What follows belongs to an exercise in optimizing a design on an open flow for small area; a production flow would make more cautious choices.
RTL that was checked went through simulation tests only; none was proved equivalent to the original.
The series may have gaps, and a smaller design here may also do less where the tests do not look.
Only the layout flow was run in runs 2 to 10 and 15; the RTL was not checked for function there.

**Run 1: placed cells, one color a class**

Drawn at 4 px/um. Fill, decap, tap and diode cells in gray.
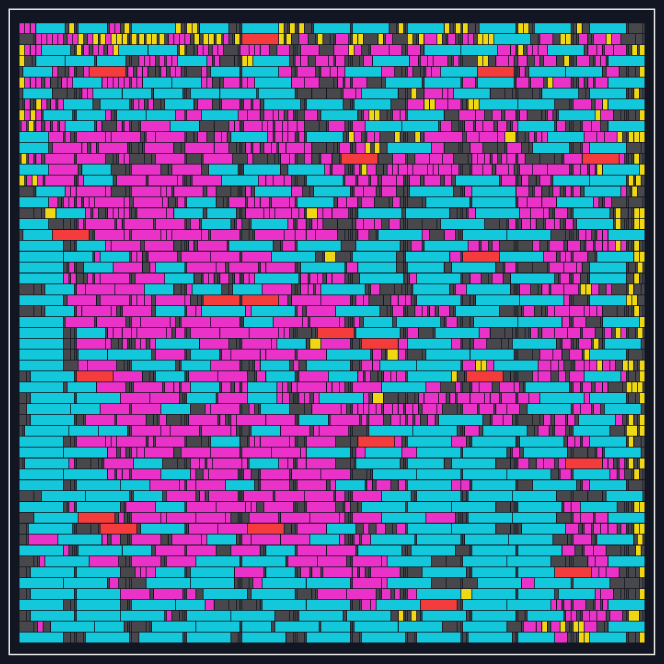
**Run 1: wires at chosen ports, followed through buffers**

Drawn at 4 px/um.
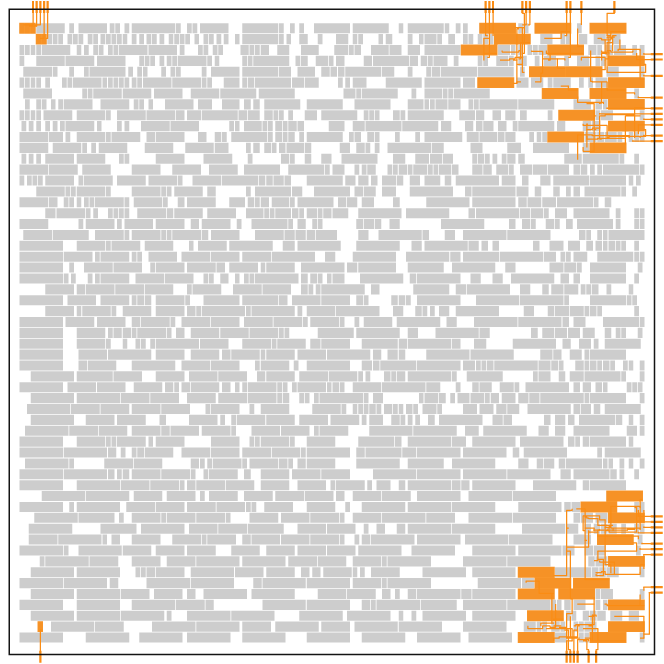
**Run 1: signal wires on met1**

Drawn at 4 px/um. Supply wires on this layer in gray. Cells faint in the background.
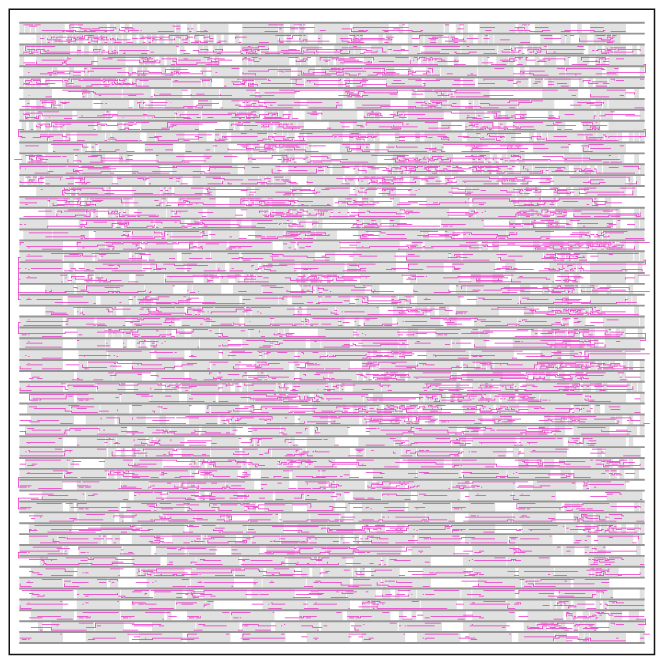
**Run 1: sizing map**

Drawn at 4 px/um.
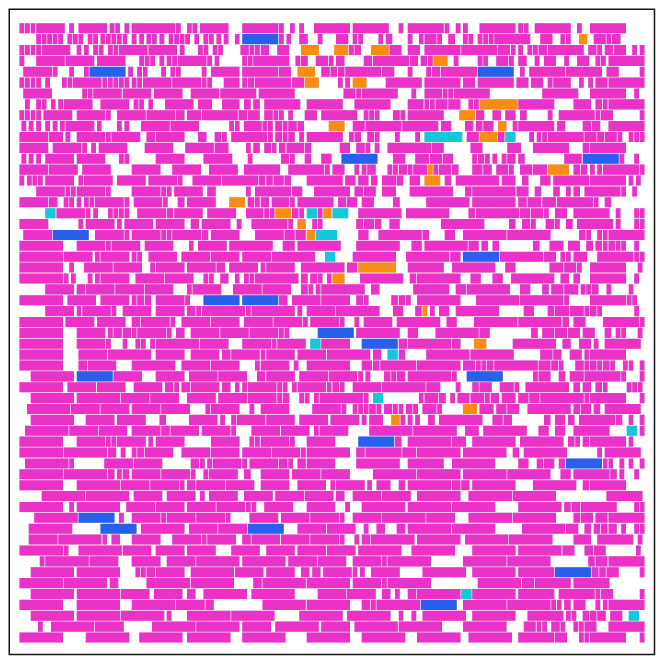
==> flow/design.v <==
package neural_compressor_pkg;
    parameter int DATA_WIDTH = 32;         
    typedef struct packed {
        logic [15:0] sample_count;
        logic [15:0] spike_count;
        logic [7:0]  compression_ratio;
        logic        overflow;
    } compress_stats_t;
endpackage
import neural_compressor_pkg::*;
module fixed_point_filter
(
    input  logic                    clk,
    input  logic                    rst_n,
    input  logic [DATA_WIDTH-1:0]   data_in,
    input  logic                    valid_in,
    output logic                    ready_out,
    output logic [DATA_WIDTH-1:0]   data_out,
    output logic                    valid_out,
    input  logic                    ready_in,
    input  logic                    taken,
    output logic [DATA_WIDTH-1:0]   delta_out
);
    logic [3:0] cnt;
    logic       fresh;     
    logic [31:0] xr;       
    logic [10:0] hx;       
    logic [13:0] hf;       
    logic [31:0] yr;       
    logic [31:0] s1, s2, s3, s4;  
    logic [31:0] dr;       
    logic        dz;       
    wire idle  = (cnt == 4'd0);
    wire outc  = (cnt == 4'd11);
    wire last  = outc & ~valid_out;
    wire shy   = (~idle & ~outc) | last;
    wire shs   = ((cnt >= 4'd4) & ~outc) | last;
    wire clrh  = idle | outc;
    wire c4    = (cnt == 4'd4);
    assign ready_out = idle;
    assign data_out  = yr;
    assign delta_out = dz ? 32'd0 : dr;
    always_ff @(posedge clk or negedge rst_n) begin
        if (!rst_n) begin
            cnt       <= 4'd0;
            valid_out <= 1'b0;
            fresh     <= 1'b1;
        end else begin
            valid_out <= outc;
            if (last) fresh <= 1'b0;
            if (idle) begin
                if (valid_in) cnt <= 4'd1;
            end else if (outc) begin
                if (ready_in) cnt <= 4'd0;
            end else begin
                cnt <= cnt + 4'd1;
            end
        end
    end
    wire [3:0] xs  = idle ? data_in[3:0] : xr[7:4];
    wire [3:0] hdx = idle ? 4'd0 : xr[3:0];
    wire [18:0] wx = {xs, hdx, hx};
    wire [7:0] yg  = fresh ? 8'd0 : yr[7:0];
    wire [3:0] fs  = clrh ? yg[3:0] : yg[7:4];
    wire [3:0] hdf = idle ? 4'd0 : yg[3:0];
    wire [21:0] wf = {fs, hdf, hf};
    logic cy1, cy2, cy3, cy4, cy6, cy7, cy8, cy9, cy10, cy12, cy13, cy14, cy16, cy17, cy18, cy19, cy20, cy21, cy22, cy23, cy25, cy26, cy27, cy28, cy29, cy30, cy31, cy33, cy34, cy35, cy36, cy37, cy39, cy40, cy41, cy42, cy43, cy44, cy45, cy46, cy47, cy49, cy50;
    wire [3:0] a1g = fresh ? 4'd0 : s1[3:0];
    wire [3:0] a2g = fresh ? 4'd0 : s2[3:0];
    wire [3:0] a3g = fresh ? 4'd0 : s3[3:0];
    wire [3:0] a4g = fresh ? 4'd0 : s4[3:0];
    wire [3:0] dg  = dz ? 4'd0 : dr[3:0];
    wire ci1 = cy1 & ~idle;
    wire [4:0] k1;
    wire [3:0] sm1;
    assign k1[0] = ci1;
    assign sm1[0] = wx[15] ^ wx[13] ^ k1[0];
    assign k1[1] = (wx[15] & wx[13]) | (k1[0] & (wx[15] ^ wx[13]));
    assign sm1[1] = wx[16] ^ wx[14] ^ k1[1];
    assign k1[2] = (wx[16] & wx[14]) | (k1[1] & (wx[16] ^ wx[14]));
    assign sm1[2] = wx[17] ^ wx[15] ^ k1[2];
    assign k1[3] = (wx[17] & wx[15]) | (k1[2] & (wx[17] ^ wx[15]));
    assign sm1[3] = wx[18] ^ wx[16] ^ k1[3];
    assign k1[4] = (wx[18] & wx[16]) | (k1[3] & (wx[18] ^ wx[16]));
    wire ci2 = cy2 & ~idle;
    wire [4:0] k2;
    wire [3:0] sm2;
    assign k2[0] = ci2;
    assign sm2[0] = sm1[0] ^ wx[11] ^ k2[0];
    assign k2[1] = (sm1[0] & wx[11]) | (k2[0] & (sm1[0] ^ wx[11]));
    assign sm2[1] = sm1[1] ^ wx[12] ^ k2[1];
    assign k2[2] = (sm1[1] & wx[12]) | (k2[1] & (sm1[1] ^ wx[12]));
    assign sm2[2] = sm1[2] ^ wx[13] ^ k2[2];
    assign k2[3] = (sm1[2] & wx[13]) | (k2[2] & (sm1[2] ^ wx[13]));
    assign sm2[3] = sm1[3] ^ wx[14] ^ k2[3];
    assign k2[4] = (sm1[3] & wx[14]) | (k2[3] & (sm1[3] ^ wx[14]));
    wire ci3 = cy3 & ~idle;
    wire [4:0] k3;
    wire [3:0] sm3;
    assign k3[0] = ci3;
    assign sm3[0] = sm2[0] ^ wx[8] ^ k3[0];
    assign k3[1] = (sm2[0] & wx[8]) | (k3[0] & (sm2[0] ^ wx[8]));
    assign sm3[1] = sm2[1] ^ wx[9] ^ k3[1];
    assign k3[2] = (sm2[1] & wx[9]) | (k3[1] & (sm2[1] ^ wx[9]));
    assign sm3[2] = sm2[2] ^ wx[10] ^ k3[2];
    assign k3[3] = (sm2[2] & wx[10]) | (k3[2] & (sm2[2] ^ wx[10]));
    assign sm3[3] = sm2[3] ^ wx[11] ^ k3[3];
    assign k3[4] = (sm2[3] & wx[11]) | (k3[3] & (sm2[3] ^ wx[11]));
    wire ci4 = cy4 & ~idle;
    wire [4:0] k4;
    wire [3:0] sm4;
    assign k4[0] = ci4;
    assign sm4[0] = sm3[0] ^ wx[6] ^ k4[0];
    assign k4[1] = (sm3[0] & wx[6]) | (k4[0] & (sm3[0] ^ wx[6]));
    assign sm4[1] = sm3[1] ^ wx[7] ^ k4[1];
    assign k4[2] = (sm3[1] & wx[7]) | (k4[1] & (sm3[1] ^ wx[7]));
    assign sm4[2] = sm3[2] ^ wx[8] ^ k4[2];
    assign k4[3] = (sm3[2] & wx[8]) | (k4[2] & (sm3[2] ^ wx[8]));
    assign sm4[3] = sm3[3] ^ wx[9] ^ k4[3];
    assign k4[4] = (sm3[3] & wx[9]) | (k4[3] & (sm3[3] ^ wx[9]));
    wire [3:0] n5 = ~sm4;
    wire ci6 = cy6 | idle;
    wire [4:0] k6;
    wire [3:0] sm6;
    assign k6[0] = ci6;
    assign sm6[0] = n5[0] ^ wx[3] ^ k6[0];
    assign k6[1] = (n5[0] & wx[3]) | (k6[0] & (n5[0] ^ wx[3]));
    assign sm6[1] = n5[1] ^ wx[4] ^ k6[1];
    assign k6[2] = (n5[1] & wx[4]) | (k6[1] & (n5[1] ^ wx[4]));
    assign sm6[2] = n5[2] ^ wx[5] ^ k6[2];
    assign k6[3] = (n5[2] & wx[5]) | (k6[2] & (n5[2] ^ wx[5]));
    assign sm6[3] = n5[3] ^ wx[6] ^ k6[3];
    assign k6[4] = (n5[3] & wx[6]) | (k6[3] & (n5[3] ^ wx[6]));
    wire ci7 = cy7 & ~idle;
    wire [4:0] k7;
    wire [3:0] sm7;
    assign k7[0] = ci7;
    assign sm7[0] = wx[12] ^ wx[10] ^ k7[0];
    assign k7[1] = (wx[12] & wx[10]) | (k7[0] & (wx[12] ^ wx[10]));
    assign sm7[1] = wx[13] ^ wx[11] ^ k7[1];
    assign k7[2] = (wx[13] & wx[11]) | (k7[1] & (wx[13] ^ wx[11]));
    assign sm7[2] = wx[14] ^ wx[12] ^ k7[2];
    assign k7[3] = (wx[14] & wx[12]) | (k7[2] & (wx[14] ^ wx[12]));
    assign sm7[3] = wx[15] ^ wx[13] ^ k7[3];
    assign k7[4] = (wx[15] & wx[13]) | (k7[3] & (wx[15] ^ wx[13]));
    wire ci8 = cy8 & ~idle;
    wire [4:0] k8;
    wire [3:0] sm8;
    assign k8[0] = ci8;
    assign sm8[0] = sm7[0] ^ wx[4] ^ k8[0];
    assign k8[1] = (sm7[0] & wx[4]) | (k8[0] & (sm7[0] ^ wx[4]));
    assign sm8[1] = sm7[1] ^ wx[5] ^ k8[1];
    assign k8[2] = (sm7[1] & wx[5]) | (k8[1] & (sm7[1] ^ wx[5]));
    assign sm8[2] = sm7[2] ^ wx[6] ^ k8[2];
    assign k8[3] = (sm7[2] & wx[6]) | (k8[2] & (sm7[2] ^ wx[6]));
    assign sm8[3] = sm7[3] ^ wx[7] ^ k8[3];
    assign k8[4] = (sm7[3] & wx[7]) | (k8[3] & (sm7[3] ^ wx[7]));
    wire ci9 = cy9 & ~idle;
    wire [4:0] k9;
    wire [3:0] sm9;
    assign k9[0] = ci9;
    assign sm9[0] = sm8[0] ^ wx[2] ^ k9[0];
    assign k9[1] = (sm8[0] & wx[2]) | (k9[0] & (sm8[0] ^ wx[2]));
    assign sm9[1] = sm8[1] ^ wx[3] ^ k9[1];
    assign k9[2] = (sm8[1] & wx[3]) | (k9[1] & (sm8[1] ^ wx[3]));
    assign sm9[2] = sm8[2] ^ wx[4] ^ k9[2];
    assign k9[3] = (sm8[2] & wx[4]) | (k9[2] & (sm8[2] ^ wx[4]));
    assign sm9[3] = sm8[3] ^ wx[5] ^ k9[3];
    assign k9[4] = (sm8[3] & wx[5]) | (k9[3] & (sm8[3] ^ wx[5]));
    wire ci10 = cy10 & ~idle;
    wire [4:0] k10;
    wire [3:0] sm10;
    assign k10[0] = ci10;
    assign sm10[0] = sm9[0] ^ wx[0] ^ k10[0];
    assign k10[1] = (sm9[0] & wx[0]) | (k10[0] & (sm9[0] ^ wx[0]));
    assign sm10[1] = sm9[1] ^ wx[1] ^ k10[1];
    assign k10[2] = (sm9[1] & wx[1]) | (k10[1] & (sm9[1] ^ wx[1]));
    assign sm10[2] = sm9[2] ^ wx[2] ^ k10[2];
    assign k10[3] = (sm9[2] & wx[2]) | (k10[2] & (sm9[2] ^ wx[2]));
    assign sm10[3] = sm9[3] ^ wx[3] ^ k10[3];
    assign k10[4] = (sm9[3] & wx[3]) | (k10[3] & (sm9[3] ^ wx[3]));
    wire [3:0] n11 = ~sm10;
    wire ci12 = cy12 | idle;
    wire [4:0] k12;
    wire [3:0] sm12;
    assign k12[0] = ci12;
    assign sm12[0] = n11[0] ^ wx[14] ^ k12[0];
    assign k12[1] = (n11[0] & wx[14]) | (k12[0] & (n11[0] ^ wx[14]));
    assign sm12[1] = n11[1] ^ wx[15] ^ k12[1];
    assign k12[2] = (n11[1] & wx[15]) | (k12[1] & (n11[1] ^ wx[15]));
    assign sm12[2] = n11[2] ^ wx[16] ^ k12[2];
    assign k12[3] = (n11[2] & wx[16]) | (k12[2] & (n11[2] ^ wx[16]));
    assign sm12[3] = n11[3] ^ wx[17] ^ k12[3];
    assign k12[4] = (n11[3] & wx[17]) | (k12[3] & (n11[3] ^ wx[17]));
    wire ci13 = cy13 & ~idle;
    wire [4:0] k13;
    wire [3:0] sm13;
    assign k13[0] = ci13;
    assign sm13[0] = sm12[0] ^ wx[8] ^ k13[0];
    assign k13[1] = (sm12[0] & wx[8]) | (k13[0] & (sm12[0] ^ wx[8]));
    assign sm13[1] = sm12[1] ^ wx[9] ^ k13[1];
    assign k13[2] = (sm12[1] & wx[9]) | (k13[1] & (sm12[1] ^ wx[9]));
    assign sm13[2] = sm12[2] ^ wx[10] ^ k13[2];
    assign k13[3] = (sm12[2] & wx[10]) | (k13[2] & (sm12[2] ^ wx[10]));
    assign sm13[3] = sm12[3] ^ wx[11] ^ k13[3];
    assign k13[4] = (sm12[3] & wx[11]) | (k13[3] & (sm12[3] ^ wx[11]));
    wire ci14 = cy14 & ~idle;
    wire [4:0] k14;
    wire [3:0] sm14;
    assign k14[0] = ci14;
    assign sm14[0] = sm13[0] ^ wx[6] ^ k14[0];
    assign k14[1] = (sm13[0] & wx[6]) | (k14[0] & (sm13[0] ^ wx[6]));
    assign sm14[1] = sm13[1] ^ wx[7] ^ k14[1];
    assign k14[2] = (sm13[1] & wx[7]) | (k14[1] & (sm13[1] ^ wx[7]));
    assign sm14[2] = sm13[2] ^ wx[8] ^ k14[2];
    assign k14[3] = (sm13[2] & wx[8]) | (k14[2] & (sm13[2] ^ wx[8]));
    assign sm14[3] = sm13[3] ^ wx[9] ^ k14[3];
    assign k14[4] = (sm13[3] & wx[9]) | (k14[3] & (sm13[3] ^ wx[9]));
    wire [3:0] n15 = ~wf[9:6];
    wire ci16 = cy16 & ~idle;
    wire [4:0] k16;
    wire [3:0] sm16;
    assign k16[0] = ci16;
    assign sm16[0] = n15[0] ^ wf[16] ^ k16[0];
    assign k16[1] = (n15[0] & wf[16]) | (k16[0] & (n15[0] ^ wf[16]));
    assign sm16[1] = n15[1] ^ wf[17] ^ k16[1];
    assign k16[2] = (n15[1] & wf[17]) | (k16[1] & (n15[1] ^ wf[17]));
    assign sm16[2] = n15[2] ^ wf[18] ^ k16[2];
    assign k16[3] = (n15[2] & wf[18]) | (k16[2] & (n15[2] ^ wf[18]));
    assign sm16[3] = n15[3] ^ wf[19] ^ k16[3];
    assign k16[4] = (n15[3] & wf[19]) | (k16[3] & (n15[3] ^ wf[19]));
    wire ci17 = cy17 & ~idle;
    wire [4:0] k17;
    wire [3:0] sm17;
    assign k17[0] = ci17;
    assign sm17[0] = sm16[0] ^ wf[13] ^ k17[0];
    assign k17[1] = (sm16[0] & wf[13]) | (k17[0] & (sm16[0] ^ wf[13]));
    assign sm17[1] = sm16[1] ^ wf[14] ^ k17[1];
    assign k17[2] = (sm16[1] & wf[14]) | (k17[1] & (sm16[1] ^ wf[14]));
    assign sm17[2] = sm16[2] ^ wf[15] ^ k17[2];
    assign k17[3] = (sm16[2] & wf[15]) | (k17[2] & (sm16[2] ^ wf[15]));
    assign sm17[3] = sm16[3] ^ wf[16] ^ k17[3];
    assign k17[4] = (sm16[3] & wf[16]) | (k17[3] & (sm16[3] ^ wf[16]));
    wire ci18 = cy18 & ~idle;
    wire [4:0] k18;
    wire [3:0] sm18;
    assign k18[0] = ci18;
    assign sm18[0] = sm17[0] ^ wf[11] ^ k18[0];
    assign k18[1] = (sm17[0] & wf[11]) | (k18[0] & (sm17[0] ^ wf[11]));
    assign sm18[1] = sm17[1] ^ wf[12] ^ k18[1];
    assign k18[2] = (sm17[1] & wf[12]) | (k18[1] & (sm17[1] ^ wf[12]));
    assign sm18[2] = sm17[2] ^ wf[13] ^ k18[2];
    assign k18[3] = (sm17[2] & wf[13]) | (k18[2] & (sm17[2] ^ wf[13]));
    assign sm18[3] = sm17[3] ^ wf[14] ^ k18[3];
    assign k18[4] = (sm17[3] & wf[14]) | (k18[3] & (sm17[3] ^ wf[14]));
    wire ci19 = cy19 & ~idle;
    wire [4:0] k19;
    wire [3:0] sm19;
    assign k19[0] = ci19;
    assign sm19[0] = sm18[0] ^ wf[3] ^ k19[0];
    assign k19[1] = (sm18[0] & wf[3]) | (k19[0] & (sm18[0] ^ wf[3]));
    assign sm19[1] = sm18[1] ^ wf[4] ^ k19[1];
    assign k19[2] = (sm18[1] & wf[4]) | (k19[1] & (sm18[1] ^ wf[4]));
    assign sm19[2] = sm18[2] ^ wf[5] ^ k19[2];
    assign k19[3] = (sm18[2] & wf[5]) | (k19[2] & (sm18[2] ^ wf[5]));
    assign sm19[3] = sm18[3] ^ wf[6] ^ k19[3];
    assign k19[4] = (sm18[3] & wf[6]) | (k19[3] & (sm18[3] ^ wf[6]));
    wire ci20 = cy20 & ~idle;
    wire [4:0] k20;
    wire [3:0] sm20;
    assign k20[0] = ci20;
    assign sm20[0] = sm19[0] ^ wf[1] ^ k20[0];
    assign k20[1] = (sm19[0] & wf[1]) | (k20[0] & (sm19[0] ^ wf[1]));
    assign sm20[1] = sm19[1] ^ wf[2] ^ k20[1];
    assign k20[2] = (sm19[1] & wf[2]) | (k20[1] & (sm19[1] ^ wf[2]));
    assign sm20[2] = sm19[2] ^ wf[3] ^ k20[2];
    assign k20[3] = (sm19[2] & wf[3]) | (k20[2] & (sm19[2] ^ wf[3]));
    assign sm20[3] = sm19[3] ^ wf[4] ^ k20[3];
    assign k20[4] = (sm19[3] & wf[4]) | (k20[3] & (sm19[3] ^ wf[4]));
    wire ci21 = cy21 & ~idle;
    wire [4:0] k21;
    wire [3:0] sm21;
    assign k21[0] = ci21;
    assign sm21[0] = wf[17] ^ wf[14] ^ k21[0];
    assign k21[1] = (wf[17] & wf[14]) | (k21[0] & (wf[17] ^ wf[14]));
    assign sm21[1] = wf[18] ^ wf[15] ^ k21[1];
    assign k21[2] = (wf[18] & wf[15]) | (k21[1] & (wf[18] ^ wf[15]));
    assign sm21[2] = wf[19] ^ wf[16] ^ k21[2];
    assign k21[3] = (wf[19] & wf[16]) | (k21[2] & (wf[19] ^ wf[16]));
    assign sm21[3] = wf[20] ^ wf[17] ^ k21[3];
    assign k21[4] = (wf[20] & wf[17]) | (k21[3] & (wf[20] ^ wf[17]));
    wire ci22 = cy22 & ~idle;
    wire [4:0] k22;
    wire [3:0] sm22;
    assign k22[0] = ci22;
    assign sm22[0] = sm21[0] ^ wf[12] ^ k22[0];
    assign k22[1] = (sm21[0] & wf[12]) | (k22[0] & (sm21[0] ^ wf[12]));
    assign sm22[1] = sm21[1] ^ wf[13] ^ k22[1];
    assign k22[2] = (sm21[1] & wf[13]) | (k22[1] & (sm21[1] ^ wf[13]));
    assign sm22[2] = sm21[2] ^ wf[14] ^ k22[2];
    assign k22[3] = (sm21[2] & wf[14]) | (k22[2] & (sm21[2] ^ wf[14]));
    assign sm22[3] = sm21[3] ^ wf[15] ^ k22[3];
    assign k22[4] = (sm21[3] & wf[15]) | (k22[3] & (sm21[3] ^ wf[15]));
    wire ci23 = cy23 & ~idle;
    wire [4:0] k23;
    wire [3:0] sm23;
    assign k23[0] = ci23;
    assign sm23[0] = sm22[0] ^ wf[0] ^ k23[0];
    assign k23[1] = (sm22[0] & wf[0]) | (k23[0] & (sm22[0] ^ wf[0]));
    assign sm23[1] = sm22[1] ^ wf[1] ^ k23[1];
    assign k23[2] = (sm22[1] & wf[1]) | (k23[1] & (sm22[1] ^ wf[1]));
    assign sm23[2] = sm22[2] ^ wf[2] ^ k23[2];
    assign k23[3] = (sm22[2] & wf[2]) | (k23[2] & (sm22[2] ^ wf[2]));
    assign sm23[3] = sm22[3] ^ wf[3] ^ k23[3];
    assign k23[4] = (sm22[3] & wf[3]) | (k23[3] & (sm22[3] ^ wf[3]));
    wire [3:0] n24 = ~sm23;
    wire ci25 = cy25 & ~idle;
    wire [4:0] k25;
    wire [3:0] sm25;
    assign k25[0] = ci25;
    assign sm25[0] = n24[0] ^ wf[7] ^ k25[0];
    assign k25[1] = (n24[0] & wf[7]) | (k25[0] & (n24[0] ^ wf[7]));
    assign sm25[1] = n24[1] ^ wf[8] ^ k25[1];
    assign k25[2] = (n24[1] & wf[8]) | (k25[1] & (n24[1] ^ wf[8]));
    assign sm25[2] = n24[2] ^ wf[9] ^ k25[2];
    assign k25[3] = (n24[2] & wf[9]) | (k25[2] & (n24[2] ^ wf[9]));
    assign sm25[3] = n24[3] ^ wf[10] ^ k25[3];
    assign k25[4] = (n24[3] & wf[10]) | (k25[3] & (n24[3] ^ wf[10]));
    wire ci26 = cy26 & ~idle;
    wire [4:0] k26;
    wire [3:0] sm26;
    assign k26[0] = ci26;
    assign sm26[0] = sm25[0] ^ wf[4] ^ k26[0];
    assign k26[1] = (sm25[0] & wf[4]) | (k26[0] & (sm25[0] ^ wf[4]));
    assign sm26[1] = sm25[1] ^ wf[5] ^ k26[1];
    assign k26[2] = (sm25[1] & wf[5]) | (k26[1] & (sm25[1] ^ wf[5]));
    assign sm26[2] = sm25[2] ^ wf[6] ^ k26[2];
    assign k26[3] = (sm25[2] & wf[6]) | (k26[2] & (sm25[2] ^ wf[6]));
    assign sm26[3] = sm25[3] ^ wf[7] ^ k26[3];
    assign k26[4] = (sm25[3] & wf[7]) | (k26[3] & (sm25[3] ^ wf[7]));
    wire ci27 = cy27 & ~idle;
    wire [4:0] k27;
    wire [3:0] sm27;
    assign k27[0] = ci27;
    assign sm27[0] = sm26[0] ^ wf[2] ^ k27[0];
    assign k27[1] = (sm26[0] & wf[2]) | (k27[0] & (sm26[0] ^ wf[2]));
    assign sm27[1] = sm26[1] ^ wf[3] ^ k27[1];
    assign k27[2] = (sm26[1] & wf[3]) | (k27[1] & (sm26[1] ^ wf[3]));
    assign sm27[2] = sm26[2] ^ wf[4] ^ k27[2];
    assign k27[3] = (sm26[2] & wf[4]) | (k27[2] & (sm26[2] ^ wf[4]));
    assign sm27[3] = sm26[3] ^ wf[5] ^ k27[3];
    assign k27[4] = (sm26[3] & wf[5]) | (k27[3] & (sm26[3] ^ wf[5]));
    wire ci28 = cy28 & ~idle;
    wire [4:0] k28;
    wire [3:0] sm28;
    assign k28[0] = ci28;
    assign sm28[0] = wf[18] ^ wf[14] ^ k28[0];
    assign k28[1] = (wf[18] & wf[14]) | (k28[0] & (wf[18] ^ wf[14]));
    assign sm28[1] = wf[19] ^ wf[15] ^ k28[1];
    assign k28[2] = (wf[19] & wf[15]) | (k28[1] & (wf[19] ^ wf[15]));
    assign sm28[2] = wf[20] ^ wf[16] ^ k28[2];
    assign k28[3] = (wf[20] & wf[16]) | (k28[2] & (wf[20] ^ wf[16]));
    assign sm28[3] = wf[21] ^ wf[17] ^ k28[3];
    assign k28[4] = (wf[21] & wf[17]) | (k28[3] & (wf[21] ^ wf[17]));
    wire ci29 = cy29 & ~idle;
    wire [4:0] k29;
    wire [3:0] sm29;
    assign k29[0] = ci29;
    assign sm29[0] = sm28[0] ^ wf[10] ^ k29[0];
    assign k29[1] = (sm28[0] & wf[10]) | (k29[0] & (sm28[0] ^ wf[10]));
    assign sm29[1] = sm28[1] ^ wf[11] ^ k29[1];
    assign k29[2] = (sm28[1] & wf[11]) | (k29[1] & (sm28[1] ^ wf[11]));
    assign sm29[2] = sm28[2] ^ wf[12] ^ k29[2];
    assign k29[3] = (sm28[2] & wf[12]) | (k29[2] & (sm28[2] ^ wf[12]));
    assign sm29[3] = sm28[3] ^ wf[13] ^ k29[3];
    assign k29[4] = (sm28[3] & wf[13]) | (k29[3] & (sm28[3] ^ wf[13]));
    wire ci30 = cy30 & ~idle;
    wire [4:0] k30;
    wire [3:0] sm30;
    assign k30[0] = ci30;
    assign sm30[0] = sm29[0] ^ wf[6] ^ k30[0];
    assign k30[1] = (sm29[0] & wf[6]) | (k30[0] & (sm29[0] ^ wf[6]));
    assign sm30[1] = sm29[1] ^ wf[7] ^ k30[1];
    assign k30[2] = (sm29[1] & wf[7]) | (k30[1] & (sm29[1] ^ wf[7]));
    assign sm30[2] = sm29[2] ^ wf[8] ^ k30[2];
    assign k30[3] = (sm29[2] & wf[8]) | (k30[2] & (sm29[2] ^ wf[8]));
    assign sm30[3] = sm29[3] ^ wf[9] ^ k30[3];
    assign k30[4] = (sm29[3] & wf[9]) | (k30[3] & (sm29[3] ^ wf[9]));
    wire ci31 = cy31 & ~idle;
    wire [4:0] k31;
    wire [3:0] sm31;
    assign k31[0] = ci31;
    assign sm31[0] = sm30[0] ^ wf[4] ^ k31[0];
    assign k31[1] = (sm30[0] & wf[4]) | (k31[0] & (sm30[0] ^ wf[4]));
    assign sm31[1] = sm30[1] ^ wf[5] ^ k31[1];
    assign k31[2] = (sm30[1] & wf[5]) | (k31[1] & (sm30[1] ^ wf[5]));
    assign sm31[2] = sm30[2] ^ wf[6] ^ k31[2];
    assign k31[3] = (sm30[2] & wf[6]) | (k31[2] & (sm30[2] ^ wf[6]));
    assign sm31[3] = sm30[3] ^ wf[7] ^ k31[3];
    assign k31[4] = (sm30[3] & wf[7]) | (k31[3] & (sm30[3] ^ wf[7]));
    wire [3:0] n32 = ~sm31;
    wire ci33 = cy33 & ~idle;
    wire [4:0] k33;
    wire [3:0] sm33;
    assign k33[0] = ci33;
    assign sm33[0] = n32[0] ^ wf[16] ^ k33[0];
    assign k33[1] = (n32[0] & wf[16]) | (k33[0] & (n32[0] ^ wf[16]));
    assign sm33[1] = n32[1] ^ wf[17] ^ k33[1];
    assign k33[2] = (n32[1] & wf[17]) | (k33[1] & (n32[1] ^ wf[17]));
    assign sm33[2] = n32[2] ^ wf[18] ^ k33[2];
    assign k33[3] = (n32[2] & wf[18]) | (k33[2] & (n32[2] ^ wf[18]));
    assign sm33[3] = n32[3] ^ wf[19] ^ k33[3];
    assign k33[4] = (n32[3] & wf[19]) | (k33[3] & (n32[3] ^ wf[19]));
    wire ci34 = cy34 & ~idle;
    wire [4:0] k34;
    wire [3:0] sm34;
    assign k34[0] = ci34;
    assign sm34[0] = sm33[0] ^ wf[12] ^ k34[0];
    assign k34[1] = (sm33[0] & wf[12]) | (k34[0] & (sm33[0] ^ wf[12]));
    assign sm34[1] = sm33[1] ^ wf[13] ^ k34[1];
    assign k34[2] = (sm33[1] & wf[13]) | (k34[1] & (sm33[1] ^ wf[13]));
    assign sm34[2] = sm33[2] ^ wf[14] ^ k34[2];
    assign k34[3] = (sm33[2] & wf[14]) | (k34[2] & (sm33[2] ^ wf[14]));
    assign sm34[3] = sm33[3] ^ wf[15] ^ k34[3];
    assign k34[4] = (sm33[3] & wf[15]) | (k34[3] & (sm33[3] ^ wf[15]));
    wire ci35 = cy35 & ~idle;
    wire [4:0] k35;
    wire [3:0] sm35;
    assign k35[0] = ci35;
    assign sm35[0] = sm34[0] ^ wf[8] ^ k35[0];
    assign k35[1] = (sm34[0] & wf[8]) | (k35[0] & (sm34[0] ^ wf[8]));
    assign sm35[1] = sm34[1] ^ wf[9] ^ k35[1];
    assign k35[2] = (sm34[1] & wf[9]) | (k35[1] & (sm34[1] ^ wf[9]));
    assign sm35[2] = sm34[2] ^ wf[10] ^ k35[2];
    assign k35[3] = (sm34[2] & wf[10]) | (k35[2] & (sm34[2] ^ wf[10]));
    assign sm35[3] = sm34[3] ^ wf[11] ^ k35[3];
    assign k35[4] = (sm34[3] & wf[11]) | (k35[3] & (sm34[3] ^ wf[11]));
    wire ci36 = cy36 & ~idle;
    wire [4:0] k36;
    wire [3:0] sm36;
    assign k36[0] = ci36;
    assign sm36[0] = sm35[0] ^ wf[1] ^ k36[0];
    assign k36[1] = (sm35[0] & wf[1]) | (k36[0] & (sm35[0] ^ wf[1]));
    assign sm36[1] = sm35[1] ^ wf[2] ^ k36[1];
    assign k36[2] = (sm35[1] & wf[2]) | (k36[1] & (sm35[1] ^ wf[2]));
    assign sm36[2] = sm35[2] ^ wf[3] ^ k36[2];
    assign k36[3] = (sm35[2] & wf[3]) | (k36[2] & (sm35[2] ^ wf[3]));
    assign sm36[3] = sm35[3] ^ wf[4] ^ k36[3];
    assign k36[4] = (sm35[3] & wf[4]) | (k36[3] & (sm35[3] ^ wf[4]));
    wire ci37 = cy37 & ~idle;
    wire [4:0] k37;
    wire [3:0] sm37;
    assign k37[0] = ci37;
    assign sm37[0] = wf[18] ^ wf[4] ^ k37[0];
    assign k37[1] = (wf[18] & wf[4]) | (k37[0] & (wf[18] ^ wf[4]));
    assign sm37[1] = wf[19] ^ wf[5] ^ k37[1];
    assign k37[2] = (wf[19] & wf[5]) | (k37[1] & (wf[19] ^ wf[5]));
    assign sm37[2] = wf[20] ^ wf[6] ^ k37[2];
    assign k37[3] = (wf[20] & wf[6]) | (k37[2] & (wf[20] ^ wf[6]));
    assign sm37[3] = wf[21] ^ wf[7] ^ k37[3];
    assign k37[4] = (wf[21] & wf[7]) | (k37[3] & (wf[21] ^ wf[7]));
    wire [3:0] n38 = ~sm37;
    wire ci39 = cy39 & ~idle;
    wire [4:0] k39;
    wire [3:0] sm39;
    assign k39[0] = ci39;
    assign sm39[0] = n38[0] ^ wf[14] ^ k39[0];
    assign k39[1] = (n38[0] & wf[14]) | (k39[0] & (n38[0] ^ wf[14]));
    assign sm39[1] = n38[1] ^ wf[15] ^ k39[1];
    assign k39[2] = (n38[1] & wf[15]) | (k39[1] & (n38[1] ^ wf[15]));
    assign sm39[2] = n38[2] ^ wf[16] ^ k39[2];
    assign k39[3] = (n38[2] & wf[16]) | (k39[2] & (n38[2] ^ wf[16]));
    assign sm39[3] = n38[3] ^ wf[17] ^ k39[3];
    assign k39[4] = (n38[3] & wf[17]) | (k39[3] & (n38[3] ^ wf[17]));
    wire ci40 = cy40 & ~idle;
    wire [4:0] k40;
    wire [3:0] sm40;
    assign k40[0] = ci40;
    assign sm40[0] = sm39[0] ^ wf[11] ^ k40[0];
    assign k40[1] = (sm39[0] & wf[11]) | (k40[0] & (sm39[0] ^ wf[11]));
    assign sm40[1] = sm39[1] ^ wf[12] ^ k40[1];
    assign k40[2] = (sm39[1] & wf[12]) | (k40[1] & (sm39[1] ^ wf[12]));
    assign sm40[2] = sm39[2] ^ wf[13] ^ k40[2];
    assign k40[3] = (sm39[2] & wf[13]) | (k40[2] & (sm39[2] ^ wf[13]));
    assign sm40[3] = sm39[3] ^ wf[14] ^ k40[3];
    assign k40[4] = (sm39[3] & wf[14]) | (k40[3] & (sm39[3] ^ wf[14]));
    wire ci41 = cy41 & ~idle;
    wire [4:0] k41;
    wire [3:0] sm41;
    assign k41[0] = ci41;
    assign sm41[0] = sm40[0] ^ wf[9] ^ k41[0];
    assign k41[1] = (sm40[0] & wf[9]) | (k41[0] & (sm40[0] ^ wf[9]));
    assign sm41[1] = sm40[1] ^ wf[10] ^ k41[1];
    assign k41[2] = (sm40[1] & wf[10]) | (k41[1] & (sm40[1] ^ wf[10]));
    assign sm41[2] = sm40[2] ^ wf[11] ^ k41[2];
    assign k41[3] = (sm40[2] & wf[11]) | (k41[2] & (sm40[2] ^ wf[11]));
    assign sm41[3] = sm40[3] ^ wf[12] ^ k41[3];
    assign k41[4] = (sm40[3] & wf[12]) | (k41[3] & (sm40[3] ^ wf[12]));
    wire ci42 = cy42 & ~c4;
    wire [4:0] k42;
    wire [3:0] sm42;
    assign k42[0] = ci42;
    assign sm42[0] = a1g[0] ^ sm6[0] ^ k42[0];
    assign k42[1] = (a1g[0] & sm6[0]) | (k42[0] & (a1g[0] ^ sm6[0]));
    assign sm42[1] = a1g[1] ^ sm6[1] ^ k42[1];
    assign k42[2] = (a1g[1] & sm6[1]) | (k42[1] & (a1g[1] ^ sm6[1]));
    assign sm42[2] = a1g[2] ^ sm6[2] ^ k42[2];
    assign k42[3] = (a1g[2] & sm6[2]) | (k42[2] & (a1g[2] ^ sm6[2]));
    assign sm42[3] = a1g[3] ^ sm6[3] ^ k42[3];
    assign k42[4] = (a1g[3] & sm6[3]) | (k42[3] & (a1g[3] ^ sm6[3]));
    wire ci43 = cy43 | c4;
    wire [4:0] k43;
    wire [3:0] sm43;
    assign k43[0] = ci43;
    assign sm43[0] = a2g[0] ^ sm20[0] ^ k43[0];
    assign k43[1] = (a2g[0] & sm20[0]) | (k43[0] & (a2g[0] ^ sm20[0]));
    assign sm43[1] = a2g[1] ^ sm20[1] ^ k43[1];
    assign k43[2] = (a2g[1] & sm20[1]) | (k43[1] & (a2g[1] ^ sm20[1]));
    assign sm43[2] = a2g[2] ^ sm20[2] ^ k43[2];
    assign k43[3] = (a2g[2] & sm20[2]) | (k43[2] & (a2g[2] ^ sm20[2]));
    assign sm43[3] = a2g[3] ^ sm20[3] ^ k43[3];
    assign k43[4] = (a2g[3] & sm20[3]) | (k43[3] & (a2g[3] ^ sm20[3]));
    wire ci44 = cy44 | c4;
    wire [4:0] k44;
    wire [3:0] sm44;
    assign k44[0] = ci44;
    assign sm44[0] = a3g[0] ^ sm14[0] ^ k44[0];
    assign k44[1] = (a3g[0] & sm14[0]) | (k44[0] & (a3g[0] ^ sm14[0]));
    assign sm44[1] = a3g[1] ^ sm14[1] ^ k44[1];
    assign k44[2] = (a3g[1] & sm14[1]) | (k44[1] & (a3g[1] ^ sm14[1]));
    assign sm44[2] = a3g[2] ^ sm14[2] ^ k44[2];
    assign k44[3] = (a3g[2] & sm14[2]) | (k44[2] & (a3g[2] ^ sm14[2]));
    assign sm44[3] = a3g[3] ^ sm14[3] ^ k44[3];
    assign k44[4] = (a3g[3] & sm14[3]) | (k44[3] & (a3g[3] ^ sm14[3]));
    wire ci45 = cy45 & ~c4;
    wire [4:0] k45;
    wire [3:0] sm45;
    assign k45[0] = ci45;
    assign sm45[0] = sm44[0] ^ sm27[0] ^ k45[0];
    assign k45[1] = (sm44[0] & sm27[0]) | (k45[0] & (sm44[0] ^ sm27[0]));
    assign sm45[1] = sm44[1] ^ sm27[1] ^ k45[1];
    assign k45[2] = (sm44[1] & sm27[1]) | (k45[1] & (sm44[1] ^ sm27[1]));
    assign sm45[2] = sm44[2] ^ sm27[2] ^ k45[2];
    assign k45[3] = (sm44[2] & sm27[2]) | (k45[2] & (sm44[2] ^ sm27[2]));
    assign sm45[3] = sm44[3] ^ sm27[3] ^ k45[3];
    assign k45[4] = (sm44[3] & sm27[3]) | (k45[3] & (sm44[3] ^ sm27[3]));
    wire ci46 = cy46 | c4;
    wire [4:0] k46;
    wire [3:0] sm46;
    assign k46[0] = ci46;
    assign sm46[0] = a4g[0] ^ sm36[0] ^ k46[0];
    assign k46[1] = (a4g[0] & sm36[0]) | (k46[0] & (a4g[0] ^ sm36[0]));
    assign sm46[1] = a4g[1] ^ sm36[1] ^ k46[1];
    assign k46[2] = (a4g[1] & sm36[1]) | (k46[1] & (a4g[1] ^ sm36[1]));
    assign sm46[2] = a4g[2] ^ sm36[2] ^ k46[2];
    assign k46[3] = (a4g[2] & sm36[2]) | (k46[2] & (a4g[2] ^ sm36[2]));
    assign sm46[3] = a4g[3] ^ sm36[3] ^ k46[3];
    assign k46[4] = (a4g[3] & sm36[3]) | (k46[3] & (a4g[3] ^ sm36[3]));
    wire ci47 = cy47 | c4;
    wire [4:0] k47;
    wire [3:0] sm47;
    assign k47[0] = ci47;
    assign sm47[0] = sm6[0] ^ sm41[0] ^ k47[0];
    assign k47[1] = (sm6[0] & sm41[0]) | (k47[0] & (sm6[0] ^ sm41[0]));
    assign sm47[1] = sm6[1] ^ sm41[1] ^ k47[1];
    assign k47[2] = (sm6[1] & sm41[1]) | (k47[1] & (sm6[1] ^ sm41[1]));
    assign sm47[2] = sm6[2] ^ sm41[2] ^ k47[2];
    assign k47[3] = (sm6[2] & sm41[2]) | (k47[2] & (sm6[2] ^ sm41[2]));
    assign sm47[3] = sm6[3] ^ sm41[3] ^ k47[3];
    assign k47[4] = (sm6[3] & sm41[3]) | (k47[3] & (sm6[3] ^ sm41[3]));
    wire [3:0] n48 = ~hf[5:2];
    wire ci49 = cy49 | c4;
    wire [4:0] k49;
    wire [3:0] sm49;
    assign k49[0] = ci49;
    assign sm49[0] = dg[0] ^ sm42[0] ^ k49[0];
    assign k49[1] = (dg[0] & sm42[0]) | (k49[0] & (dg[0] ^ sm42[0]));
    assign sm49[1] = dg[1] ^ sm42[1] ^ k49[1];
    assign k49[2] = (dg[1] & sm42[1]) | (k49[1] & (dg[1] ^ sm42[1]));
    assign sm49[2] = dg[2] ^ sm42[2] ^ k49[2];
    assign k49[3] = (dg[2] & sm42[2]) | (k49[2] & (dg[2] ^ sm42[2]));
    assign sm49[3] = dg[3] ^ sm42[3] ^ k49[3];
    assign k49[4] = (dg[3] & sm42[3]) | (k49[3] & (dg[3] ^ sm42[3]));
    wire ci50 = cy50 & ~c4;
    wire [4:0] k50;
    wire [3:0] sm50;
    assign k50[0] = ci50;
    assign sm50[0] = sm49[0] ^ n48[0] ^ k50[0];
    assign k50[1] = (sm49[0] & n48[0]) | (k50[0] & (sm49[0] ^ n48[0]));
    assign sm50[1] = sm49[1] ^ n48[1] ^ k50[1];
    assign k50[2] = (sm49[1] & n48[1]) | (k50[1] & (sm49[1] ^ n48[1]));
    assign sm50[2] = sm49[2] ^ n48[2] ^ k50[2];
    assign k50[3] = (sm49[2] & n48[2]) | (k50[2] & (sm49[2] ^ n48[2]));
    assign sm50[3] = sm49[3] ^ n48[3] ^ k50[3];
    assign k50[4] = (sm49[3] & n48[3]) | (k50[3] & (sm49[3] ^ n48[3]));
    always_ff @(posedge clk) begin
        xr <= idle ? data_in : {{4{xr[31]}}, xr[31:4]};
        hx <= clrh ? 11'd0 : {xr[3:0], hx[10:4]};
        hf <= clrh ? 14'd0 : {yg[3:0], hf[13:4]};
        cy1 <= k1[4];
        cy2 <= k2[4];
        cy3 <= k3[4];
        cy4 <= k4[4];
        cy6 <= k6[4];
        cy7 <= k7[4];
        cy8 <= k8[4];
        cy9 <= k9[4];
        cy10 <= k10[4];
        cy12 <= k12[4];
        cy13 <= k13[4];
        cy14 <= k14[4];
        cy16 <= k16[4];
        cy17 <= k17[4];
        cy18 <= k18[4];
        cy19 <= k19[4];
        cy20 <= k20[4];
        cy21 <= k21[4];
        cy22 <= k22[4];
        cy23 <= k23[4];
        cy25 <= k25[4];
        cy26 <= k26[4];
        cy27 <= k27[4];
        cy28 <= k28[4];
        cy29 <= k29[4];
        cy30 <= k30[4];
        cy31 <= k31[4];
        cy33 <= k33[4];
        cy34 <= k34[4];
        cy35 <= k35[4];
        cy36 <= k36[4];
        cy37 <= k37[4];
        cy39 <= k39[4];
        cy40 <= k40[4];
        cy41 <= k41[4];
        cy42 <= k42[4];
        cy43 <= k43[4];
        cy44 <= k44[4];
        cy45 <= k45[4];
        cy46 <= k46[4];
        cy47 <= k47[4];
        cy49 <= k49[4];
        cy50 <= k50[4];
        if (taken) dz <= 1'b1;
        else if (last) dz <= 1'b0;
        if (shy) yr <= {(cnt <= 4'd3) ? {4{yr[31]}} : sm42, yr[31:4]};
        if (shs) begin
            s1 <= {sm43, s1[31:4]};
            s2 <= {sm45, s2[31:4]};
            s3 <= {sm46, s3[31:4]};
            s4 <= {sm47, s4[31:4]};
            dr <= {sm50, dr[31:4]};
        end
    end
endmodule
import neural_compressor_pkg::*;
module spike_detector
(
    input  logic                    clk,
    input  logic                    rst_n,
    input  logic [DATA_WIDTH-1:0]   data_in,
    input  logic                    valid_in,
    output logic                    spike_detected,
    output logic                    valid_out,
    input  logic                    ready_in,
    input  logic [DATA_WIDTH-1:0]   threshold,
    output logic [15:0]             spike_count
);
    logic [4:0] cnt;
    logic       window_full;
    logic       spike_flag;
    wire take = valid_in & ready_in;
    wire        neg = data_in[DATA_WIDTH-1];
    wire [31:0] mag = data_in ^ {32{neg}};
    logic [32:0] cmp;
    assign cmp[0] = neg;
    for (genvar i = 0; i < 32; i++) begin : g_cmp
        assign cmp[i+1] = (mag[i] & ~threshold[i]) | (cmp[i] & (mag[i] | ~threshold[i]));
    end
    wire threshold_exceeded = cmp[32];
    wire refractory = window_full & (cnt[3:0] != 4'd0);
    wire detect = window_full & (cnt[3:0] == 4'd0) & threshold_exceeded;
    always_ff @(posedge clk or negedge rst_n) begin
        if (!rst_n) begin
            cnt <= '0;
            window_full <= '0;
            spike_count <= '0;
            spike_flag <= '0;
            spike_detected <= '0;
            valid_out <= '0;
        end else begin
            valid_out <= take | (valid_out & valid_in & ~ready_in);
            spike_flag <= take & detect;
            if (take) begin
                spike_detected <= spike_flag;
                if (!window_full) begin
                    cnt <= cnt + 5'd1;
                    window_full <= (cnt == 5'd31);
                end else if (refractory) begin
                    cnt <= cnt - 5'd1;
                end else if (detect) begin
                    cnt <= 5'd8;
                end
                if (detect) spike_count <= spike_count + 16'd1;
            end
        end
    end
endmodule
import neural_compressor_pkg::*;
module delta_compressor
(
    input  logic                    clk,
    input  logic                    rst_n,
    input  logic [DATA_WIDTH-1:0]   data_in,
    input  logic [DATA_WIDTH-1:0]   delta_in,      
    input  logic                    spike_in,
    input  logic                    valid_in,
    input  logic                    ready_in,
    output logic [DATA_WIDTH-1:0]   compressed_out,
    output logic [1:0]              packet_type,   
    output logic                    valid_out,
    output neural_compressor_pkg::compress_stats_t stats,
    output logic                    take
);
    logic first_sample;
    logic [15:0] sample_cnt, spike_cnt;
    logic ratio_set;
    assign take = valid_in & ready_in;
    wire raw  = spike_in | first_sample;
    always_ff @(posedge clk or negedge rst_n) begin
        if (!rst_n) begin
            compressed_out <= '0;
            packet_type <= '0;
            valid_out <= '0;
            first_sample <= '1;
            sample_cnt <= '0;
            spike_cnt <= '0;
            ratio_set <= '0;
        end else begin
            valid_out <= take;
            ratio_set <= 1'b1;
            sample_cnt <= sample_cnt + {15'd0, valid_out};
            spike_cnt <= spike_cnt + {15'd0, valid_out & packet_type[1] & ~packet_type[0]};
            if (take) begin
                compressed_out <= raw ? data_in : delta_in;
                packet_type <= {raw, ~spike_in & first_sample};
                first_sample <= 1'b0;
            end
        end
    end
    assign stats.sample_count = sample_cnt;
    assign stats.spike_count = spike_cnt;
    assign stats.compression_ratio = {1'b0, ratio_set, ratio_set, 2'b00, ratio_set, 2'b00};
    assign stats.overflow = 1'b0;
endmodule
import neural_compressor_pkg::*;
module neural_compressor_top
(
    input  logic        clk,
    input  logic        rst_n,
    input  logic [DATA_WIDTH-1:0]   s_axis_tdata,
    input  logic                    s_axis_tvalid,
    output logic                    s_axis_tready,
    input  logic                    s_axis_tlast,
    output logic [DATA_WIDTH-1:0]   m_axis_tdata,
    output logic [1:0]              m_axis_tuser,   
    output logic                    m_axis_tvalid,
    input  logic                    m_axis_tready,
    output logic                    m_axis_tlast,
    input  logic [DATA_WIDTH-1:0]   cfg_threshold,
    input  logic                    cfg_enable,
    output neural_compressor_pkg::compress_stats_t         stats,
    output logic [15:0]             spike_count
);
    logic [DATA_WIDTH-1:0] filtered_data;
    logic filtered_valid;
    logic spike_detected;
    logic detected_valid;
    logic [DATA_WIDTH-1:0] delta;
    logic taken;
    fixed_point_filter u_filter (
        .clk        (clk),
        .rst_n      (rst_n),
        .data_in    (s_axis_tdata),
        .valid_in   (s_axis_tvalid && cfg_enable),
        .ready_out  (s_axis_tready),
        .data_out   (filtered_data),
        .valid_out  (filtered_valid),
        .ready_in   (m_axis_tready),
        .taken      (taken),
        .delta_out  (delta)
    );
    spike_detector u_detector (
        .clk            (clk),
        .rst_n          (rst_n),
        .data_in        (filtered_data),
        .valid_in       (filtered_valid),
        .spike_detected (spike_detected),
        .valid_out      (detected_valid),
        .ready_in       (m_axis_tready),
        .threshold      (cfg_threshold),
        .spike_count    (spike_count)
    );
    delta_compressor u_compressor (
        .clk            (clk),
        .rst_n          (rst_n),
        .data_in        (filtered_data),
        .delta_in       (delta),
        .spike_in       (spike_detected),
        .valid_in       (detected_valid),
        .ready_in       (m_axis_tready),
        .compressed_out (m_axis_tdata),
        .packet_type    (m_axis_tuser),
        .valid_out      (m_axis_tvalid),
        .stats          (stats),
        .take           (taken)
    );
    logic tlast_pending;
    always_ff @(posedge clk or negedge rst_n) begin
        if (!rst_n) begin
            tlast_pending <= '0;
            m_axis_tlast <= '0;
        end else begin
            if (s_axis_tvalid && s_axis_tready && s_axis_tlast)
                tlast_pending <= '1;
            if (m_axis_tvalid && m_axis_tready && tlast_pending) begin
                m_axis_tlast <= '1;
                tlast_pending <= '0;
            end else begin
                m_axis_tlast <= '0;
            end
        end
    end
endmodule
==> flow/flow/run.sh <==
#!/bin/bash
# Layout flow: the standard ORFS flow (standard.sh: standard synthesis,
# floorplan, placement, CTS, routing), with two changes:
#  - the I/O port buffers are the smallest buffer cell;
#  - the clock tree uses large leaf clusters of clkbuf_16 and no dummy loads.
# ORFS keeps each step's full log under orfs/logs/; make's own output, and the
# final DEF export's, goes to make_flow.log here.
set -euo pipefail
export BUFFER_PORTS_ARGS="-buffer_cell sky130_fd_sc_hd__buf_1"
export CTS_ARGS="-sink_clustering_enable -repair_clock_nets -buf_list sky130_fd_sc_hd__clkbuf_16 -sink_clustering_size 24 -sink_clustering_max_diameter 80 -dont_use_dummy_load"
bash standard.sh > make_flow.log 2>&1
==> flow/standard.sh <==
#!/bin/bash
# synth_recipe.tcl (not shown) runs the flow's synth.tcl, then flattens the netlist and writes it again
# the make line also repeats each setting of config.mk as NAME=value (left out here)
make -C /OpenROAD-flow-scripts/flow DESIGN_CONFIG=/design/flow/config.mk WORK_HOME=/design/flow/orfs CLKGATE_MAP_FILE= SYNTH_SCRIPT=/design/flow/synth_recipe.tcl "${@:-finish}"
==> flow/config.mk <==
export PLATFORM = sky130hd
export DESIGN_NAME = neural_compressor_top
export DESIGN_NICKNAME = neural_compressor_top
export VERILOG_FILES = /design/flow/design.v
export SDC_FILE = /design/flow/constraint.sdc
export NUM_CORES = 8
export LEC_CHECK = 0
export CAP_MARGIN = 20
export CORE_MARGIN = 2
export CORE_UTILIZATION = 75
export SLEW_MARGIN = 20
==> flow/constraint.sdc <==
create_clock -name core_clock -period 120.0 [get_ports {clk}]
set_input_delay 24.0000 -clock core_clock [delete_from_list [all_inputs] [get_ports {clk}]]
set_output_delay 24.0000 -clock core_clock [all_outputs]
set_load 0.01 [all_outputs]
==> flow_metrics.env, run 1 <==
export IMPL_gr_max_usage_layer="met2"
export IMPL_clock_path_buffers=3
export IMPL_post_cts_setup_buffers=0
export IMPL_detailedRoute_firstIterationViolations=1125
export IMPL_setup_violations=0
export IMPL_crit_top_cell="fa_1"
export IMPL_slew_headroom_pct=38.22
export IMPL_crit_required_ps=120310
export IMPL_count_of_buffer_and_inverter_cells_on_the_critical_path=7
export IMPL_maximum_number_of_pins_on_one_net_before_global_route_repair=70
export IMPL_place_detailed_hpwl_mm=25.85
export IMPL_die_width_um=161.0
export IMPL_worstPathArrival_ps=30210
export IMPL_setup_worst_path_end_class="flip-flop"
export IMPL_critPathMaxStageDelay_ps=600
export IMPL_max_cap_violations=0
export IMPL_kind_of_critical_path="in2reg"
export IMPL_synth_warnings=4
export IMPL_cts_resized=0
export IMPL_total_global_route_track_usage_pct=28.74
export IMPL_full_die_area_sq_mm=0.02591
export IMPL_avgRoutedWirePerCell_um=19.35
export IMPL_max_stage_delay_cell_worst_path="fa_1"
export IMPL_crit_chain="buf_1 > mux2i_1 > inv_1 > fa_1 > inv_1 > fa_1 > fa_1 > fa_1 > fa_1 > fa_1 > fa_1 > inv_1 > fa_1 > inv_1 > fa_1 > fa_1 > inv_1 > fa_1 > inv_1"
export IMPL_syn_instance_count=1412
export IMPL_detailed_place_area_sq_mm=0.01930
export IMPL_final_min_period_over_clock_period_pct=24.92
export IMPL_number_of_standard_cell_rows_in_the_floorplan=57
export IMPL_vias_per_cell=5.880
export IMPL_hold_fix_buffers_cts=0
export IMPL_routed_antenna_nets=0
export IMPL_status="timing/DRC/antenna clean"
export IMPL_finalCoreUtilization_pct=81.67
export IMPL_detailedRoute_firstPassIterationCount=5
export IMPL_start_util_pct=76.20
export IMPL_synth_async_sr_flop_share_pct=25.82
export IMPL_wl_met2_mm=17.28
export IMPL_cts_reportedPaths_clkPinSlew_ps=100
export IMPL_drcViolationCount=0
export IMPL_grt_util_met2_pct=45.03
export IMPL_drive_above_1_share_pct=3.876
export IMPL_gp_routability_congestion=0.9080
export IMPL_worstMarginPinSlew_ps=925.6
export IMPL_fmaxAchievable_ghz=0.03344
export IMPL_overflow=0
export IMPL_ys_seq_area_share_pct=56.03
export IMPL_highest_layer="met4"
export IMPL_cts_tree="done"
export IMPL_clock_sinks=395
export IMPL_setup_tns_after_final_layout_ps=0
export IMPL_routedLengthMet1_mm=14.58
export IMPL_final_nets=1802
export IMPL_layout_cell_area_non_filler_sq_mm=0.01980
export IMPL_rsz0062_at_grt="no"
export IMPL_route_met3_wl_mm=2.779
export IMPL_synth_area_sq_mm=0.01848
export IMPL_place_inst=1852
export IMPL_synth_enable_flop_cells=193
export IMPL_grt_pass1_vias=10828
export IMPL_global_route_wire_length_before_repair_mm=57.33
export IMPL_antenna_cells=0
export IMPL_startpoint_type="input port"
export IMPL_die_height_um=161.0
export IMPL_grt_antenna_before_repair=0
export IMPL_syn_area_per_cell_sq_um=13.09
export IMPL_insertion_delay_ps=530
export IMPL_use_met3_pct=5.501
export IMPL_synth_seq_cells=395
export IMPL_timing_final_hold_violations=0
export IMPL_timing_critical_path_fanout_max=4
export IMPL_post_layout_nonfiller_instances=1872
export IMPL_critPathTopFamily="adder cells"
export IMPL_period_needed_ps=29900
export IMPL_ctsRootBufferMaster="clkbuf_16"
export IMPL_yosys_cell_types_count=69
export IMPL_ys_flop_type="edfxtp_1"
export IMPL_cts_htree_levels=1
export IMPL_cts_buffers=20
export IMPL_finalMaxSlewViolations=0
export IMPL_timing_hold_worst_class="reg2reg"
export IMPL_worst_clock_skew_ps=42.45
Back to the opening pictures, 'placed cells, one color a class':
red -> clock drivers  # cells 20
yellow -> remaining buffers and delay cells  # cells 166
magenta -> combinational and other logic  # cells 967
cyan -> sequential cells  # cells 395
sequential cell area share: 52.27%
Core Region: 0.02425 sq mm

Back to the opening pictures, 'wires at chosen ports, followed through buffers':
orange -> stats  # bits 41, direction output, end cells 39, buffers 35, wire 977 um
# port buffers: 157
number of placed I/O pins: 164

Back to the opening pictures, 'signal wires on met1':
nets with wire on the layer = 1626
main direction = horizontal
share of all routed wire = 40%
wire length on this layer = 14600 um
met1 usage in global routing: 41.26%
final wirelength: 36.22 mm
detailed-route via count: 11008

Back to the opening pictures, 'sizing map':
orange -> _2 cells  # cells 27, share 1.7%
cyan -> _3 and _4 cells  # cells 13, share 0.84%
blue -> _6 and larger  # cells 20, share 1.3%
magenta -> _0 and _1 cells  # cells 1488, share 96%
setup slack after layout: 90100 ps
number of buffers other than clock buffers in the final layout: 166
Area Overhead vs Synth: 7.185%

## run 1: cells in the final DEF (no fill, tap or decap), types with 3 or more instances in the layout
| master | instances |
|---|---|
| mux2i_1 | 9 |
| buf_4 | 9 |
| and3_1 | 16 |
| nand3_1 | 26 |
| o211ai_1 | 4 |
| a31oi_1 | 3 |
| xor2_1 | 23 |
| o31ai_1 | 5 |
| edfxtp_1 | 193 |
| o21ai_0 | 48 |
| inv_1 | 151 |
| a221o_1 | 20 |
| o221ai_1 | 15 |
| nand2b_1 | 17 |
| ha_1 | 10 |
| nor2_1 | 44 |
| o22ai_1 | 5 |
| buf_1 | 156 |
| nand2_1 | 167 |
| clkbuf_16 | 20 |
| dfrtp_1 | 100 |
| nor4_2 | 3 |
| nor3b_1 | 30 |
| a221oi_1 | 3 |
| nor2b_1 | 17 |
| or2_2 | 5 |
| conb_1 | 7 |
| and2_1 | 26 |
| dfxtp_1 | 100 |
| nor4_1 | 3 |
| nor3_2 | 4 |
| a21oi_1 | 40 |
| fa_1 | 172 |
| nand4_1 | 7 |
| nor3_1 | 15 |
| mux2_2 | 3 |
| xnor2_1 | 26 |
## run 1: stage by stage
stage          setup slack [ps]  hold slack [ps]
2_1_floorplan             89860            398.8
3_3_place_gp              89610            400.5
3_5_place_dp              89520            404.5
4_1_cts                   90080            402.5
5_1_grt                   89870            409.9
6_report                  90100            408.4
## run 1: cell type report
class,instances,area (sq um)
sequential,395,10350
multi-input combinational,813,7307
fill,1388,4444
timing repair buffer,166,660.6
inverter,154,578.1
clock buffer,20,500.5
tap,324,405.4
## run 1: flip-flops by register name (all words and copies together) (netlist names), 2 cells and up
name,cells
u_filter.s2,32
u_compressor.packet_type,2
u_compressor.compressed_out,32
u_compressor.spike_cnt,16
u_filter.dr,32
u_compressor.sample_cnt,16
u_detector.cnt,5
u_filter.xr,32
u_filter.yr,32
u_filter.hf,14
u_filter.s4,32
u_filter.s3,32
u_detector.spike_count,16
u_filter.hx,11
u_filter.s1,32
u_filter.cnt,4
## run 1: synthesized netlist by cell type, types with 26 or more instances
| cell | count | area [sq um] |
|---|---|---|
| a21oi_1 | 41 | 205.2 |
| and2_1 | 26 | 162.7 |
| clkbuf_1 | 37 | 138.9 |
| dfrtp_1 | 100 | 2502 |
| dfxtp_1 | 100 | 2002 |
| edfxtp_1 | 193 | 5796 |
| fa_1 | 172 | 3443 |
| inv_1 | 152 | 570.6 |
| nand2_1 | 169 | 634.4 |
| nand3_1 | 26 | 130.1 |
| nor2_1 | 44 | 165.2 |
| nor3b_1 | 30 | 225.2 |
| o21ai_0 | 48 | 240.2 |
| xnor2_1 | 26 | 227.7 |
## run 1: worst register-to-register path, cell delays in order, from the launching register on
cell	delay, ps
dfrtp_1	400
ha_1	240
nand2_1	60
or2_2	390
inv_1	720
nor2_1	410
mux2i_1	210
or2_1	400
fa_1	590
inv_1	60
fa_1	460
fa_1	500
fa_1	520
fa_1	550
fa_1	580
inv_1	80
fa_1	580
fa_1	460
fa_1	550
inv_1	60
fa_1	410
fa_1	370
inv_1	90
fa_1	410
## run 1: cell families (layout without fill, tap and decap cells)
| group | after synthesis | count (layout) | synth area share (%) |
|---|---|---|---|
| AOI/OAI and AO/OA | 171 | 171 | 6.379 |
| DFF | 395 | 395 | 56.03 |
| muxes | 14 | 14 | 0.7923 |
| xor gates and xnor gates | 49 | 49 | 2.323 |
| buffers and inverters | 209 | 340 | 4.639 |
| and+or+nand+nor | 389 | 389 | 10.42 |
| adders and majority gates | 183 | 183 | 19.37 |
| other | 2 | 7 | 0.04065 |
## run 1: path summary, 6_finish.rpt
path	to	startpoint	slack (ps)	cells after the start
hold reg to reg	u_filter.s3[13]	u_filter.s3[17]	410	0
max in group asynchronous	u_detector.spike_count[12]	rst_n	95310	2
setup reg to reg	u_filter.s3[31]	u_filter.cnt[0]	110600	23
setup / recovery	u_filter.dr[31]	s_axis_tdata[0]	90100	19
hold / removal	u_filter.s3[13]	u_filter.s3[17]	410	0
min in group asynchronous	u_compressor.spike_cnt[13]	rst_n	23500	1
==> run 2: a larger rewrite; changed files in full <==
removed: flow/flow/run.sh
removed: flow/standard.sh
==> flow/design.v <==
package neural_compressor_pkg;
    parameter int DATA_WIDTH = 32;         
    typedef struct packed {
        logic [15:0] sample_count;
        logic [15:0] spike_count;
        logic [7:0]  compression_ratio;
        logic        overflow;
    } compress_stats_t;
endpackage
import neural_compressor_pkg::*;
module fixed_point_filter
(
    input  logic                    clk,
    input  logic                    rst_n,
    input  logic [DATA_WIDTH-1:0]   data_in,
    input  logic                    valid_in,
    output logic                    ready_out,
    output logic [DATA_WIDTH-1:0]   data_out,
    output logic                    valid_out,
    input  logic                    ready_in,
    input  logic                    taken,
    output logic [DATA_WIDTH-1:0]   delta_out
);
    logic [3:0] cnt;
    logic       fresh;     
    logic [31:0] xr;       
    logic [10:0] hx;       
    logic [13:0] hf;       
    logic [31:0] yr;       
    logic [31:0] s1, s2, s3, s4;  
    logic [31:0] dr;       
    logic        dz;       
    wire idle  = (cnt == 4'd0);
    wire outc  = (cnt == 4'd11);
    wire last  = outc & ~valid_out;
    wire shy   = (~idle & ~outc) | last;
    wire shs   = ((cnt >= 4'd4) & ~outc) | last;
    wire clrh  = idle | outc;
    wire c4    = (cnt == 4'd4);
    assign ready_out = idle;
    assign data_out  = yr;
    assign delta_out = dz ? 32'd0 : dr;
    always_ff @(posedge clk or negedge rst_n) begin
        if (!rst_n) begin
            cnt       <= 4'd0;
            valid_out <= 1'b0;
            fresh     <= 1'b1;
        end else begin
            valid_out <= outc;
            if (last) fresh <= 1'b0;
            if (idle) begin
                if (valid_in) cnt <= 4'd1;
            end else if (outc) begin
                if (ready_in) cnt <= 4'd0;
            end else begin
                cnt <= cnt + 4'd1;
            end
        end
    end
    wire [3:0] xs  = idle ? data_in[3:0] : xr[7:4];
    wire [3:0] hdx = idle ? 4'd0 : xr[3:0];
    wire [18:0] wx = {xs, hdx, hx};
    wire [7:0] yg  = fresh ? 8'd0 : yr[7:0];
    wire [3:0] fs  = clrh ? yg[3:0] : yg[7:4];
    wire [3:0] hdf = idle ? 4'd0 : yg[3:0];
    wire [21:0] wf = {fs, hdf, hf};
    logic cy1, cy2, cy3, cy4, cy6, cy7, cy8, cy9, cy10, cy12, cy13, cy14, cy16, cy17, cy18, cy19, cy20, cy21, cy22, cy23, cy25, cy26, cy27, cy28, cy29, cy30, cy31, cy33, cy34, cy35, cy36, cy37, cy39, cy40, cy41, cy42, cy43, cy44, cy45, cy46, cy47, cy49, cy50;
    wire [3:0] a1g = fresh ? 4'd0 : s1[3:0];
    wire [3:0] a2g = fresh ? 4'd0 : s2[3:0];
    wire [3:0] a3g = fresh ? 4'd0 : s3[3:0];
    wire [3:0] a4g = fresh ? 4'd0 : s4[3:0];
    wire [3:0] dg  = dz ? 4'd0 : dr[3:0];
    wire ci1 = cy1 & ~idle;
    wire [4:0] k1;
    wire [3:0] sm1;
    assign k1[0] = ci1;
    assign sm1[0] = wx[18:15][0] ^ wx[16:13][0] ^ k1[0];
    assign k1[1] = (wx[18:15][0] & wx[16:13][0]) | (k1[0] & (wx[18:15][0] ^ wx[16:13][0]));
    assign sm1[1] = wx[18:15][1] ^ wx[16:13][1] ^ k1[1];
    assign k1[2] = (wx[18:15][1] & wx[16:13][1]) | (k1[1] & (wx[18:15][1] ^ wx[16:13][1]));
    assign sm1[2] = wx[18:15][2] ^ wx[16:13][2] ^ k1[2];
    assign k1[3] = (wx[18:15][2] & wx[16:13][2]) | (k1[2] & (wx[18:15][2] ^ wx[16:13][2]));
    assign sm1[3] = wx[18:15][3] ^ wx[16:13][3] ^ k1[3];
    assign k1[4] = (wx[18:15][3] & wx[16:13][3]) | (k1[3] & (wx[18:15][3] ^ wx[16:13][3]));
    wire ci2 = cy2 & ~idle;
    wire [4:0] k2;
    wire [3:0] sm2;
    assign k2[0] = ci2;
    assign sm2[0] = sm1[0] ^ wx[14:11][0] ^ k2[0];
    assign k2[1] = (sm1[0] & wx[14:11][0]) | (k2[0] & (sm1[0] ^ wx[14:11][0]));
    assign sm2[1] = sm1[1] ^ wx[14:11][1] ^ k2[1];
    assign k2[2] = (sm1[1] & wx[14:11][1]) | (k2[1] & (sm1[1] ^ wx[14:11][1]));
    assign sm2[2] = sm1[2] ^ wx[14:11][2] ^ k2[2];
    assign k2[3] = (sm1[2] & wx[14:11][2]) | (k2[2] & (sm1[2] ^ wx[14:11][2]));
    assign sm2[3] = sm1[3] ^ wx[14:11][3] ^ k2[3];
    assign k2[4] = (sm1[3] & wx[14:11][3]) | (k2[3] & (sm1[3] ^ wx[14:11][3]));
    wire ci3 = cy3 & ~idle;
    wire [4:0] k3;
    wire [3:0] sm3;
    assign k3[0] = ci3;
    assign sm3[0] = sm2[0] ^ wx[11:8][0] ^ k3[0];
    assign k3[1] = (sm2[0] & wx[11:8][0]) | (k3[0] & (sm2[0] ^ wx[11:8][0]));
    assign sm3[1] = sm2[1] ^ wx[11:8][1] ^ k3[1];
    assign k3[2] = (sm2[1] & wx[11:8][1]) | (k3[1] & (sm2[1] ^ wx[11:8][1]));
    assign sm3[2] = sm2[2] ^ wx[11:8][2] ^ k3[2];
    assign k3[3] = (sm2[2] & wx[11:8][2]) | (k3[2] & (sm2[2] ^ wx[11:8][2]));
    assign sm3[3] = sm2[3] ^ wx[11:8][3] ^ k3[3];
    assign k3[4] = (sm2[3] & wx[11:8][3]) | (k3[3] & (sm2[3] ^ wx[11:8][3]));
    wire ci4 = cy4 & ~idle;
    wire [4:0] k4;
    wire [3:0] sm4;
    assign k4[0] = ci4;
    assign sm4[0] = sm3[0] ^ wx[9:6][0] ^ k4[0];
    assign k4[1] = (sm3[0] & wx[9:6][0]) | (k4[0] & (sm3[0] ^ wx[9:6][0]));
    assign sm4[1] = sm3[1] ^ wx[9:6][1] ^ k4[1];
    assign k4[2] = (sm3[1] & wx[9:6][1]) | (k4[1] & (sm3[1] ^ wx[9:6][1]));
    assign sm4[2] = sm3[2] ^ wx[9:6][2] ^ k4[2];
    assign k4[3] = (sm3[2] & wx[9:6][2]) | (k4[2] & (sm3[2] ^ wx[9:6][2]));
    assign sm4[3] = sm3[3] ^ wx[9:6][3] ^ k4[3];
    assign k4[4] = (sm3[3] & wx[9:6][3]) | (k4[3] & (sm3[3] ^ wx[9:6][3]));
    wire [3:0] n5 = ~sm4;
    wire ci6 = cy6 | idle;
    wire [4:0] k6;
    wire [3:0] sm6;
    assign k6[0] = ci6;
    assign sm6[0] = n5[0] ^ wx[6:3][0] ^ k6[0];
    assign k6[1] = (n5[0] & wx[6:3][0]) | (k6[0] & (n5[0] ^ wx[6:3][0]));
    assign sm6[1] = n5[1] ^ wx[6:3][1] ^ k6[1];
    assign k6[2] = (n5[1] & wx[6:3][1]) | (k6[1] & (n5[1] ^ wx[6:3][1]));
    assign sm6[2] = n5[2] ^ wx[6:3][2] ^ k6[2];
    assign k6[3] = (n5[2] & wx[6:3][2]) | (k6[2] & (n5[2] ^ wx[6:3][2]));
    assign sm6[3] = n5[3] ^ wx[6:3][3] ^ k6[3];
    assign k6[4] = (n5[3] & wx[6:3][3]) | (k6[3] & (n5[3] ^ wx[6:3][3]));
    wire ci7 = cy7 & ~idle;
    wire [4:0] k7;
    wire [3:0] sm7;
    assign k7[0] = ci7;
    assign sm7[0] = wx[15:12][0] ^ wx[13:10][0] ^ k7[0];
    assign k7[1] = (wx[15:12][0] & wx[13:10][0]) | (k7[0] & (wx[15:12][0] ^ wx[13:10][0]));
    assign sm7[1] = wx[15:12][1] ^ wx[13:10][1] ^ k7[1];
    assign k7[2] = (wx[15:12][1] & wx[13:10][1]) | (k7[1] & (wx[15:12][1] ^ wx[13:10][1]));
    assign sm7[2] = wx[15:12][2] ^ wx[13:10][2] ^ k7[2];
    assign k7[3] = (wx[15:12][2] & wx[13:10][2]) | (k7[2] & (wx[15:12][2] ^ wx[13:10][2]));
    assign sm7[3] = wx[15:12][3] ^ wx[13:10][3] ^ k7[3];
    assign k7[4] = (wx[15:12][3] & wx[13:10][3]) | (k7[3] & (wx[15:12][3] ^ wx[13:10][3]));
    wire ci8 = cy8 & ~idle;
    wire [4:0] k8;
    wire [3:0] sm8;
    assign k8[0] = ci8;
    assign sm8[0] = sm7[0] ^ wx[7:4][0] ^ k8[0];
    assign k8[1] = (sm7[0] & wx[7:4][0]) | (k8[0] & (sm7[0] ^ wx[7:4][0]));
    assign sm8[1] = sm7[1] ^ wx[7:4][1] ^ k8[1];
    assign k8[2] = (sm7[1] & wx[7:4][1]) | (k8[1] & (sm7[1] ^ wx[7:4][1]));
    assign sm8[2] = sm7[2] ^ wx[7:4][2] ^ k8[2];
    assign k8[3] = (sm7[2] & wx[7:4][2]) | (k8[2] & (sm7[2] ^ wx[7:4][2]));
    assign sm8[3] = sm7[3] ^ wx[7:4][3] ^ k8[3];
    assign k8[4] = (sm7[3] & wx[7:4][3]) | (k8[3] & (sm7[3] ^ wx[7:4][3]));
    wire ci9 = cy9 & ~idle;
    wire [4:0] k9;
    wire [3:0] sm9;
    assign k9[0] = ci9;
    assign sm9[0] = sm8[0] ^ wx[5:2][0] ^ k9[0];
    assign k9[1] = (sm8[0] & wx[5:2][0]) | (k9[0] & (sm8[0] ^ wx[5:2][0]));
    assign sm9[1] = sm8[1] ^ wx[5:2][1] ^ k9[1];
    assign k9[2] = (sm8[1] & wx[5:2][1]) | (k9[1] & (sm8[1] ^ wx[5:2][1]));
    assign sm9[2] = sm8[2] ^ wx[5:2][2] ^ k9[2];
    assign k9[3] = (sm8[2] & wx[5:2][2]) | (k9[2] & (sm8[2] ^ wx[5:2][2]));
    assign sm9[3] = sm8[3] ^ wx[5:2][3] ^ k9[3];
    assign k9[4] = (sm8[3] & wx[5:2][3]) | (k9[3] & (sm8[3] ^ wx[5:2][3]));
    wire ci10 = cy10 & ~idle;
    wire [4:0] k10;
    wire [3:0] sm10;
    assign k10[0] = ci10;
    assign sm10[0] = sm9[0] ^ wx[3:0][0] ^ k10[0];
    assign k10[1] = (sm9[0] & wx[3:0][0]) | (k10[0] & (sm9[0] ^ wx[3:0][0]));
    assign sm10[1] = sm9[1] ^ wx[3:0][1] ^ k10[1];
    assign k10[2] = (sm9[1] & wx[3:0][1]) | (k10[1] & (sm9[1] ^ wx[3:0][1]));
    assign sm10[2] = sm9[2] ^ wx[3:0][2] ^ k10[2];
    assign k10[3] = (sm9[2] & wx[3:0][2]) | (k10[2] & (sm9[2] ^ wx[3:0][2]));
    assign sm10[3] = sm9[3] ^ wx[3:0][3] ^ k10[3];
    assign k10[4] = (sm9[3] & wx[3:0][3]) | (k10[3] & (sm9[3] ^ wx[3:0][3]));
    wire [3:0] n11 = ~sm10;
    wire ci12 = cy12 | idle;
    wire [4:0] k12;
    wire [3:0] sm12;
    assign k12[0] = ci12;
    assign sm12[0] = n11[0] ^ wx[17:14][0] ^ k12[0];
    assign k12[1] = (n11[0] & wx[17:14][0]) | (k12[0] & (n11[0] ^ wx[17:14][0]));
    assign sm12[1] = n11[1] ^ wx[17:14][1] ^ k12[1];
    assign k12[2] = (n11[1] & wx[17:14][1]) | (k12[1] & (n11[1] ^ wx[17:14][1]));
    assign sm12[2] = n11[2] ^ wx[17:14][2] ^ k12[2];
    assign k12[3] = (n11[2] & wx[17:14][2]) | (k12[2] & (n11[2] ^ wx[17:14][2]));
    assign sm12[3] = n11[3] ^ wx[17:14][3] ^ k12[3];
    assign k12[4] = (n11[3] & wx[17:14][3]) | (k12[3] & (n11[3] ^ wx[17:14][3]));
    wire ci13 = cy13 & ~idle;
    wire [4:0] k13;
    wire [3:0] sm13;
    assign k13[0] = ci13;
    assign sm13[0] = sm12[0] ^ wx[11:8][0] ^ k13[0];
    assign k13[1] = (sm12[0] & wx[11:8][0]) | (k13[0] & (sm12[0] ^ wx[11:8][0]));
    assign sm13[1] = sm12[1] ^ wx[11:8][1] ^ k13[1];
    assign k13[2] = (sm12[1] & wx[11:8][1]) | (k13[1] & (sm12[1] ^ wx[11:8][1]));
    assign sm13[2] = sm12[2] ^ wx[11:8][2] ^ k13[2];
    assign k13[3] = (sm12[2] & wx[11:8][2]) | (k13[2] & (sm12[2] ^ wx[11:8][2]));
    assign sm13[3] = sm12[3] ^ wx[11:8][3] ^ k13[3];
    assign k13[4] = (sm12[3] & wx[11:8][3]) | (k13[3] & (sm12[3] ^ wx[11:8][3]));
    wire ci14 = cy14 & ~idle;
    wire [4:0] k14;
    wire [3:0] sm14;
    assign k14[0] = ci14;
    assign sm14[0] = sm13[0] ^ wx[9:6][0] ^ k14[0];
    assign k14[1] = (sm13[0] & wx[9:6][0]) | (k14[0] & (sm13[0] ^ wx[9:6][0]));
    assign sm14[1] = sm13[1] ^ wx[9:6][1] ^ k14[1];
    assign k14[2] = (sm13[1] & wx[9:6][1]) | (k14[1] & (sm13[1] ^ wx[9:6][1]));
    assign sm14[2] = sm13[2] ^ wx[9:6][2] ^ k14[2];
    assign k14[3] = (sm13[2] & wx[9:6][2]) | (k14[2] & (sm13[2] ^ wx[9:6][2]));
    assign sm14[3] = sm13[3] ^ wx[9:6][3] ^ k14[3];
    assign k14[4] = (sm13[3] & wx[9:6][3]) | (k14[3] & (sm13[3] ^ wx[9:6][3]));
    wire [3:0] n15 = ~wf[9:6];
    wire ci16 = cy16 & ~idle;
    wire [4:0] k16;
    wire [3:0] sm16;
    assign k16[0] = ci16;
    assign sm16[0] = n15[0] ^ wf[19:16][0] ^ k16[0];
    assign k16[1] = (n15[0] & wf[19:16][0]) | (k16[0] & (n15[0] ^ wf[19:16][0]));
    assign sm16[1] = n15[1] ^ wf[19:16][1] ^ k16[1];
    assign k16[2] = (n15[1] & wf[19:16][1]) | (k16[1] & (n15[1] ^ wf[19:16][1]));
    assign sm16[2] = n15[2] ^ wf[19:16][2] ^ k16[2];
    assign k16[3] = (n15[2] & wf[19:16][2]) | (k16[2] & (n15[2] ^ wf[19:16][2]));
    assign sm16[3] = n15[3] ^ wf[19:16][3] ^ k16[3];
    assign k16[4] = (n15[3] & wf[19:16][3]) | (k16[3] & (n15[3] ^ wf[19:16][3]));
    wire ci17 = cy17 & ~idle;
    wire [4:0] k17;
    wire [3:0] sm17;
    assign k17[0] = ci17;
    assign sm17[0] = sm16[0] ^ wf[16:13][0] ^ k17[0];
    assign k17[1] = (sm16[0] & wf[16:13][0]) | (k17[0] & (sm16[0] ^ wf[16:13][0]));
    assign sm17[1] = sm16[1] ^ wf[16:13][1] ^ k17[1];
    assign k17[2] = (sm16[1] & wf[16:13][1]) | (k17[1] & (sm16[1] ^ wf[16:13][1]));
    assign sm17[2] = sm16[2] ^ wf[16:13][2] ^ k17[2];
    assign k17[3] = (sm16[2] & wf[16:13][2]) | (k17[2] & (sm16[2] ^ wf[16:13][2]));
    assign sm17[3] = sm16[3] ^ wf[16:13][3] ^ k17[3];
    assign k17[4] = (sm16[3] & wf[16:13][3]) | (k17[3] & (sm16[3] ^ wf[16:13][3]));
    wire ci18 = cy18 & ~idle;
    wire [4:0] k18;
    wire [3:0] sm18;
    assign k18[0] = ci18;
    assign sm18[0] = sm17[0] ^ wf[14:11][0] ^ k18[0];
    assign k18[1] = (sm17[0] & wf[14:11][0]) | (k18[0] & (sm17[0] ^ wf[14:11][0]));
    assign sm18[1] = sm17[1] ^ wf[14:11][1] ^ k18[1];
    assign k18[2] = (sm17[1] & wf[14:11][1]) | (k18[1] & (sm17[1] ^ wf[14:11][1]));
    assign sm18[2] = sm17[2] ^ wf[14:11][2] ^ k18[2];
    assign k18[3] = (sm17[2] & wf[14:11][2]) | (k18[2] & (sm17[2] ^ wf[14:11][2]));
    assign sm18[3] = sm17[3] ^ wf[14:11][3] ^ k18[3];
    assign k18[4] = (sm17[3] & wf[14:11][3]) | (k18[3] & (sm17[3] ^ wf[14:11][3]));
    wire ci19 = cy19 & ~idle;
    wire [4:0] k19;
    wire [3:0] sm19;
    assign k19[0] = ci19;
    assign sm19[0] = sm18[0] ^ wf[6:3][0] ^ k19[0];
    assign k19[1] = (sm18[0] & wf[6:3][0]) | (k19[0] & (sm18[0] ^ wf[6:3][0]));
    assign sm19[1] = sm18[1] ^ wf[6:3][1] ^ k19[1];
    assign k19[2] = (sm18[1] & wf[6:3][1]) | (k19[1] & (sm18[1] ^ wf[6:3][1]));
    assign sm19[2] = sm18[2] ^ wf[6:3][2] ^ k19[2];
    assign k19[3] = (sm18[2] & wf[6:3][2]) | (k19[2] & (sm18[2] ^ wf[6:3][2]));
    assign sm19[3] = sm18[3] ^ wf[6:3][3] ^ k19[3];
    assign k19[4] = (sm18[3] & wf[6:3][3]) | (k19[3] & (sm18[3] ^ wf[6:3][3]));
    wire ci20 = cy20 & ~idle;
    wire [4:0] k20;
    wire [3:0] sm20;
    assign k20[0] = ci20;
    assign sm20[0] = sm19[0] ^ wf[4:1][0] ^ k20[0];
    assign k20[1] = (sm19[0] & wf[4:1][0]) | (k20[0] & (sm19[0] ^ wf[4:1][0]));
    assign sm20[1] = sm19[1] ^ wf[4:1][1] ^ k20[1];
    assign k20[2] = (sm19[1] & wf[4:1][1]) | (k20[1] & (sm19[1] ^ wf[4:1][1]));
    assign sm20[2] = sm19[2] ^ wf[4:1][2] ^ k20[2];
    assign k20[3] = (sm19[2] & wf[4:1][2]) | (k20[2] & (sm19[2] ^ wf[4:1][2]));
    assign sm20[3] = sm19[3] ^ wf[4:1][3] ^ k20[3];
    assign k20[4] = (sm19[3] & wf[4:1][3]) | (k20[3] & (sm19[3] ^ wf[4:1][3]));
    wire ci21 = cy21 & ~idle;
    wire [4:0] k21;
    wire [3:0] sm21;
    assign k21[0] = ci21;
    assign sm21[0] = wf[20:17][0] ^ wf[17:14][0] ^ k21[0];
    assign k21[1] = (wf[20:17][0] & wf[17:14][0]) | (k21[0] & (wf[20:17][0] ^ wf[17:14][0]));
    assign sm21[1] = wf[20:17][1] ^ wf[17:14][1] ^ k21[1];
    assign k21[2] = (wf[20:17][1] & wf[17:14][1]) | (k21[1] & (wf[20:17][1] ^ wf[17:14][1]));
    assign sm21[2] = wf[20:17][2] ^ wf[17:14][2] ^ k21[2];
    assign k21[3] = (wf[20:17][2] & wf[17:14][2]) | (k21[2] & (wf[20:17][2] ^ wf[17:14][2]));
    assign sm21[3] = wf[20:17][3] ^ wf[17:14][3] ^ k21[3];
    assign k21[4] = (wf[20:17][3] & wf[17:14][3]) | (k21[3] & (wf[20:17][3] ^ wf[17:14][3]));
    wire ci22 = cy22 & ~idle;
    wire [4:0] k22;
    wire [3:0] sm22;
    assign k22[0] = ci22;
    assign sm22[0] = sm21[0] ^ wf[15:12][0] ^ k22[0];
    assign k22[1] = (sm21[0] & wf[15:12][0]) | (k22[0] & (sm21[0] ^ wf[15:12][0]));
    assign sm22[1] = sm21[1] ^ wf[15:12][1] ^ k22[1];
    assign k22[2] = (sm21[1] & wf[15:12][1]) | (k22[1] & (sm21[1] ^ wf[15:12][1]));
    assign sm22[2] = sm21[2] ^ wf[15:12][2] ^ k22[2];
    assign k22[3] = (sm21[2] & wf[15:12][2]) | (k22[2] & (sm21[2] ^ wf[15:12][2]));
    assign sm22[3] = sm21[3] ^ wf[15:12][3] ^ k22[3];
    assign k22[4] = (sm21[3] & wf[15:12][3]) | (k22[3] & (sm21[3] ^ wf[15:12][3]));
    wire ci23 = cy23 & ~idle;
    wire [4:0] k23;
    wire [3:0] sm23;
    assign k23[0] = ci23;
    assign sm23[0] = sm22[0] ^ wf[3:0][0] ^ k23[0];
    assign k23[1] = (sm22[0] & wf[3:0][0]) | (k23[0] & (sm22[0] ^ wf[3:0][0]));
    assign sm23[1] = sm22[1] ^ wf[3:0][1] ^ k23[1];
    assign k23[2] = (sm22[1] & wf[3:0][1]) | (k23[1] & (sm22[1] ^ wf[3:0][1]));
    assign sm23[2] = sm22[2] ^ wf[3:0][2] ^ k23[2];
    assign k23[3] = (sm22[2] & wf[3:0][2]) | (k23[2] & (sm22[2] ^ wf[3:0][2]));
    assign sm23[3] = sm22[3] ^ wf[3:0][3] ^ k23[3];
    assign k23[4] = (sm22[3] & wf[3:0][3]) | (k23[3] & (sm22[3] ^ wf[3:0][3]));
    wire [3:0] n24 = ~sm23;
    wire ci25 = cy25 & ~idle;
    wire [4:0] k25;
    wire [3:0] sm25;
    assign k25[0] = ci25;
    assign sm25[0] = n24[0] ^ wf[10:7][0] ^ k25[0];
    assign k25[1] = (n24[0] & wf[10:7][0]) | (k25[0] & (n24[0] ^ wf[10:7][0]));
    assign sm25[1] = n24[1] ^ wf[10:7][1] ^ k25[1];
    assign k25[2] = (n24[1] & wf[10:7][1]) | (k25[1] & (n24[1] ^ wf[10:7][1]));
    assign sm25[2] = n24[2] ^ wf[10:7][2] ^ k25[2];
    assign k25[3] = (n24[2] & wf[10:7][2]) | (k25[2] & (n24[2] ^ wf[10:7][2]));
    assign sm25[3] = n24[3] ^ wf[10:7][3] ^ k25[3];
    assign k25[4] = (n24[3] & wf[10:7][3]) | (k25[3] & (n24[3] ^ wf[10:7][3]));
    wire ci26 = cy26 & ~idle;
    wire [4:0] k26;
    wire [3:0] sm26;
    assign k26[0] = ci26;
    assign sm26[0] = sm25[0] ^ wf[7:4][0] ^ k26[0];
    assign k26[1] = (sm25[0] & wf[7:4][0]) | (k26[0] & (sm25[0] ^ wf[7:4][0]));
    assign sm26[1] = sm25[1] ^ wf[7:4][1] ^ k26[1];
    assign k26[2] = (sm25[1] & wf[7:4][1]) | (k26[1] & (sm25[1] ^ wf[7:4][1]));
    assign sm26[2] = sm25[2] ^ wf[7:4][2] ^ k26[2];
    assign k26[3] = (sm25[2] & wf[7:4][2]) | (k26[2] & (sm25[2] ^ wf[7:4][2]));
    assign sm26[3] = sm25[3] ^ wf[7:4][3] ^ k26[3];
    assign k26[4] = (sm25[3] & wf[7:4][3]) | (k26[3] & (sm25[3] ^ wf[7:4][3]));
    wire ci27 = cy27 & ~idle;
    wire [4:0] k27;
    wire [3:0] sm27;
    assign k27[0] = ci27;
    assign sm27[0] = sm26[0] ^ wf[5:2][0] ^ k27[0];
    assign k27[1] = (sm26[0] & wf[5:2][0]) | (k27[0] & (sm26[0] ^ wf[5:2][0]));
    assign sm27[1] = sm26[1] ^ wf[5:2][1] ^ k27[1];
    assign k27[2] = (sm26[1] & wf[5:2][1]) | (k27[1] & (sm26[1] ^ wf[5:2][1]));
    assign sm27[2] = sm26[2] ^ wf[5:2][2] ^ k27[2];
    assign k27[3] = (sm26[2] & wf[5:2][2]) | (k27[2] & (sm26[2] ^ wf[5:2][2]));
    assign sm27[3] = sm26[3] ^ wf[5:2][3] ^ k27[3];
    assign k27[4] = (sm26[3] & wf[5:2][3]) | (k27[3] & (sm26[3] ^ wf[5:2][3]));
    wire ci28 = cy28 & ~idle;
    wire [4:0] k28;
    wire [3:0] sm28;
    assign k28[0] = ci28;
    assign sm28[0] = wf[21:18][0] ^ wf[17:14][0] ^ k28[0];
    assign k28[1] = (wf[21:18][0] & wf[17:14][0]) | (k28[0] & (wf[21:18][0] ^ wf[17:14][0]));
    assign sm28[1] = wf[21:18][1] ^ wf[17:14][1] ^ k28[1];
    assign k28[2] = (wf[21:18][1] & wf[17:14][1]) | (k28[1] & (wf[21:18][1] ^ wf[17:14][1]));
    assign sm28[2] = wf[21:18][2] ^ wf[17:14][2] ^ k28[2];
    assign k28[3] = (wf[21:18][2] & wf[17:14][2]) | (k28[2] & (wf[21:18][2] ^ wf[17:14][2]));
    assign sm28[3] = wf[21:18][3] ^ wf[17:14][3] ^ k28[3];
    assign k28[4] = (wf[21:18][3] & wf[17:14][3]) | (k28[3] & (wf[21:18][3] ^ wf[17:14][3]));
    wire ci29 = cy29 & ~idle;
    wire [4:0] k29;
    wire [3:0] sm29;
    assign k29[0] = ci29;
    assign sm29[0] = sm28[0] ^ wf[13:10][0] ^ k29[0];
    assign k29[1] = (sm28[0] & wf[13:10][0]) | (k29[0] & (sm28[0] ^ wf[13:10][0]));
    assign sm29[1] = sm28[1] ^ wf[13:10][1] ^ k29[1];
    assign k29[2] = (sm28[1] & wf[13:10][1]) | (k29[1] & (sm28[1] ^ wf[13:10][1]));
    assign sm29[2] = sm28[2] ^ wf[13:10][2] ^ k29[2];
    assign k29[3] = (sm28[2] & wf[13:10][2]) | (k29[2] & (sm28[2] ^ wf[13:10][2]));
    assign sm29[3] = sm28[3] ^ wf[13:10][3] ^ k29[3];
    assign k29[4] = (sm28[3] & wf[13:10][3]) | (k29[3] & (sm28[3] ^ wf[13:10][3]));
    wire ci30 = cy30 & ~idle;
    wire [4:0] k30;
    wire [3:0] sm30;
    assign k30[0] = ci30;
    assign sm30[0] = sm29[0] ^ wf[9:6][0] ^ k30[0];
    assign k30[1] = (sm29[0] & wf[9:6][0]) | (k30[0] & (sm29[0] ^ wf[9:6][0]));
    assign sm30[1] = sm29[1] ^ wf[9:6][1] ^ k30[1];
    assign k30[2] = (sm29[1] & wf[9:6][1]) | (k30[1] & (sm29[1] ^ wf[9:6][1]));
    assign sm30[2] = sm29[2] ^ wf[9:6][2] ^ k30[2];
    assign k30[3] = (sm29[2] & wf[9:6][2]) | (k30[2] & (sm29[2] ^ wf[9:6][2]));
    assign sm30[3] = sm29[3] ^ wf[9:6][3] ^ k30[3];
    assign k30[4] = (sm29[3] & wf[9:6][3]) | (k30[3] & (sm29[3] ^ wf[9:6][3]));
    wire ci31 = cy31 & ~idle;
    wire [4:0] k31;
    wire [3:0] sm31;
    assign k31[0] = ci31;
    assign sm31[0] = sm30[0] ^ wf[7:4][0] ^ k31[0];
    assign k31[1] = (sm30[0] & wf[7:4][0]) | (k31[0] & (sm30[0] ^ wf[7:4][0]));
    assign sm31[1] = sm30[1] ^ wf[7:4][1] ^ k31[1];
    assign k31[2] = (sm30[1] & wf[7:4][1]) | (k31[1] & (sm30[1] ^ wf[7:4][1]));
    assign sm31[2] = sm30[2] ^ wf[7:4][2] ^ k31[2];
    assign k31[3] = (sm30[2] & wf[7:4][2]) | (k31[2] & (sm30[2] ^ wf[7:4][2]));
    assign sm31[3] = sm30[3] ^ wf[7:4][3] ^ k31[3];
    assign k31[4] = (sm30[3] & wf[7:4][3]) | (k31[3] & (sm30[3] ^ wf[7:4][3]));
    wire [3:0] n32 = ~sm31;
    wire ci33 = cy33 & ~idle;
    wire [4:0] k33;
    wire [3:0] sm33;
    assign k33[0] = ci33;
    assign sm33[0] = n32[0] ^ wf[19:16][0] ^ k33[0];
    assign k33[1] = (n32[0] & wf[19:16][0]) | (k33[0] & (n32[0] ^ wf[19:16][0]));
    assign sm33[1] = n32[1] ^ wf[19:16][1] ^ k33[1];
    assign k33[2] = (n32[1] & wf[19:16][1]) | (k33[1] & (n32[1] ^ wf[19:16][1]));
    assign sm33[2] = n32[2] ^ wf[19:16][2] ^ k33[2];
    assign k33[3] = (n32[2] & wf[19:16][2]) | (k33[2] & (n32[2] ^ wf[19:16][2]));
    assign sm33[3] = n32[3] ^ wf[19:16][3] ^ k33[3];
    assign k33[4] = (n32[3] & wf[19:16][3]) | (k33[3] & (n32[3] ^ wf[19:16][3]));
    wire ci34 = cy34 & ~idle;
    wire [4:0] k34;
    wire [3:0] sm34;
    assign k34[0] = ci34;
    assign sm34[0] = sm33[0] ^ wf[15:12][0] ^ k34[0];
    assign k34[1] = (sm33[0] & wf[15:12][0]) | (k34[0] & (sm33[0] ^ wf[15:12][0]));
    assign sm34[1] = sm33[1] ^ wf[15:12][1] ^ k34[1];
    assign k34[2] = (sm33[1] & wf[15:12][1]) | (k34[1] & (sm33[1] ^ wf[15:12][1]));
    assign sm34[2] = sm33[2] ^ wf[15:12][2] ^ k34[2];
    assign k34[3] = (sm33[2] & wf[15:12][2]) | (k34[2] & (sm33[2] ^ wf[15:12][2]));
    assign sm34[3] = sm33[3] ^ wf[15:12][3] ^ k34[3];
    assign k34[4] = (sm33[3] & wf[15:12][3]) | (k34[3] & (sm33[3] ^ wf[15:12][3]));
    wire ci35 = cy35 & ~idle;
    wire [4:0] k35;
    wire [3:0] sm35;
    assign k35[0] = ci35;
    assign sm35[0] = sm34[0] ^ wf[11:8][0] ^ k35[0];
    assign k35[1] = (sm34[0] & wf[11:8][0]) | (k35[0] & (sm34[0] ^ wf[11:8][0]));
    assign sm35[1] = sm34[1] ^ wf[11:8][1] ^ k35[1];
    assign k35[2] = (sm34[1] & wf[11:8][1]) | (k35[1] & (sm34[1] ^ wf[11:8][1]));
    assign sm35[2] = sm34[2] ^ wf[11:8][2] ^ k35[2];
    assign k35[3] = (sm34[2] & wf[11:8][2]) | (k35[2] & (sm34[2] ^ wf[11:8][2]));
    assign sm35[3] = sm34[3] ^ wf[11:8][3] ^ k35[3];
    assign k35[4] = (sm34[3] & wf[11:8][3]) | (k35[3] & (sm34[3] ^ wf[11:8][3]));
    wire ci36 = cy36 & ~idle;
    wire [4:0] k36;
    wire [3:0] sm36;
    assign k36[0] = ci36;
    assign sm36[0] = sm35[0] ^ wf[4:1][0] ^ k36[0];
    assign k36[1] = (sm35[0] & wf[4:1][0]) | (k36[0] & (sm35[0] ^ wf[4:1][0]));
    assign sm36[1] = sm35[1] ^ wf[4:1][1] ^ k36[1];
    assign k36[2] = (sm35[1] & wf[4:1][1]) | (k36[1] & (sm35[1] ^ wf[4:1][1]));
    assign sm36[2] = sm35[2] ^ wf[4:1][2] ^ k36[2];
    assign k36[3] = (sm35[2] & wf[4:1][2]) | (k36[2] & (sm35[2] ^ wf[4:1][2]));
    assign sm36[3] = sm35[3] ^ wf[4:1][3] ^ k36[3];
    assign k36[4] = (sm35[3] & wf[4:1][3]) | (k36[3] & (sm35[3] ^ wf[4:1][3]));
    wire ci37 = cy37 & ~idle;
    wire [4:0] k37;
    wire [3:0] sm37;
    assign k37[0] = ci37;
    assign sm37[0] = wf[21:18][0] ^ wf[7:4][0] ^ k37[0];
    assign k37[1] = (wf[21:18][0] & wf[7:4][0]) | (k37[0] & (wf[21:18][0] ^ wf[7:4][0]));
    assign sm37[1] = wf[21:18][1] ^ wf[7:4][1] ^ k37[1];
    assign k37[2] = (wf[21:18][1] & wf[7:4][1]) | (k37[1] & (wf[21:18][1] ^ wf[7:4][1]));
    assign sm37[2] = wf[21:18][2] ^ wf[7:4][2] ^ k37[2];
    assign k37[3] = (wf[21:18][2] & wf[7:4][2]) | (k37[2] & (wf[21:18][2] ^ wf[7:4][2]));
    assign sm37[3] = wf[21:18][3] ^ wf[7:4][3] ^ k37[3];
    assign k37[4] = (wf[21:18][3] & wf[7:4][3]) | (k37[3] & (wf[21:18][3] ^ wf[7:4][3]));
    wire [3:0] n38 = ~sm37;
    wire ci39 = cy39 & ~idle;
    wire [4:0] k39;
    wire [3:0] sm39;
    assign k39[0] = ci39;
    assign sm39[0] = n38[0] ^ wf[17:14][0] ^ k39[0];
    assign k39[1] = (n38[0] & wf[17:14][0]) | (k39[0] & (n38[0] ^ wf[17:14][0]));
    assign sm39[1] = n38[1] ^ wf[17:14][1] ^ k39[1];
    assign k39[2] = (n38[1] & wf[17:14][1]) | (k39[1] & (n38[1] ^ wf[17:14][1]));
    assign sm39[2] = n38[2] ^ wf[17:14][2] ^ k39[2];
    assign k39[3] = (n38[2] & wf[17:14][2]) | (k39[2] & (n38[2] ^ wf[17:14][2]));
    assign sm39[3] = n38[3] ^ wf[17:14][3] ^ k39[3];
    assign k39[4] = (n38[3] & wf[17:14][3]) | (k39[3] & (n38[3] ^ wf[17:14][3]));
    wire ci40 = cy40 & ~idle;
    wire [4:0] k40;
    wire [3:0] sm40;
    assign k40[0] = ci40;
    assign sm40[0] = sm39[0] ^ wf[14:11][0] ^ k40[0];
    assign k40[1] = (sm39[0] & wf[14:11][0]) | (k40[0] & (sm39[0] ^ wf[14:11][0]));
    assign sm40[1] = sm39[1] ^ wf[14:11][1] ^ k40[1];
    assign k40[2] = (sm39[1] & wf[14:11][1]) | (k40[1] & (sm39[1] ^ wf[14:11][1]));
    assign sm40[2] = sm39[2] ^ wf[14:11][2] ^ k40[2];
    assign k40[3] = (sm39[2] & wf[14:11][2]) | (k40[2] & (sm39[2] ^ wf[14:11][2]));
    assign sm40[3] = sm39[3] ^ wf[14:11][3] ^ k40[3];
    assign k40[4] = (sm39[3] & wf[14:11][3]) | (k40[3] & (sm39[3] ^ wf[14:11][3]));
    wire ci41 = cy41 & ~idle;
    wire [4:0] k41;
    wire [3:0] sm41;
    assign k41[0] = ci41;
    assign sm41[0] = sm40[0] ^ wf[12:9][0] ^ k41[0];
    assign k41[1] = (sm40[0] & wf[12:9][0]) | (k41[0] & (sm40[0] ^ wf[12:9][0]));
    assign sm41[1] = sm40[1] ^ wf[12:9][1] ^ k41[1];
    assign k41[2] = (sm40[1] & wf[12:9][1]) | (k41[1] & (sm40[1] ^ wf[12:9][1]));
    assign sm41[2] = sm40[2] ^ wf[12:9][2] ^ k41[2];
    assign k41[3] = (sm40[2] & wf[12:9][2]) | (k41[2] & (sm40[2] ^ wf[12:9][2]));
    assign sm41[3] = sm40[3] ^ wf[12:9][3] ^ k41[3];
    assign k41[4] = (sm40[3] & wf[12:9][3]) | (k41[3] & (sm40[3] ^ wf[12:9][3]));
    wire ci42 = cy42 & ~c4;
    wire [4:0] k42;
    wire [3:0] sm42;
    assign k42[0] = ci42;
    assign sm42[0] = a1g[0] ^ sm6[0] ^ k42[0];
    assign k42[1] = (a1g[0] & sm6[0]) | (k42[0] & (a1g[0] ^ sm6[0]));
    assign sm42[1] = a1g[1] ^ sm6[1] ^ k42[1];
    assign k42[2] = (a1g[1] & sm6[1]) | (k42[1] & (a1g[1] ^ sm6[1]));
    assign sm42[2] = a1g[2] ^ sm6[2] ^ k42[2];
    assign k42[3] = (a1g[2] & sm6[2]) | (k42[2] & (a1g[2] ^ sm6[2]));
    assign sm42[3] = a1g[3] ^ sm6[3] ^ k42[3];
    assign k42[4] = (a1g[3] & sm6[3]) | (k42[3] & (a1g[3] ^ sm6[3]));
    wire ci43 = cy43 | c4;
    wire [4:0] k43;
    wire [3:0] sm43;
    assign k43[0] = ci43;
    assign sm43[0] = a2g[0] ^ sm20[0] ^ k43[0];
    assign k43[1] = (a2g[0] & sm20[0]) | (k43[0] & (a2g[0] ^ sm20[0]));
    assign sm43[1] = a2g[1] ^ sm20[1] ^ k43[1];
    assign k43[2] = (a2g[1] & sm20[1]) | (k43[1] & (a2g[1] ^ sm20[1]));
    assign sm43[2] = a2g[2] ^ sm20[2] ^ k43[2];
    assign k43[3] = (a2g[2] & sm20[2]) | (k43[2] & (a2g[2] ^ sm20[2]));
    assign sm43[3] = a2g[3] ^ sm20[3] ^ k43[3];
    assign k43[4] = (a2g[3] & sm20[3]) | (k43[3] & (a2g[3] ^ sm20[3]));
    wire ci44 = cy44 | c4;
    wire [4:0] k44;
    wire [3:0] sm44;
    assign k44[0] = ci44;
    assign sm44[0] = a3g[0] ^ sm14[0] ^ k44[0];
    assign k44[1] = (a3g[0] & sm14[0]) | (k44[0] & (a3g[0] ^ sm14[0]));
    assign sm44[1] = a3g[1] ^ sm14[1] ^ k44[1];
    assign k44[2] = (a3g[1] & sm14[1]) | (k44[1] & (a3g[1] ^ sm14[1]));
    assign sm44[2] = a3g[2] ^ sm14[2] ^ k44[2];
    assign k44[3] = (a3g[2] & sm14[2]) | (k44[2] & (a3g[2] ^ sm14[2]));
    assign sm44[3] = a3g[3] ^ sm14[3] ^ k44[3];
    assign k44[4] = (a3g[3] & sm14[3]) | (k44[3] & (a3g[3] ^ sm14[3]));
    wire ci45 = cy45 & ~c4;
    wire [4:0] k45;
    wire [3:0] sm45;
    assign k45[0] = ci45;
    assign sm45[0] = sm44[0] ^ sm27[0] ^ k45[0];
    assign k45[1] = (sm44[0] & sm27[0]) | (k45[0] & (sm44[0] ^ sm27[0]));
    assign sm45[1] = sm44[1] ^ sm27[1] ^ k45[1];
    assign k45[2] = (sm44[1] & sm27[1]) | (k45[1] & (sm44[1] ^ sm27[1]));
    assign sm45[2] = sm44[2] ^ sm27[2] ^ k45[2];
    assign k45[3] = (sm44[2] & sm27[2]) | (k45[2] & (sm44[2] ^ sm27[2]));
    assign sm45[3] = sm44[3] ^ sm27[3] ^ k45[3];
    assign k45[4] = (sm44[3] & sm27[3]) | (k45[3] & (sm44[3] ^ sm27[3]));
    wire ci46 = cy46 | c4;
    wire [4:0] k46;
    wire [3:0] sm46;
    assign k46[0] = ci46;
    assign sm46[0] = a4g[0] ^ sm36[0] ^ k46[0];
    assign k46[1] = (a4g[0] & sm36[0]) | (k46[0] & (a4g[0] ^ sm36[0]));
    assign sm46[1] = a4g[1] ^ sm36[1] ^ k46[1];
    assign k46[2] = (a4g[1] & sm36[1]) | (k46[1] & (a4g[1] ^ sm36[1]));
    assign sm46[2] = a4g[2] ^ sm36[2] ^ k46[2];
    assign k46[3] = (a4g[2] & sm36[2]) | (k46[2] & (a4g[2] ^ sm36[2]));
    assign sm46[3] = a4g[3] ^ sm36[3] ^ k46[3];
    assign k46[4] = (a4g[3] & sm36[3]) | (k46[3] & (a4g[3] ^ sm36[3]));
    wire ci47 = cy47 | c4;
    wire [4:0] k47;
    wire [3:0] sm47;
    assign k47[0] = ci47;
    assign sm47[0] = sm6[0] ^ sm41[0] ^ k47[0];
    assign k47[1] = (sm6[0] & sm41[0]) | (k47[0] & (sm6[0] ^ sm41[0]));
    assign sm47[1] = sm6[1] ^ sm41[1] ^ k47[1];
    assign k47[2] = (sm6[1] & sm41[1]) | (k47[1] & (sm6[1] ^ sm41[1]));
    assign sm47[2] = sm6[2] ^ sm41[2] ^ k47[2];
    assign k47[3] = (sm6[2] & sm41[2]) | (k47[2] & (sm6[2] ^ sm41[2]));
    assign sm47[3] = sm6[3] ^ sm41[3] ^ k47[3];
    assign k47[4] = (sm6[3] & sm41[3]) | (k47[3] & (sm6[3] ^ sm41[3]));
    wire [3:0] n48 = ~hf[5:2];
    wire ci49 = cy49 | c4;
    wire [4:0] k49;
    wire [3:0] sm49;
    assign k49[0] = ci49;
    assign sm49[0] = dg[0] ^ sm42[0] ^ k49[0];
    assign k49[1] = (dg[0] & sm42[0]) | (k49[0] & (dg[0] ^ sm42[0]));
    assign sm49[1] = dg[1] ^ sm42[1] ^ k49[1];
    assign k49[2] = (dg[1] & sm42[1]) | (k49[1] & (dg[1] ^ sm42[1]));
    assign sm49[2] = dg[2] ^ sm42[2] ^ k49[2];
    assign k49[3] = (dg[2] & sm42[2]) | (k49[2] & (dg[2] ^ sm42[2]));
    assign sm49[3] = dg[3] ^ sm42[3] ^ k49[3];
    assign k49[4] = (dg[3] & sm42[3]) | (k49[3] & (dg[3] ^ sm42[3]));
    wire ci50 = cy50 & ~c4;
    wire [4:0] k50;
    wire [3:0] sm50;
    assign k50[0] = ci50;
    assign sm50[0] = sm49[0] ^ n48[0] ^ k50[0];
    assign k50[1] = (sm49[0] & n48[0]) | (k50[0] & (sm49[0] ^ n48[0]));
    assign sm50[1] = sm49[1] ^ n48[1] ^ k50[1];
    assign k50[2] = (sm49[1] & n48[1]) | (k50[1] & (sm49[1] ^ n48[1]));
    assign sm50[2] = sm49[2] ^ n48[2] ^ k50[2];
    assign k50[3] = (sm49[2] & n48[2]) | (k50[2] & (sm49[2] ^ n48[2]));
    assign sm50[3] = sm49[3] ^ n48[3] ^ k50[3];
    assign k50[4] = (sm49[3] & n48[3]) | (k50[3] & (sm49[3] ^ n48[3]));
    always_ff @(posedge clk) begin
        xr <= idle ? data_in : {{4{xr[31]}}, xr[31:4]};
        hx <= clrh ? 11'd0 : {xr[3:0], hx[10:4]};
        hf <= clrh ? 14'd0 : {yg[3:0], hf[13:4]};
        cy1 <= k1[4];
        cy2 <= k2[4];
        cy3 <= k3[4];
        cy4 <= k4[4];
        cy6 <= k6[4];
        cy7 <= k7[4];
        cy8 <= k8[4];
        cy9 <= k9[4];
        cy10 <= k10[4];
        cy12 <= k12[4];
        cy13 <= k13[4];
        cy14 <= k14[4];
        cy16 <= k16[4];
        cy17 <= k17[4];
        cy18 <= k18[4];
        cy19 <= k19[4];
        cy20 <= k20[4];
        cy21 <= k21[4];
        cy22 <= k22[4];
        cy23 <= k23[4];
        cy25 <= k25[4];
        cy26 <= k26[4];
        cy27 <= k27[4];
        cy28 <= k28[4];
        cy29 <= k29[4];
        cy30 <= k30[4];
        cy31 <= k31[4];
        cy33 <= k33[4];
        cy34 <= k34[4];
        cy35 <= k35[4];
        cy36 <= k36[4];
        cy37 <= k37[4];
        cy39 <= k39[4];
        cy40 <= k40[4];
        cy41 <= k41[4];
        cy42 <= k42[4];
        cy43 <= k43[4];
        cy44 <= k44[4];
        cy45 <= k45[4];
        cy46 <= k46[4];
        cy47 <= k47[4];
        cy49 <= k49[4];
        cy50 <= k50[4];
        if (taken) dz <= 1'b1;
        else if (last) dz <= 1'b0;
        if (shy) yr <= {(cnt <= 4'd3) ? {4{yr[31]}} : sm42, yr[31:4]};
        if (shs) begin
            s1 <= {sm43, s1[31:4]};
            s2 <= {sm45, s2[31:4]};
            s3 <= {sm46, s3[31:4]};
            s4 <= {sm47, s4[31:4]};
            dr <= {sm50, dr[31:4]};
        end
    end
endmodule
import neural_compressor_pkg::*;
module spike_detector
(
    input  logic                    clk,
    input  logic                    rst_n,
    input  logic [DATA_WIDTH-1:0]   data_in,
    input  logic                    valid_in,
    output logic                    spike_detected,
    output logic                    valid_out,
    input  logic                    ready_in,
    input  logic [DATA_WIDTH-1:0]   threshold,
    output logic [15:0]             spike_count
);
    logic [4:0] wcnt;
    logic       window_full;
    logic       spike_flag;
    logic [3:0] refractory_counter;
    wire take = valid_in & ready_in;
    wire        neg = data_in[DATA_WIDTH-1];
    wire [31:0] mag = data_in ^ {32{neg}};
    wire [32:0] cmp = {1'b0, mag} + {1'b0, ~threshold} + {32'd0, neg};
    wire threshold_exceeded = cmp[32];
    always_ff @(posedge clk or negedge rst_n) begin
        if (!rst_n) begin
            wcnt <= '0;
            window_full <= '0;
            spike_count <= '0;
            spike_flag <= '0;
            refractory_counter <= '0;
            spike_detected <= '0;
            valid_out <= '0;
        end else begin
            valid_out <= take | (valid_out & valid_in & ~ready_in);
            if (take) begin
                spike_detected <= spike_flag;
                if (!window_full) begin
                    wcnt <= wcnt + 5'd1;
                    window_full <= (wcnt == 5'd31);
                end
                if (refractory_counter != 4'd0) begin
                    refractory_counter <= refractory_counter - 4'd1;
                    spike_flag <= 1'b0;
                end else if (threshold_exceeded && window_full) begin
                    spike_flag <= 1'b1;
                    spike_count <= spike_count + 16'd1;
                    refractory_counter <= 4'd8;
                end else begin
                    spike_flag <= 1'b0;
                end
            end else begin
                spike_flag <= 1'b0;
            end
        end
    end
endmodule
import neural_compressor_pkg::*;
module delta_compressor
(
    input  logic                    clk,
    input  logic                    rst_n,
    input  logic [DATA_WIDTH-1:0]   data_in,
    input  logic [DATA_WIDTH-1:0]   delta_in,      
    input  logic                    spike_in,
    input  logic                    valid_in,
    input  logic                    ready_in,
    output logic [DATA_WIDTH-1:0]   compressed_out,
    output logic [1:0]              packet_type,   
    output logic                    valid_out,
    output neural_compressor_pkg::compress_stats_t stats,
    output logic                    take
);
    logic first_sample;
    logic [15:0] sample_cnt, spike_cnt;
    logic ratio_set;
    assign take = valid_in & ready_in;
    wire raw  = spike_in | first_sample;
    always_ff @(posedge clk or negedge rst_n) begin
        if (!rst_n) begin
            compressed_out <= '0;
            packet_type <= '0;
            valid_out <= '0;
            first_sample <= '1;
            sample_cnt <= '0;
            spike_cnt <= '0;
            ratio_set <= '0;
        end else begin
            valid_out <= take;
            ratio_set <= 1'b1;
            sample_cnt <= sample_cnt + {15'd0, valid_out};
            spike_cnt <= spike_cnt + {15'd0, valid_out & packet_type[1] & ~packet_type[0]};
            if (take) begin
                compressed_out <= raw ? data_in : delta_in;
                packet_type <= {raw, ~spike_in & first_sample};
                first_sample <= 1'b0;
            end
        end
    end
    assign stats.sample_count = sample_cnt;
    assign stats.spike_count = spike_cnt;
    assign stats.compression_ratio = {1'b0, ratio_set, ratio_set, 2'b00, ratio_set, 2'b00};
    assign stats.overflow = 1'b0;
endmodule
import neural_compressor_pkg::*;
module neural_compressor_top
(
    input  logic        clk,
    input  logic        rst_n,
    input  logic [DATA_WIDTH-1:0]   s_axis_tdata,
    input  logic                    s_axis_tvalid,
    output logic                    s_axis_tready,
    input  logic                    s_axis_tlast,
    output logic [DATA_WIDTH-1:0]   m_axis_tdata,
    output logic [1:0]              m_axis_tuser,   
    output logic                    m_axis_tvalid,
    input  logic                    m_axis_tready,
    output logic                    m_axis_tlast,
    input  logic [DATA_WIDTH-1:0]   cfg_threshold,
    input  logic                    cfg_enable,
    output neural_compressor_pkg::compress_stats_t         stats,
    output logic [15:0]             spike_count
);
    logic [DATA_WIDTH-1:0] filtered_data;
    logic filtered_valid;
    logic spike_detected;
    logic detected_valid;
    logic [DATA_WIDTH-1:0] delta;
    logic taken;
    fixed_point_filter u_filter (
        .clk        (clk),
        .rst_n      (rst_n),
        .data_in    (s_axis_tdata),
        .valid_in   (s_axis_tvalid && cfg_enable),
        .ready_out  (s_axis_tready),
        .data_out   (filtered_data),
        .valid_out  (filtered_valid),
        .ready_in   (m_axis_tready),
        .taken      (taken),
        .delta_out  (delta)
    );
    spike_detector u_detector (
        .clk            (clk),
        .rst_n          (rst_n),
        .data_in        (filtered_data),
        .valid_in       (filtered_valid),
        .spike_detected (spike_detected),
        .valid_out      (detected_valid),
        .ready_in       (m_axis_tready),
        .threshold      (cfg_threshold),
        .spike_count    (spike_count)
    );
    delta_compressor u_compressor (
        .clk            (clk),
        .rst_n          (rst_n),
        .data_in        (filtered_data),
        .delta_in       (delta),
        .spike_in       (spike_detected),
        .valid_in       (detected_valid),
        .ready_in       (m_axis_tready),
        .compressed_out (m_axis_tdata),
        .packet_type    (m_axis_tuser),
        .valid_out      (m_axis_tvalid),
        .stats          (stats),
        .take           (taken)
    );
    logic tlast_pending;
    always_ff @(posedge clk or negedge rst_n) begin
        if (!rst_n) begin
            tlast_pending <= '0;
            m_axis_tlast <= '0;
        end else begin
            if (s_axis_tvalid && s_axis_tready && s_axis_tlast)
                tlast_pending <= '1;
            if (m_axis_tvalid && m_axis_tready && tlast_pending) begin
                m_axis_tlast <= '1;
                tlast_pending <= '0;
            end else begin
                m_axis_tlast <= '0;
            end
        end
    end
endmodule
==> flow/run.sh <==
#!/bin/bash
# synth_recipe.tcl (not shown) runs the flow's synth.tcl, then flattens the netlist and writes it again
# the make line also repeats each setting of config.mk as NAME=value (left out here)
make -C /OpenROAD-flow-scripts/flow DESIGN_CONFIG=/design/flow/config.mk WORK_HOME=/design/flow/orfs CLKGATE_MAP_FILE= SYNTH_SCRIPT=/design/flow/synth_recipe.tcl finish
==> flow/config.mk <==
export PLATFORM = sky130hd
export DESIGN_NAME = neural_compressor_top
export DESIGN_NICKNAME = neural_compressor_top
export VERILOG_FILES = /design/flow/design.v
export SDC_FILE = /design/flow/constraint.sdc
export NUM_CORES = 8
export LEC_CHECK = 0
export CAP_MARGIN = 20
export CORE_MARGIN = 2
export CORE_UTILIZATION = 40
export CTS_BUF_LIST = sky130_fd_sc_hd__clkbuf_4
export SLEW_MARGIN = 20
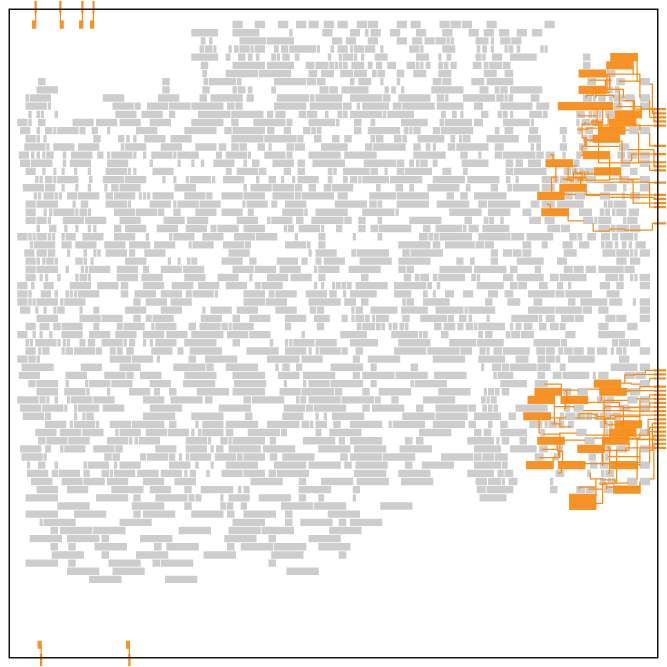
**Above:** run 2 (wires at chosen ports, followed through buffers).
Drawn at 3 px/um.
orange -> stats  # bits 41, direction output, end cells 39, buffers 35, wire 1270 um

==> flow_metrics.env, run 2 <==
export IMPL_layout_cell_area_non_filler_sq_mm=0.02165
export IMPL_rsz0062_at_grt="no"
export IMPL_synth_most_common_cell="edfxtp_1"
export IMPL_detailedRoute_firstIterationViolations=528
export IMPL_global_route_wire_length_before_repair_mm=56.54
export IMPL_critPathTopFamily="simple AND/OR/NAND/NOR gates"
export IMPL_finalMaxSlewViolations=0
export IMPL_ios=164
export IMPL_gp_routability_congestion=0.7874
export IMPL_setup_violations=0
export IMPL_clock_path_buffers=3
export IMPL_syn_instance_count=1322
export IMPL_coreArea_sq_mm=0.04422
export IMPL_synth_enable_flop_cells=193
export IMPL_number_of_standard_cell_rows_in_the_floorplan=77
export IMPL_maximum_number_of_pins_on_one_net_before_global_route_repair=91
export IMPL_die_width_um=215.7
export IMPL_n_fill_cell=3931
export IMPL_yosys_cell_types_count=51
export IMPL_vias_per_cell=4.622
export IMPL_cts_htree_levels=3
export IMPL_ys_flop_type="edfxtp_1"
export IMPL_timing_critical_path_fanout_max=15
export IMPL_worstMarginPinSlew_ps=1053
export IMPL_total_global_route_track_usage_pct=15.38
export IMPL_detailedRoute_firstPassIterationCount=4
export IMPL_cts_buffers=102
export IMPL_syn_area_per_cell_sq_um=13.55
export IMPL_areaGrowthSynthToFinish_pct=20.82
export IMPL_final_common_cell="edfxtp_1"
export IMPL_synth_fa_ha_area_share_pct=19.71
export IMPL_full_die_area_sq_mm=0.04650
export IMPL_max_cap_violations=0
export IMPL_grt_antenna_before_repair=2
export IMPL_ctsRootBufferMaster="clkbuf_4"
export IMPL_cts_reportedPaths_clkPinSlew_ps=70
export IMPL_crit_required_ps=120680
export IMPL_detailed_place_area_sq_mm=0.02014
export IMPL_status="timing/DRC/antenna clean"
export IMPL_drcViolationCount=0
export IMPL_worst_clock_skew_ps=61.73
export IMPL_cts_resized=0
export IMPL_final_min_period_over_clock_period_pct=21.97
export IMPL_die_height_um=215.7
export IMPL_cts_tree="done"
export IMPL_synth_mux_area_fraction_pct=0.5586
export IMPL_final_nets=1814
export IMPL_fmaxAchievable_ghz=0.03793
export IMPL_drive_above_1_share_pct=13.36
export IMPL_critPathMaxStageDelay_ps=560
export IMPL_kind_of_critical_path="in2reg"
export IMPL_start_util_pct=40.52
export IMPL_synth_simple_gate_area_share_pct=9.846
export IMPL_synth_warnings=4
export IMPL_clock_sinks=396
export IMPL_count_of_buffer_and_inverter_cells_on_the_critical_path=2
export IMPL_avgRoutedWirePerCell_um=15.50
export IMPL_grt_util_met2_pct=23.92
export IMPL_ys_seq_area_share_pct=58.00
export IMPL_grt_pass1_vias=10869
export IMPL_routed_antenna_nets=0
export IMPL_worstPathArrival_ps=27040
export IMPL_startpoint_type="input port"
export IMPL_gr_max_usage_layer="met2"
export IMPL_overflow=0
export IMPL_layout_common_cells="edfxtp_1, clkbuf_4, nand2_1"
export IMPL_crit_top_cell="or4_4"
export IMPL_crit_chain="clkdlybuf4s50_1 > inv_1 > ha_1 > nand4b_4 > or4_4 > or4_4 > a31oi_4 > o21ai_2 > mux2_4"
export IMPL_synth_compound_area_share_pct=4.155
export IMPL_insertion_delay_ps=810
export IMPL_post_cts_setup_buffers=0
export IMPL_setup_tns_after_final_layout_ps=0
export IMPL_hold_fix_buffers_cts=0
export IMPL_timing_final_hold_violations=0
export IMPL_place_detailed_hpwl_mm=23.40
export IMPL_max_stage_delay_cell_worst_path="or4_4"
export IMPL_synth_area_sq_mm=0.01792
export IMPL_yosys_top_cells_count="edfxtp_1, nand2_1, fa_1"
export IMPL_synth_seq_cells=396
export IMPL_synth_area_leader_cell="edfxtp_1"
export IMPL_timing_hold_worst_class="reg2reg"
export IMPL_period_needed_ps=26370
export IMPL_use_met3_pct=3.707
export IMPL_synth_async_sr_flop_share_pct=26.77
export IMPL_area_contributors_post_synth="edfxtp_1, fa_1, dfrtp_1"
export IMPL_synth_largest_type_area_fraction_pct=32.34
export IMPL_synth_top_family_by_area="adder cells"
export IMPL_setup_worst_path_end_class="flip-flop"
export IMPL_synth_xor_area_share_pct=3.764
export IMPL_slew_headroom_pct=29.57
export IMPL_buffer_ports_inserted=157
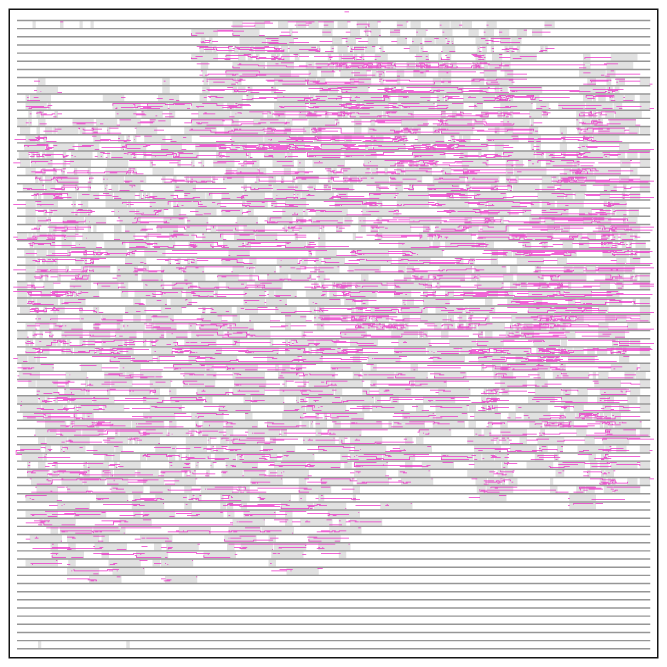
**Above:** run 2 (signal wires on met1).
Drawn at 3 px/um. Supply wires on this layer in gray. Cells faint in the background.
wire length on this layer = 16000 um
main direction = horizontal
share of all routed wire = 46%
detailed-route via count: 10322
final wirelength: 34.61 mm
met1 usage in global routing: 21.16%

## run 2: layout make-up
class                      count  area [sq um]  area share [%]
inverter                     128         480.5           2.219
clock buffer                 173          1299           5.999
sequential                   396         10390           48.00
tap                          592         740.7           3.421
multi-input combinational    755          6869           31.73
antenna                        2         5.005         0.02312
clock inverter                17         172.7          0.7976
timing repair buffer         170          1690           7.808
## run 2: metal layers
metal	vias to the layer above	routed length, um
met4	0	615
li1	4885	-
met2	250	16200
met3	53	1747
met5	-	0
met1	5134	16050
## run 2: through the flow
step / utilization, % / instances / worst slack, ps / hold slack, ps
after CTS: 48.86 / 2230 / 93610 / 394.5
after detailed placement: 45.54 / 2040 / 92850 / 405.2
final: 48.96 / 2233 / 93630 / 386.8
after global routing: 48.96 / 2233 / 93520 / 402.2
after global placement: 45.54 / 2040 / 92870 / 400.9
after floorplan: - / 1327 / 93750 / 398.8
## run 2: worst reg2reg max path, delay by kind of cell, from the launching register on
family / cells / cell delay, ps
flip-flops: 1 / 390
buffers and inverters: 6 / 1020
adder cells (fa/ha/maj): 12 / 5400
AND/OR/NAND/NOR: 2 / 490
## run 2: final timing paths
path	startpoint	endpoint	slack [ps]	cells after the start
max	cfg_threshold[29]	u_detector.spike_count[1]	93630	9
min	u_filter.s1[6]	u_filter.s1[2]	390	0
max reg2reg	u_filter.cnt[0]	u_filter.s3[31]	112460	20
min reg2reg	u_filter.s1[6]	u_filter.s1[2]	390	0
max in group asynchronous	rst_n	u_filter.cnt[0]	95530	2
min in group asynchronous	rst_n	u_compressor.sample_cnt[6]	23130	1
## run 2: cells by family after synthesis
family | Yosys count
xor+xnor | 77
other cells | 2
compound gates | 123
simple gates | 348
buf+inv | 176
mux | 9
fa+ha+maj | 191
flops | 396
--- run 3 (diff from run 2) ---
--- a/flow/config.mk
+++ b/flow/config.mk
@@ -8,5 +8,6 @@
 export CAP_MARGIN = 20
 export CORE_MARGIN = 2
-export CORE_UTILIZATION = 40
-export CTS_BUF_LIST = sky130_fd_sc_hd__clkbuf_4
+export CORE_UTILIZATION = 60
+export CTS_BUF_LIST = sky130_fd_sc_hd__clkbuf_2
+export CTS_CLUSTER_SIZE = 20
 export SLEW_MARGIN = 20
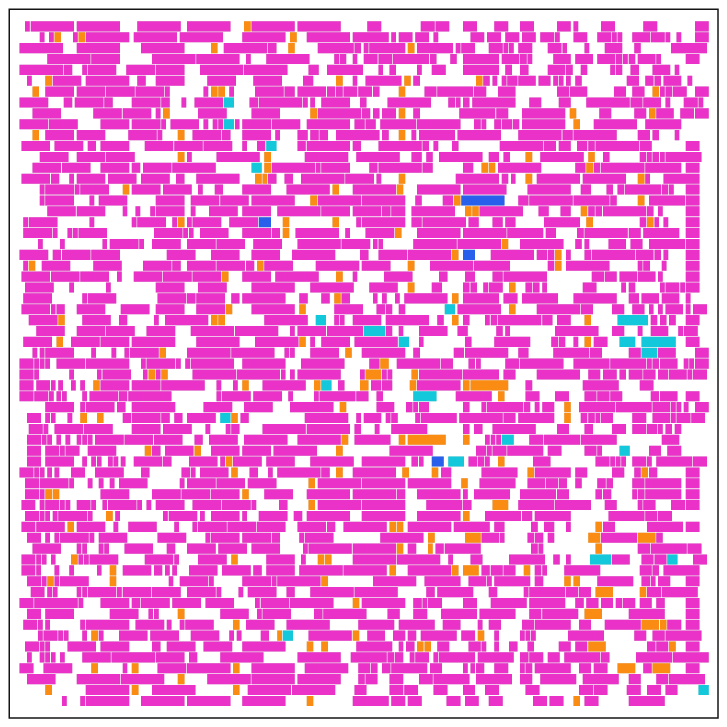
**Above:** run 3 (sizing map).
Drawn at 4 px/um.
magenta -> _0 and _1 cells  # cells 1431, share 88%
blue -> _6 and larger  # cells 4, share 0.24%
orange -> _2 cells  # cells 177, share 11%
cyan -> _3 and _4 cells  # cells 22, share 1.3%
final instance area: 0.02083 sq mm
Area Overhead vs Synth: 16.26%
setup slack after layout: 92830 ps

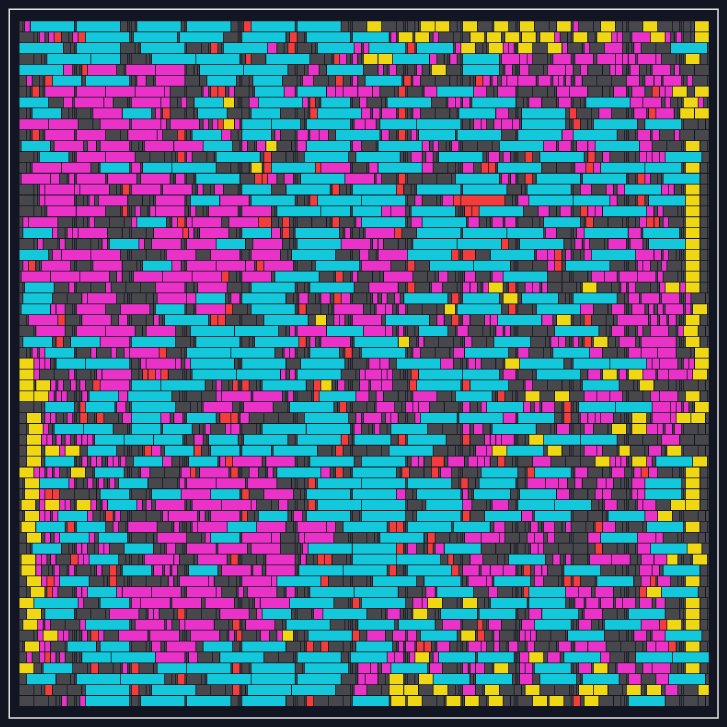
**Above:** run 3 (placed cells, one color a class).
Drawn at 4 px/um. Fill, decap, tap and diode cells in gray.
red -> clock drivers and dummy loads  # cells 187
yellow -> remaining buffers and delay cells  # cells 168
cyan -> sequential cells  # cells 396
magenta -> combinational and other logic  # cells 883
Core Region: 0.02956 sq mm
final design utilization: 70.47%
number of standard-cell rows in the floorplan: 63
sequential cell area share: 49.89%

==> flow_metrics.env, run 3 <==
export IMPL_cts_buffers=99
export IMPL_yosys_top_cells_count="edfxtp_1, nand2_1, fa_1"
export IMPL_detailedRoute_firstPassIterationCount=4
export IMPL_grt_pass1_vias=10730
export IMPL_routed_antenna_nets=0
export IMPL_drive_above_1_share_pct=12.42
export IMPL_overflow=0
export IMPL_setup_violations=0
export IMPL_cts_tree="done"
export IMPL_avgRoutedWirePerCell_um=16.01
export IMPL_worstMarginPinSlew_ps=1031
export IMPL_syn_instance_count=1322
export IMPL_setup_reg_to_reg_worst_slack_ps=112440
export IMPL_setup_tns_after_final_layout_ps=0
export IMPL_synth_area_sq_mm=0.01792
export IMPL_dr_total_vias=10159
export IMPL_period_needed_ps=27170
export IMPL_worstPathArrival_ps=3170
export IMPL_start_point_of_the_worst_min_delay_path="u_filter.s3[24]"
export IMPL_startpoint_type="flip-flop"
export IMPL_setup_worst_path_end_class="output pin"
export IMPL_clock_sinks=396
export IMPL_detailedRoute_firstIterationViolations=619
export IMPL_timing_hold_worst_class="reg2reg"
export IMPL_grt_antenna_before_repair=1
export IMPL_layout_common_cells="edfxtp_1, nand2_1, clkbuf_2, clkdlybuf4s50_1, fa_1"
export IMPL_drcViolationCount=0
export IMPL_fmaxAchievable_ghz=0.03681
export IMPL_vias_per_cell=5.017
export IMPL_status="timing/DRC/antenna clean"
export IMPL_place_detailed_hpwl_mm=22.19
export IMPL_final_common_cell="edfxtp_1"
export IMPL_ys_seq_area_share_pct=58.00
export IMPL_critical_path_reg2reg_startpoint="u_filter.cnt[0]"
export IMPL_post_cts_setup_buffers=0
export IMPL_timing_reg2reg_worst_path_depth=19
export IMPL_syn_area_per_cell_sq_um=13.55
export IMPL_timing_final_hold_violations=0
export IMPL_start_util_pct=60.62
export IMPL_die_width_um=176.8
export IMPL_drt_wl_total_mm=32.43
export IMPL_rsz0062_at_grt="no"
export IMPL_kind_of_critical_path="reg2out"
export IMPL_ys_flop_type="edfxtp_1"
export IMPL_cts_reportedPaths_clkPinSlew_ps=110
export IMPL_final_min_period_over_clock_period_pct=22.64
export IMPL_synth_seq_cells=396
export IMPL_synth_enable_flop_cells=193
export IMPL_gp_routability_congestion=0.8013
export IMPL_cts_htree_levels=3
export IMPL_synth_async_sr_flop_share_pct=26.77
export IMPL_global_route_wire_length_before_repair_mm=53.52
export IMPL_cts_resized=0
export IMPL_insertion_delay_ps=930
export IMPL_critPathLaunch="u_filter.cnt[0]"
export IMPL_synth_largest_type_area_fraction_pct=32.34
export IMPL_maximum_number_of_pins_on_one_net_before_global_route_repair=82
export IMPL_synth_most_common_cell="edfxtp_1"
export IMPL_area_contributors_post_synth="edfxtp_1, fa_1, dfrtp_1"
export IMPL_max_cap_violations=0
export IMPL_synth_area_leader_cell="edfxtp_1"
export IMPL_finalMaxSlewViolations=0
export IMPL_slew_headroom_pct=31.13
export IMPL_total_global_route_track_usage_pct=22.01
export IMPL_final_nets=1809
export IMPL_full_die_area_sq_mm=0.03126
export IMPL_holdPathStages=0
export IMPL_clock_path_buffers=3
export IMPL_worst_clock_skew_ps=108.4
export IMPL_die_height_um=176.8
export IMPL_worstReg2RegEnd="u_filter.s2[31]"
export IMPL_ios=164
export IMPL_timing_critical_path_fanout_max=78
export IMPL_crit_required_ps=96000
export IMPL_buffer_ports_inserted=157
export IMPL_synth_warnings=4
export IMPL_ctsRootBufferMaster="clkbuf_2"
export IMPL_hold_fix_buffers_cts=0
==> run 3: cell counts after synthesis <==
No cell type changed its count.
==> run 3: layout make-up <==
type	count	area (sq um)
Timing Repair Buffer	168	1652
Clock buffer	156	780.7
Multi-Input combinational cell	755	6872
Antenna cell	1	2.502
Fill cell	2186	8728
Clock inverter	31	163.9
Tap cell	390	488.0
Inverter	128	480.5
Sequential cell	396	10390
==> run 3: logic make-up (layout without fill, tap and decap cells) <==
family / Yosys count / after routing / synth area share [%]
AO/OA/AOI/OAI: 123 / 123 / 4.155
flip-flops: 396 / 396 / 58.00
XOR/XNOR: 77 / 77 / 3.764
other: 2 / 8 / 0.04191
multiplexers: 9 / 9 / 0.5586
adder cells (fa/ha/maj): 191 / 191 / 19.71
AND/OR/NAND/NOR: 348 / 348 / 9.846
buffers and inverters: 176 / 483 / 3.931
==> run 3: worst max path at each step <==
stage and end:
6_report s_axis_tready, 3_5_place_dp u_detector.spike_count[1], 3_3_place_gp u_detector.spike_count[1], 5_1_grt s_axis_tready, 4_1_cts s_axis_tready, 2_1_floorplan u_detector.spike_count[1]
==> run 3: critical path, stage by stage, from the launching register on <==
cell	delay (ps)
dfrtp_1	410
inv_1	70
ha_1	230
nand2_2	70
buf_4	610
inv_2	40
buf_4	280
clkdlybuf4s50_1	530
==> run 3: layer usage <==
| metal | vias up | track usage [%] | wire length [um] |
|---|---|---|---|
| met5 | - | 0 | 0 |
| li1 | 4866 | - | - |
| met4 | 0 | 6.887 | 437 |
| met3 | 38 | 4.768 | 1683 |
| met2 | 249 | 35.86 | 15590 |
| met1 | 5006 | 30.04 | 14720 |
==> run 3: per-stage QoR <==
step                      std cells  hold WS (ps)  setup WS [ps]  area [sq um]
after floorplan                1327         398.8          93750         17940
after global placement         1837         400.3          92880         19880
after detailed placement       1837         404.5          92850         19880
after CTS                      2024         344.3          92750         20820
after global routing           2025         381.7          92530         20830
final                          2025         389.1          92830         20830
--- run 4 (diff from run 3) ---
--- a/flow/config.mk
+++ b/flow/config.mk
@@ -9,5 +9,6 @@
 export CORE_MARGIN = 2
 export CORE_UTILIZATION = 60
-export CTS_BUF_LIST = sky130_fd_sc_hd__clkbuf_2
-export CTS_CLUSTER_SIZE = 20
+export CTS_BUF_LIST = sky130_fd_sc_hd__clkbuf_8
+export CTS_CLUSTER_DIAMETER = 60
+export CTS_CLUSTER_SIZE = 12
 export SLEW_MARGIN = 20
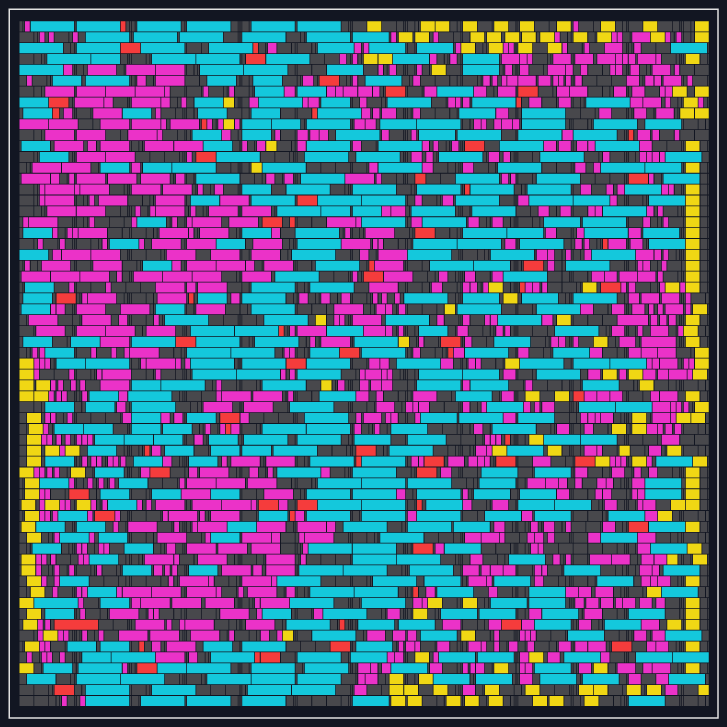
**Above:** run 4 (placed cells, one color a class).
Drawn at 4 px/um. Fill, decap, tap and diode cells in gray.
red -> clock drivers and dummy loads  # cells 67
magenta -> combinational and other logic  # cells 883
cyan -> sequential cells  # cells 396
yellow -> remaining buffers and delay cells  # cells 168
final instance area: 0.02056 sq mm
sequential cell area share: 50.54%

==> flow_metrics.env, run 4 <==
export IMPL_multi_input_area_sq_mm=0.006872
export IMPL_crit_top_cell="buf_4"
export IMPL_synth_area_sq_mm=0.01792
export IMPL_area_contributors_post_synth="edfxtp_1, fa_1, dfrtp_1"
export IMPL_startpoint_type="flip-flop"
export IMPL_vias_per_cell=5.127
export IMPL_setup_worst_path_end_class="output pin"
export IMPL_layout_common_cells="edfxtp_1, nand2_1, clkdlybuf4s50_1"
export IMPL_routed_antenna_nets=0
export IMPL_worstPathArrival_ps=2810
export IMPL_critical_path_reg2reg_startpoint="u_filter.cnt[0]"
export IMPL_worstReg2RegEnd="u_filter.s2[31]"
export IMPL_ctsRootBufferMaster="clkbuf_8"
export IMPL_global_route_wire_length_before_repair_mm=52.28
export IMPL_setup_reg_to_reg_worst_slack_ps=112460
export IMPL_syn_instance_count=1322
export IMPL_finalMaxSlewViolations=0
export IMPL_synth_xor_area_share_pct=3.764
export IMPL_period_needed_ps=26810
export IMPL_start_util_pct=60.62
export IMPL_maximum_number_of_pins_on_one_net_before_global_route_repair=82
export IMPL_detailedRoute_firstIterationViolations=598
export IMPL_clock_path_buffers=3
export IMPL_timing_reg2reg_worst_path_depth=19
export IMPL_synth_largest_type_area_fraction_pct=32.34
export IMPL_start_point_of_the_worst_min_delay_path="u_filter.xr[11]"
export IMPL_cts_reportedPaths_clkPinSlew_ps=80
export IMPL_ys_flop_type="edfxtp_1"
export IMPL_cts_buffers=39
export IMPL_synth_enable_flop_cells=193
export IMPL_setup_tns_after_final_layout_ps=0
export IMPL_max_cap_violations=0
export IMPL_die_height_um=176.8
export IMPL_fmaxAchievable_ghz=0.03729
export IMPL_coreArea_sq_mm=0.02956
export IMPL_antenna_cells=0
export IMPL_crit_chain="inv_1 > ha_1 > nand2_2 > buf_4 > inv_2 > buf_4 > clkdlybuf4s50_1"
export IMPL_final_common_cell="edfxtp_1"
export IMPL_drcViolationCount=0
export IMPL_timing_critical_path_fanout_max=78
export IMPL_post_cts_setup_buffers=0
export IMPL_syn_area_per_cell_sq_um=13.55
export IMPL_synth_simple_gate_area_share_pct=9.846
export IMPL_full_die_area_sq_mm=0.03126
export IMPL_hold_fix_buffers_cts=0
export IMPL_synth_mux_area_fraction_pct=0.5586
export IMPL_cts_htree_levels=2
export IMPL_synth_seq_cells=396
export IMPL_clock_sinks=396
export IMPL_max_stage_delay_cell_worst_path="buf_4"
export IMPL_insertion_delay_ps=570
export IMPL_holdPathStages=2
export IMPL_worst_hold_path_endpoint="u_filter.xr[7]"
export IMPL_avgRoutedWirePerCell_um=16.69
export IMPL_n_fill_cell=2182
export IMPL_die_width_um=176.8
export IMPL_yosys_top_cells_count="edfxtp_1, nand2_1, fa_1"
export IMPL_critPathMaxStageDelay_ps=610
export IMPL_synth_compound_area_share_pct=4.155
export IMPL_synth_warnings=4
export IMPL_number_of_standard_cell_rows_in_the_floorplan=63
export IMPL_finalCoreUtilization_pct=69.56
export IMPL_status="timing/DRC/antenna clean"
export IMPL_detailedRoute_firstPassIterationCount=5
export IMPL_final_min_period_over_clock_period_pct=22.34
export IMPL_worstMarginPinSlew_ps=1033
export IMPL_final_nets=1749
export IMPL_gp_routability_congestion=0.8013
export IMPL_place_detailed_hpwl_mm=22.19
export IMPL_synth_top_family_by_area="adder cells"
export IMPL_place_worst_setup_slack_ps=92850
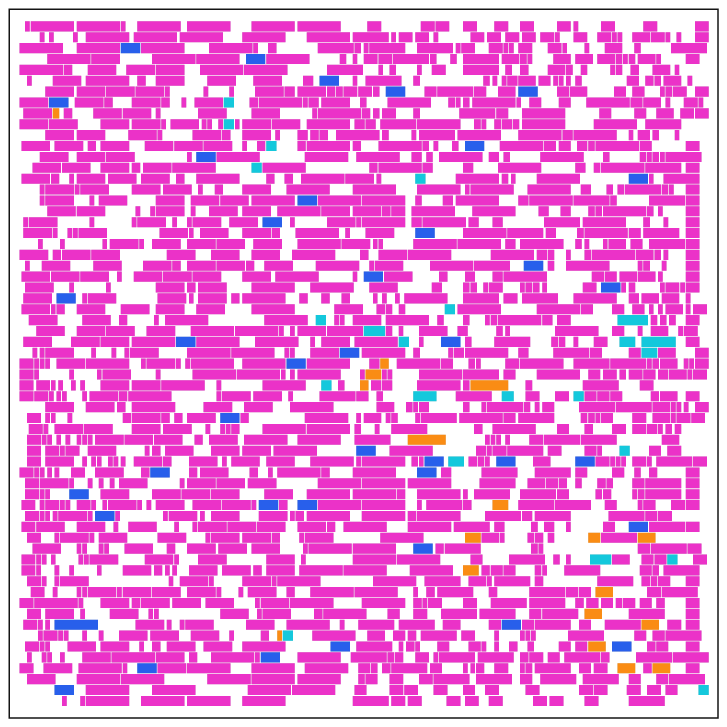
**Above:** run 4 (sizing map).
Drawn at 4 px/um.
blue -> _6 and larger  # cells 40, share 2.6%
orange -> _2 cells  # cells 18, share 1.2%
cyan -> _3 and _4 cells  # cells 23, share 1.5%
magenta -> _0 and _1 cells  # cells 1433, share 95%
number of buffers other than clock buffers in the final layout: 168
setup slack after layout: 93190 ps

==> run 4: cell counts after synthesis <==
Identical to the previous run, type by type.
==> run 4: worst max path at each step <==
stage,startpoint,to,slack [ps],cells past startpoint
2_1_floorplan,cfg_threshold[29],u_detector.spike_count[1],93750,8
3_3_place_gp,cfg_threshold[29],u_detector.spike_count[1],92880,9
3_5_place_dp,cfg_threshold[29],u_detector.spike_count[1],92850,9
4_1_cts,u_filter.cnt[0],s_axis_tready,93150,7
5_1_grt,u_filter.cnt[0],s_axis_tready,92970,7
6_report,u_filter.cnt[0],s_axis_tready,93190,7
==> run 4: logic make-up (layout without fill, tap and decap cells) <==
group,after synthesis,in the layout
flip-flops,396,396
XOR/XNOR,77,77
AND/OR/NAND/NOR,348,348
AO/OA/AOI/OAI,123,123
other,2,7
buffers and inverters,176,363
adder cells (fa/ha/maj),191,191
multiplexers,9,9
==> run 4: cell type report <==
cell class / count / share of cell area, %
Multi-Input combinational cell: 755 / 33.42
Clock buffer: 39 / 2.611
Sequential cell: 396 / 50.54
Inverter: 128 / 2.337
Clock inverter: 28 / 0.6816
Tap cell: 390 / 2.373
Timing Repair Buffer: 168 / 8.033
==> run 4: worst max-delay path: cells and delay by family, from the launching register on <==
kind                       cells  cell delay, ps
DFF                            1             400
adders and majority gates      1             230
buffers and inverters          5            1530
and+or+nand+nor                1              70
==> run 4: stage by stage <==
stage               instance area [sq um]  hold slack (ps)  cells
floorplan                           17940            398.8   1327
global placement                    19880            400.3   1837
detailed placement                  19880            404.5   1837
CTS                                 20550            402.5   1904
global route                        20560            422.0   1904
finish                              20560            403.5   1904
==> run 4: per-layer routing <==
metal / part of all wire (%) / track usage [%]
met5: 0 / 0
met4: 1.6 / 4.752
met3: 4.6 / 3.351
met2: 48 / 35.38
met1: 46 / 30.50
--- run 5 (diff from run 4) ---
==> flow/flow/run.sh (new file) <==
#!/bin/bash
set -euo pipefail
export BUFFER_PORTS_ARGS="-buffer_cell sky130_fd_sc_hd__buf_1"
export CTS_ARGS="-sink_clustering_enable -repair_clock_nets -buf_list sky130_fd_sc_hd__clkbuf_16 -sink_clustering_size 30 -sink_clustering_max_diameter 60 -dont_use_dummy_load"
bash standard.sh > make_flow.log 2>&1
==> flow/standard.sh (new file) <==
#!/bin/bash
# synth_recipe.tcl (not shown) runs the flow's synth.tcl, then flattens the netlist and writes it again
# the make line also repeats each setting of config.mk as NAME=value (left out here)
make -C /OpenROAD-flow-scripts/flow DESIGN_CONFIG=/design/flow/config.mk WORK_HOME=/design/flow/orfs CLKGATE_MAP_FILE= SYNTH_SCRIPT=/design/flow/synth_recipe.tcl "${@:-finish}"
--- a/flow/config.mk
+++ b/flow/config.mk
@@ -9,6 +9,3 @@
 export CORE_MARGIN = 2
 export CORE_UTILIZATION = 60
-export CTS_BUF_LIST = sky130_fd_sc_hd__clkbuf_8
-export CTS_CLUSTER_DIAMETER = 60
-export CTS_CLUSTER_SIZE = 12
 export SLEW_MARGIN = 20
removed: flow/run.sh
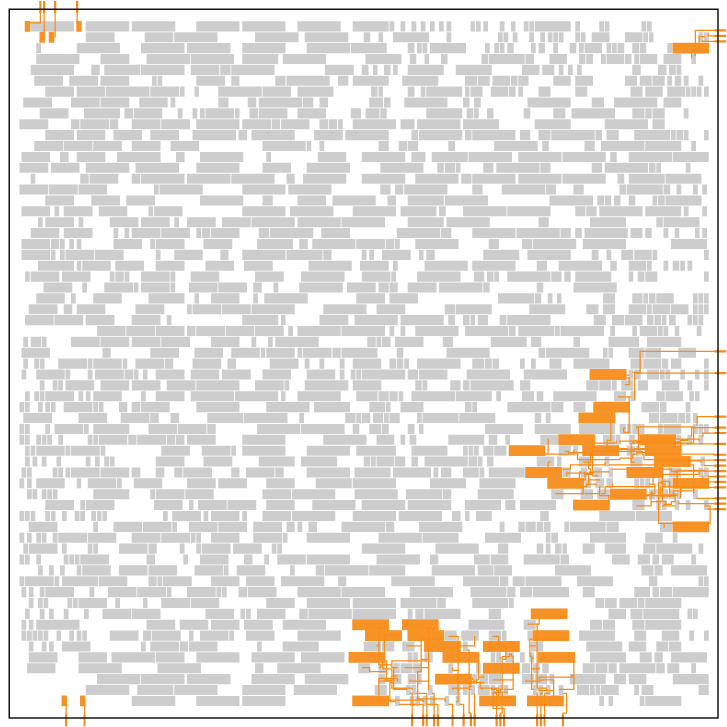
**Above:** run 5 (wires at chosen ports, followed through buffers).
Drawn at 4 px/um.
orange -> stats  # bits 41, direction output, end cells 39, buffers 35, wire 1200 um

==> flow_metrics.env, run 5 <==
export IMPL_status="timing/DRC/antenna clean"
export IMPL_clock_path_buffers=3
export IMPL_synth_area_sq_mm=0.01792
export IMPL_full_die_area_sq_mm=0.03126
export IMPL_gr_max_usage_layer="met2"
export IMPL_fmaxAchievable_ghz=0.03809
export IMPL_vias_per_cell=5.170
export IMPL_hold_fix_buffers_cts=0
export IMPL_ys_flop_type="edfxtp_1"
export IMPL_maximum_number_of_pins_on_one_net_before_global_route_repair=94
export IMPL_timing_final_hold_violations=0
export IMPL_kind_of_critical_path="in2reg"
export IMPL_period_needed_ps=26250
export IMPL_avgRoutedWirePerCell_um=16.72
export IMPL_cts_reportedPaths_clkPinSlew_ps=80
export IMPL_global_route_wire_length_before_repair_mm=50.92
export IMPL_yosys_top_cells_count="edfxtp_1, nand2_1, fa_1"
export IMPL_area_contributors_post_synth="edfxtp_1, fa_1, dfrtp_1"
export IMPL_ys_seq_area_share_pct=58.00
export IMPL_cts_tree="done"
export IMPL_cts_htree_levels=2
export IMPL_worstPathArrival_ps=26640
export IMPL_insertion_delay_ps=520
export IMPL_areaGrowthSynthToFinish_pct=10.45
export IMPL_synth_enable_flop_cells=193
export IMPL_max_cap_violations=0
export IMPL_final_nets=1745
export IMPL_synth_async_sr_flop_share_pct=26.77
export IMPL_worst_clock_skew_ps=37.97
export IMPL_gp_routability_congestion=0.8010
export IMPL_setup_violations=0
export IMPL_setup_tns_after_final_layout_ps=0
export IMPL_overflow=0
export IMPL_startpoint_type="input port"
export IMPL_ios=164
export IMPL_crit_required_ps=120390
export IMPL_post_cts_setup_buffers=0
export IMPL_syn_area_per_cell_sq_um=13.55
export IMPL_place_worst_setup_slack_ps=93240
export IMPL_coreArea_sq_mm=0.02956
export IMPL_grt_antenna_before_repair=0
export IMPL_place_inst=1837
export IMPL_timing_hold_worst_class="reg2reg"
export IMPL_buffer_ports_inserted=157
export IMPL_clock_sinks=396
export IMPL_cts_buffers=34
export IMPL_cts_resized=0
export IMPL_layout_common_cells="edfxtp_1, nand2_1, buf_1"
export IMPL_timing_reg2reg_worst_path_depth=19
export IMPL_drive_above_1_share_pct=4.926
export IMPL_slew_headroom_pct=30.16
export IMPL_finalMaxSlewViolations=0
export IMPL_setup_worst_path_end_class="flip-flop"
export IMPL_total_global_route_track_usage_pct=20.99
export IMPL_synth_largest_type_area_fraction_pct=32.34
export IMPL_setup_reg_to_reg_worst_slack_ps=112540
export IMPL_holdPathStages=2
export IMPL_grt_pass1_vias=9759
export IMPL_drcViolationCount=0
export IMPL_timing_critical_path_fanout_max=15
export IMPL_synth_area_leader_cell="edfxtp_1"
export IMPL_final_min_period_over_clock_period_pct=21.88
export IMPL_post_layout_nonfiller_instances=1872
export IMPL_grt_util_met2_pct=34.07
export IMPL_final_common_cell="edfxtp_1"
export IMPL_place_detailed_hpwl_mm=21.58
export IMPL_routed_antenna_nets=0
export IMPL_detailedRoute_firstPassIterationCount=5
export IMPL_worstMarginPinSlew_ps=1045
export IMPL_die_width_um=176.8
export IMPL_rsz0062_at_grt="no"
export IMPL_yosys_cell_types_count=51
export IMPL_fin_ws_ps=93750
export IMPL_detailedRoute_firstIterationViolations=585
export IMPL_start_util_pct=60.62
export IMPL_ctsRootBufferMaster="clkbuf_16"
export IMPL_synth_warnings=4
export IMPL_antenna_cells=0
export IMPL_use_met3_pct=3.071
export IMPL_synth_most_common_cell="edfxtp_1"
export IMPL_synth_seq_cells=396
export IMPL_die_height_um=176.8
export IMPL_number_of_standard_cell_rows_in_the_floorplan=63
export IMPL_syn_instance_count=1322
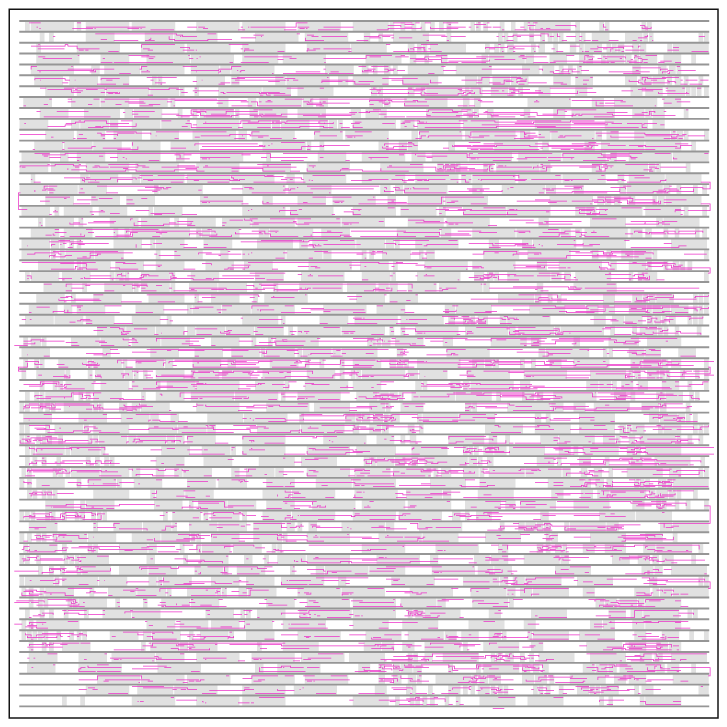
**Above:** run 5 (signal wires on met1).
Drawn at 4 px/um. Supply wires on this layer in gray. Cells faint in the background.
share of all routed wire = 46%
wire length on this layer = 14300 um
nets with wire on the layer = 1584
longest straight run = 60.3 um
final wirelength: 31.31 mm
detailed-route via count: 9678
met1 usage in global routing: 30.44%

==> run 5: critical path: stages <==
cell,delay [ps]
buf_1,70
inv_1,40
ha_1,330
nand4b_4,120
or4_4,540
or4_4,500
a31oi_4,520
o21ai_2,190
mux2_4,330
==> run 5: stage by stage <==
stage                     hold slack (ps)  util [%]  area, sq um
final                               392.3     66.95        19790
after global routing                404.8     66.95        19790
after CTS                           398.9     66.82        19750
after detailed placement            404.5     63.94        18900
after global placement              400.3     63.94        18900
after floorplan                     398.8         -        17940
==> run 5: routing by layer <==
layer	wire, um	up-vias
met5	0	-
met4	623	0
met3	1449	35
met2	14970	207
met1	14270	4804
li1	-	4632
==> run 5: layout make-up <==
class                           instances  area, sq um
Sequential cell                       396        10390
Fill cell                            2253         9769
Multi-Input combinational cell        755         6872
Clock buffer                           34        850.8
Timing Repair Buffer                  169        706.9
Tap cell                              390        488.0
Inverter                              128        480.5
==> run 5: path summary, 6_finish.rpt <==
path                                   start                              end
setup / recovery           cfg_threshold[29]        u_detector.spike_count[1]
hold / removal               u_filter.xr[22]                  u_filter.xr[18]
setup reg to reg             u_filter.cnt[0]                  u_filter.s2[31]
hold reg to reg              u_filter.xr[22]                  u_filter.xr[18]
max in group asynchronous              rst_n  u_compressor.compressed_out[12]
min in group asynchronous              rst_n        u_detector.spike_count[7]
==> run 5: logic make-up after synthesis <==
group,share of synthesized area [%]
flops,58.00
simple gates,9.846
fa+ha+maj,19.71
buf+inv,3.931
compound gates,4.155
xor+xnor,3.764
mux,0.5586
other cells,0.04191
**Run 5: sizing map**

Drawn at 4 px/um.
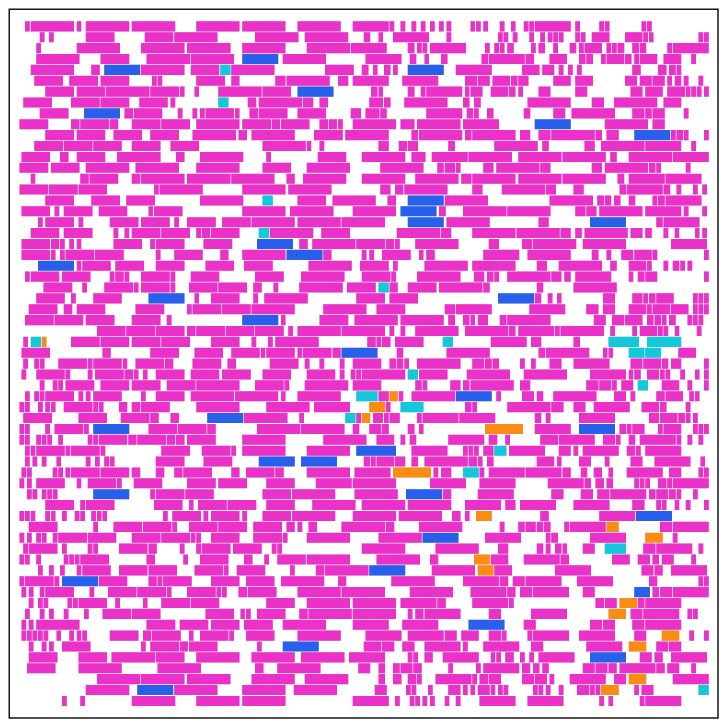

--- run 6 (diff from run 5) ---
==> flow/flow/run.sh (replaced) <==
#!/bin/bash
set -euo pipefail
export BUFFER_PORTS_ARGS="-buffer_cell sky130_fd_sc_hd__buf_1"
export CTS_ARGS="-sink_clustering_enable -repair_clock_nets -buf_list sky130_fd_sc_hd__clkbuf_8 -sink_clustering_size 16 -sink_clustering_max_diameter 50 -dont_use_dummy_load"
bash standard.sh > make_flow.log 2>&1
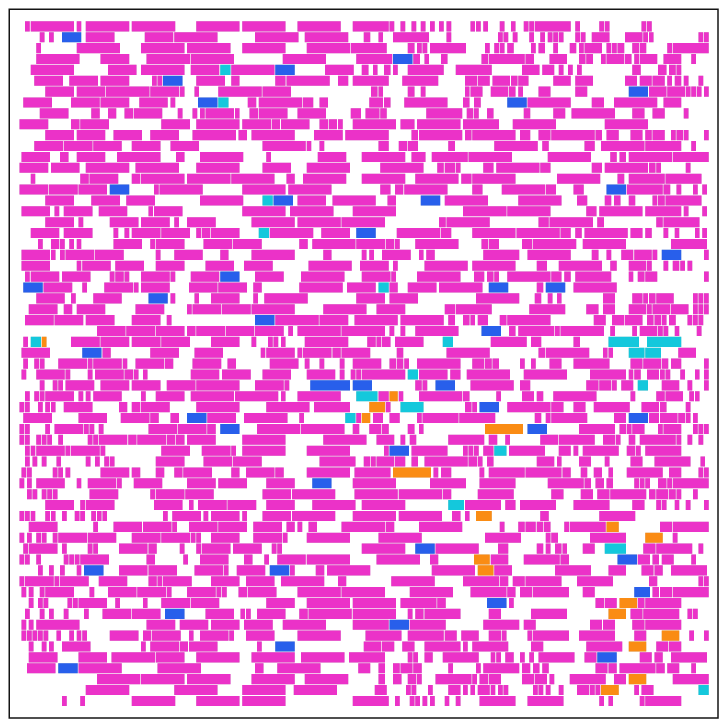
**Above:** run 6 (sizing map).
Drawn at 4 px/um.
magenta -> _0 and _1 cells  # cells 1409, share 95%
blue -> _6 and larger  # cells 42, share 2.8%
cyan -> _3 and _4 cells  # cells 20, share 1.3%
orange -> _2 cells  # cells 17, share 1.1%
number of buffers other than clock buffers in the final layout: 169
setup slack after layout: 93820 ps

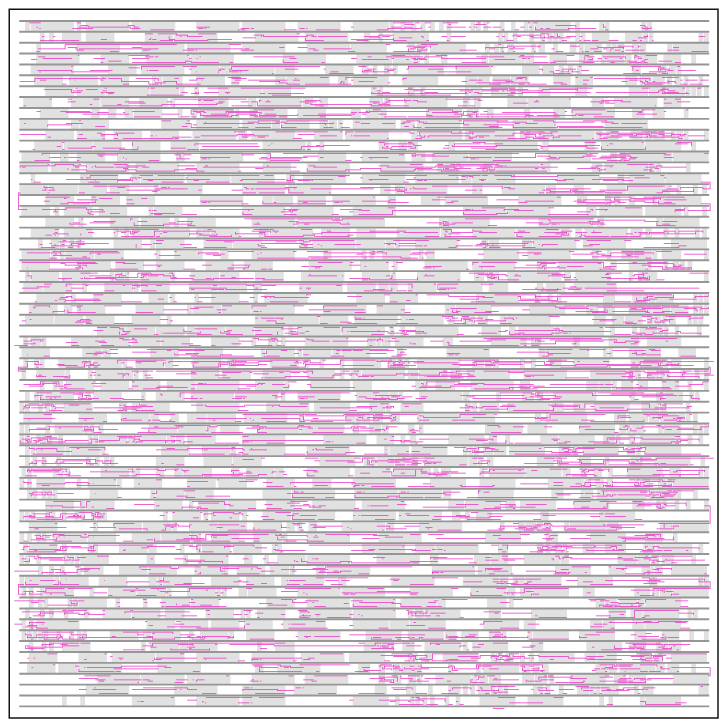
**Above:** run 6 (signal wires on met1).
Drawn at 4 px/um. Supply wires on this layer in gray. Cells faint in the background.
nets with wire on the layer = 1597
wire length on this layer = 14300 um
met1 usage in global routing: 30.07%
final wirelength: 31.17 mm

==> flow_metrics.env, run 6 <==
export IMPL_crit_top_cell="or4_4"
export IMPL_area_contributors_post_synth="edfxtp_1, fa_1, dfrtp_1"
export IMPL_wl_met2_mm=14.88
export IMPL_synth_warnings=4
export IMPL_cts_reportedPaths_clkPinSlew_ps=90
export IMPL_max_stage_delay_cell_worst_path="or4_4"
export IMPL_critPathLaunch="cfg_threshold[29]"
export IMPL_yosys_top_cells_count="edfxtp_1, nand2_1, fa_1"
export IMPL_setup_worst_path_end_class="flip-flop"
export IMPL_yosys_cell_types_count=51
export IMPL_vias_per_cell=5.149
export IMPL_timing_hold_worst_class="reg2reg"
export IMPL_worstPathArrival_ps=26630
export IMPL_avgRoutedWirePerCell_um=16.60
export IMPL_fmaxAchievable_ghz=0.03820
export IMPL_synth_seq_cells=396
export IMPL_global_route_wire_length_before_repair_mm=50.64
export IMPL_n_fill_cell=2297
export IMPL_final_nets=1751
export IMPL_drcViolationCount=0
export IMPL_hold_fix_buffers_cts=0
export IMPL_cts_resized=0
export IMPL_syn_instance_count=1322
export IMPL_synth_enable_flop_cells=193
export IMPL_cts_tree="done"
export IMPL_synth_area_leader_cell="edfxtp_1"
export IMPL_synth_async_sr_flop_share_pct=26.77
export IMPL_setup_violations=0
export IMPL_slew_headroom_pct=30.79
export IMPL_grt_pass1_vias=9720
export IMPL_start_point_of_the_worst_min_delay_path="u_filter.s3[27]"
export IMPL_worst_clock_skew_ps=70.75
export IMPL_clock_sinks=396
export IMPL_status="timing/DRC/antenna clean"
export IMPL_ctsRootBufferMaster="clkbuf_8"
export IMPL_max_cap_violations=0
export IMPL_place_detailed_hpwl_mm=21.58
export IMPL_detailedRoute_firstIterationViolations=549
export IMPL_layout_common_cells="edfxtp_1, nand2_1, buf_1"
export IMPL_coreArea_sq_mm=0.02956
export IMPL_routed_antenna_nets=0
export IMPL_insertion_delay_ps=550
export IMPL_setup_reg_to_reg_worst_slack_ps=112490
export IMPL_die_width_um=176.8
export IMPL_final_common_cell="edfxtp_1"
export IMPL_detailedRoute_firstPassIterationCount=4
export IMPL_synth_most_common_cell="edfxtp_1"
export IMPL_post_cts_setup_buffers=0
export IMPL_synth_largest_type_area_fraction_pct=32.34
export IMPL_period_needed_ps=26180
export IMPL_start_util_pct=60.62
export IMPL_ys_flop_type="edfxtp_1"
export IMPL_final_min_period_over_clock_period_pct=21.82
export IMPL_cts_htree_levels=2
export IMPL_die_height_um=176.8
export IMPL_full_die_area_sq_mm=0.03126
export IMPL_crit_chain="buf_1 > inv_1 > ha_1 > nand4b_4 > or4_4 > or4_4 > a31oi_4 > o21ai_2 > mux2_4"
export IMPL_post_layout_nonfiller_instances=1878
export IMPL_setup_tns_after_final_layout_ps=0
export IMPL_critPathMaxStageDelay_ps=540
export IMPL_highest_layer="met4"
export IMPL_finalHoldWorstSlack_ps=365.1
export IMPL_overflow=0
export IMPL_dr_total_vias=9669
export IMPL_finalMaxSlewViolations=0
export IMPL_syn_area_per_cell_sq_um=13.55
export IMPL_number_of_standard_cell_rows_in_the_floorplan=63
export IMPL_crit_required_ps=120450
export IMPL_gp_routability_congestion=0.8010
export IMPL_ios=164
export IMPL_timing_critical_path_fanout_max=15
export IMPL_clock_path_buffers=3
export IMPL_antenna_cells=0
export IMPL_startpoint_type="input port"
export IMPL_drive_above_1_share_pct=5.309
export IMPL_kind_of_critical_path="in2reg"
export IMPL_timing_final_hold_violations=0
export IMPL_place_inst=1837
export IMPL_grt_antenna_before_repair=0
export IMPL_synth_area_sq_mm=0.01792
export IMPL_critical_path_reg2reg_startpoint="u_filter.cnt[0]"
run 6: cell counts after synthesis:
No cell type changed its count.
run 6: critical path, delay by kind of cell:
family,cells,cell delay [ps]
AOI/OAI and AO/OA,2,690
adders and majority gates,1,330
buffers and inverters,2,110
muxes,1,330
and+or+nand+nor,3,1160
run 6: cell families after synthesis:
logic type               Yosys count  share of synthesized area [%]
AO/OA/AOI/OAI                    123                          4.155
other                              2                        0.04191
XOR/XNOR                          77                          3.764
flip-flops                       396                          58.00
buffers and inverters            176                          3.931
multiplexers                       9                         0.5586
AND/OR/NAND/NOR                  348                          9.846
adder cells (fa/ha/maj)          191                          19.71
run 6: layout make-up:
class                           instances  area (sq um)  share of cell area, %
Sequential cell                       396         10390                  53.32
Multi-Input combinational cell        755          6872                  35.26
Timing Repair Buffer                  169         706.9                  3.627
Clock buffer                           40         550.5                  2.825
Tap cell                              390         488.0                  2.504
Inverter                              128         480.5                  2.465
run 6: routing by layer:
layer	global-route usage (%)	up-vias
met5	0	-
met4	5.165	0
met3	3.179	46
met2	33.77	189
met1	30.07	4801
li1	-	4633
run 6: worst paths after layout:
kind                                                        end  cells past startpoint
min in group asynchronous            u_detector.spike_count[11]                      1
worst max register to register                  u_filter.s2[31]                     19
worst min-delay path                            u_filter.s3[23]                      0
worst max-delay path                  u_detector.spike_count[1]                      9
max in group asynchronous       u_compressor.compressed_out[19]                      2
worst min register to register                  u_filter.s3[23]                      0
run 6: metrics by stage:
stage               instance area [sq um]  util (%)  setup WS, ps
floorplan                           17940         -         93750
global placement                    18900     63.94         93270
detailed placement                  18900     63.94         93240
CTS                                 19450     65.80         93770
global route                        19490     65.93         93630
finish                              19490     65.93         93820
**Run 6: wires at chosen ports, followed through buffers**

Drawn at 4 px/um.
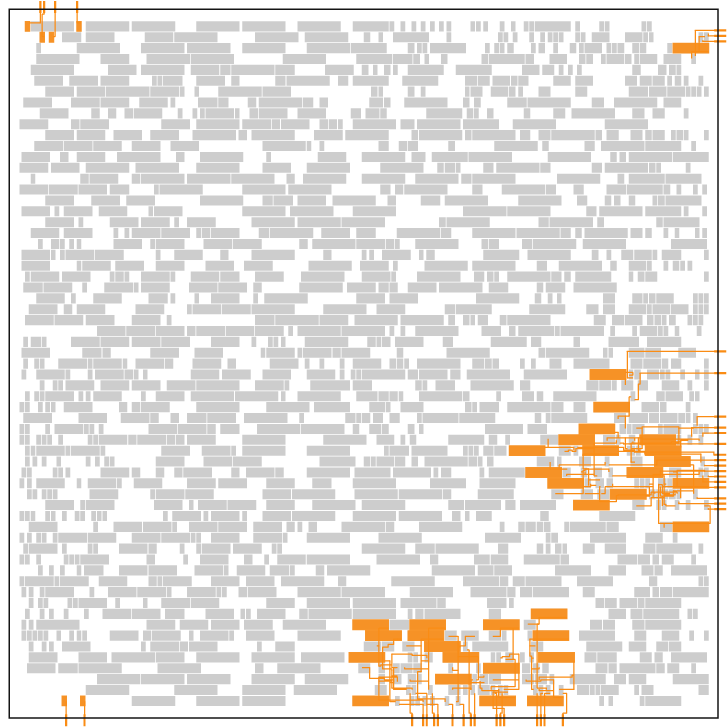

--- run 7 (diff from run 6) ---
==> flow/flow/run.sh (replaced) <==
#!/bin/bash
set -euo pipefail
export BUFFER_PORTS_ARGS="-buffer_cell sky130_fd_sc_hd__buf_1"
export CTS_ARGS="-sink_clustering_enable -repair_clock_nets -buf_list sky130_fd_sc_hd__clkbuf_16 -sink_clustering_size 20 -sink_clustering_max_diameter 100 -dont_use_dummy_load"
bash standard.sh > make_flow.log 2>&1
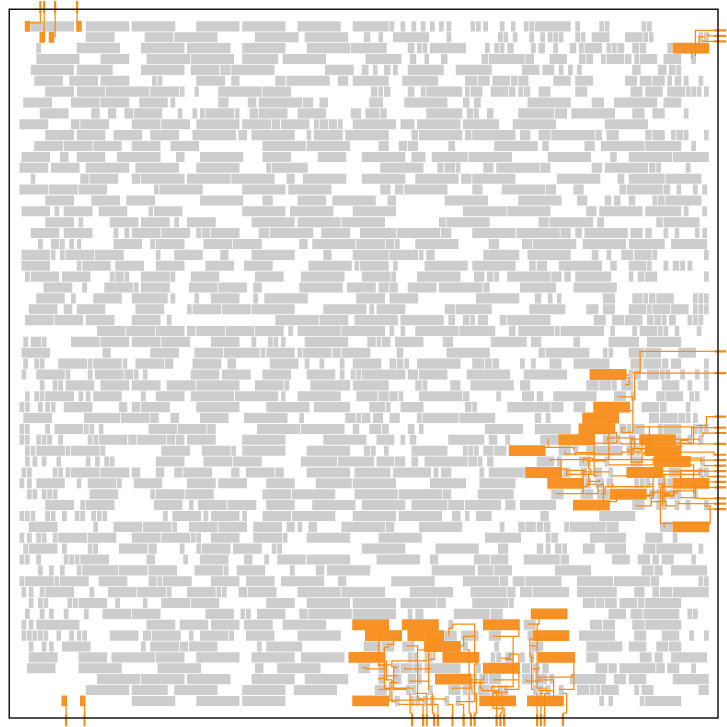
**Above:** run 7 (wires at chosen ports, followed through buffers).
Drawn at 4 px/um.
orange -> stats  # bits 41, direction output, end cells 39, buffers 35, wire 1220 um

==> flow_metrics.env, run 7 <==
export IMPL_detailedRoute_firstIterationViolations=645
export IMPL_critPathMaxStageDelay_ps=540
export IMPL_setup_tns_after_final_layout_ps=0
export IMPL_synth_area_sq_mm=0.01792
export IMPL_final_common_cell="edfxtp_1"
export IMPL_worstPathArrival_ps=26630
export IMPL_timing_hold_worst_class="reg2reg"
export IMPL_yosys_cell_types_count=51
export IMPL_timing_final_hold_violations=0
export IMPL_status="timing/DRC/antenna clean"
export IMPL_overflow=0
export IMPL_worstMarginPinSlew_ps=1029
export IMPL_place_worst_setup_slack_ps=93240
export IMPL_finalMaxSlewViolations=0
export IMPL_worst_clock_skew_ps=39.36
export IMPL_synth_async_sr_flop_share_pct=26.77
export IMPL_crit_chain="buf_1 > inv_1 > ha_1 > nand4b_4 > or4_4 > or4_4 > a31oi_4 > o21ai_2 > mux2_4"
export IMPL_rsz0062_at_grt="no"
export IMPL_detailedRoute_firstPassIterationCount=5
export IMPL_post_cts_setup_buffers=0
export IMPL_synth_enable_flop_cells=193
export IMPL_cts_buffers=23
export IMPL_synth_area_leader_cell="edfxtp_1"
export IMPL_routed_antenna_nets=0
export IMPL_buffer_ports_inserted=157
export IMPL_synth_most_common_cell="edfxtp_1"
export IMPL_area_contributors_post_synth="edfxtp_1, fa_1, dfrtp_1"
export IMPL_total_global_route_track_usage_pct=20.67
export IMPL_grt_antenna_before_repair=0
export IMPL_finalHoldWorstSlack_ps=391.1
export IMPL_fin_ws_ps=93810
export IMPL_kind_of_critical_path="in2reg"
export IMPL_ctsRootBufferMaster="clkbuf_16"
export IMPL_maximum_number_of_pins_on_one_net_before_global_route_repair=94
export IMPL_synth_warnings=4
export IMPL_count_of_buffer_and_inverter_cells_on_the_critical_path=2
export IMPL_global_route_wire_length_before_repair_mm=50.48
export IMPL_ys_seq_area_share_pct=58.00
export IMPL_final_nets=1735
export IMPL_max_stage_delay_cell_worst_path="or4_4"
export IMPL_place_detailed_hpwl_mm=21.58
export IMPL_final_min_period_over_clock_period_pct=21.83
export IMPL_drive_above_1_share_pct=4.280
export IMPL_yosys_top_cells_count="edfxtp_1, nand2_1, fa_1"
export IMPL_ys_flop_type="edfxtp_1"
export IMPL_hold_fix_buffers_cts=0
export IMPL_antenna_cells=0
export IMPL_slew_headroom_pct=31.26
export IMPL_crit_top_cell="or4_4"
export IMPL_ios=164
export IMPL_crit_required_ps=120440
export IMPL_die_width_um=176.8
export IMPL_full_die_area_sq_mm=0.03126
export IMPL_gp_routability_congestion=0.8010
export IMPL_areaGrowthSynthToFinish_pct=9.042
export IMPL_syn_area_per_cell_sq_um=13.55
export IMPL_number_of_standard_cell_rows_in_the_floorplan=63
export IMPL_syn_instance_count=1322
export IMPL_cts_htree_levels=1
export IMPL_timing_critical_path_fanout_max=15
export IMPL_coreArea_sq_mm=0.02956
export IMPL_vias_per_cell=5.165
export IMPL_cts_reportedPaths_clkPinSlew_ps=80
export IMPL_clock_sinks=396
export IMPL_avgRoutedWirePerCell_um=16.68
export IMPL_grt_pass1_vias=9587
export IMPL_setup_violations=0
export IMPL_die_height_um=176.8
export IMPL_post_layout_nonfiller_instances=1862
export IMPL_clock_path_buffers=3
export IMPL_max_cap_violations=0
export IMPL_critPathTopFamily="simple AND/OR/NAND/NOR gates"
export IMPL_startpoint_type="input port"
export IMPL_period_needed_ps=26190
export IMPL_cts_tree="done"
export IMPL_layout_common_cells="edfxtp_1, nand2_1, buf_1"
export IMPL_setup_worst_path_end_class="flip-flop"
export IMPL_start_util_pct=60.62
export IMPL_drcViolationCount=0
export IMPL_fmaxAchievable_ghz=0.03818
export IMPL_insertion_delay_ps=550
export IMPL_synth_seq_cells=396
export IMPL_cts_resized=0
export IMPL_place_inst=1837
export IMPL_synth_largest_type_area_fraction_pct=32.34
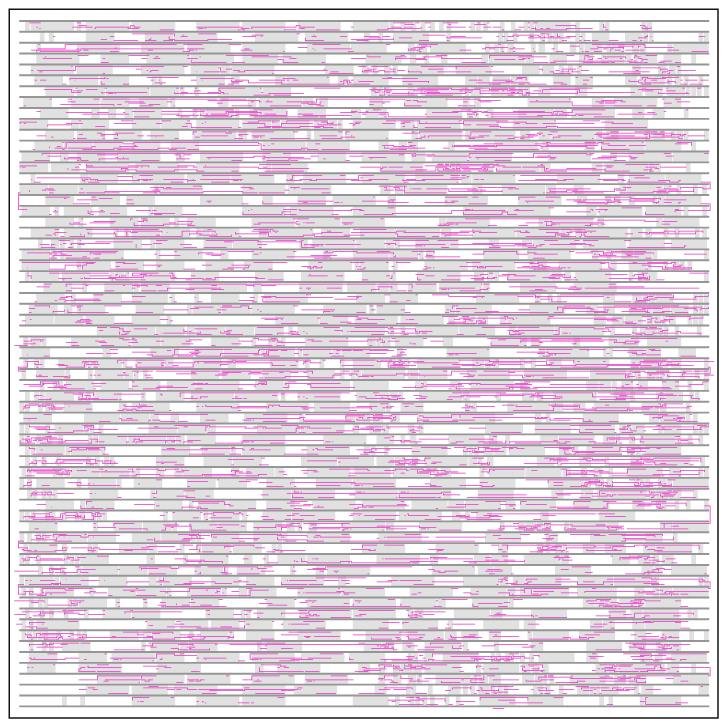
**Above:** run 7 (signal wires on met1).
Drawn at 4 px/um. Supply wires on this layer in gray. Cells faint in the background.
nets with wire on the layer = 1581
longest straight run = 86.5 um
main direction = horizontal
wire length on this layer = 14400 um
share of all routed wire = 46%
final wirelength: 31.06 mm
detailed-route via count: 9618

==> run 7: changes by cell type in the layout (fill, tap and decap cells not counted) <==
cell and change:
clkbuf_8 -40, buf_16 +1, buf_4 +1, clkbuf_16 +23, buf_6 -1
==> run 7: through the flow <==
step | util [%] | area [sq um]
finish | 66.10 | 19540
global route | 66.10 | 19540
CTS | 65.89 | 19480
detailed placement | 63.94 | 18900
global placement | 63.94 | 18900
floorplan | - | 17940
==> run 7: cells by family (layout without fill, tap and decap cells) <==
| kind of cell | Yosys count | in the layout | synth area share (%) |
|---|---|---|---|
| adders and majority gates | 191 | 191 | 19.71 |
| muxes | 9 | 9 | 0.5586 |
| AOI/OAI and AO/OA | 123 | 123 | 4.155 |
| buffers and inverters | 176 | 321 | 3.931 |
| DFF | 396 | 396 | 58.00 |
| other | 2 | 7 | 0.04191 |
| and+or+nand+nor | 348 | 348 | 9.846 |
| xor gates and xnor gates | 77 | 77 | 3.764 |
==> run 7: worst paths after layout <==
check                                   from                              to  slack (ps)  cells past startpoint
setup reg to reg             u_filter.cnt[0]                 u_filter.s2[31]      112500                     19
hold / removal               u_filter.s2[26]                 u_filter.s2[22]         390                      0
min in group asynchronous              rst_n      u_detector.spike_count[15]       23410                      1
hold reg to reg              u_filter.s2[26]                 u_filter.s2[22]         390                      0
setup / recovery           cfg_threshold[29]       u_detector.spike_count[1]       93810                      9
max in group asynchronous              rst_n  u_compressor.compressed_out[1]       95560                      3
==> run 7: area by class of cell <==
class / count / area [sq um]
Clock buffer: 23 / 575.6
Fill cell: 2283 / 10020
Inverter: 128 / 480.5
Multi-Input combinational cell: 755 / 6872
Sequential cell: 396 / 10390
Tap cell: 390 / 488.0
Timing Repair Buffer: 170 / 730.7
==> run 7: layer usage <==
layer | GRT usage (%) | wire (um) | up-vias
met3 | 2.577 | 1355 | 32
met1 | 30.20 | 14430 | 4777
met5 | 0 | 0 | -
li1 | - | - | 4607
met4 | 3.719 | 420 | 0
met2 | 34.23 | 14850 | 202
==> run 7: worst register-to-register path, stage by stage, from the launching register on <==
cell	delay, ps
dfrtp_1	410
inv_1	80
ha_1	240
nand2_2	70
buf_4	570
and2_1	350
fa_1	450
fa_1	520
fa_1	520
fa_1	540
inv_1	60
fa_1	500
fa_1	470
fa_1	440
fa_1	500
fa_1	550
inv_1	70
fa_1	410
inv_1	80
fa_1	420
--- run 8 (diff from run 7) ---
==> flow/flow/run.sh (replaced) <==
#!/bin/bash
set -euo pipefail
export BUFFER_PORTS_ARGS="-buffer_cell sky130_fd_sc_hd__buf_1"
export CTS_ARGS="-sink_clustering_enable -repair_clock_nets -buf_list sky130_fd_sc_hd__clkbuf_16 -sink_clustering_size 24 -sink_clustering_max_diameter 80 -dont_use_dummy_load"
bash standard.sh > make_flow.log 2>&1
--- a/flow/config.mk
+++ b/flow/config.mk
@@ -8,4 +8,4 @@
 export CAP_MARGIN = 20
 export CORE_MARGIN = 2
-export CORE_UTILIZATION = 60
+export CORE_UTILIZATION = 75
 export SLEW_MARGIN = 20
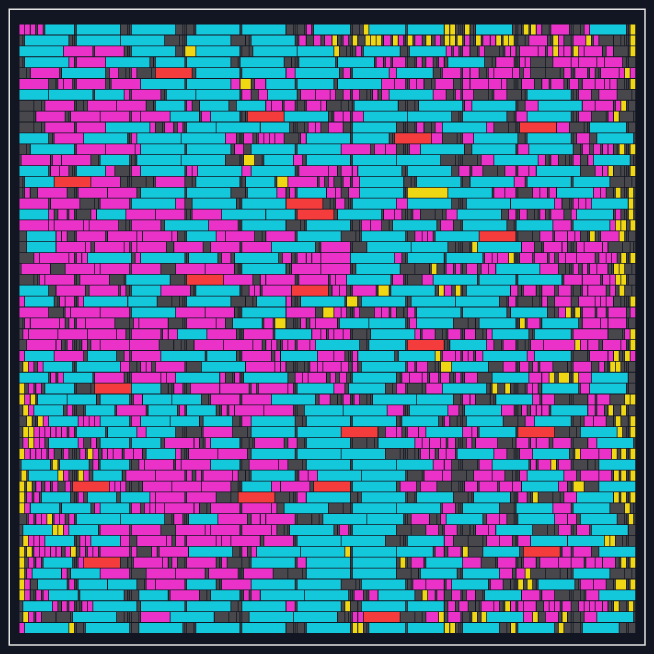
**Above:** run 8 (placed cells, one color a class).
Drawn at 4 px/um. Fill, decap, tap and diode cells in gray.
magenta -> combinational and other logic  # cells 883
yellow -> remaining buffers and delay cells  # cells 169
red -> clock drivers  # cells 20
cyan -> sequential cells  # cells 396
number of standard-cell rows in the floorplan: 56
final instance area: 0.01934 sq mm

==> flow_metrics.env, run 8 <==
export IMPL_hold_fix_buffers_cts=0
export IMPL_ys_flop_type="edfxtp_1"
export IMPL_critPathLaunch="cfg_threshold[29]"
export IMPL_critical_path_reg2reg_startpoint="u_filter.cnt[0]"
export IMPL_antenna_cells=0
export IMPL_yosys_cell_types_count=51
export IMPL_synth_largest_type_area_fraction_pct=32.34
export IMPL_yosys_top_cells_count="edfxtp_1, nand2_1, fa_1"
export IMPL_die_width_um=158.6
export IMPL_detailedRoute_firstPassIterationCount=7
export IMPL_place_inst=1766
export IMPL_area_contributors_post_synth="edfxtp_1, fa_1, dfrtp_1"
export IMPL_cts_tree="done"
export IMPL_worstMarginPinSlew_ps=1036
export IMPL_dr_total_vias=9907
export IMPL_final_common_cell="edfxtp_1"
export IMPL_setup_violations=0
export IMPL_worst_clock_skew_ps=32.14
export IMPL_critPathMaxStageDelay_ps=550
export IMPL_drive_above_1_share_pct=4.019
export IMPL_detailed_place_area_sq_mm=0.01881
export IMPL_clock_path_buffers=3
export IMPL_avgRoutedWirePerCell_um=18.22
export IMPL_drcViolationCount=0
export IMPL_full_die_area_sq_mm=0.02514
export IMPL_synth_warnings=4
export IMPL_routed_antenna_nets=0
export IMPL_setup_worst_path_end_class="flip-flop"
export IMPL_coreArea_sq_mm=0.02347
export IMPL_crit_chain="buf_1 > inv_1 > ha_1 > nand4b_4 > or4_4 > or4_4 > a31oi_4 > o21ai_2 > mux2_4"
export IMPL_synth_async_sr_flop_share_pct=26.77
export IMPL_detailedRoute_firstIterationViolations=769
export IMPL_cts_buffers=20
export IMPL_ios=164
export IMPL_syn_area_per_cell_sq_um=13.55
export IMPL_maximum_number_of_pins_on_one_net_before_global_route_repair=87
export IMPL_worstPathArrival_ps=26610
export IMPL_seqCellArea_sq_mm=0.01039
export IMPL_synth_most_common_cell="edfxtp_1"
export IMPL_die_height_um=158.6
export IMPL_vias_per_cell=5.544
export IMPL_start_util_pct=76.34
export IMPL_period_needed_ps=26200
export IMPL_gp_routability_congestion=0.8113
export IMPL_insertion_delay_ps=520
export IMPL_crit_top_cell="or4_4"
export IMPL_syn_instance_count=1322
export IMPL_post_layout_nonfiller_instances=1787
export IMPL_clock_sinks=396
export IMPL_ctsRootBufferMaster="clkbuf_16"
export IMPL_cts_reportedPaths_clkPinSlew_ps=90
export IMPL_overflow=0
export IMPL_ys_seq_area_share_pct=58.00
export IMPL_fmaxAchievable_ghz=0.03816
export IMPL_timing_final_hold_violations=0
export IMPL_setup_tns_after_final_layout_ps=0
export IMPL_startpoint_type="input port"
export IMPL_slew_headroom_pct=30.77
export IMPL_timing_critical_path_fanout_max=15
export IMPL_critPathTopFamily="simple AND/OR/NAND/NOR gates"
export IMPL_post_cts_setup_buffers=0
export IMPL_total_global_route_track_usage_pct=27.15
export IMPL_status="timing/DRC/antenna clean"
export IMPL_finalMaxSlewViolations=0
export IMPL_grt_antenna_before_repair=0
export IMPL_buffer_ports_inserted=157
export IMPL_multi_input_area_sq_mm=0.006869
export IMPL_global_route_wire_length_before_repair_mm=51.64
export IMPL_cts_htree_levels=1
export IMPL_crit_required_ps=120410
export IMPL_synth_enable_flop_cells=193
export IMPL_place_worst_setup_slack_ps=93270
export IMPL_n_fill_cell=1285
export IMPL_count_of_buffer_and_inverter_cells_on_the_critical_path=2
export IMPL_cts_resized=0
export IMPL_synth_area_leader_cell="edfxtp_1"
export IMPL_max_stage_delay_cell_worst_path="or4_4"
export IMPL_place_detailed_hpwl_mm=22.66
export IMPL_rsz0062_at_grt="no"
export IMPL_timing_hold_worst_class="reg2reg"
export IMPL_synth_seq_cells=396
export IMPL_kind_of_critical_path="in2reg"
export IMPL_final_min_period_over_clock_period_pct=21.84
export IMPL_final_nets=1731
export IMPL_synth_area_sq_mm=0.01792
export IMPL_drt_wl_total_mm=32.57
export IMPL_layout_common_cells="edfxtp_1, nand2_1, buf_1"
export IMPL_start_point_of_the_worst_min_delay_path="u_filter.s3[19]"
export IMPL_max_cap_violations=0
export IMPL_grt_pass1_vias=10050
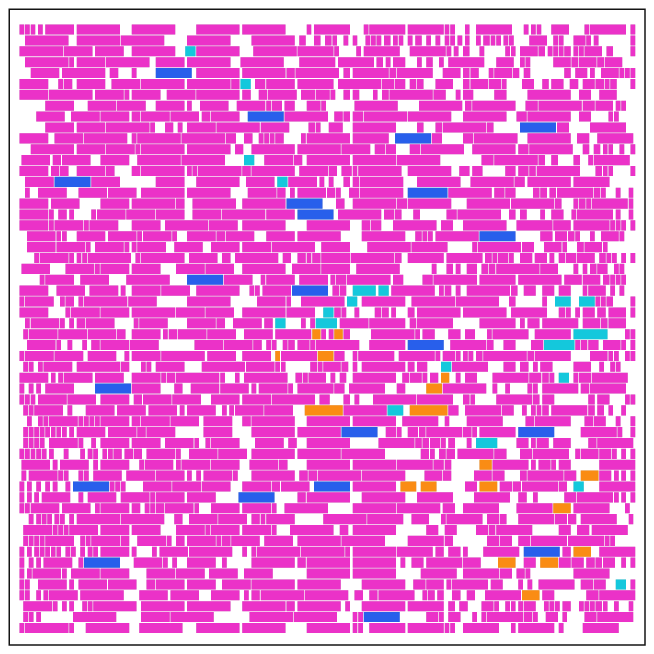
**Above:** run 8 (sizing map).
Drawn at 4 px/um.
blue -> _6 and larger  # cells 21, share 1.4%
cyan -> _3 and _4 cells  # cells 20, share 1.4%
magenta -> _0 and _1 cells  # cells 1409, share 96%
orange -> _2 cells  # cells 18, share 1.2%
Area Overhead vs Synth: 7.960%
setup slack after layout: 93800 ps

[run 8: cell types whose count changed in the layout (fill, tap and decap cells not counted), sizes merged]
cell    change
buf         -1
clkbuf      -3
[run 8: logic make-up after synthesis]
kind of cell	share of synthesized area (%)
adder cells (fa/ha/maj)	19.71
multiplexers	0.5586
AND/OR/NAND/NOR	9.846
other	0.04191
flip-flops	58.00
buffers and inverters	3.931
AO/OA/AOI/OAI	4.155
XOR/XNOR	3.764
[run 8: worst paths after layout]
kind	end	slack, ps	cells after the start
setup / recovery	u_detector.spike_count[1]	93800	9
hold / removal	u_filter.s3[15]	390	0
setup reg to reg	u_filter.s3[31]	112400	18
hold reg to reg	u_filter.s3[15]	390	0
max in group asynchronous	u_compressor.compressed_out[1]	95220	2
min in group asynchronous	u_compressor.spike_cnt[12]	23480	1
[run 8: area by class of cell]
type | instances | area share, %
Timing Repair Buffer | 169 | 3.635
Clock buffer | 20 | 2.587
Tap cell | 319 | 2.063
Inverter | 128 | 2.484
Sequential cell | 396 | 53.72
Multi-Input combinational cell | 755 | 35.51
[run 8: worst reg2reg max path: stages (launching register included)]
cell	delay, ps
dfrtp_1	410
inv_1	70
ha_1	240
nand2_2	90
buf_4	580
nand2_1	330
inv_1	160
fa_1	460
fa_1	520
fa_1	430
fa_1	420
fa_1	440
fa_1	480
fa_1	510
inv_1	50
fa_1	530
fa_1	450
fa_1	630
fa_1	490
[run 8: routing by layer]
layer | wire, um | up-vias | track usage [%]
met5 | 0 | - | 0
met4 | 704 | 0 | 7.207
met3 | 1897 | 43 | 3.430
met2 | 16420 | 339 | 46.69
met1 | 13550 | 4917 | 37.52
li1 | - | 4608 | -
[run 8: metrics by stage]
step	utilization (%)	hold WS [ps]
after floorplan	-	398.8
after global placement	80.14	400.4
after detailed placement	80.14	404.5
after CTS	82.28	385.7
after global routing	82.41	396.1
final	82.41	385.2
--- run 9 (diff from run 8) ---
--- a/flow/config.mk
+++ b/flow/config.mk
@@ -8,4 +8,4 @@
 export CAP_MARGIN = 20
 export CORE_MARGIN = 2
-export CORE_UTILIZATION = 75
+export CORE_UTILIZATION = 85
 export SLEW_MARGIN = 20
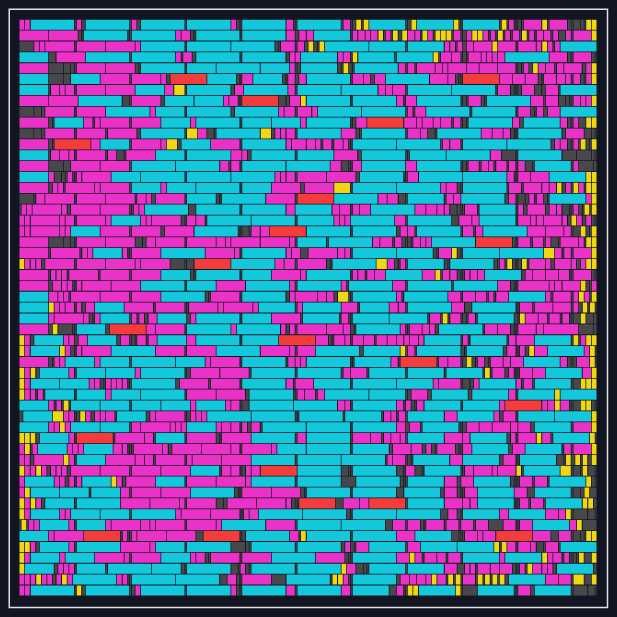
**Above:** run 9 (placed cells, one color a class).
Drawn at 4 px/um. Fill, decap, tap and diode cells in gray.
cyan -> sequential cells  # cells 396
yellow -> remaining buffers and delay cells  # cells 167
red -> clock drivers  # cells 20
magenta -> combinational and other logic  # cells 883
Core Region: 0.02082 sq mm
sequential cell area share: 53.96%

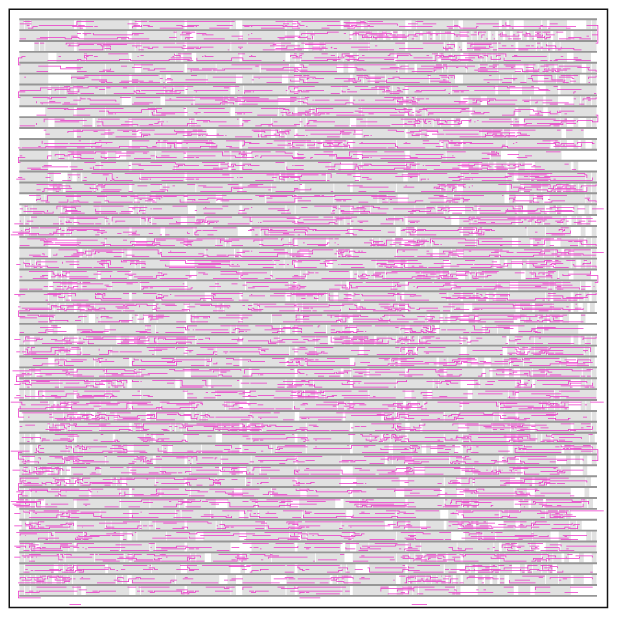
**Above:** run 9 (signal wires on met1).
Drawn at 4 px/um. Supply wires on this layer in gray. Cells faint in the background.
longest straight run = 51.5 um
main direction = horizontal
detailed-route via count: 11058
met1 usage in global routing: 51.84%
final wirelength: 42.35 mm

==> flow_metrics.env, run 9 <==
export IMPL_drcViolationCount=0
export IMPL_synth_fa_ha_area_share_pct=19.71
export IMPL_global_route_wire_length_before_repair_mm=65.07
export IMPL_synth_mux_area_fraction_pct=0.5586
export IMPL_grt_antenna_before_repair=0
export IMPL_critPathTopFamily="buffers and inverters"
export IMPL_ys_flop_type="edfxtp_1"
export IMPL_ys_seq_area_share_pct=58.00
export IMPL_kind_of_critical_path="reg2out"
export IMPL_worst_clock_skew_ps=18.74
export IMPL_yosys_cell_types_count=51
export IMPL_detailedRoute_firstIterationViolations=1094
export IMPL_final_nets=1729
export IMPL_total_global_route_track_usage_pct=39.84
export IMPL_cts_htree_levels=1
export IMPL_full_die_area_sq_mm=0.02226
export IMPL_start_util_pct=86.05
export IMPL_yosys_top_cells_count="edfxtp_1, nand2_1, fa_1"
export IMPL_synth_compound_area_share_pct=4.155
export IMPL_synth_async_sr_flop_share_pct=26.77
export IMPL_synth_seq_cells=396
export IMPL_max_cap_violations=0
export IMPL_place_detailed_hpwl_mm=26.03
export IMPL_cts_buffers=20
export IMPL_ios=164
export IMPL_final_min_period_over_clock_period_pct=22.22
export IMPL_buffer_ports_inserted=157
export IMPL_antenna_cells=0
export IMPL_hold_fix_buffers_cts=0
export IMPL_crit_cells=5
export IMPL_final_common_cell="edfxtp_1"
export IMPL_finalCoreUtilization_pct=92.50
export IMPL_setup_tns_after_final_layout_ps=0
export IMPL_timing_reg2reg_worst_path_depth=19
export IMPL_die_width_um=149.2
export IMPL_die_height_um=149.2
export IMPL_clock_sinks=396
export IMPL_synth_area_sq_mm=0.01792
export IMPL_status="timing/DRC/antenna clean"
export IMPL_finalMaxSlewViolations=0
export IMPL_setup_violations=0
export IMPL_layout_common_cells="edfxtp_1, nand2_1, buf_1"
export IMPL_rsz0062_at_grt="no"
export IMPL_post_layout_nonfiller_instances=1741
export IMPL_place_inst=1721
export IMPL_syn_area_per_cell_sq_um=13.55
export IMPL_fmaxAchievable_ghz=0.03750
export IMPL_crit_chain="inv_1 > ha_1 > nand2_2 > inv_2 > buf_1"
export IMPL_timing_final_hold_violations=0
export IMPL_cts_reportedPaths_clkPinSlew_ps=90
export IMPL_setup_worst_path_end_class="output pin"
export IMPL_timing_hold_worst_class="reg2reg"
export IMPL_synth_warnings=4
export IMPL_insertion_delay_ps=520
export IMPL_areaGrowthSynthToFinish_pct=7.493
export IMPL_gp_routability_congestion=0.8236
export IMPL_holdPathStages=0
export IMPL_critPathMaxStageDelay_ps=710
export IMPL_grt_pass1_vias=11402
export IMPL_maximum_number_of_pins_on_one_net_before_global_route_repair=93
export IMPL_count_of_buffer_and_inverter_cells_on_the_critical_path=3
export IMPL_cts_tree="done"
export IMPL_timing_critical_path_fanout_max=38
export IMPL_number_of_standard_cell_rows_in_the_floorplan=53
export IMPL_routed_antenna_nets=0
export IMPL_setup_reg_to_reg_worst_slack_ps=111730
export IMPL_clock_path_buffers=3
export IMPL_drive_above_1_share_pct=3.888
export IMPL_area_contributors_post_synth="edfxtp_1, fa_1, dfrtp_1"
export IMPL_worstPathArrival_ps=2670
export IMPL_vias_per_cell=6.352
export IMPL_synth_simple_gate_area_share_pct=9.846
export IMPL_synth_largest_type_area_fraction_pct=32.34
export IMPL_ctsRootBufferMaster="clkbuf_16"
export IMPL_synth_area_leader_cell="edfxtp_1"
export IMPL_synth_xor_area_share_pct=3.764
export IMPL_synth_enable_flop_cells=193
export IMPL_worstMarginPinSlew_ps=1046
export IMPL_detailedRoute_firstPassIterationCount=5
export IMPL_syn_instance_count=1322
export IMPL_avgRoutedWirePerCell_um=24.33
export IMPL_overflow=0
export IMPL_synth_most_common_cell="edfxtp_1"
export IMPL_crit_required_ps=96000
export IMPL_max_stage_delay_cell_worst_path="inv_2"
export IMPL_cts_resized=0
export IMPL_period_needed_ps=26670
export IMPL_startpoint_type="flip-flop"
export IMPL_synth_top_family_by_area="adder cells"
export IMPL_slew_headroom_pct=30.10
export IMPL_post_cts_setup_buffers=0
run 9: cell counts after synthesis:
Identical to the previous run, type by type.
run 9: kinds of logic after synthesis:
kind of cell / Yosys count
AO/OA/AOI/OAI: 123
adder cells (fa/ha/maj): 191
flip-flops: 396
AND/OR/NAND/NOR: 348
multiplexers: 9
other: 2
buffers and inverters: 176
XOR/XNOR: 77
run 9: layout make-up:
type | count | area (sq um)
flip-flops and latches | 396 | 10390
fillers | 649 | 1562
well taps | 275 | 344.1
inverters | 128 | 480.5
clock buffers | 20 | 500.5
repair buffers | 167 | 671.9
multi-input cells | 755 | 6872
run 9: path summary, 6_finish.rpt:
| kind | start | endpoint |
|---|---|---|
| worst max-delay path | u_filter.cnt[0] | s_axis_tready |
| worst min-delay path | u_filter.s1[20] | u_filter.s1[16] |
| worst max register to register | u_filter.cnt[0] | u_filter.s2[31] |
| worst min register to register | u_filter.s1[20] | u_filter.s1[16] |
| max in group asynchronous | rst_n | u_compressor.compressed_out[6] |
| min in group asynchronous | rst_n | u_compressor.spike_cnt[13] |
run 9: layer usage:
layer	track usage, %	part of all wire (%)	vias to the layer above
li1	-	-	4596
met1	51.84	35	5496
met2	68.04	51	801
met3	6.177	8.9	165
met4	17.62	5.5	0
met5	0	0	-
run 9: stage by stage:
stage / area [sq um] / hold slack, ps / worst slack [ps]
2_1_floorplan: 17940 / 398.8 / 93750
3_3_place_gp: 18750 / 401.7 / 93300
3_5_place_dp: 18750 / 404.5 / 93220
4_1_cts: 19250 / 406.1 / 93380
5_1_grt: 19260 / 412.3 / 93240
6_report: 19260 / 402.5 / 93330
run 9: worst register-to-register path: stages (launching register included):
cell and delay [ps]:
dfrtp_1 440, inv_1 100, ha_1 270, nand2_2 450, buf_4 570, and2_1 300
fa_1 460, fa_1 520, fa_1 510, fa_1 560, inv_1 80, fa_1 500
fa_1 550, fa_1 480, fa_1 510, fa_1 620, inv_1 150, fa_1 470
inv_1 90, fa_1 400
--- run 10 (diff from run 9) ---
==> flow/flow/run.sh (replaced) <==
#!/bin/bash
set -euo pipefail
export BUFFER_PORTS_ARGS="-buffer_cell sky130_fd_sc_hd__buf_1"
export CTS_ARGS="-sink_clustering_enable -repair_clock_nets -buf_list sky130_fd_sc_hd__clkbuf_16 -sink_clustering_size 32 -sink_clustering_max_diameter 100 -dont_use_dummy_load"
bash standard.sh > make_flow.log 2>&1
--- a/flow/config.mk
+++ b/flow/config.mk
@@ -8,4 +8,4 @@
 export CAP_MARGIN = 20
 export CORE_MARGIN = 2
-export CORE_UTILIZATION = 85
+export CORE_UTILIZATION = 75
 export SLEW_MARGIN = 20
==> flow_metrics.env, run 10 <==
export IMPL_status="timing/DRC/antenna clean"
export IMPL_timing_reg2reg_worst_path_depth=18
export IMPL_cts_resized=0
export IMPL_critPathLaunch="cfg_threshold[29]"
export IMPL_gp_routability_congestion=0.8113
export IMPL_synth_async_sr_flop_share_pct=26.77
export IMPL_maximum_number_of_pins_on_one_net_before_global_route_repair=87
export IMPL_max_stage_delay_cell_worst_path="or4_4"
export IMPL_ios=164
export IMPL_finalMaxSlewViolations=0
export IMPL_setup_violations=0
export IMPL_synth_largest_type_area_fraction_pct=32.34
export IMPL_die_width_um=158.6
export IMPL_syn_instance_count=1322
export IMPL_place_inst=1766
export IMPL_synth_seq_cells=396
export IMPL_grt_pass1_vias=10026
export IMPL_crit_chain="buf_1 > inv_1 > ha_1 > nand4b_4 > or4_4 > or4_4 > a31oi_4 > o21ai_2 > mux2_4"
export IMPL_die_height_um=158.6
export IMPL_clock_sinks=396
export IMPL_drcViolationCount=0
export IMPL_synth_area_leader_cell="edfxtp_1"
export IMPL_rsz0062_at_grt="no"
export IMPL_timing_hold_worst_class="reg2reg"
export IMPL_drive_above_1_share_pct=3.757
export IMPL_insertion_delay_ps=520
export IMPL_timing_critical_path_fanout_max=15
export IMPL_ys_flop_type="edfxtp_1"
export IMPL_timing_critical_path_to="u_detector.spike_count[1]"
export IMPL_setup_reg_to_reg_worst_slack_ps=112280
export IMPL_fmaxAchievable_ghz=0.03817
export IMPL_worstPathArrival_ps=26620
export IMPL_cts_htree_levels=1
export IMPL_detailedRoute_firstIterationViolations=822
export IMPL_cts_reportedPaths_clkPinSlew_ps=120
export IMPL_global_route_wire_length_before_repair_mm=51.58
export IMPL_area_contributors_post_synth="edfxtp_1, fa_1, dfrtp_1"
export IMPL_post_cts_setup_buffers=0
export IMPL_antenna_cells=0
export IMPL_place_detailed_hpwl_mm=22.66
export IMPL_detailedRoute_firstPassIterationCount=5
export IMPL_worstMarginPinSlew_ps=1025
export IMPL_setup_worst_path_end_class="flip-flop"
export IMPL_clock_path_buffers=3
export IMPL_start_util_pct=76.34
export IMPL_synth_most_common_cell="edfxtp_1"
export IMPL_slew_headroom_pct=31.51
export IMPL_synth_enable_flop_cells=193
export IMPL_crit_top_cell="or4_4"
export IMPL_final_nets=1727
export IMPL_crit_required_ps=120420
export IMPL_crit_cells=9
export IMPL_max_cap_violations=0
export IMPL_hold_fix_buffers_cts=0
export IMPL_avgRoutedWirePerCell_um=18.37
export IMPL_post_layout_nonfiller_instances=1783
export IMPL_layout_common_cells="edfxtp_1, nand2_1, buf_1"
export IMPL_timing_final_hold_violations=0
export IMPL_yosys_top_cells_count="edfxtp_1, nand2_1, fa_1"
export IMPL_cts_buffers=16
export IMPL_final_min_period_over_clock_period_pct=21.83
export IMPL_yosys_cell_types_count=51
export IMPL_dr_total_vias=9878
export IMPL_number_of_standard_cell_rows_in_the_floorplan=56
export IMPL_vias_per_cell=5.540
export IMPL_synth_area_sq_mm=0.01792
export IMPL_critPathTopFamily="simple AND/OR/NAND/NOR gates"
export IMPL_critical_path_reg2reg_startpoint="u_filter.cnt[0]"
export IMPL_buffer_ports_inserted=157
export IMPL_ys_seq_area_share_pct=58.00
export IMPL_ctsRootBufferMaster="clkbuf_16"
export IMPL_grt_antenna_before_repair=0
export IMPL_drt_wl_total_mm=32.75
export IMPL_synth_warnings=4
export IMPL_full_die_area_sq_mm=0.02514
export IMPL_worst_clock_skew_ps=50.35
export IMPL_period_needed_ps=26200
export IMPL_cts_tree="done"
export IMPL_kind_of_critical_path="in2reg"
export IMPL_total_global_route_track_usage_pct=27.19
export IMPL_routed_antenna_nets=0
export IMPL_worstReg2RegEnd="u_filter.s3[31]"
export IMPL_overflow=0
export IMPL_setup_tns_after_final_layout_ps=0
export IMPL_final_common_cell="edfxtp_1"
export IMPL_critPathMaxStageDelay_ps=550
export IMPL_startpoint_type="input port"
export IMPL_count_of_buffer_and_inverter_cells_on_the_critical_path=2
export IMPL_syn_area_per_cell_sq_um=13.55
-- run 10: kinds of logic after synthesis --
kind of cell | synth area share (%)
and+or+nand+nor | 9.846
other | 0.04191
xor gates and xnor gates | 3.764
adders and majority gates | 19.71
buffers and inverters | 3.931
DFF | 58.00
muxes | 0.5586
AOI/OAI and AO/OA | 4.155
-- run 10: layout make-up --
cell class                 count  area, sq um
tap                          319        399.1
sequential                   396        10390
fill                        1328         4228
timing repair buffer         169        703.2
clock buffer                  16        400.4
multi-input combinational    755         6869
inverter                     128        480.5
-- run 10: metal layers --
metal	part of all wire [%]	global-route usage, %	up-vias
met5	0	0	-
met4	1.6	5.620	0
met3	5.4	3.375	38
met2	50	47.21	298
met1	43	37.94	4942
li1	-	-	4600
-- run 10: worst min path at each step --
stage / startpoint / end / depth (start not counted)
after floorplan: u_filter.xr[4] / u_filter.xr[0] / 2
after detailed placement: u_filter.s3[13] / u_filter.s3[9] / 0
after global placement: u_filter.s1[18] / u_filter.s1[14] / 0
final: u_filter.s3[22] / u_filter.s3[18] / 0
after global routing: u_filter.s3[22] / u_filter.s3[18] / 0
after CTS: u_filter.s3[22] / u_filter.s3[18] / 0
-- run 10: stage by stage --
stage | setup WS (ps) | utilization [%] | cell area [sq um] | hold WS (ps)
CTS | 93820 | 81.85 | 19210 | 366.0
global route | 93710 | 81.99 | 19240 | 366.3
detailed placement | 93270 | 80.14 | 18810 | 404.5
floorplan | 93750 | - | 17940 | 398.8
finish | 93800 | 81.99 | 19240 | 360.3
global placement | 93300 | 80.14 | 18810 | 400.4
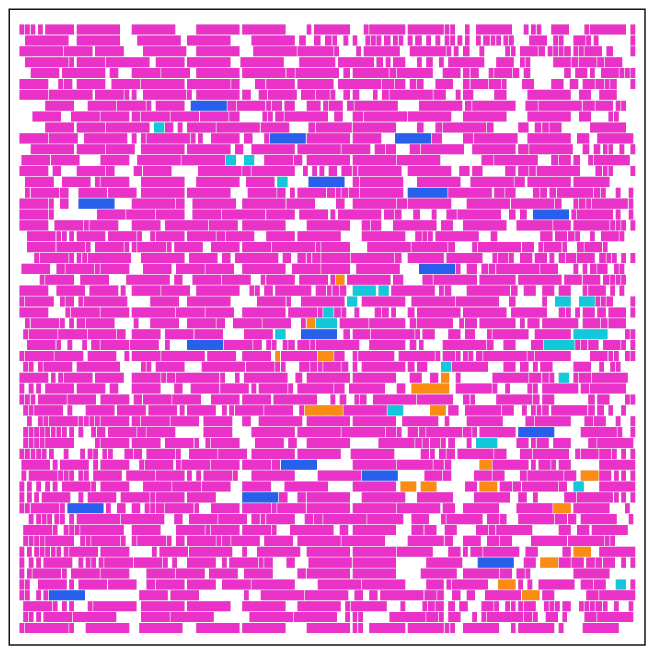
**Above:** run 10 (sizing map).
Drawn at 4 px/um.
orange -> _2 cells  # cells 18, share 1.2%
magenta -> _0 and _1 cells  # cells 1409, share 96%
cyan -> _3 and _4 cells  # cells 20, share 1.4%
blue -> _6 and larger  # cells 17, share 1.2%
final instance area: 0.01924 sq mm
Area Overhead vs Synth: 7.402%
setup slack after layout: 93800 ps

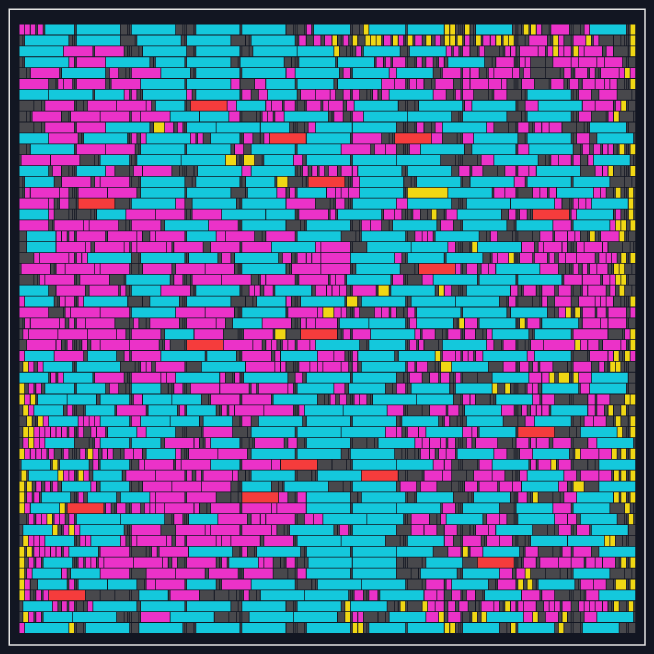
**Above:** run 10 (placed cells, one color a class).
Drawn at 4 px/um. Fill, decap, tap and diode cells in gray.
magenta -> combinational and other logic  # cells 883
cyan -> sequential cells  # cells 396
yellow -> remaining buffers and delay cells  # cells 169
red -> clock drivers  # cells 16
final design utilization: 81.99%
sequential cell area share: 54.00%
Core Region: 0.02347 sq mm

==> run 11: too many edits to list; what changed since run 10 <==
flow/design.v: 835 -> 722 lines; modules unchanged: 2
  fixed_point_filter: edited, 644 -> 533 lines
  spike_detector: edited, 54 -> 52 lines
==> module spike_detector as of run 11 <==
module spike_detector
(
    input  logic                    clk,
    input  logic                    rst_n,
    input  logic [DATA_WIDTH-1:0]   data_in,
    input  logic                    valid_in,
    output logic                    spike_detected,
    output logic                    valid_out,
    input  logic                    ready_in,
    input  logic [DATA_WIDTH-1:0]   threshold,
    output logic [15:0]             spike_count
);
    logic [4:0] cnt;
    logic       window_full;
    logic       spike_flag;
    wire take = valid_in & ready_in;
    wire        neg = data_in[DATA_WIDTH-1];
    wire [31:0] mag = data_in ^ {32{neg}};
    logic [32:0] cmp;
    assign cmp[0] = neg;
    for (genvar i = 0; i < 32; i++) begin : g_cmp
        assign cmp[i+1] = (mag[i] & ~threshold[i]) | (cmp[i] & (mag[i] | ~threshold[i]));
    end
    wire threshold_exceeded = cmp[32];
    wire refractory = window_full & (cnt[3:0] != 4'd0);
    wire detect = window_full & (cnt[3:0] == 4'd0) & threshold_exceeded;
    always_ff @(posedge clk or negedge rst_n) begin
        if (!rst_n) begin
            cnt <= '0;
            window_full <= '0;
            spike_count <= '0;
            spike_flag <= '0;
            spike_detected <= '0;
            valid_out <= '0;
        end else begin
            valid_out <= take | (valid_out & valid_in & ~ready_in);
            spike_flag <= take & detect;
            if (take) begin
                spike_detected <= spike_flag;
                if (!window_full) begin
                    cnt <= cnt + 5'd1;
                    window_full <= (cnt == 5'd31);
                end else if (refractory) begin
                    cnt <= cnt - 5'd1;
                end else if (detect) begin
                    cnt <= 5'd8;
                end
                if (detect) spike_count <= spike_count + 16'd1;
            end
        end
    end
endmodule
==> flow/flow/run.sh (replaced) <==
#!/bin/bash
set -euo pipefail
export BUFFER_PORTS_ARGS="-buffer_cell sky130_fd_sc_hd__buf_1"
export CTS_ARGS="-sink_clustering_enable -repair_clock_nets -buf_list sky130_fd_sc_hd__clkbuf_16 -sink_clustering_size 28 -sink_clustering_max_diameter 90 -dont_use_dummy_load"
bash standard.sh > make_flow.log 2>&1
--- a/flow/config.mk
+++ b/flow/config.mk
@@ -8,4 +8,4 @@
 export CAP_MARGIN = 20
 export CORE_MARGIN = 2
-export CORE_UTILIZATION = 75
+export CORE_UTILIZATION = 80
 export SLEW_MARGIN = 20
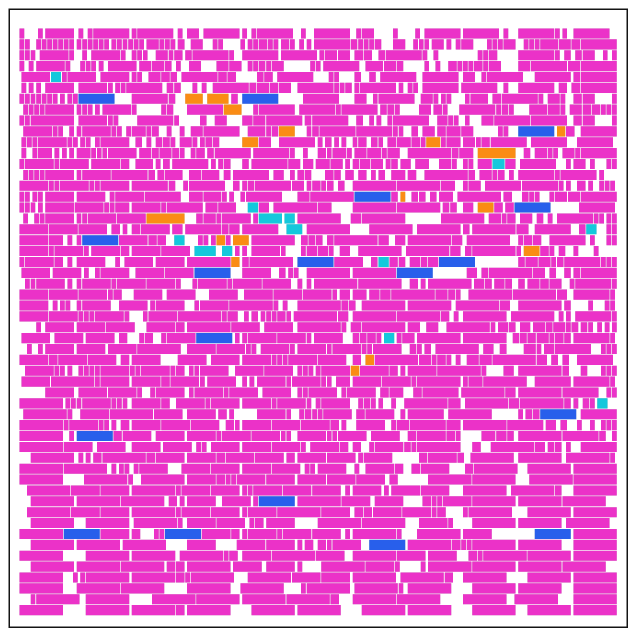
**Above:** run 11 (sizing map).
Drawn at 4 px/um.
orange -> _2 cells  # cells 17, share 1.1%
blue -> _6 and larger  # cells 18, share 1.2%
cyan -> _3 and _4 cells  # cells 13, share 0.84%
magenta -> _0 and _1 cells  # cells 1499, share 97%
setup slack after layout: 90220 ps
number of buffers other than clock buffers in the final layout: 165

==> flow_metrics.env, run 11 <==
export IMPL_worstPathArrival_ps=30080
export IMPL_antenna_cells=0
export IMPL_worstMarginPinSlew_ps=1042
export IMPL_post_cts_setup_buffers=0
export IMPL_total_global_route_track_usage_pct=33.55
export IMPL_timing_critical_path_fanout_max=3
export IMPL_synth_enable_flop_cells=193
export IMPL_clock_path_buffers=3
export IMPL_ctsRootBufferMaster="clkbuf_16"
export IMPL_final_nets=1765
export IMPL_final_min_period_over_clock_period_pct=24.82
export IMPL_cts_reportedPaths_clkPinSlew_ps=110
export IMPL_routed_antenna_nets=0
export IMPL_number_of_standard_cell_rows_in_the_floorplan=54
export IMPL_setup_worst_path_end_class="flip-flop"
export IMPL_place_detailed_hpwl_mm=27.63
export IMPL_worst_clock_skew_ps=39.10
export IMPL_cts_htree_levels=1
export IMPL_cts_buffers=18
export IMPL_gp_routability_congestion=0.8966
export IMPL_status="timing/DRC/antenna clean"
export IMPL_global_route_wire_length_before_repair_mm=60.91
export IMPL_ys_seq_area_share_pct=58.87
export IMPL_syn_instance_count=1417
export IMPL_syn_area_per_cell_sq_um=12.72
export IMPL_areaGrowthSynthToFinish_pct=6.858
export IMPL_insertion_delay_ps=530
export IMPL_synth_warnings=4
export IMPL_crit_required_ps=120300
export IMPL_die_width_um=154.1
export IMPL_max_cap_violations=0
export IMPL_grt_pass1_vias=11474
export IMPL_fmaxAchievable_ghz=0.03358
export IMPL_die_height_um=154.1
export IMPL_synth_most_common_cell="edfxtp_1"
export IMPL_setup_tns_after_final_layout_ps=0
export IMPL_period_needed_ps=29780
export IMPL_vias_per_cell=6.143
export IMPL_yosys_top_cells_count="edfxtp_1, nand2_1, inv_1"
export IMPL_synth_area_leader_cell="edfxtp_1"
export IMPL_detailedRoute_firstPassIterationCount=7
export IMPL_synth_area_sq_mm=0.01803
export IMPL_detailedRoute_firstIterationViolations=1111
export IMPL_drcViolationCount=0
export IMPL_final_common_cell="edfxtp_1"
export IMPL_hold_fix_buffers_cts=0
export IMPL_n_fill_cell=961
export IMPL_synth_seq_cells=408
export IMPL_cts_tree="done"
export IMPL_cts_resized=0
export IMPL_start_util_pct=82.09
export IMPL_full_die_area_sq_mm=0.02375
export IMPL_coreArea_sq_mm=0.02196
export IMPL_grt_antenna_before_repair=0
export IMPL_buffer_ports_inserted=157
export IMPL_avgRoutedWirePerCell_um=21.09
export IMPL_drive_above_1_share_pct=3.103
export IMPL_synth_async_sr_flop_share_pct=25.00
export IMPL_kind_of_critical_path="in2reg"
export IMPL_ys_flop_type="edfxtp_1"
export IMPL_finalMaxSlewViolations=0
export IMPL_synth_largest_type_area_fraction_pct=32.15
export IMPL_clock_sinks=408
export IMPL_yosys_cell_types_count=60
export IMPL_overflow=0
export IMPL_timing_hold_worst_class="reg2reg"
export IMPL_ios=164
export IMPL_finalCoreUtilization_pct=87.72
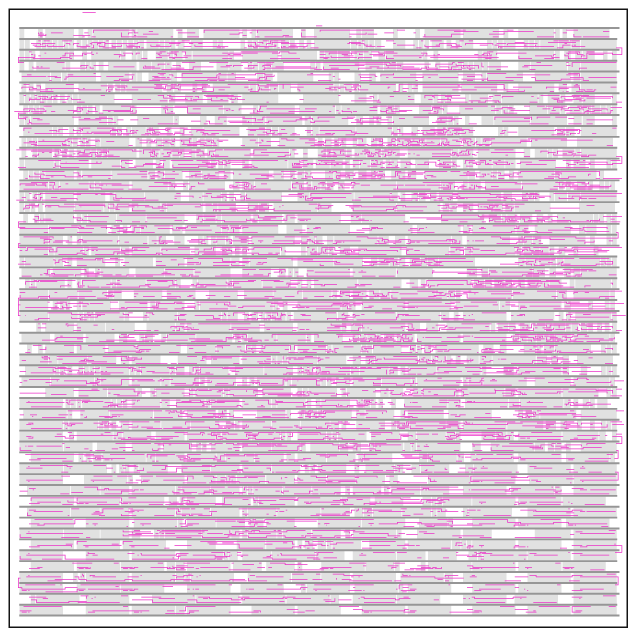
**Above:** run 11 (signal wires on met1).
Drawn at 4 px/um. Supply wires on this layer in gray. Cells faint in the background.
main direction = horizontal
longest straight run = 43.7 um
wire length on this layer = 14200 um
share of all routed wire = 37%
nets with wire on the layer = 1605
detailed-route via count: 11224
final wirelength: 38.53 mm
met1 usage in global routing: 44.57%

==> run 11: changes by cell type in the layout (fill, tap and decap cells not counted), moves of 10 or more <==
cell,previous run,this run
inv_1,127,164
a221o_1,0,10
dfxtp_1,97,113
nor2_1,23,58
ha_1,39,10
xor2_1,43,22
o221ai_1,0,12
fa_1,152,136
o22ai_1,0,11
a221oi_1,1,17
==> run 11: worst paths after layout <==
| kind | from | end | slack [ps] | cells after the start |
|---|---|---|---|---|
| max reg2reg | u_filter.cnt[0] | u_filter.s3[31] | 111500 | 23 |
| max | s_axis_tdata[0] | u_filter.dr[31] | 90220 | 18 |
| max in group asynchronous | rst_n | u_filter.cnt[0] | 95330 | 2 |
| min in group asynchronous | rst_n | u_compressor.compressed_out[1] | 23430 | 1 |
| min reg2reg | u_filter.s4[13] | u_filter.s4[9] | 390 | 0 |
| min | u_filter.s4[13] | u_filter.s4[9] | 390 | 0 |
==> run 11: kinds of logic after synthesis <==
family,count (synthesis),share of synthesized area (%)
compound gates,174,6.330
xor+xnor,48,2.332
fa+ha+maj,146,15.80
buf+inv,223,4.921
flops,408,58.87
mux,12,0.6872
other cells,2,0.04166
simple gates,404,11.02
==> run 11: per-stage QoR <==
step	instances	setup WS, ps	cell area (sq um)	hold slack [ps]
2_1_floorplan	1422	90240	18040	398.8
3_3_place_gp	1809	89910	18800	400.7
3_5_place_dp	1809	89720	18800	404.5
4_1_cts	1827	90230	19250	386.6
5_1_grt	1827	89990	19260	389.6
6_report	1827	90220	19260	385.1
==> run 11: worst max-delay path: stages <==
cell	delay [ps]
buf_1	80
mux2i_1	370
inv_1	150
fa_1	610
inv_1	100
fa_1	520
fa_1	460
fa_1	420
fa_1	500
fa_1	630
inv_1	90
fa_1	540
inv_1	70
fa_1	410
fa_1	500
inv_1	60
fa_1	520
inv_1	50
==> run 11: cell type report <==
| type | instances | area (sq um) | area share (%) |
|---|---|---|---|
| Multi-Input combinational cell | 791 | 6576 | 34.14 |
| Tap cell | 280 | 350.3 | 1.819 |
| Inverter | 165 | 619.3 | 3.215 |
| Clock buffer | 18 | 450.4 | 2.338 |
| Timing Repair Buffer | 165 | 653.1 | 3.391 |
| Sequential cell | 408 | 10610 | 55.10 |
==> run 11: routing by layer <==
layer | vias up | part of all wire (%) | GRT usage (%)
met5 | - | 0 | 0
met4 | 0 | 4.3 | 12.42
met3 | 129 | 8.7 | 5.524
met2 | 615 | 50 | 57.08
met1 | 5525 | 37 | 44.57
li1 | 4955 | - | -
--- run 12 (diff from run 11) ---
==> flow/flow/run.sh (replaced) <==
#!/bin/bash
set -euo pipefail
export BUFFER_PORTS_ARGS="-buffer_cell sky130_fd_sc_hd__buf_1"
export CTS_ARGS="-sink_clustering_enable -repair_clock_nets -buf_list sky130_fd_sc_hd__clkbuf_16 -root_buf sky130_fd_sc_hd__clkbuf_8 -tree_buf sky130_fd_sc_hd__clkbuf_8 -sink_clustering_size 24 -sink_clustering_max_diameter 80 -dont_use_dummy_load"
bash standard.sh > make_flow.log 2>&1
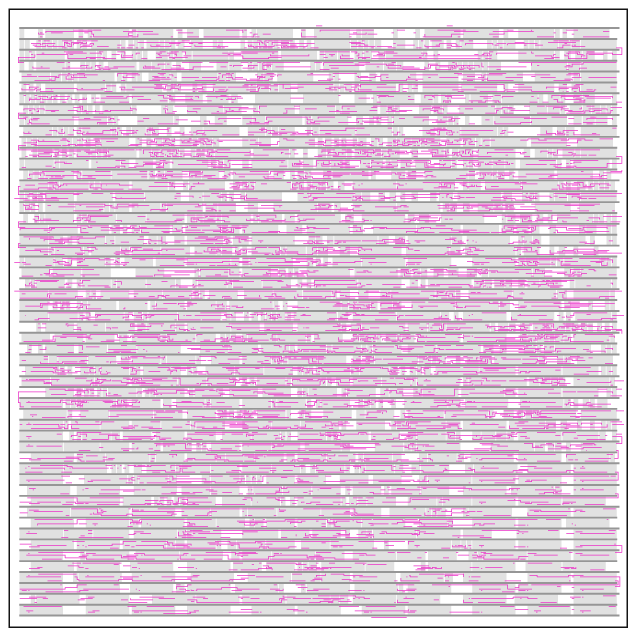
**Above:** run 12 (signal wires on met1).
Drawn at 4 px/um. Supply wires on this layer in gray. Cells faint in the background.
nets with wire on the layer = 1611
share of all routed wire = 37%
final wirelength: 38.06 mm
detailed-route via count: 11187
met1 usage in global routing: 44.11%

==> flow_metrics.env, run 12 <==
export IMPL_synth_area_leader_cell="edfxtp_1"
export IMPL_crit_required_ps=120380
export IMPL_die_height_um=154.1
export IMPL_period_needed_ps=29670
export IMPL_place_detailed_hpwl_mm=27.63
export IMPL_cts_resized=0
export IMPL_syn_area_per_cell_sq_um=12.72
export IMPL_drcViolationCount=0
export IMPL_cts_htree_levels=1
export IMPL_start_util_pct=82.09
export IMPL_synth_largest_type_area_fraction_pct=32.15
export IMPL_final_common_cell="edfxtp_1"
export IMPL_full_die_area_sq_mm=0.02375
export IMPL_ys_seq_area_share_pct=58.87
export IMPL_cts_reportedPaths_clkPinSlew_ps=90
export IMPL_buffer_ports_inserted=157
export IMPL_ys_flop_type="edfxtp_1"
export IMPL_detailed_place_area_sq_mm=0.01880
export IMPL_grt_pass1_vias=11445
export IMPL_ctsRootBufferMaster="clkbuf_8"
export IMPL_hold_fix_buffers_cts=0
export IMPL_coreArea_sq_mm=0.02196
export IMPL_setup_tns_after_final_layout_ps=0
export IMPL_synth_async_sr_flop_share_pct=25.00
export IMPL_post_cts_setup_buffers=0
export IMPL_worstMarginPinSlew_ps=1042
export IMPL_gp_routability_congestion=0.8966
export IMPL_vias_per_cell=6.116
export IMPL_insertion_delay_ps=610
export IMPL_ios=164
export IMPL_final_nets=1767
export IMPL_worst_clock_skew_ps=45.28
export IMPL_synth_area_sq_mm=0.01803
export IMPL_worstPathArrival_ps=30050
export IMPL_areaGrowthSynthToFinish_pct=6.948
export IMPL_multi_input_area_sq_mm=0.006576
export IMPL_status="timing/DRC/antenna clean"
export IMPL_overflow=0
export IMPL_grt_antenna_before_repair=0
export IMPL_rsz0062_at_grt="no"
export IMPL_timing_hold_worst_class="reg2reg"
export IMPL_yosys_top_cells_count="edfxtp_1, nand2_1, inv_1"
export IMPL_startpoint_type="input port"
export IMPL_finalMaxSlewViolations=0
export IMPL_cts_tree="done"
export IMPL_maximum_number_of_pins_on_one_net_before_global_route_repair=88
export IMPL_kind_of_critical_path="in2reg"
export IMPL_total_global_route_track_usage_pct=33.01
export IMPL_routed_antenna_nets=0
export IMPL_synth_most_common_cell="edfxtp_1"
export IMPL_setup_worst_path_end_class="flip-flop"
export IMPL_final_min_period_over_clock_period_pct=24.72
export IMPL_cts_buffers=20
export IMPL_n_fill_cell=982
export IMPL_layout_common_cells="edfxtp_1, nand2_1, inv_1"
export IMPL_detailedRoute_firstPassIterationCount=5
export IMPL_timing_critical_path_fanout_max=3
export IMPL_antenna_cells=0
export IMPL_clock_path_buffers=3
export IMPL_drive_above_1_share_pct=3.228
export IMPL_detailedRoute_firstIterationViolations=1070
export IMPL_die_width_um=154.1
export IMPL_finalCoreUtilization_pct=87.79
export IMPL_seqCellArea_sq_mm=0.01061
export IMPL_finalHoldWorstSlack_ps=420.0
export IMPL_area_contributors_post_synth="edfxtp_1, fa_1, dfrtp_1"
export IMPL_yosys_cell_types_count=60
export IMPL_max_cap_violations=0
export IMPL_timing_final_hold_violations=0
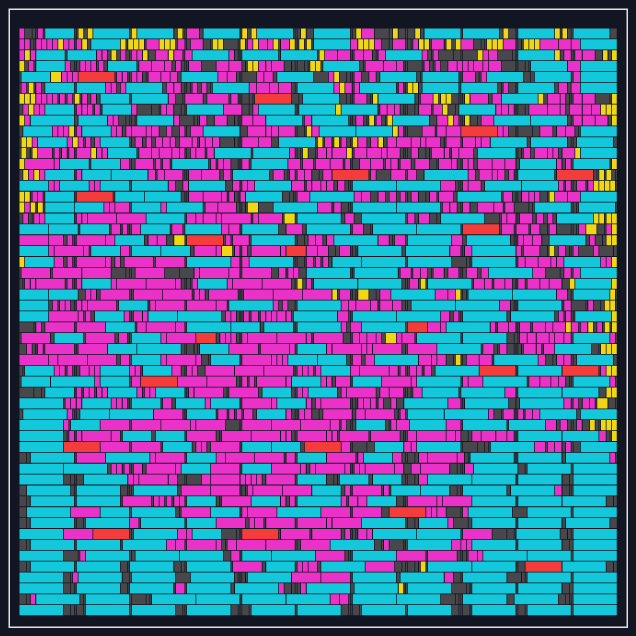
**Above:** run 12 (placed cells, one color a class).
Drawn at 4 px/um. Fill, decap, tap and diode cells in gray.
red -> clock drivers  # cells 20
cyan -> sequential cells  # cells 408
yellow -> remaining buffers and delay cells  # cells 165
magenta -> combinational and other logic  # cells 956
number of standard-cell rows in the floorplan: 54
final instance area: 0.01928 sq mm
sequential cell area share: 55.05%

[run 12: cell families after synthesis]
logic type | Yosys count | synth area share, %
and+or+nand+nor | 404 | 11.02
DFF | 408 | 58.87
xor gates and xnor gates | 48 | 2.332
other | 2 | 0.04166
adders and majority gates | 146 | 15.80
AOI/OAI and AO/OA | 174 | 6.330
muxes | 12 | 0.6872
buffers and inverters | 223 | 4.921
[run 12: path summary, 6_finish.rpt]
check / depth (start not counted) / startpoint / slack [ps] / to
min reg2reg: 0 / u_filter.s4[5] / 420 / u_filter.s4[1]
max in group asynchronous: 2 / rst_n / 95410 / u_filter.cnt[0]
min: 0 / u_filter.s4[5] / 420 / u_filter.s4[1]
max reg2reg: 23 / u_filter.cnt[0] / 111630 / u_filter.s3[31]
max: 18 / s_axis_tdata[0] / 90330 / u_filter.dr[31]
min in group asynchronous: 1 / rst_n / 23360 / u_compressor.compressed_out[1]
[run 12: critical path, stage by stage]
cell and delay, ps:
buf_1 80, mux2i_1 400, inv_1 130, fa_1 590, inv_1 90, fa_1 520, fa_1 460, fa_1 490
fa_1 600, inv_1 90, fa_1 550, inv_1 80, fa_1 430, fa_1 400, fa_1 500, inv_1 60
fa_1 520, inv_1 50
[run 12: final cells by class]
cell class | instances | share of cell area [%]
clock buffer | 20 | 2.421
inverter | 165 | 3.213
multi-input combinational | 791 | 34.11
sequential | 408 | 55.05
tap | 280 | 1.817
timing repair buffer | 165 | 3.388
[run 12: through the flow]
stage / instances / worst slack (ps)
2_1_floorplan: 1422 / 90240
3_3_place_gp: 1809 / 89910
3_5_place_dp: 1809 / 89720
4_1_cts: 1829 / 90390
5_1_grt: 1829 / 90090
6_report: 1829 / 90330
[run 12: routing by layer]
layer	GRT usage, %	vias to the layer above	part of all wire, %
met4	10.10	0	3.3
met3	5.355	114	8.4
met2	56.97	606	51
met1	44.11	5507	37
li1	-	4960	-
met5	0	-	0
--- run 13 (diff from run 12) ---
==> flow/flow/run.sh (replaced) <==
#!/bin/bash
# Layout flow: the standard ORFS flow (standard.sh: standard synthesis,
# floorplan, placement, CTS, routing), with two changes:
#  - the I/O port buffers are the smallest buffer cell;
#  - the clock tree uses large leaf clusters of clkbuf_16 and no dummy loads.
# ORFS keeps each step's full log under orfs/logs/; make's own output, and the
# final DEF export's, goes to make_flow.log here.
set -euo pipefail
export BUFFER_PORTS_ARGS="-buffer_cell sky130_fd_sc_hd__buf_1"
export CTS_ARGS="-sink_clustering_enable -repair_clock_nets -buf_list sky130_fd_sc_hd__clkbuf_16 -sink_clustering_size 24 -sink_clustering_max_diameter 80 -dont_use_dummy_load"
bash standard.sh > make_flow.log 2>&1
--- a/flow/config.mk
+++ b/flow/config.mk
@@ -8,4 +8,4 @@
 export CAP_MARGIN = 20
 export CORE_MARGIN = 2
-export CORE_UTILIZATION = 80
+export CORE_UTILIZATION = 75
 export SLEW_MARGIN = 20
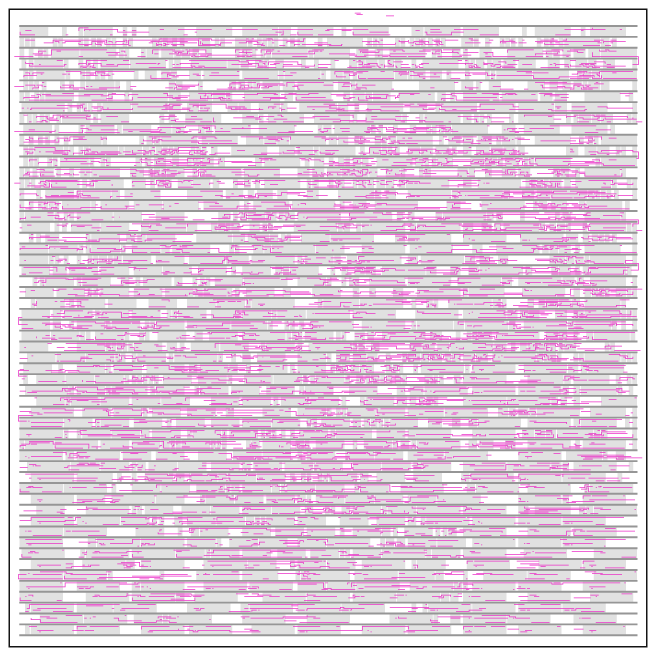
**Above:** run 13 (signal wires on met1).
Drawn at 4 px/um. Supply wires on this layer in gray. Cells faint in the background.
wire length on this layer = 14700 um
longest straight run = 46.5 um
nets with wire on the layer = 1603
main direction = horizontal
detailed-route via count: 11003
met1 usage in global routing: 42.33%

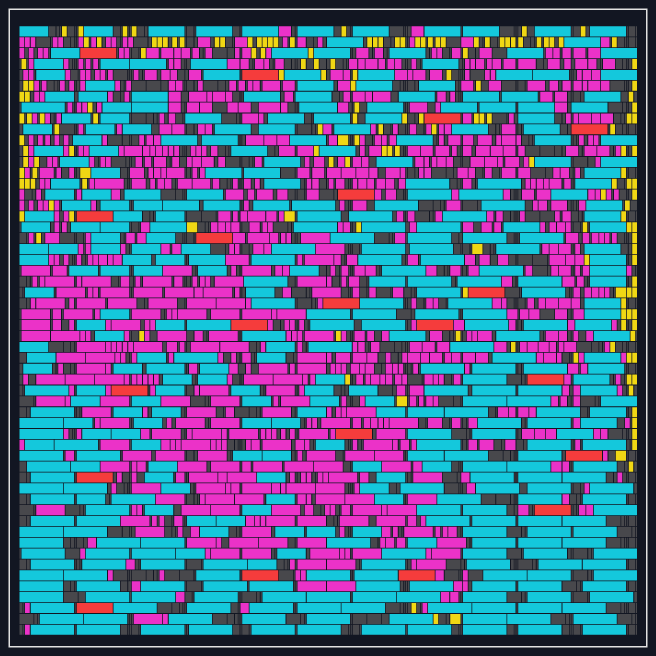
**Above:** run 13 (placed cells, one color a class).
Drawn at 4 px/um. Fill, decap, tap and diode cells in gray.
red -> clock drivers  # cells 20
yellow -> remaining buffers and delay cells  # cells 165
cyan -> sequential cells  # cells 408
magenta -> combinational and other logic  # cells 956
number of standard-cell rows in the floorplan: 56
Core Region: 0.02354 sq mm
final instance area: 0.01936 sq mm
sequential cell area share: 54.81%

==> flow_metrics.env, run 13 <==
export IMPL_status="timing/DRC/antenna clean"
export IMPL_cts_buffers=20
export IMPL_synth_seq_cells=408
export IMPL_drive_above_1_share_pct=3.228
export IMPL_setup_reg_to_reg_worst_slack_ps=111150
export IMPL_timing_critical_path_fanout_max=3
export IMPL_critical_path_reg2reg_startpoint="u_filter.cnt[0]"
export IMPL_setup_violations=0
export IMPL_ctsRootBufferMaster="clkbuf_16"
export IMPL_timing_final_hold_violations=0
export IMPL_timing_reg2reg_worst_path_depth=23
export IMPL_worstMarginPinSlew_ps=1059
export IMPL_drt_wl_total_mm=37.03
export IMPL_insertion_delay_ps=530
export IMPL_start_util_pct=76.57
export IMPL_worst_hold_path_endpoint="u_filter.s2[7]"
export IMPL_ios=164
export IMPL_use_met3_pct=4.558
export IMPL_layout_common_cells="edfxtp_1, nand2_1, inv_1"
export IMPL_yosys_top_cells_count="edfxtp_1, nand2_1, inv_1"
export IMPL_grt_pass1_vias=11075
export IMPL_routed_antenna_nets=0
export IMPL_clock_sinks=408
export IMPL_timing_hold_worst_class="reg2reg"
export IMPL_startpoint_type="input port"
export IMPL_total_global_route_track_usage_pct=30.02
export IMPL_worst_clock_skew_ps=16.27
export IMPL_ys_seq_area_share_pct=58.87
export IMPL_synth_area_sq_mm=0.01803
export IMPL_die_width_um=159.0
export IMPL_place_detailed_hpwl_mm=25.94
export IMPL_final_common_cell="edfxtp_1"
export IMPL_area_contributors_post_synth="edfxtp_1, fa_1, dfrtp_1"
export IMPL_setup_worst_path_end_class="flip-flop"
export IMPL_detailedRoute_firstPassIterationCount=7
export IMPL_final_nets=1767
export IMPL_synth_xor_area_share_pct=2.332
export IMPL_critPathTopFamily="adder cells"
export IMPL_crit_top_cell="fa_1"
export IMPL_grt_util_met2_pct=50.95
export IMPL_synth_async_sr_flop_share_pct=25.00
export IMPL_synth_mux_area_fraction_pct=0.6872
export IMPL_final_min_period_over_clock_period_pct=24.72
export IMPL_vias_per_cell=5.887
export IMPL_holdPathStages=0
export IMPL_overflow=0
export IMPL_setup_tns_after_final_layout_ps=0
export IMPL_syn_instance_count=1417
export IMPL_max_cap_violations=0
export IMPL_crit_chain="buf_1 > mux2i_1 > inv_1 > fa_1 > inv_1 > fa_1 > inv_1 > fa_1 > inv_1 > fa_1 > fa_1 > fa_1 > inv_1 > fa_1 > inv_1 > fa_1 > fa_1 > inv_1 > fa_1 > inv_1"
export IMPL_synth_warnings=4
export IMPL_detailed_place_area_sq_mm=0.01885
export IMPL_buffer_ports_inserted=157
export IMPL_slew_headroom_pct=29.42
export IMPL_avgRoutedWirePerCell_um=19.81
export IMPL_cts_resized=0
export IMPL_gp_routability_congestion=0.9460
export IMPL_gr_max_usage_layer="met2"
export IMPL_yosys_cell_types_count=60
export IMPL_kind_of_critical_path="in2reg"
export IMPL_finalMaxSlewViolations=0
export IMPL_synth_largest_type_area_fraction_pct=32.15
export IMPL_cts_reportedPaths_clkPinSlew_ps=90
export IMPL_ys_flop_type="edfxtp_1"
export IMPL_synth_enable_flop_cells=193
-- run 13: logic make-up after synthesis --
kind of cell,count (synthesis)
buf+inv,223
flops,408
xor+xnor,48
compound gates,174
mux,12
simple gates,404
other cells,2
fa+ha+maj,146
-- run 13: layout make-up --
type | count | area (sq um)
Inverter | 165 | 619.3
Clock buffer | 20 | 500.5
Tap cell | 319 | 399.1
Timing Repair Buffer | 165 | 653.1
Antenna cell | 1 | 2.502
Sequential cell | 408 | 10610
Multi-Input combinational cell | 791 | 6574
Fill cell | 1361 | 4182
-- run 13: how the worst max path moves through the flow --
stage / startpoint / end / slack [ps] / cells after the start
after floorplan: s_axis_tdata[0] / u_filter.dr[31] / 90240 / 17
after global placement: s_axis_tdata[0] / u_filter.dr[31] / 89940 / 18
after detailed placement: s_axis_tdata[0] / u_filter.dr[31] / 89730 / 20
after CTS: s_axis_tdata[0] / u_filter.dr[31] / 90280 / 20
after global routing: s_axis_tdata[0] / u_filter.dr[31] / 90130 / 18
final: s_axis_tdata[0] / u_filter.dr[31] / 90330 / 20
-- run 13: per-stage QoR --
stage / std cells / setup WS (ps) / hold WS [ps] / utilization [%]
global placement: 1848 / 89940 / 400.5 / 80.08
floorplan: 1422 / 90240 / 398.8 / -
CTS: 1868 / 90280 / 417.6 / 82.21
global route: 1869 / 90130 / 415.1 / 82.24
finish: 1869 / 90330 / 415.5 / 82.24
detailed placement: 1848 / 89730 / 404.5 / 80.08
-- run 13: layer usage --
| layer | vias up | part of all wire [%] |
|---|---|---|
| met4 | 2 | 2.5 |
| met3 | 78 | 7.4 |
| li1 | 4967 | - |
| met5 | - | 0.035 |
| met2 | 497 | 50 |
| met1 | 5459 | 40 |
--- run 14 (diff from run 13) ---
--- a/flow/design.v
+++ b/flow/design.v
@@ -569,4 +569,7 @@
     wire refractory = window_full & (cnt[3:0] != 4'd0);
     wire detect = window_full & (cnt[3:0] == 4'd0) & threshold_exceeded;
+    wire inc = take & ~window_full;
+    wire dec = take & refractory;
+    wire hit = take & detect;
     always_ff @(posedge clk or negedge rst_n) begin
         if (!rst_n) begin
@@ -579,17 +582,9 @@
         end else begin
             valid_out <= take | (valid_out & valid_in & ~ready_in);
-            spike_flag <= take & detect;
-            if (take) begin
-                spike_detected <= spike_flag;
-                if (!window_full) begin
-                    cnt <= cnt + 5'd1;
-                    window_full <= (cnt == 5'd31);
-                end else if (refractory) begin
-                    cnt <= cnt - 5'd1;
-                end else if (detect) begin
-                    cnt <= 5'd8;
-                end
-                if (detect) spike_count <= spike_count + 16'd1;
-            end
+            spike_flag <= hit;
+            if (take) spike_detected <= spike_flag;
+            window_full <= window_full | (inc & (cnt == 5'd31));
+            cnt <= hit ? 5'd8 : cnt + {{4{dec}}, dec | inc};
+            spike_count <= spike_count + {15'd0, hit};
         end
     end
==> flow/flow/run.sh (replaced) <==
#!/bin/bash
# Layout flow: the standard ORFS flow (standard.sh: standard synthesis,
# floorplan, placement, CTS, routing), with two changes:
#  - the I/O port buffers are the smallest buffer cell;
#  - the clock tree uses large leaf clusters of clkbuf_16 (clkbuf_8 above
#    them) and no dummy loads.
# ORFS keeps each step's full log under orfs/logs/; make's own output, and the
# final DEF export's, goes to make_flow.log here.
set -euo pipefail
export BUFFER_PORTS_ARGS="-buffer_cell sky130_fd_sc_hd__buf_1"
export CTS_ARGS="-sink_clustering_enable -repair_clock_nets -buf_list sky130_fd_sc_hd__clkbuf_16 -root_buf sky130_fd_sc_hd__clkbuf_8 -tree_buf sky130_fd_sc_hd__clkbuf_8 -sink_clustering_size 26 -sink_clustering_max_diameter 85 -dont_use_dummy_load"
bash standard.sh > make_flow.log 2>&1
--- a/flow/config.mk
+++ b/flow/config.mk
@@ -8,4 +8,4 @@
 export CAP_MARGIN = 20
 export CORE_MARGIN = 2
-export CORE_UTILIZATION = 75
+export CORE_UTILIZATION = 80
 export SLEW_MARGIN = 20
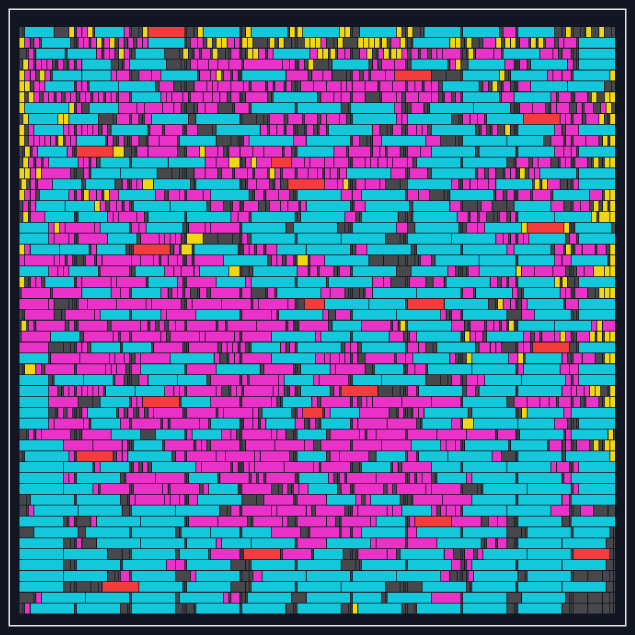
**Above:** run 14 (placed cells, one color a class).
Drawn at 4 px/um. Fill, decap, tap and diode cells in gray.
yellow -> remaining buffers and delay cells  # cells 167
cyan -> sequential cells  # cells 408
red -> clock drivers  # cells 19
magenta -> combinational and other logic  # cells 932
number of standard-cell rows in the floorplan: 54
final design utilization: 87.67%
final instance area: 0.01919 sq mm
sequential cell area share: 55.30%
Core Region: 0.02189 sq mm

==> flow_metrics.env, run 14 <==
export IMPL_detailedRoute_firstPassIterationCount=5
export IMPL_critPathMaxStageDelay_ps=620
export IMPL_ys_seq_area_share_pct=59.18
export IMPL_place_worst_setup_slack_ps=89610
export IMPL_detailedRoute_firstIterationViolations=1154
export IMPL_die_width_um=153.7
export IMPL_period_needed_ps=29750
export IMPL_highest_layer="met4"
export IMPL_timing_final_hold_violations=0
export IMPL_routed_antenna_nets=0
export IMPL_synth_largest_type_area_fraction_pct=32.32
export IMPL_area_contributors_post_synth="edfxtp_1, fa_1, dfrtp_1"
export IMPL_rsz0062_at_grt="no"
export IMPL_synth_area_leader_cell="edfxtp_1"
export IMPL_crit_chain="buf_1 > mux2i_1 > inv_1 > fa_1 > inv_1 > fa_1 > fa_1 > fa_1 > fa_1 > fa_1 > inv_1 > fa_1 > inv_1 > fa_1 > fa_1 > inv_1 > fa_1 > inv_1"
export IMPL_timing_critical_path_fanout_max=3
export IMPL_slew_headroom_pct=42.96
export IMPL_worstMarginPinSlew_ps=855.5
export IMPL_crit_top_cell="fa_1"
export IMPL_syn_area_per_cell_sq_um=12.93
export IMPL_ys_flop_type="edfxtp_1"
export IMPL_dr_total_vias=11028
export IMPL_cts_resized=0
export IMPL_worstPathArrival_ps=30130
export IMPL_timing_hold_worst_class="reg2reg"
export IMPL_post_cts_setup_buffers=0
export IMPL_full_die_area_sq_mm=0.02363
export IMPL_global_route_wire_length_before_repair_mm=60.05
export IMPL_total_global_route_track_usage_pct=33.18
export IMPL_wl_met2_mm=19.66
export IMPL_finalMaxSlewViolations=0
export IMPL_final_min_period_over_clock_period_pct=24.79
export IMPL_critPathTopFamily="adder cells"
export IMPL_insertion_delay_ps=610
export IMPL_start_util_pct=81.92
export IMPL_count_of_buffer_and_inverter_cells_on_the_critical_path=7
export IMPL_final_common_cell="edfxtp_1"
export IMPL_buffer_ports_inserted=157
export IMPL_drcViolationCount=0
export IMPL_synth_seq_cells=408
export IMPL_clock_sinks=408
export IMPL_route_met3_wl_mm=3.180
export IMPL_maximum_number_of_pins_on_one_net_before_global_route_repair=92
export IMPL_synth_enable_flop_cells=193
export IMPL_cts_buffers=19
export IMPL_ios=164
export IMPL_cts_tree="done"
export IMPL_drive_above_1_share_pct=3.342
export IMPL_yosys_top_cells_count="edfxtp_1, nand2_1, inv_1"
export IMPL_setup_violations=0
export IMPL_cts_htree_levels=1
export IMPL_grt_pass1_vias=11213
export IMPL_syn_instance_count=1387
export IMPL_max_cap_violations=0
export IMPL_max_stage_delay_cell_worst_path="fa_1"
export IMPL_overflow=0
export IMPL_clock_path_buffers=3
export IMPL_fin_ws_ps=90250
export IMPL_synth_warnings=4
export IMPL_synth_area_sq_mm=0.01793
export IMPL_routedLengthMet1_mm=14.23
export IMPL_worst_clock_skew_ps=22.46
export IMPL_fmaxAchievable_ghz=0.03361
export IMPL_die_height_um=153.7
export IMPL_drt_wl_total_mm=38.34
export IMPL_setup_tns_after_final_layout_ps=0
export IMPL_layout_common_cells="edfxtp_1, nand2_1, inv_1"
export IMPL_gp_routability_congestion=0.9113
export IMPL_synth_most_common_cell="edfxtp_1"
export IMPL_startpoint_type="input port"
export IMPL_kind_of_critical_path="in2reg"
export IMPL_yosys_cell_types_count=60
export IMPL_crit_required_ps=120380
export IMPL_synth_async_sr_flop_share_pct=25.00
export IMPL_setup_worst_path_end_class="flip-flop"
export IMPL_hold_fix_buffers_cts=0
export IMPL_ctsRootBufferMaster="clkbuf_8"
export IMPL_grt_antenna_before_repair=1
export IMPL_status="timing/DRC/antenna clean"
export IMPL_vias_per_cell=6.103
export IMPL_final_nets=1747
export IMPL_cts_reportedPaths_clkPinSlew_ps=100
export IMPL_avgRoutedWirePerCell_um=21.22
export IMPL_place_detailed_hpwl_mm=27.41
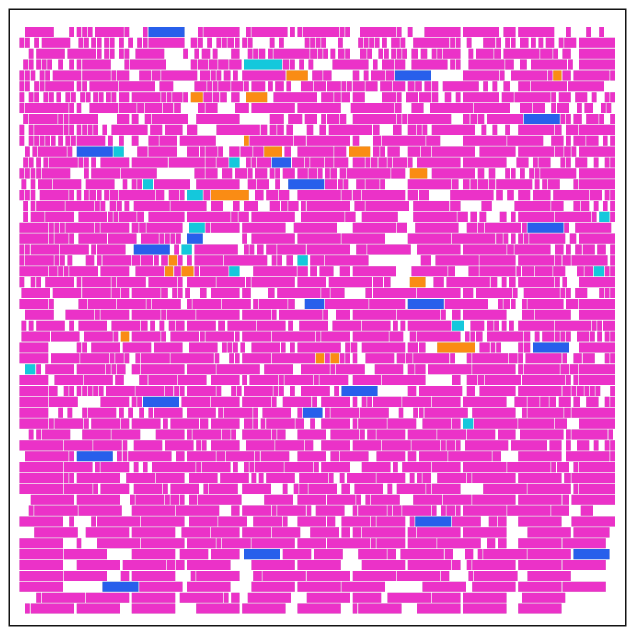
**Above:** run 14 (sizing map).
Drawn at 4 px/um.
blue -> _6 and larger  # cells 20, share 1.3%
cyan -> _3 and _4 cells  # cells 14, share 0.92%
magenta -> _0 and _1 cells  # cells 1475, share 97%
orange -> _2 cells  # cells 17, share 1.1%
number of buffers other than clock buffers in the final layout: 167
Area Overhead vs Synth: 7.012%

-- run 14: cell count changes after synthesis, sizes merged, moves of 4 or more --
cell / change
clkbuf: -9
a21oi: -4
xnor2: +10
nand2: +4
nor3: -10
a221oi: -10
nand2b: -5
inv: -5
a221o: +5
nor2b: +4
xor2: -4
-- run 14: kinds of logic after synthesis --
group	share of synthesized area [%]
other	0.04188
xor gates and xnor gates	2.637
adders and majority gates	16.13
muxes	0.5651
and+or+nand+nor	10.29
AOI/OAI and AO/OA	6.405
DFF	59.18
buffers and inverters	4.751
-- run 14: metal layers --
metal  global-route usage [%]  vias to the layer above
met5                        0                        -
met2                    56.25                      581
met1                    45.17                     5489
met3                    5.271                      107
met4                    10.88                        0
li1                         -                     4851
-- run 14: area by class of cell --
| type | count | area, sq um |
|---|---|---|
| clock buffer | 19 | 441.7 |
| tap | 280 | 350.3 |
| inverter | 160 | 600.6 |
| timing repair buffer | 167 | 671.9 |
| antenna | 1 | 2.502 |
| multi-input combinational | 772 | 6511 |
| fill | 984 | 2700 |
| sequential | 408 | 10610 |
-- run 14: per-stage QoR --
stage | hold WS [ps] | std cells | area [sq um]
after CTS | 426.2 | 1806 | 19180
after detailed placement | 404.5 | 1787 | 18740
after floorplan | 398.8 | 1392 | 17950
final | 421.8 | 1807 | 19190
after global placement | 400.5 | 1787 | 18740
after global routing | 428.5 | 1806 | 19190
-- run 14: final timing paths --
| path | from | end | slack (ps) | cells past startpoint |
|---|---|---|---|---|
| max reg2reg | u_filter.cnt[0] | u_filter.s3[31] | 111560 | 22 |
| min in group asynchronous | rst_n | u_compressor.sample_cnt[6] | 23380 | 1 |
| max | s_axis_tdata[0] | u_filter.dr[31] | 90250 | 18 |
| max in group asynchronous | rst_n | u_filter.cnt[0] | 95390 | 2 |
| min | u_filter.s4[24] | u_filter.s4[20] | 420 | 0 |
| min reg2reg | u_filter.s4[24] | u_filter.s4[20] | 420 | 0 |
## Run 15: large edit since run 14, in outline
flow/design.v: 717 -> 305 lines; modules unchanged: 0
  fixed_point_filter: edited, 533 -> 118 lines
  spike_detector: edited, 47 -> 54 lines
  delta_compressor: edited, 46 -> 48 lines
  neural_compressor_top: edited, 78 -> 72 lines
==> module delta_compressor as of run 15 <==
module delta_compressor
(
    input  logic                    clk,
    input  logic                    rst_n,
    input  logic [DATA_WIDTH-1:0]   data_in,
    input  logic                    spike_in,
    input  logic                    valid_in,
    input  logic                    ready_in,
    output logic [DATA_WIDTH-1:0]   compressed_out,
    output logic [1:0]              packet_type,   
    output logic                    valid_out,
    output neural_compressor_pkg::compress_stats_t stats
);
    logic [DATA_WIDTH-1:0] prev_value;
    logic first_sample;
    logic [15:0] sample_cnt, spike_cnt;
    logic ratio_set;
    wire take = valid_in & ready_in;
    wire raw  = spike_in | first_sample;
    always_ff @(posedge clk) begin
        if (take) prev_value <= data_in;
    end
    always_ff @(posedge clk or negedge rst_n) begin
        if (!rst_n) begin
            compressed_out <= '0;
            packet_type <= '0;
            valid_out <= '0;
            first_sample <= '1;
            sample_cnt <= '0;
            spike_cnt <= '0;
            ratio_set <= '0;
        end else begin
            valid_out <= take;
            ratio_set <= 1'b1;
            sample_cnt <= sample_cnt + {15'd0, valid_out};
            spike_cnt <= spike_cnt + {15'd0, valid_out & packet_type[1] & ~packet_type[0]};
            if (take) begin
                compressed_out <= raw ? data_in : data_in - prev_value;
                packet_type <= {raw, ~spike_in & first_sample};
                first_sample <= 1'b0;
            end
        end
    end
    assign stats.sample_count = sample_cnt;
    assign stats.spike_count = spike_cnt;
    assign stats.compression_ratio = {1'b0, ratio_set, ratio_set, 2'b00, ratio_set, 2'b00};
    assign stats.overflow = 1'b0;
endmodule
==> module spike_detector as of run 15 <==
module spike_detector
(
    input  logic                    clk,
    input  logic                    rst_n,
    input  logic [DATA_WIDTH-1:0]   data_in,
    input  logic                    valid_in,
    output logic                    spike_detected,
    output logic                    valid_out,
    input  logic                    ready_in,
    input  logic [DATA_WIDTH-1:0]   threshold,
    output logic [15:0]             spike_count
);
    logic [4:0] wcnt;
    logic       window_full;
    logic       spike_flag;
    logic [3:0] refractory_counter;
    wire take = valid_in & ready_in;
    wire        neg = data_in[DATA_WIDTH-1];
    wire [31:0] mag = data_in ^ {32{neg}};
    wire [32:0] cmp = {1'b0, mag} + {1'b0, ~threshold} + {32'd0, neg};
    wire threshold_exceeded = cmp[32];
    always_ff @(posedge clk or negedge rst_n) begin
        if (!rst_n) begin
            wcnt <= '0;
            window_full <= '0;
            spike_count <= '0;
            spike_flag <= '0;
            refractory_counter <= '0;
            spike_detected <= '0;
            valid_out <= '0;
        end else begin
            valid_out <= take | (valid_out & valid_in & ~ready_in);
            if (take) begin
                spike_detected <= spike_flag;
                if (!window_full) begin
                    wcnt <= wcnt + 5'd1;
                    window_full <= (wcnt == 5'd31);
                end
                if (refractory_counter != 4'd0) begin
                    refractory_counter <= refractory_counter - 4'd1;
                    spike_flag <= 1'b0;
                end else if (threshold_exceeded && window_full) begin
                    spike_flag <= 1'b1;
                    spike_count <= spike_count + 16'd1;
                    refractory_counter <= 4'd8;
                end else begin
                    spike_flag <= 1'b0;
                end
            end else begin
                spike_flag <= 1'b0;
            end
        end
    end
endmodule
==> flow/run.sh (new file) <==
#!/bin/bash
# synth_recipe.tcl (not shown) runs the flow's synth.tcl, then flattens the netlist and writes it again
# the make line also repeats each setting of config.mk as NAME=value (left out here)
make -C /OpenROAD-flow-scripts/flow DESIGN_CONFIG=/design/flow/config.mk WORK_HOME=/design/flow/orfs CLKGATE_MAP_FILE= SYNTH_SCRIPT=/design/flow/synth_recipe.tcl finish
--- a/flow/config.mk
+++ b/flow/config.mk
@@ -8,4 +8,4 @@
 export CAP_MARGIN = 20
 export CORE_MARGIN = 2
-export CORE_UTILIZATION = 80
+export CORE_UTILIZATION = 40
 export SLEW_MARGIN = 20
removed: flow/flow/run.sh
removed: flow/standard.sh
==> flow_metrics.env, run 15 <==
export IMPL_layout_common_cells="inv_1, edfxtp_1, nand2_1"
export IMPL_coreArea_sq_mm=0.05141
export IMPL_worst_clock_skew_ps=15.41
export IMPL_buffer_ports_inserted=157
export IMPL_crit_chain="clkdlybuf4s50_1 > mux2i_1 > ha_1 > inv_1 > a21oi_1 > nor2_1 > nor2_1 > xnor2_1 > fa_1 > inv_1 > fa_1 > inv_1 > fa_1 > inv_1 > fa_1 > fa_1 > inv_1 > ha_1 > xnor2_1 > ha_1 > ha_1 > nor2b_1 > o21ai_0 > nand2b_1"
export IMPL_max_cap_violations=0
export IMPL_synth_seq_cells=380
export IMPL_detailedRoute_firstIterationViolations=681
export IMPL_synth_most_common_cell="inv_1"
export IMPL_start_util_pct=40.59
export IMPL_drive_above_1_share_pct=5.195
export IMPL_setup_violations=0
export IMPL_drt_wl_total_mm=43.24
export IMPL_synth_fa_ha_area_share_pct=22.34
export IMPL_die_height_um=232.4
export IMPL_synth_top_family_by_area="adder cells"
export IMPL_worstMarginPinSlew_ps=997.7
export IMPL_full_die_area_sq_mm=0.05401
export IMPL_setup_tns_after_final_layout_ps=0
export IMPL_cts_buffers=42
export IMPL_cts_tree="done"
export IMPL_ys_seq_area_share_pct=48.27
export IMPL_final_common_cell="inv_1"
export IMPL_syn_area_per_cell_sq_um=11.47
export IMPL_hold_fix_buffers_cts=0
export IMPL_insertion_delay_ps=570
export IMPL_fmaxAchievable_ghz=0.03384
export IMPL_startpoint_type="input port"
export IMPL_synth_enable_flop_cells=193
export IMPL_synth_async_sr_flop_share_pct=27.89
export IMPL_detailedRoute_firstPassIterationCount=5
export IMPL_status="timing/DRC/antenna clean"
export IMPL_grt_pass1_vias=13555
export IMPL_gp_routability_congestion=0.8596
export IMPL_synth_xor_area_share_pct=6.044
export IMPL_grt_antenna_before_repair=2
export IMPL_dr_total_vias=13108
export IMPL_synth_compound_area_share_pct=8.329
export IMPL_synth_simple_gate_area_share_pct=9.138
export IMPL_synth_mux_area_fraction_pct=0.3598
export IMPL_final_min_period_over_clock_period_pct=24.63
export IMPL_final_nets=2355
export IMPL_critPathMaxStageDelay_ps=560
export IMPL_area_contributors_post_synth="edfxtp_1, dfrtp_1, fa_1"
export IMPL_finalHoldWorstSlack_ps=412.1
export IMPL_ys_flop_type="edfxtp_1"
export IMPL_number_of_standard_cell_rows_in_the_floorplan=83
export IMPL_synth_largest_type_area_fraction_pct=27.77
export IMPL_slew_headroom_pct=33.24
export IMPL_synth_warnings=4
export IMPL_clock_path_buffers=3
export IMPL_finalCoreUtilization_pct=47.86
export IMPL_yosys_top_cells_count="inv_1, edfxtp_1, nand2_1"
export IMPL_cts_htree_levels=2
export IMPL_global_route_wire_length_before_repair_mm=71.50
export IMPL_period_needed_ps=29550
export IMPL_avgRoutedWirePerCell_um=16.01
export IMPL_cts_resized=0
export IMPL_clock_sinks=380
export IMPL_post_cts_setup_buffers=0
export IMPL_overflow=0
export IMPL_ctsRootBufferMaster="clkbuf_16"
export IMPL_setup_worst_path_end_class="flip-flop"
export IMPL_syn_instance_count=1819
export IMPL_rsz0062_at_grt="no"
export IMPL_kind_of_critical_path="in2reg"
export IMPL_routed_antenna_nets=0
export IMPL_antenna_cells=0
export IMPL_die_width_um=232.4
export IMPL_crit_required_ps=120460
export IMPL_max_stage_delay_cell_worst_path="fa_1"
export IMPL_timing_critical_path_fanout_max=5
export IMPL_timing_final_hold_violations=0
export IMPL_vias_per_cell=4.853
export IMPL_ios=164
export IMPL_drcViolationCount=0
export IMPL_worstPathArrival_ps=30010
export IMPL_maximum_number_of_pins_on_one_net_before_global_route_repair=75
export IMPL_synth_area_sq_mm=0.02087
export IMPL_place_detailed_hpwl_mm=32.35
export IMPL_timing_hold_worst_class="reg2reg"
export IMPL_yosys_cell_types_count=64
export IMPL_cts_reportedPaths_clkPinSlew_ps=60
export IMPL_finalMaxSlewViolations=0
export IMPL_synth_area_leader_cell="edfxtp_1"
export IMPL_total_global_route_track_usage_pct=16.70
[run 15: final cells by class]
cell class,count,area [sq um]
inverter,249,934.6
sequential,380,10070
clock buffer,59,1206
clock inverter,18,192.7
tap,680,850.8
timing repair buffer,166,1657
fill,4677,26800
multi-input combinational,1149,9688
[run 15: final timing paths]
check                                start                        endpoint  slack (ps)  depth (start not counted)
max                        s_axis_tdata[0]                u_filter.c_t2[1]       90450                         24
min                        u_filter.s4[28]                 u_filter.s4[24]         410                          0
max reg2reg                u_filter.cnt[3]                u_filter.c_t2[1]      112640                         27
min reg2reg                u_filter.s4[28]                 u_filter.s4[24]         410                          0
max in group asynchronous            rst_n                   tlast_pending       95330                          2
min in group asynchronous            rst_n  u_compressor.compressed_out[5]       23440                          1
[run 15: cells by family after synthesis]
family          after synthesis
compound gates              274
xor+xnor                    144
fa+ha+maj                   297
buf+inv                     295
flops                       380
mux                           7
other cells                   2
simple gates                420
[run 15: critical path, delay by kind of cell]
family / cells / cell delay [ps]
mux: 1 / 490
compound gates: 2 / 260
simple gates: 4 / 370
buf+inv: 6 / 680
xor+xnor: 2 / 270
fa+ha+maj: 9 / 3950
[run 15: layer usage]
layer  vias up  global-route usage (%)  wire length (um)
met2       244                   27.22             20500
met1      6418                   22.88             19900
met5         -                       0                 0
met3        65                   3.100              1881
met4         0                   4.427               958
li1       6381                       -                 -
[run 15: per-stage QoR]
stage	cells	area (sq um)	setup WS, ps
finish	2701	24600	90450
global route	2701	24600	90150
CTS	2701	24600	90470
detailed placement	2624	23200	89860
global placement	2623	23170	89990
floorplan	1824	20890	90750
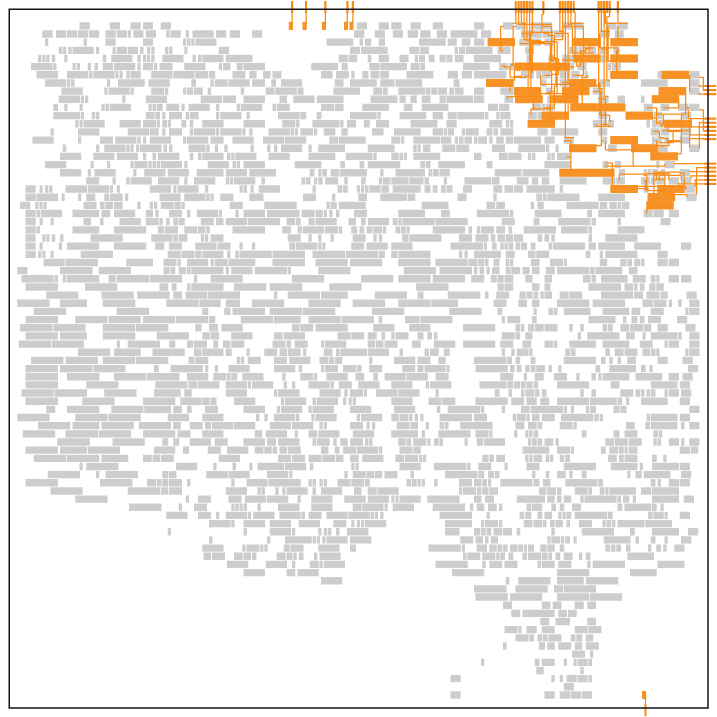
**Above:** run 15 (wires at chosen ports, followed through buffers).
Drawn at 3 px/um.
orange -> stats  # bits 41, direction output, end cells 39, buffers 35, wire 1340 um

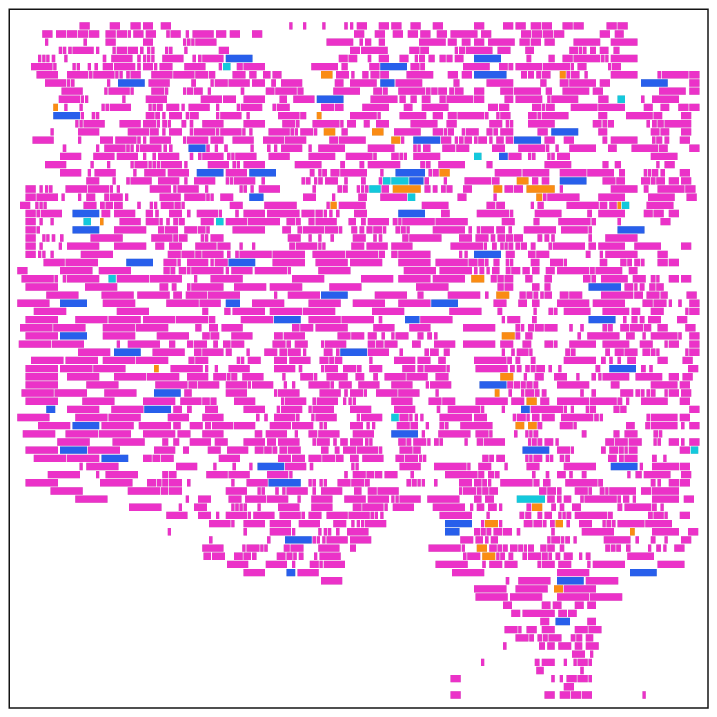
**Above:** run 15 (sizing map).
Drawn at 3 px/um.
cyan -> _3 and _4 cells  # cells 14, share 0.69%
magenta -> _0 and _1 cells  # cells 1916, share 95%
orange -> _2 cells  # cells 32, share 1.6%
blue -> _6 and larger  # cells 59, share 2.9%
number of buffers other than clock buffers in the final layout: 166
Area Overhead vs Synth: 17.90%
final instance area: 0.02460 sq mm
setup slack after layout: 90450 ps


==> gallery <==
Wires at chosen ports, followed through buffers.
Drawn at 4 px/um.
image #1
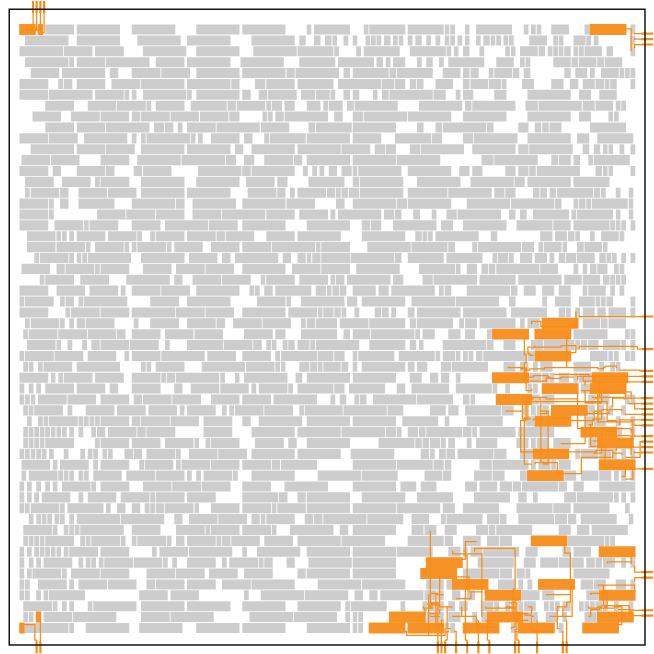
image #2
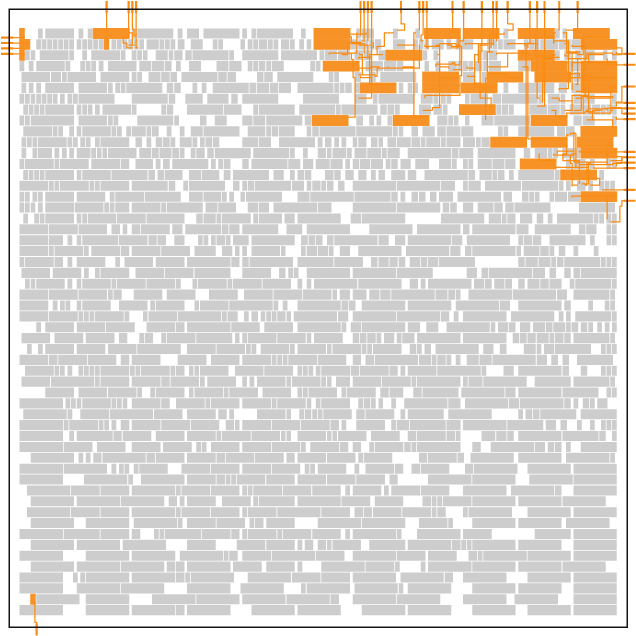
image #3
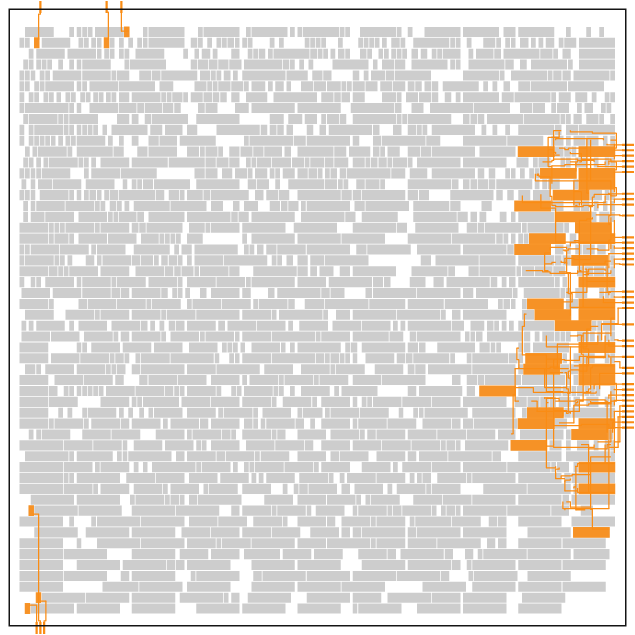
image #1 -> run 10
image #2 -> run 11
image #3 -> run 14

Key to image #1:
orange -> stats  # bits 41, direction output, end cells 39, buffers 35, wire 1110 um


==> screenshots <==
Wires at chosen ports, followed through buffers.
Drawn at 4 px/um.
panel A
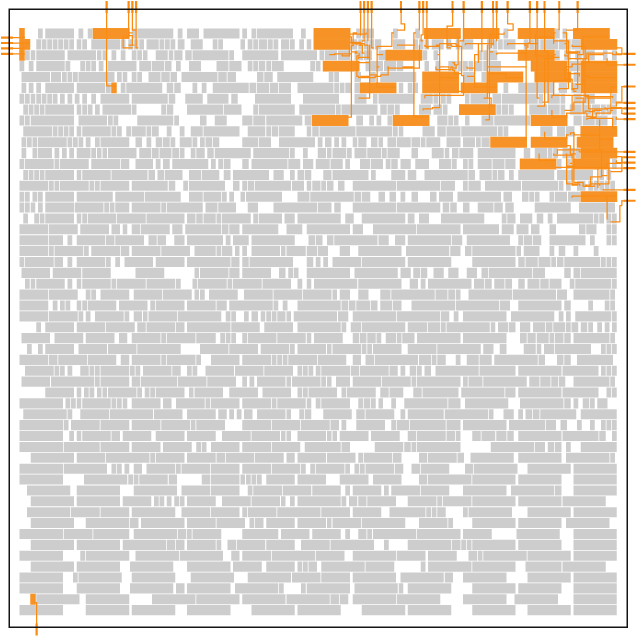
panel B
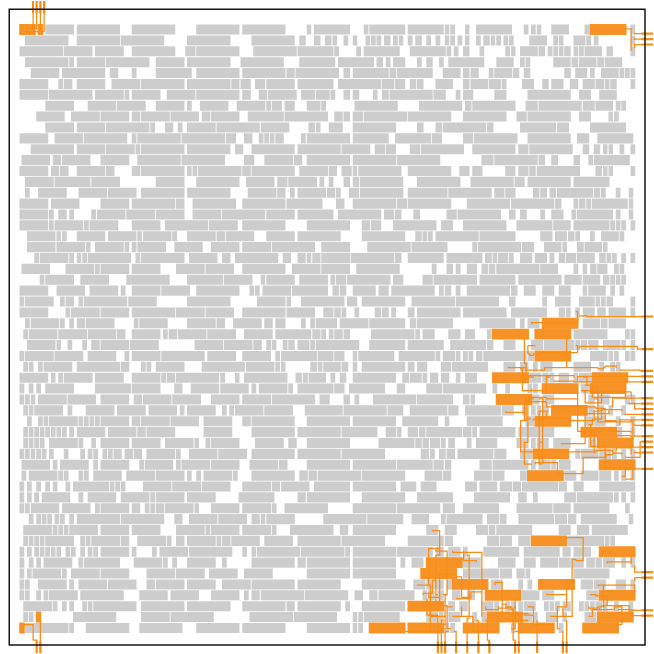
run 12 -> panel A
run 8 -> panel B

Key to panel B:
orange -> stats  # bits 41, direction output, end cells 39, buffers 35, wire 1130 um

## separate check: timing with driven ports
The flow's constraints put no driver on any port. The routed layouts listed below were extracted and timed again, unchanged, in two steps. Step 1: set_driving_cell puts a clkbuf_16 on clk and a buf_2 on each other input, an assumption about the parent block. Step 2 adds t to the input delays and takes it off the output delays; t is the mean of the earliest and latest rising clock arrival at the registers after step 1. Input paths then give back, and output paths get back, about the clock's delay inside the block. a / b / c = ideal / step 1 / step 2; a / b = the first two.
run	t (ns)	slack for setup (ns)	worst register clock-pin slew, ns
run 1	0.561	90.098 / 90.119 / 89.558	0.10 / 0.10
run 2	0.832	93.633 / 93.653 / 92.821	0.07 / 0.07
run 3	0.922	92.834 / 92.788 / 92.886	0.12 / 0.12
run 4	0.597	93.187 / 93.139 / 92.839	0.09 / 0.09
run 5	0.551	93.748 / 93.779 / 93.228	0.09 / 0.09
run 6	0.573	93.821 / 93.777 / 93.276	0.10 / 0.10
run 7	0.579	93.806 / 93.788 / 93.256	0.09 / 0.09
run 8	0.549	93.797 / 93.819 / 93.269	0.10 / 0.10
run 9	0.568	93.333 / 93.282 / 93.215	0.10 / 0.10
run 10	0.545	93.800 / 93.796 / 93.282	0.12 / 0.12
run 11	0.556	90.219 / 90.237 / 89.681	0.11 / 0.11
run 12	0.631	90.331 / 90.349 / 89.718	0.10 / 0.10
run 13	0.570	90.331 / 90.352 / 89.783	0.10 / 0.10
run 14	0.645	90.250 / 90.267 / 89.623	0.10 / 0.10
run 15	0.623	90.445 / 90.472 / 89.849	0.06 / 0.06
After both steps every run listed still meets setup and hold. For run 2, which loses most, drivers alone change the setup slack by +0.020 ns; drivers and shift together by -0.812 ns.
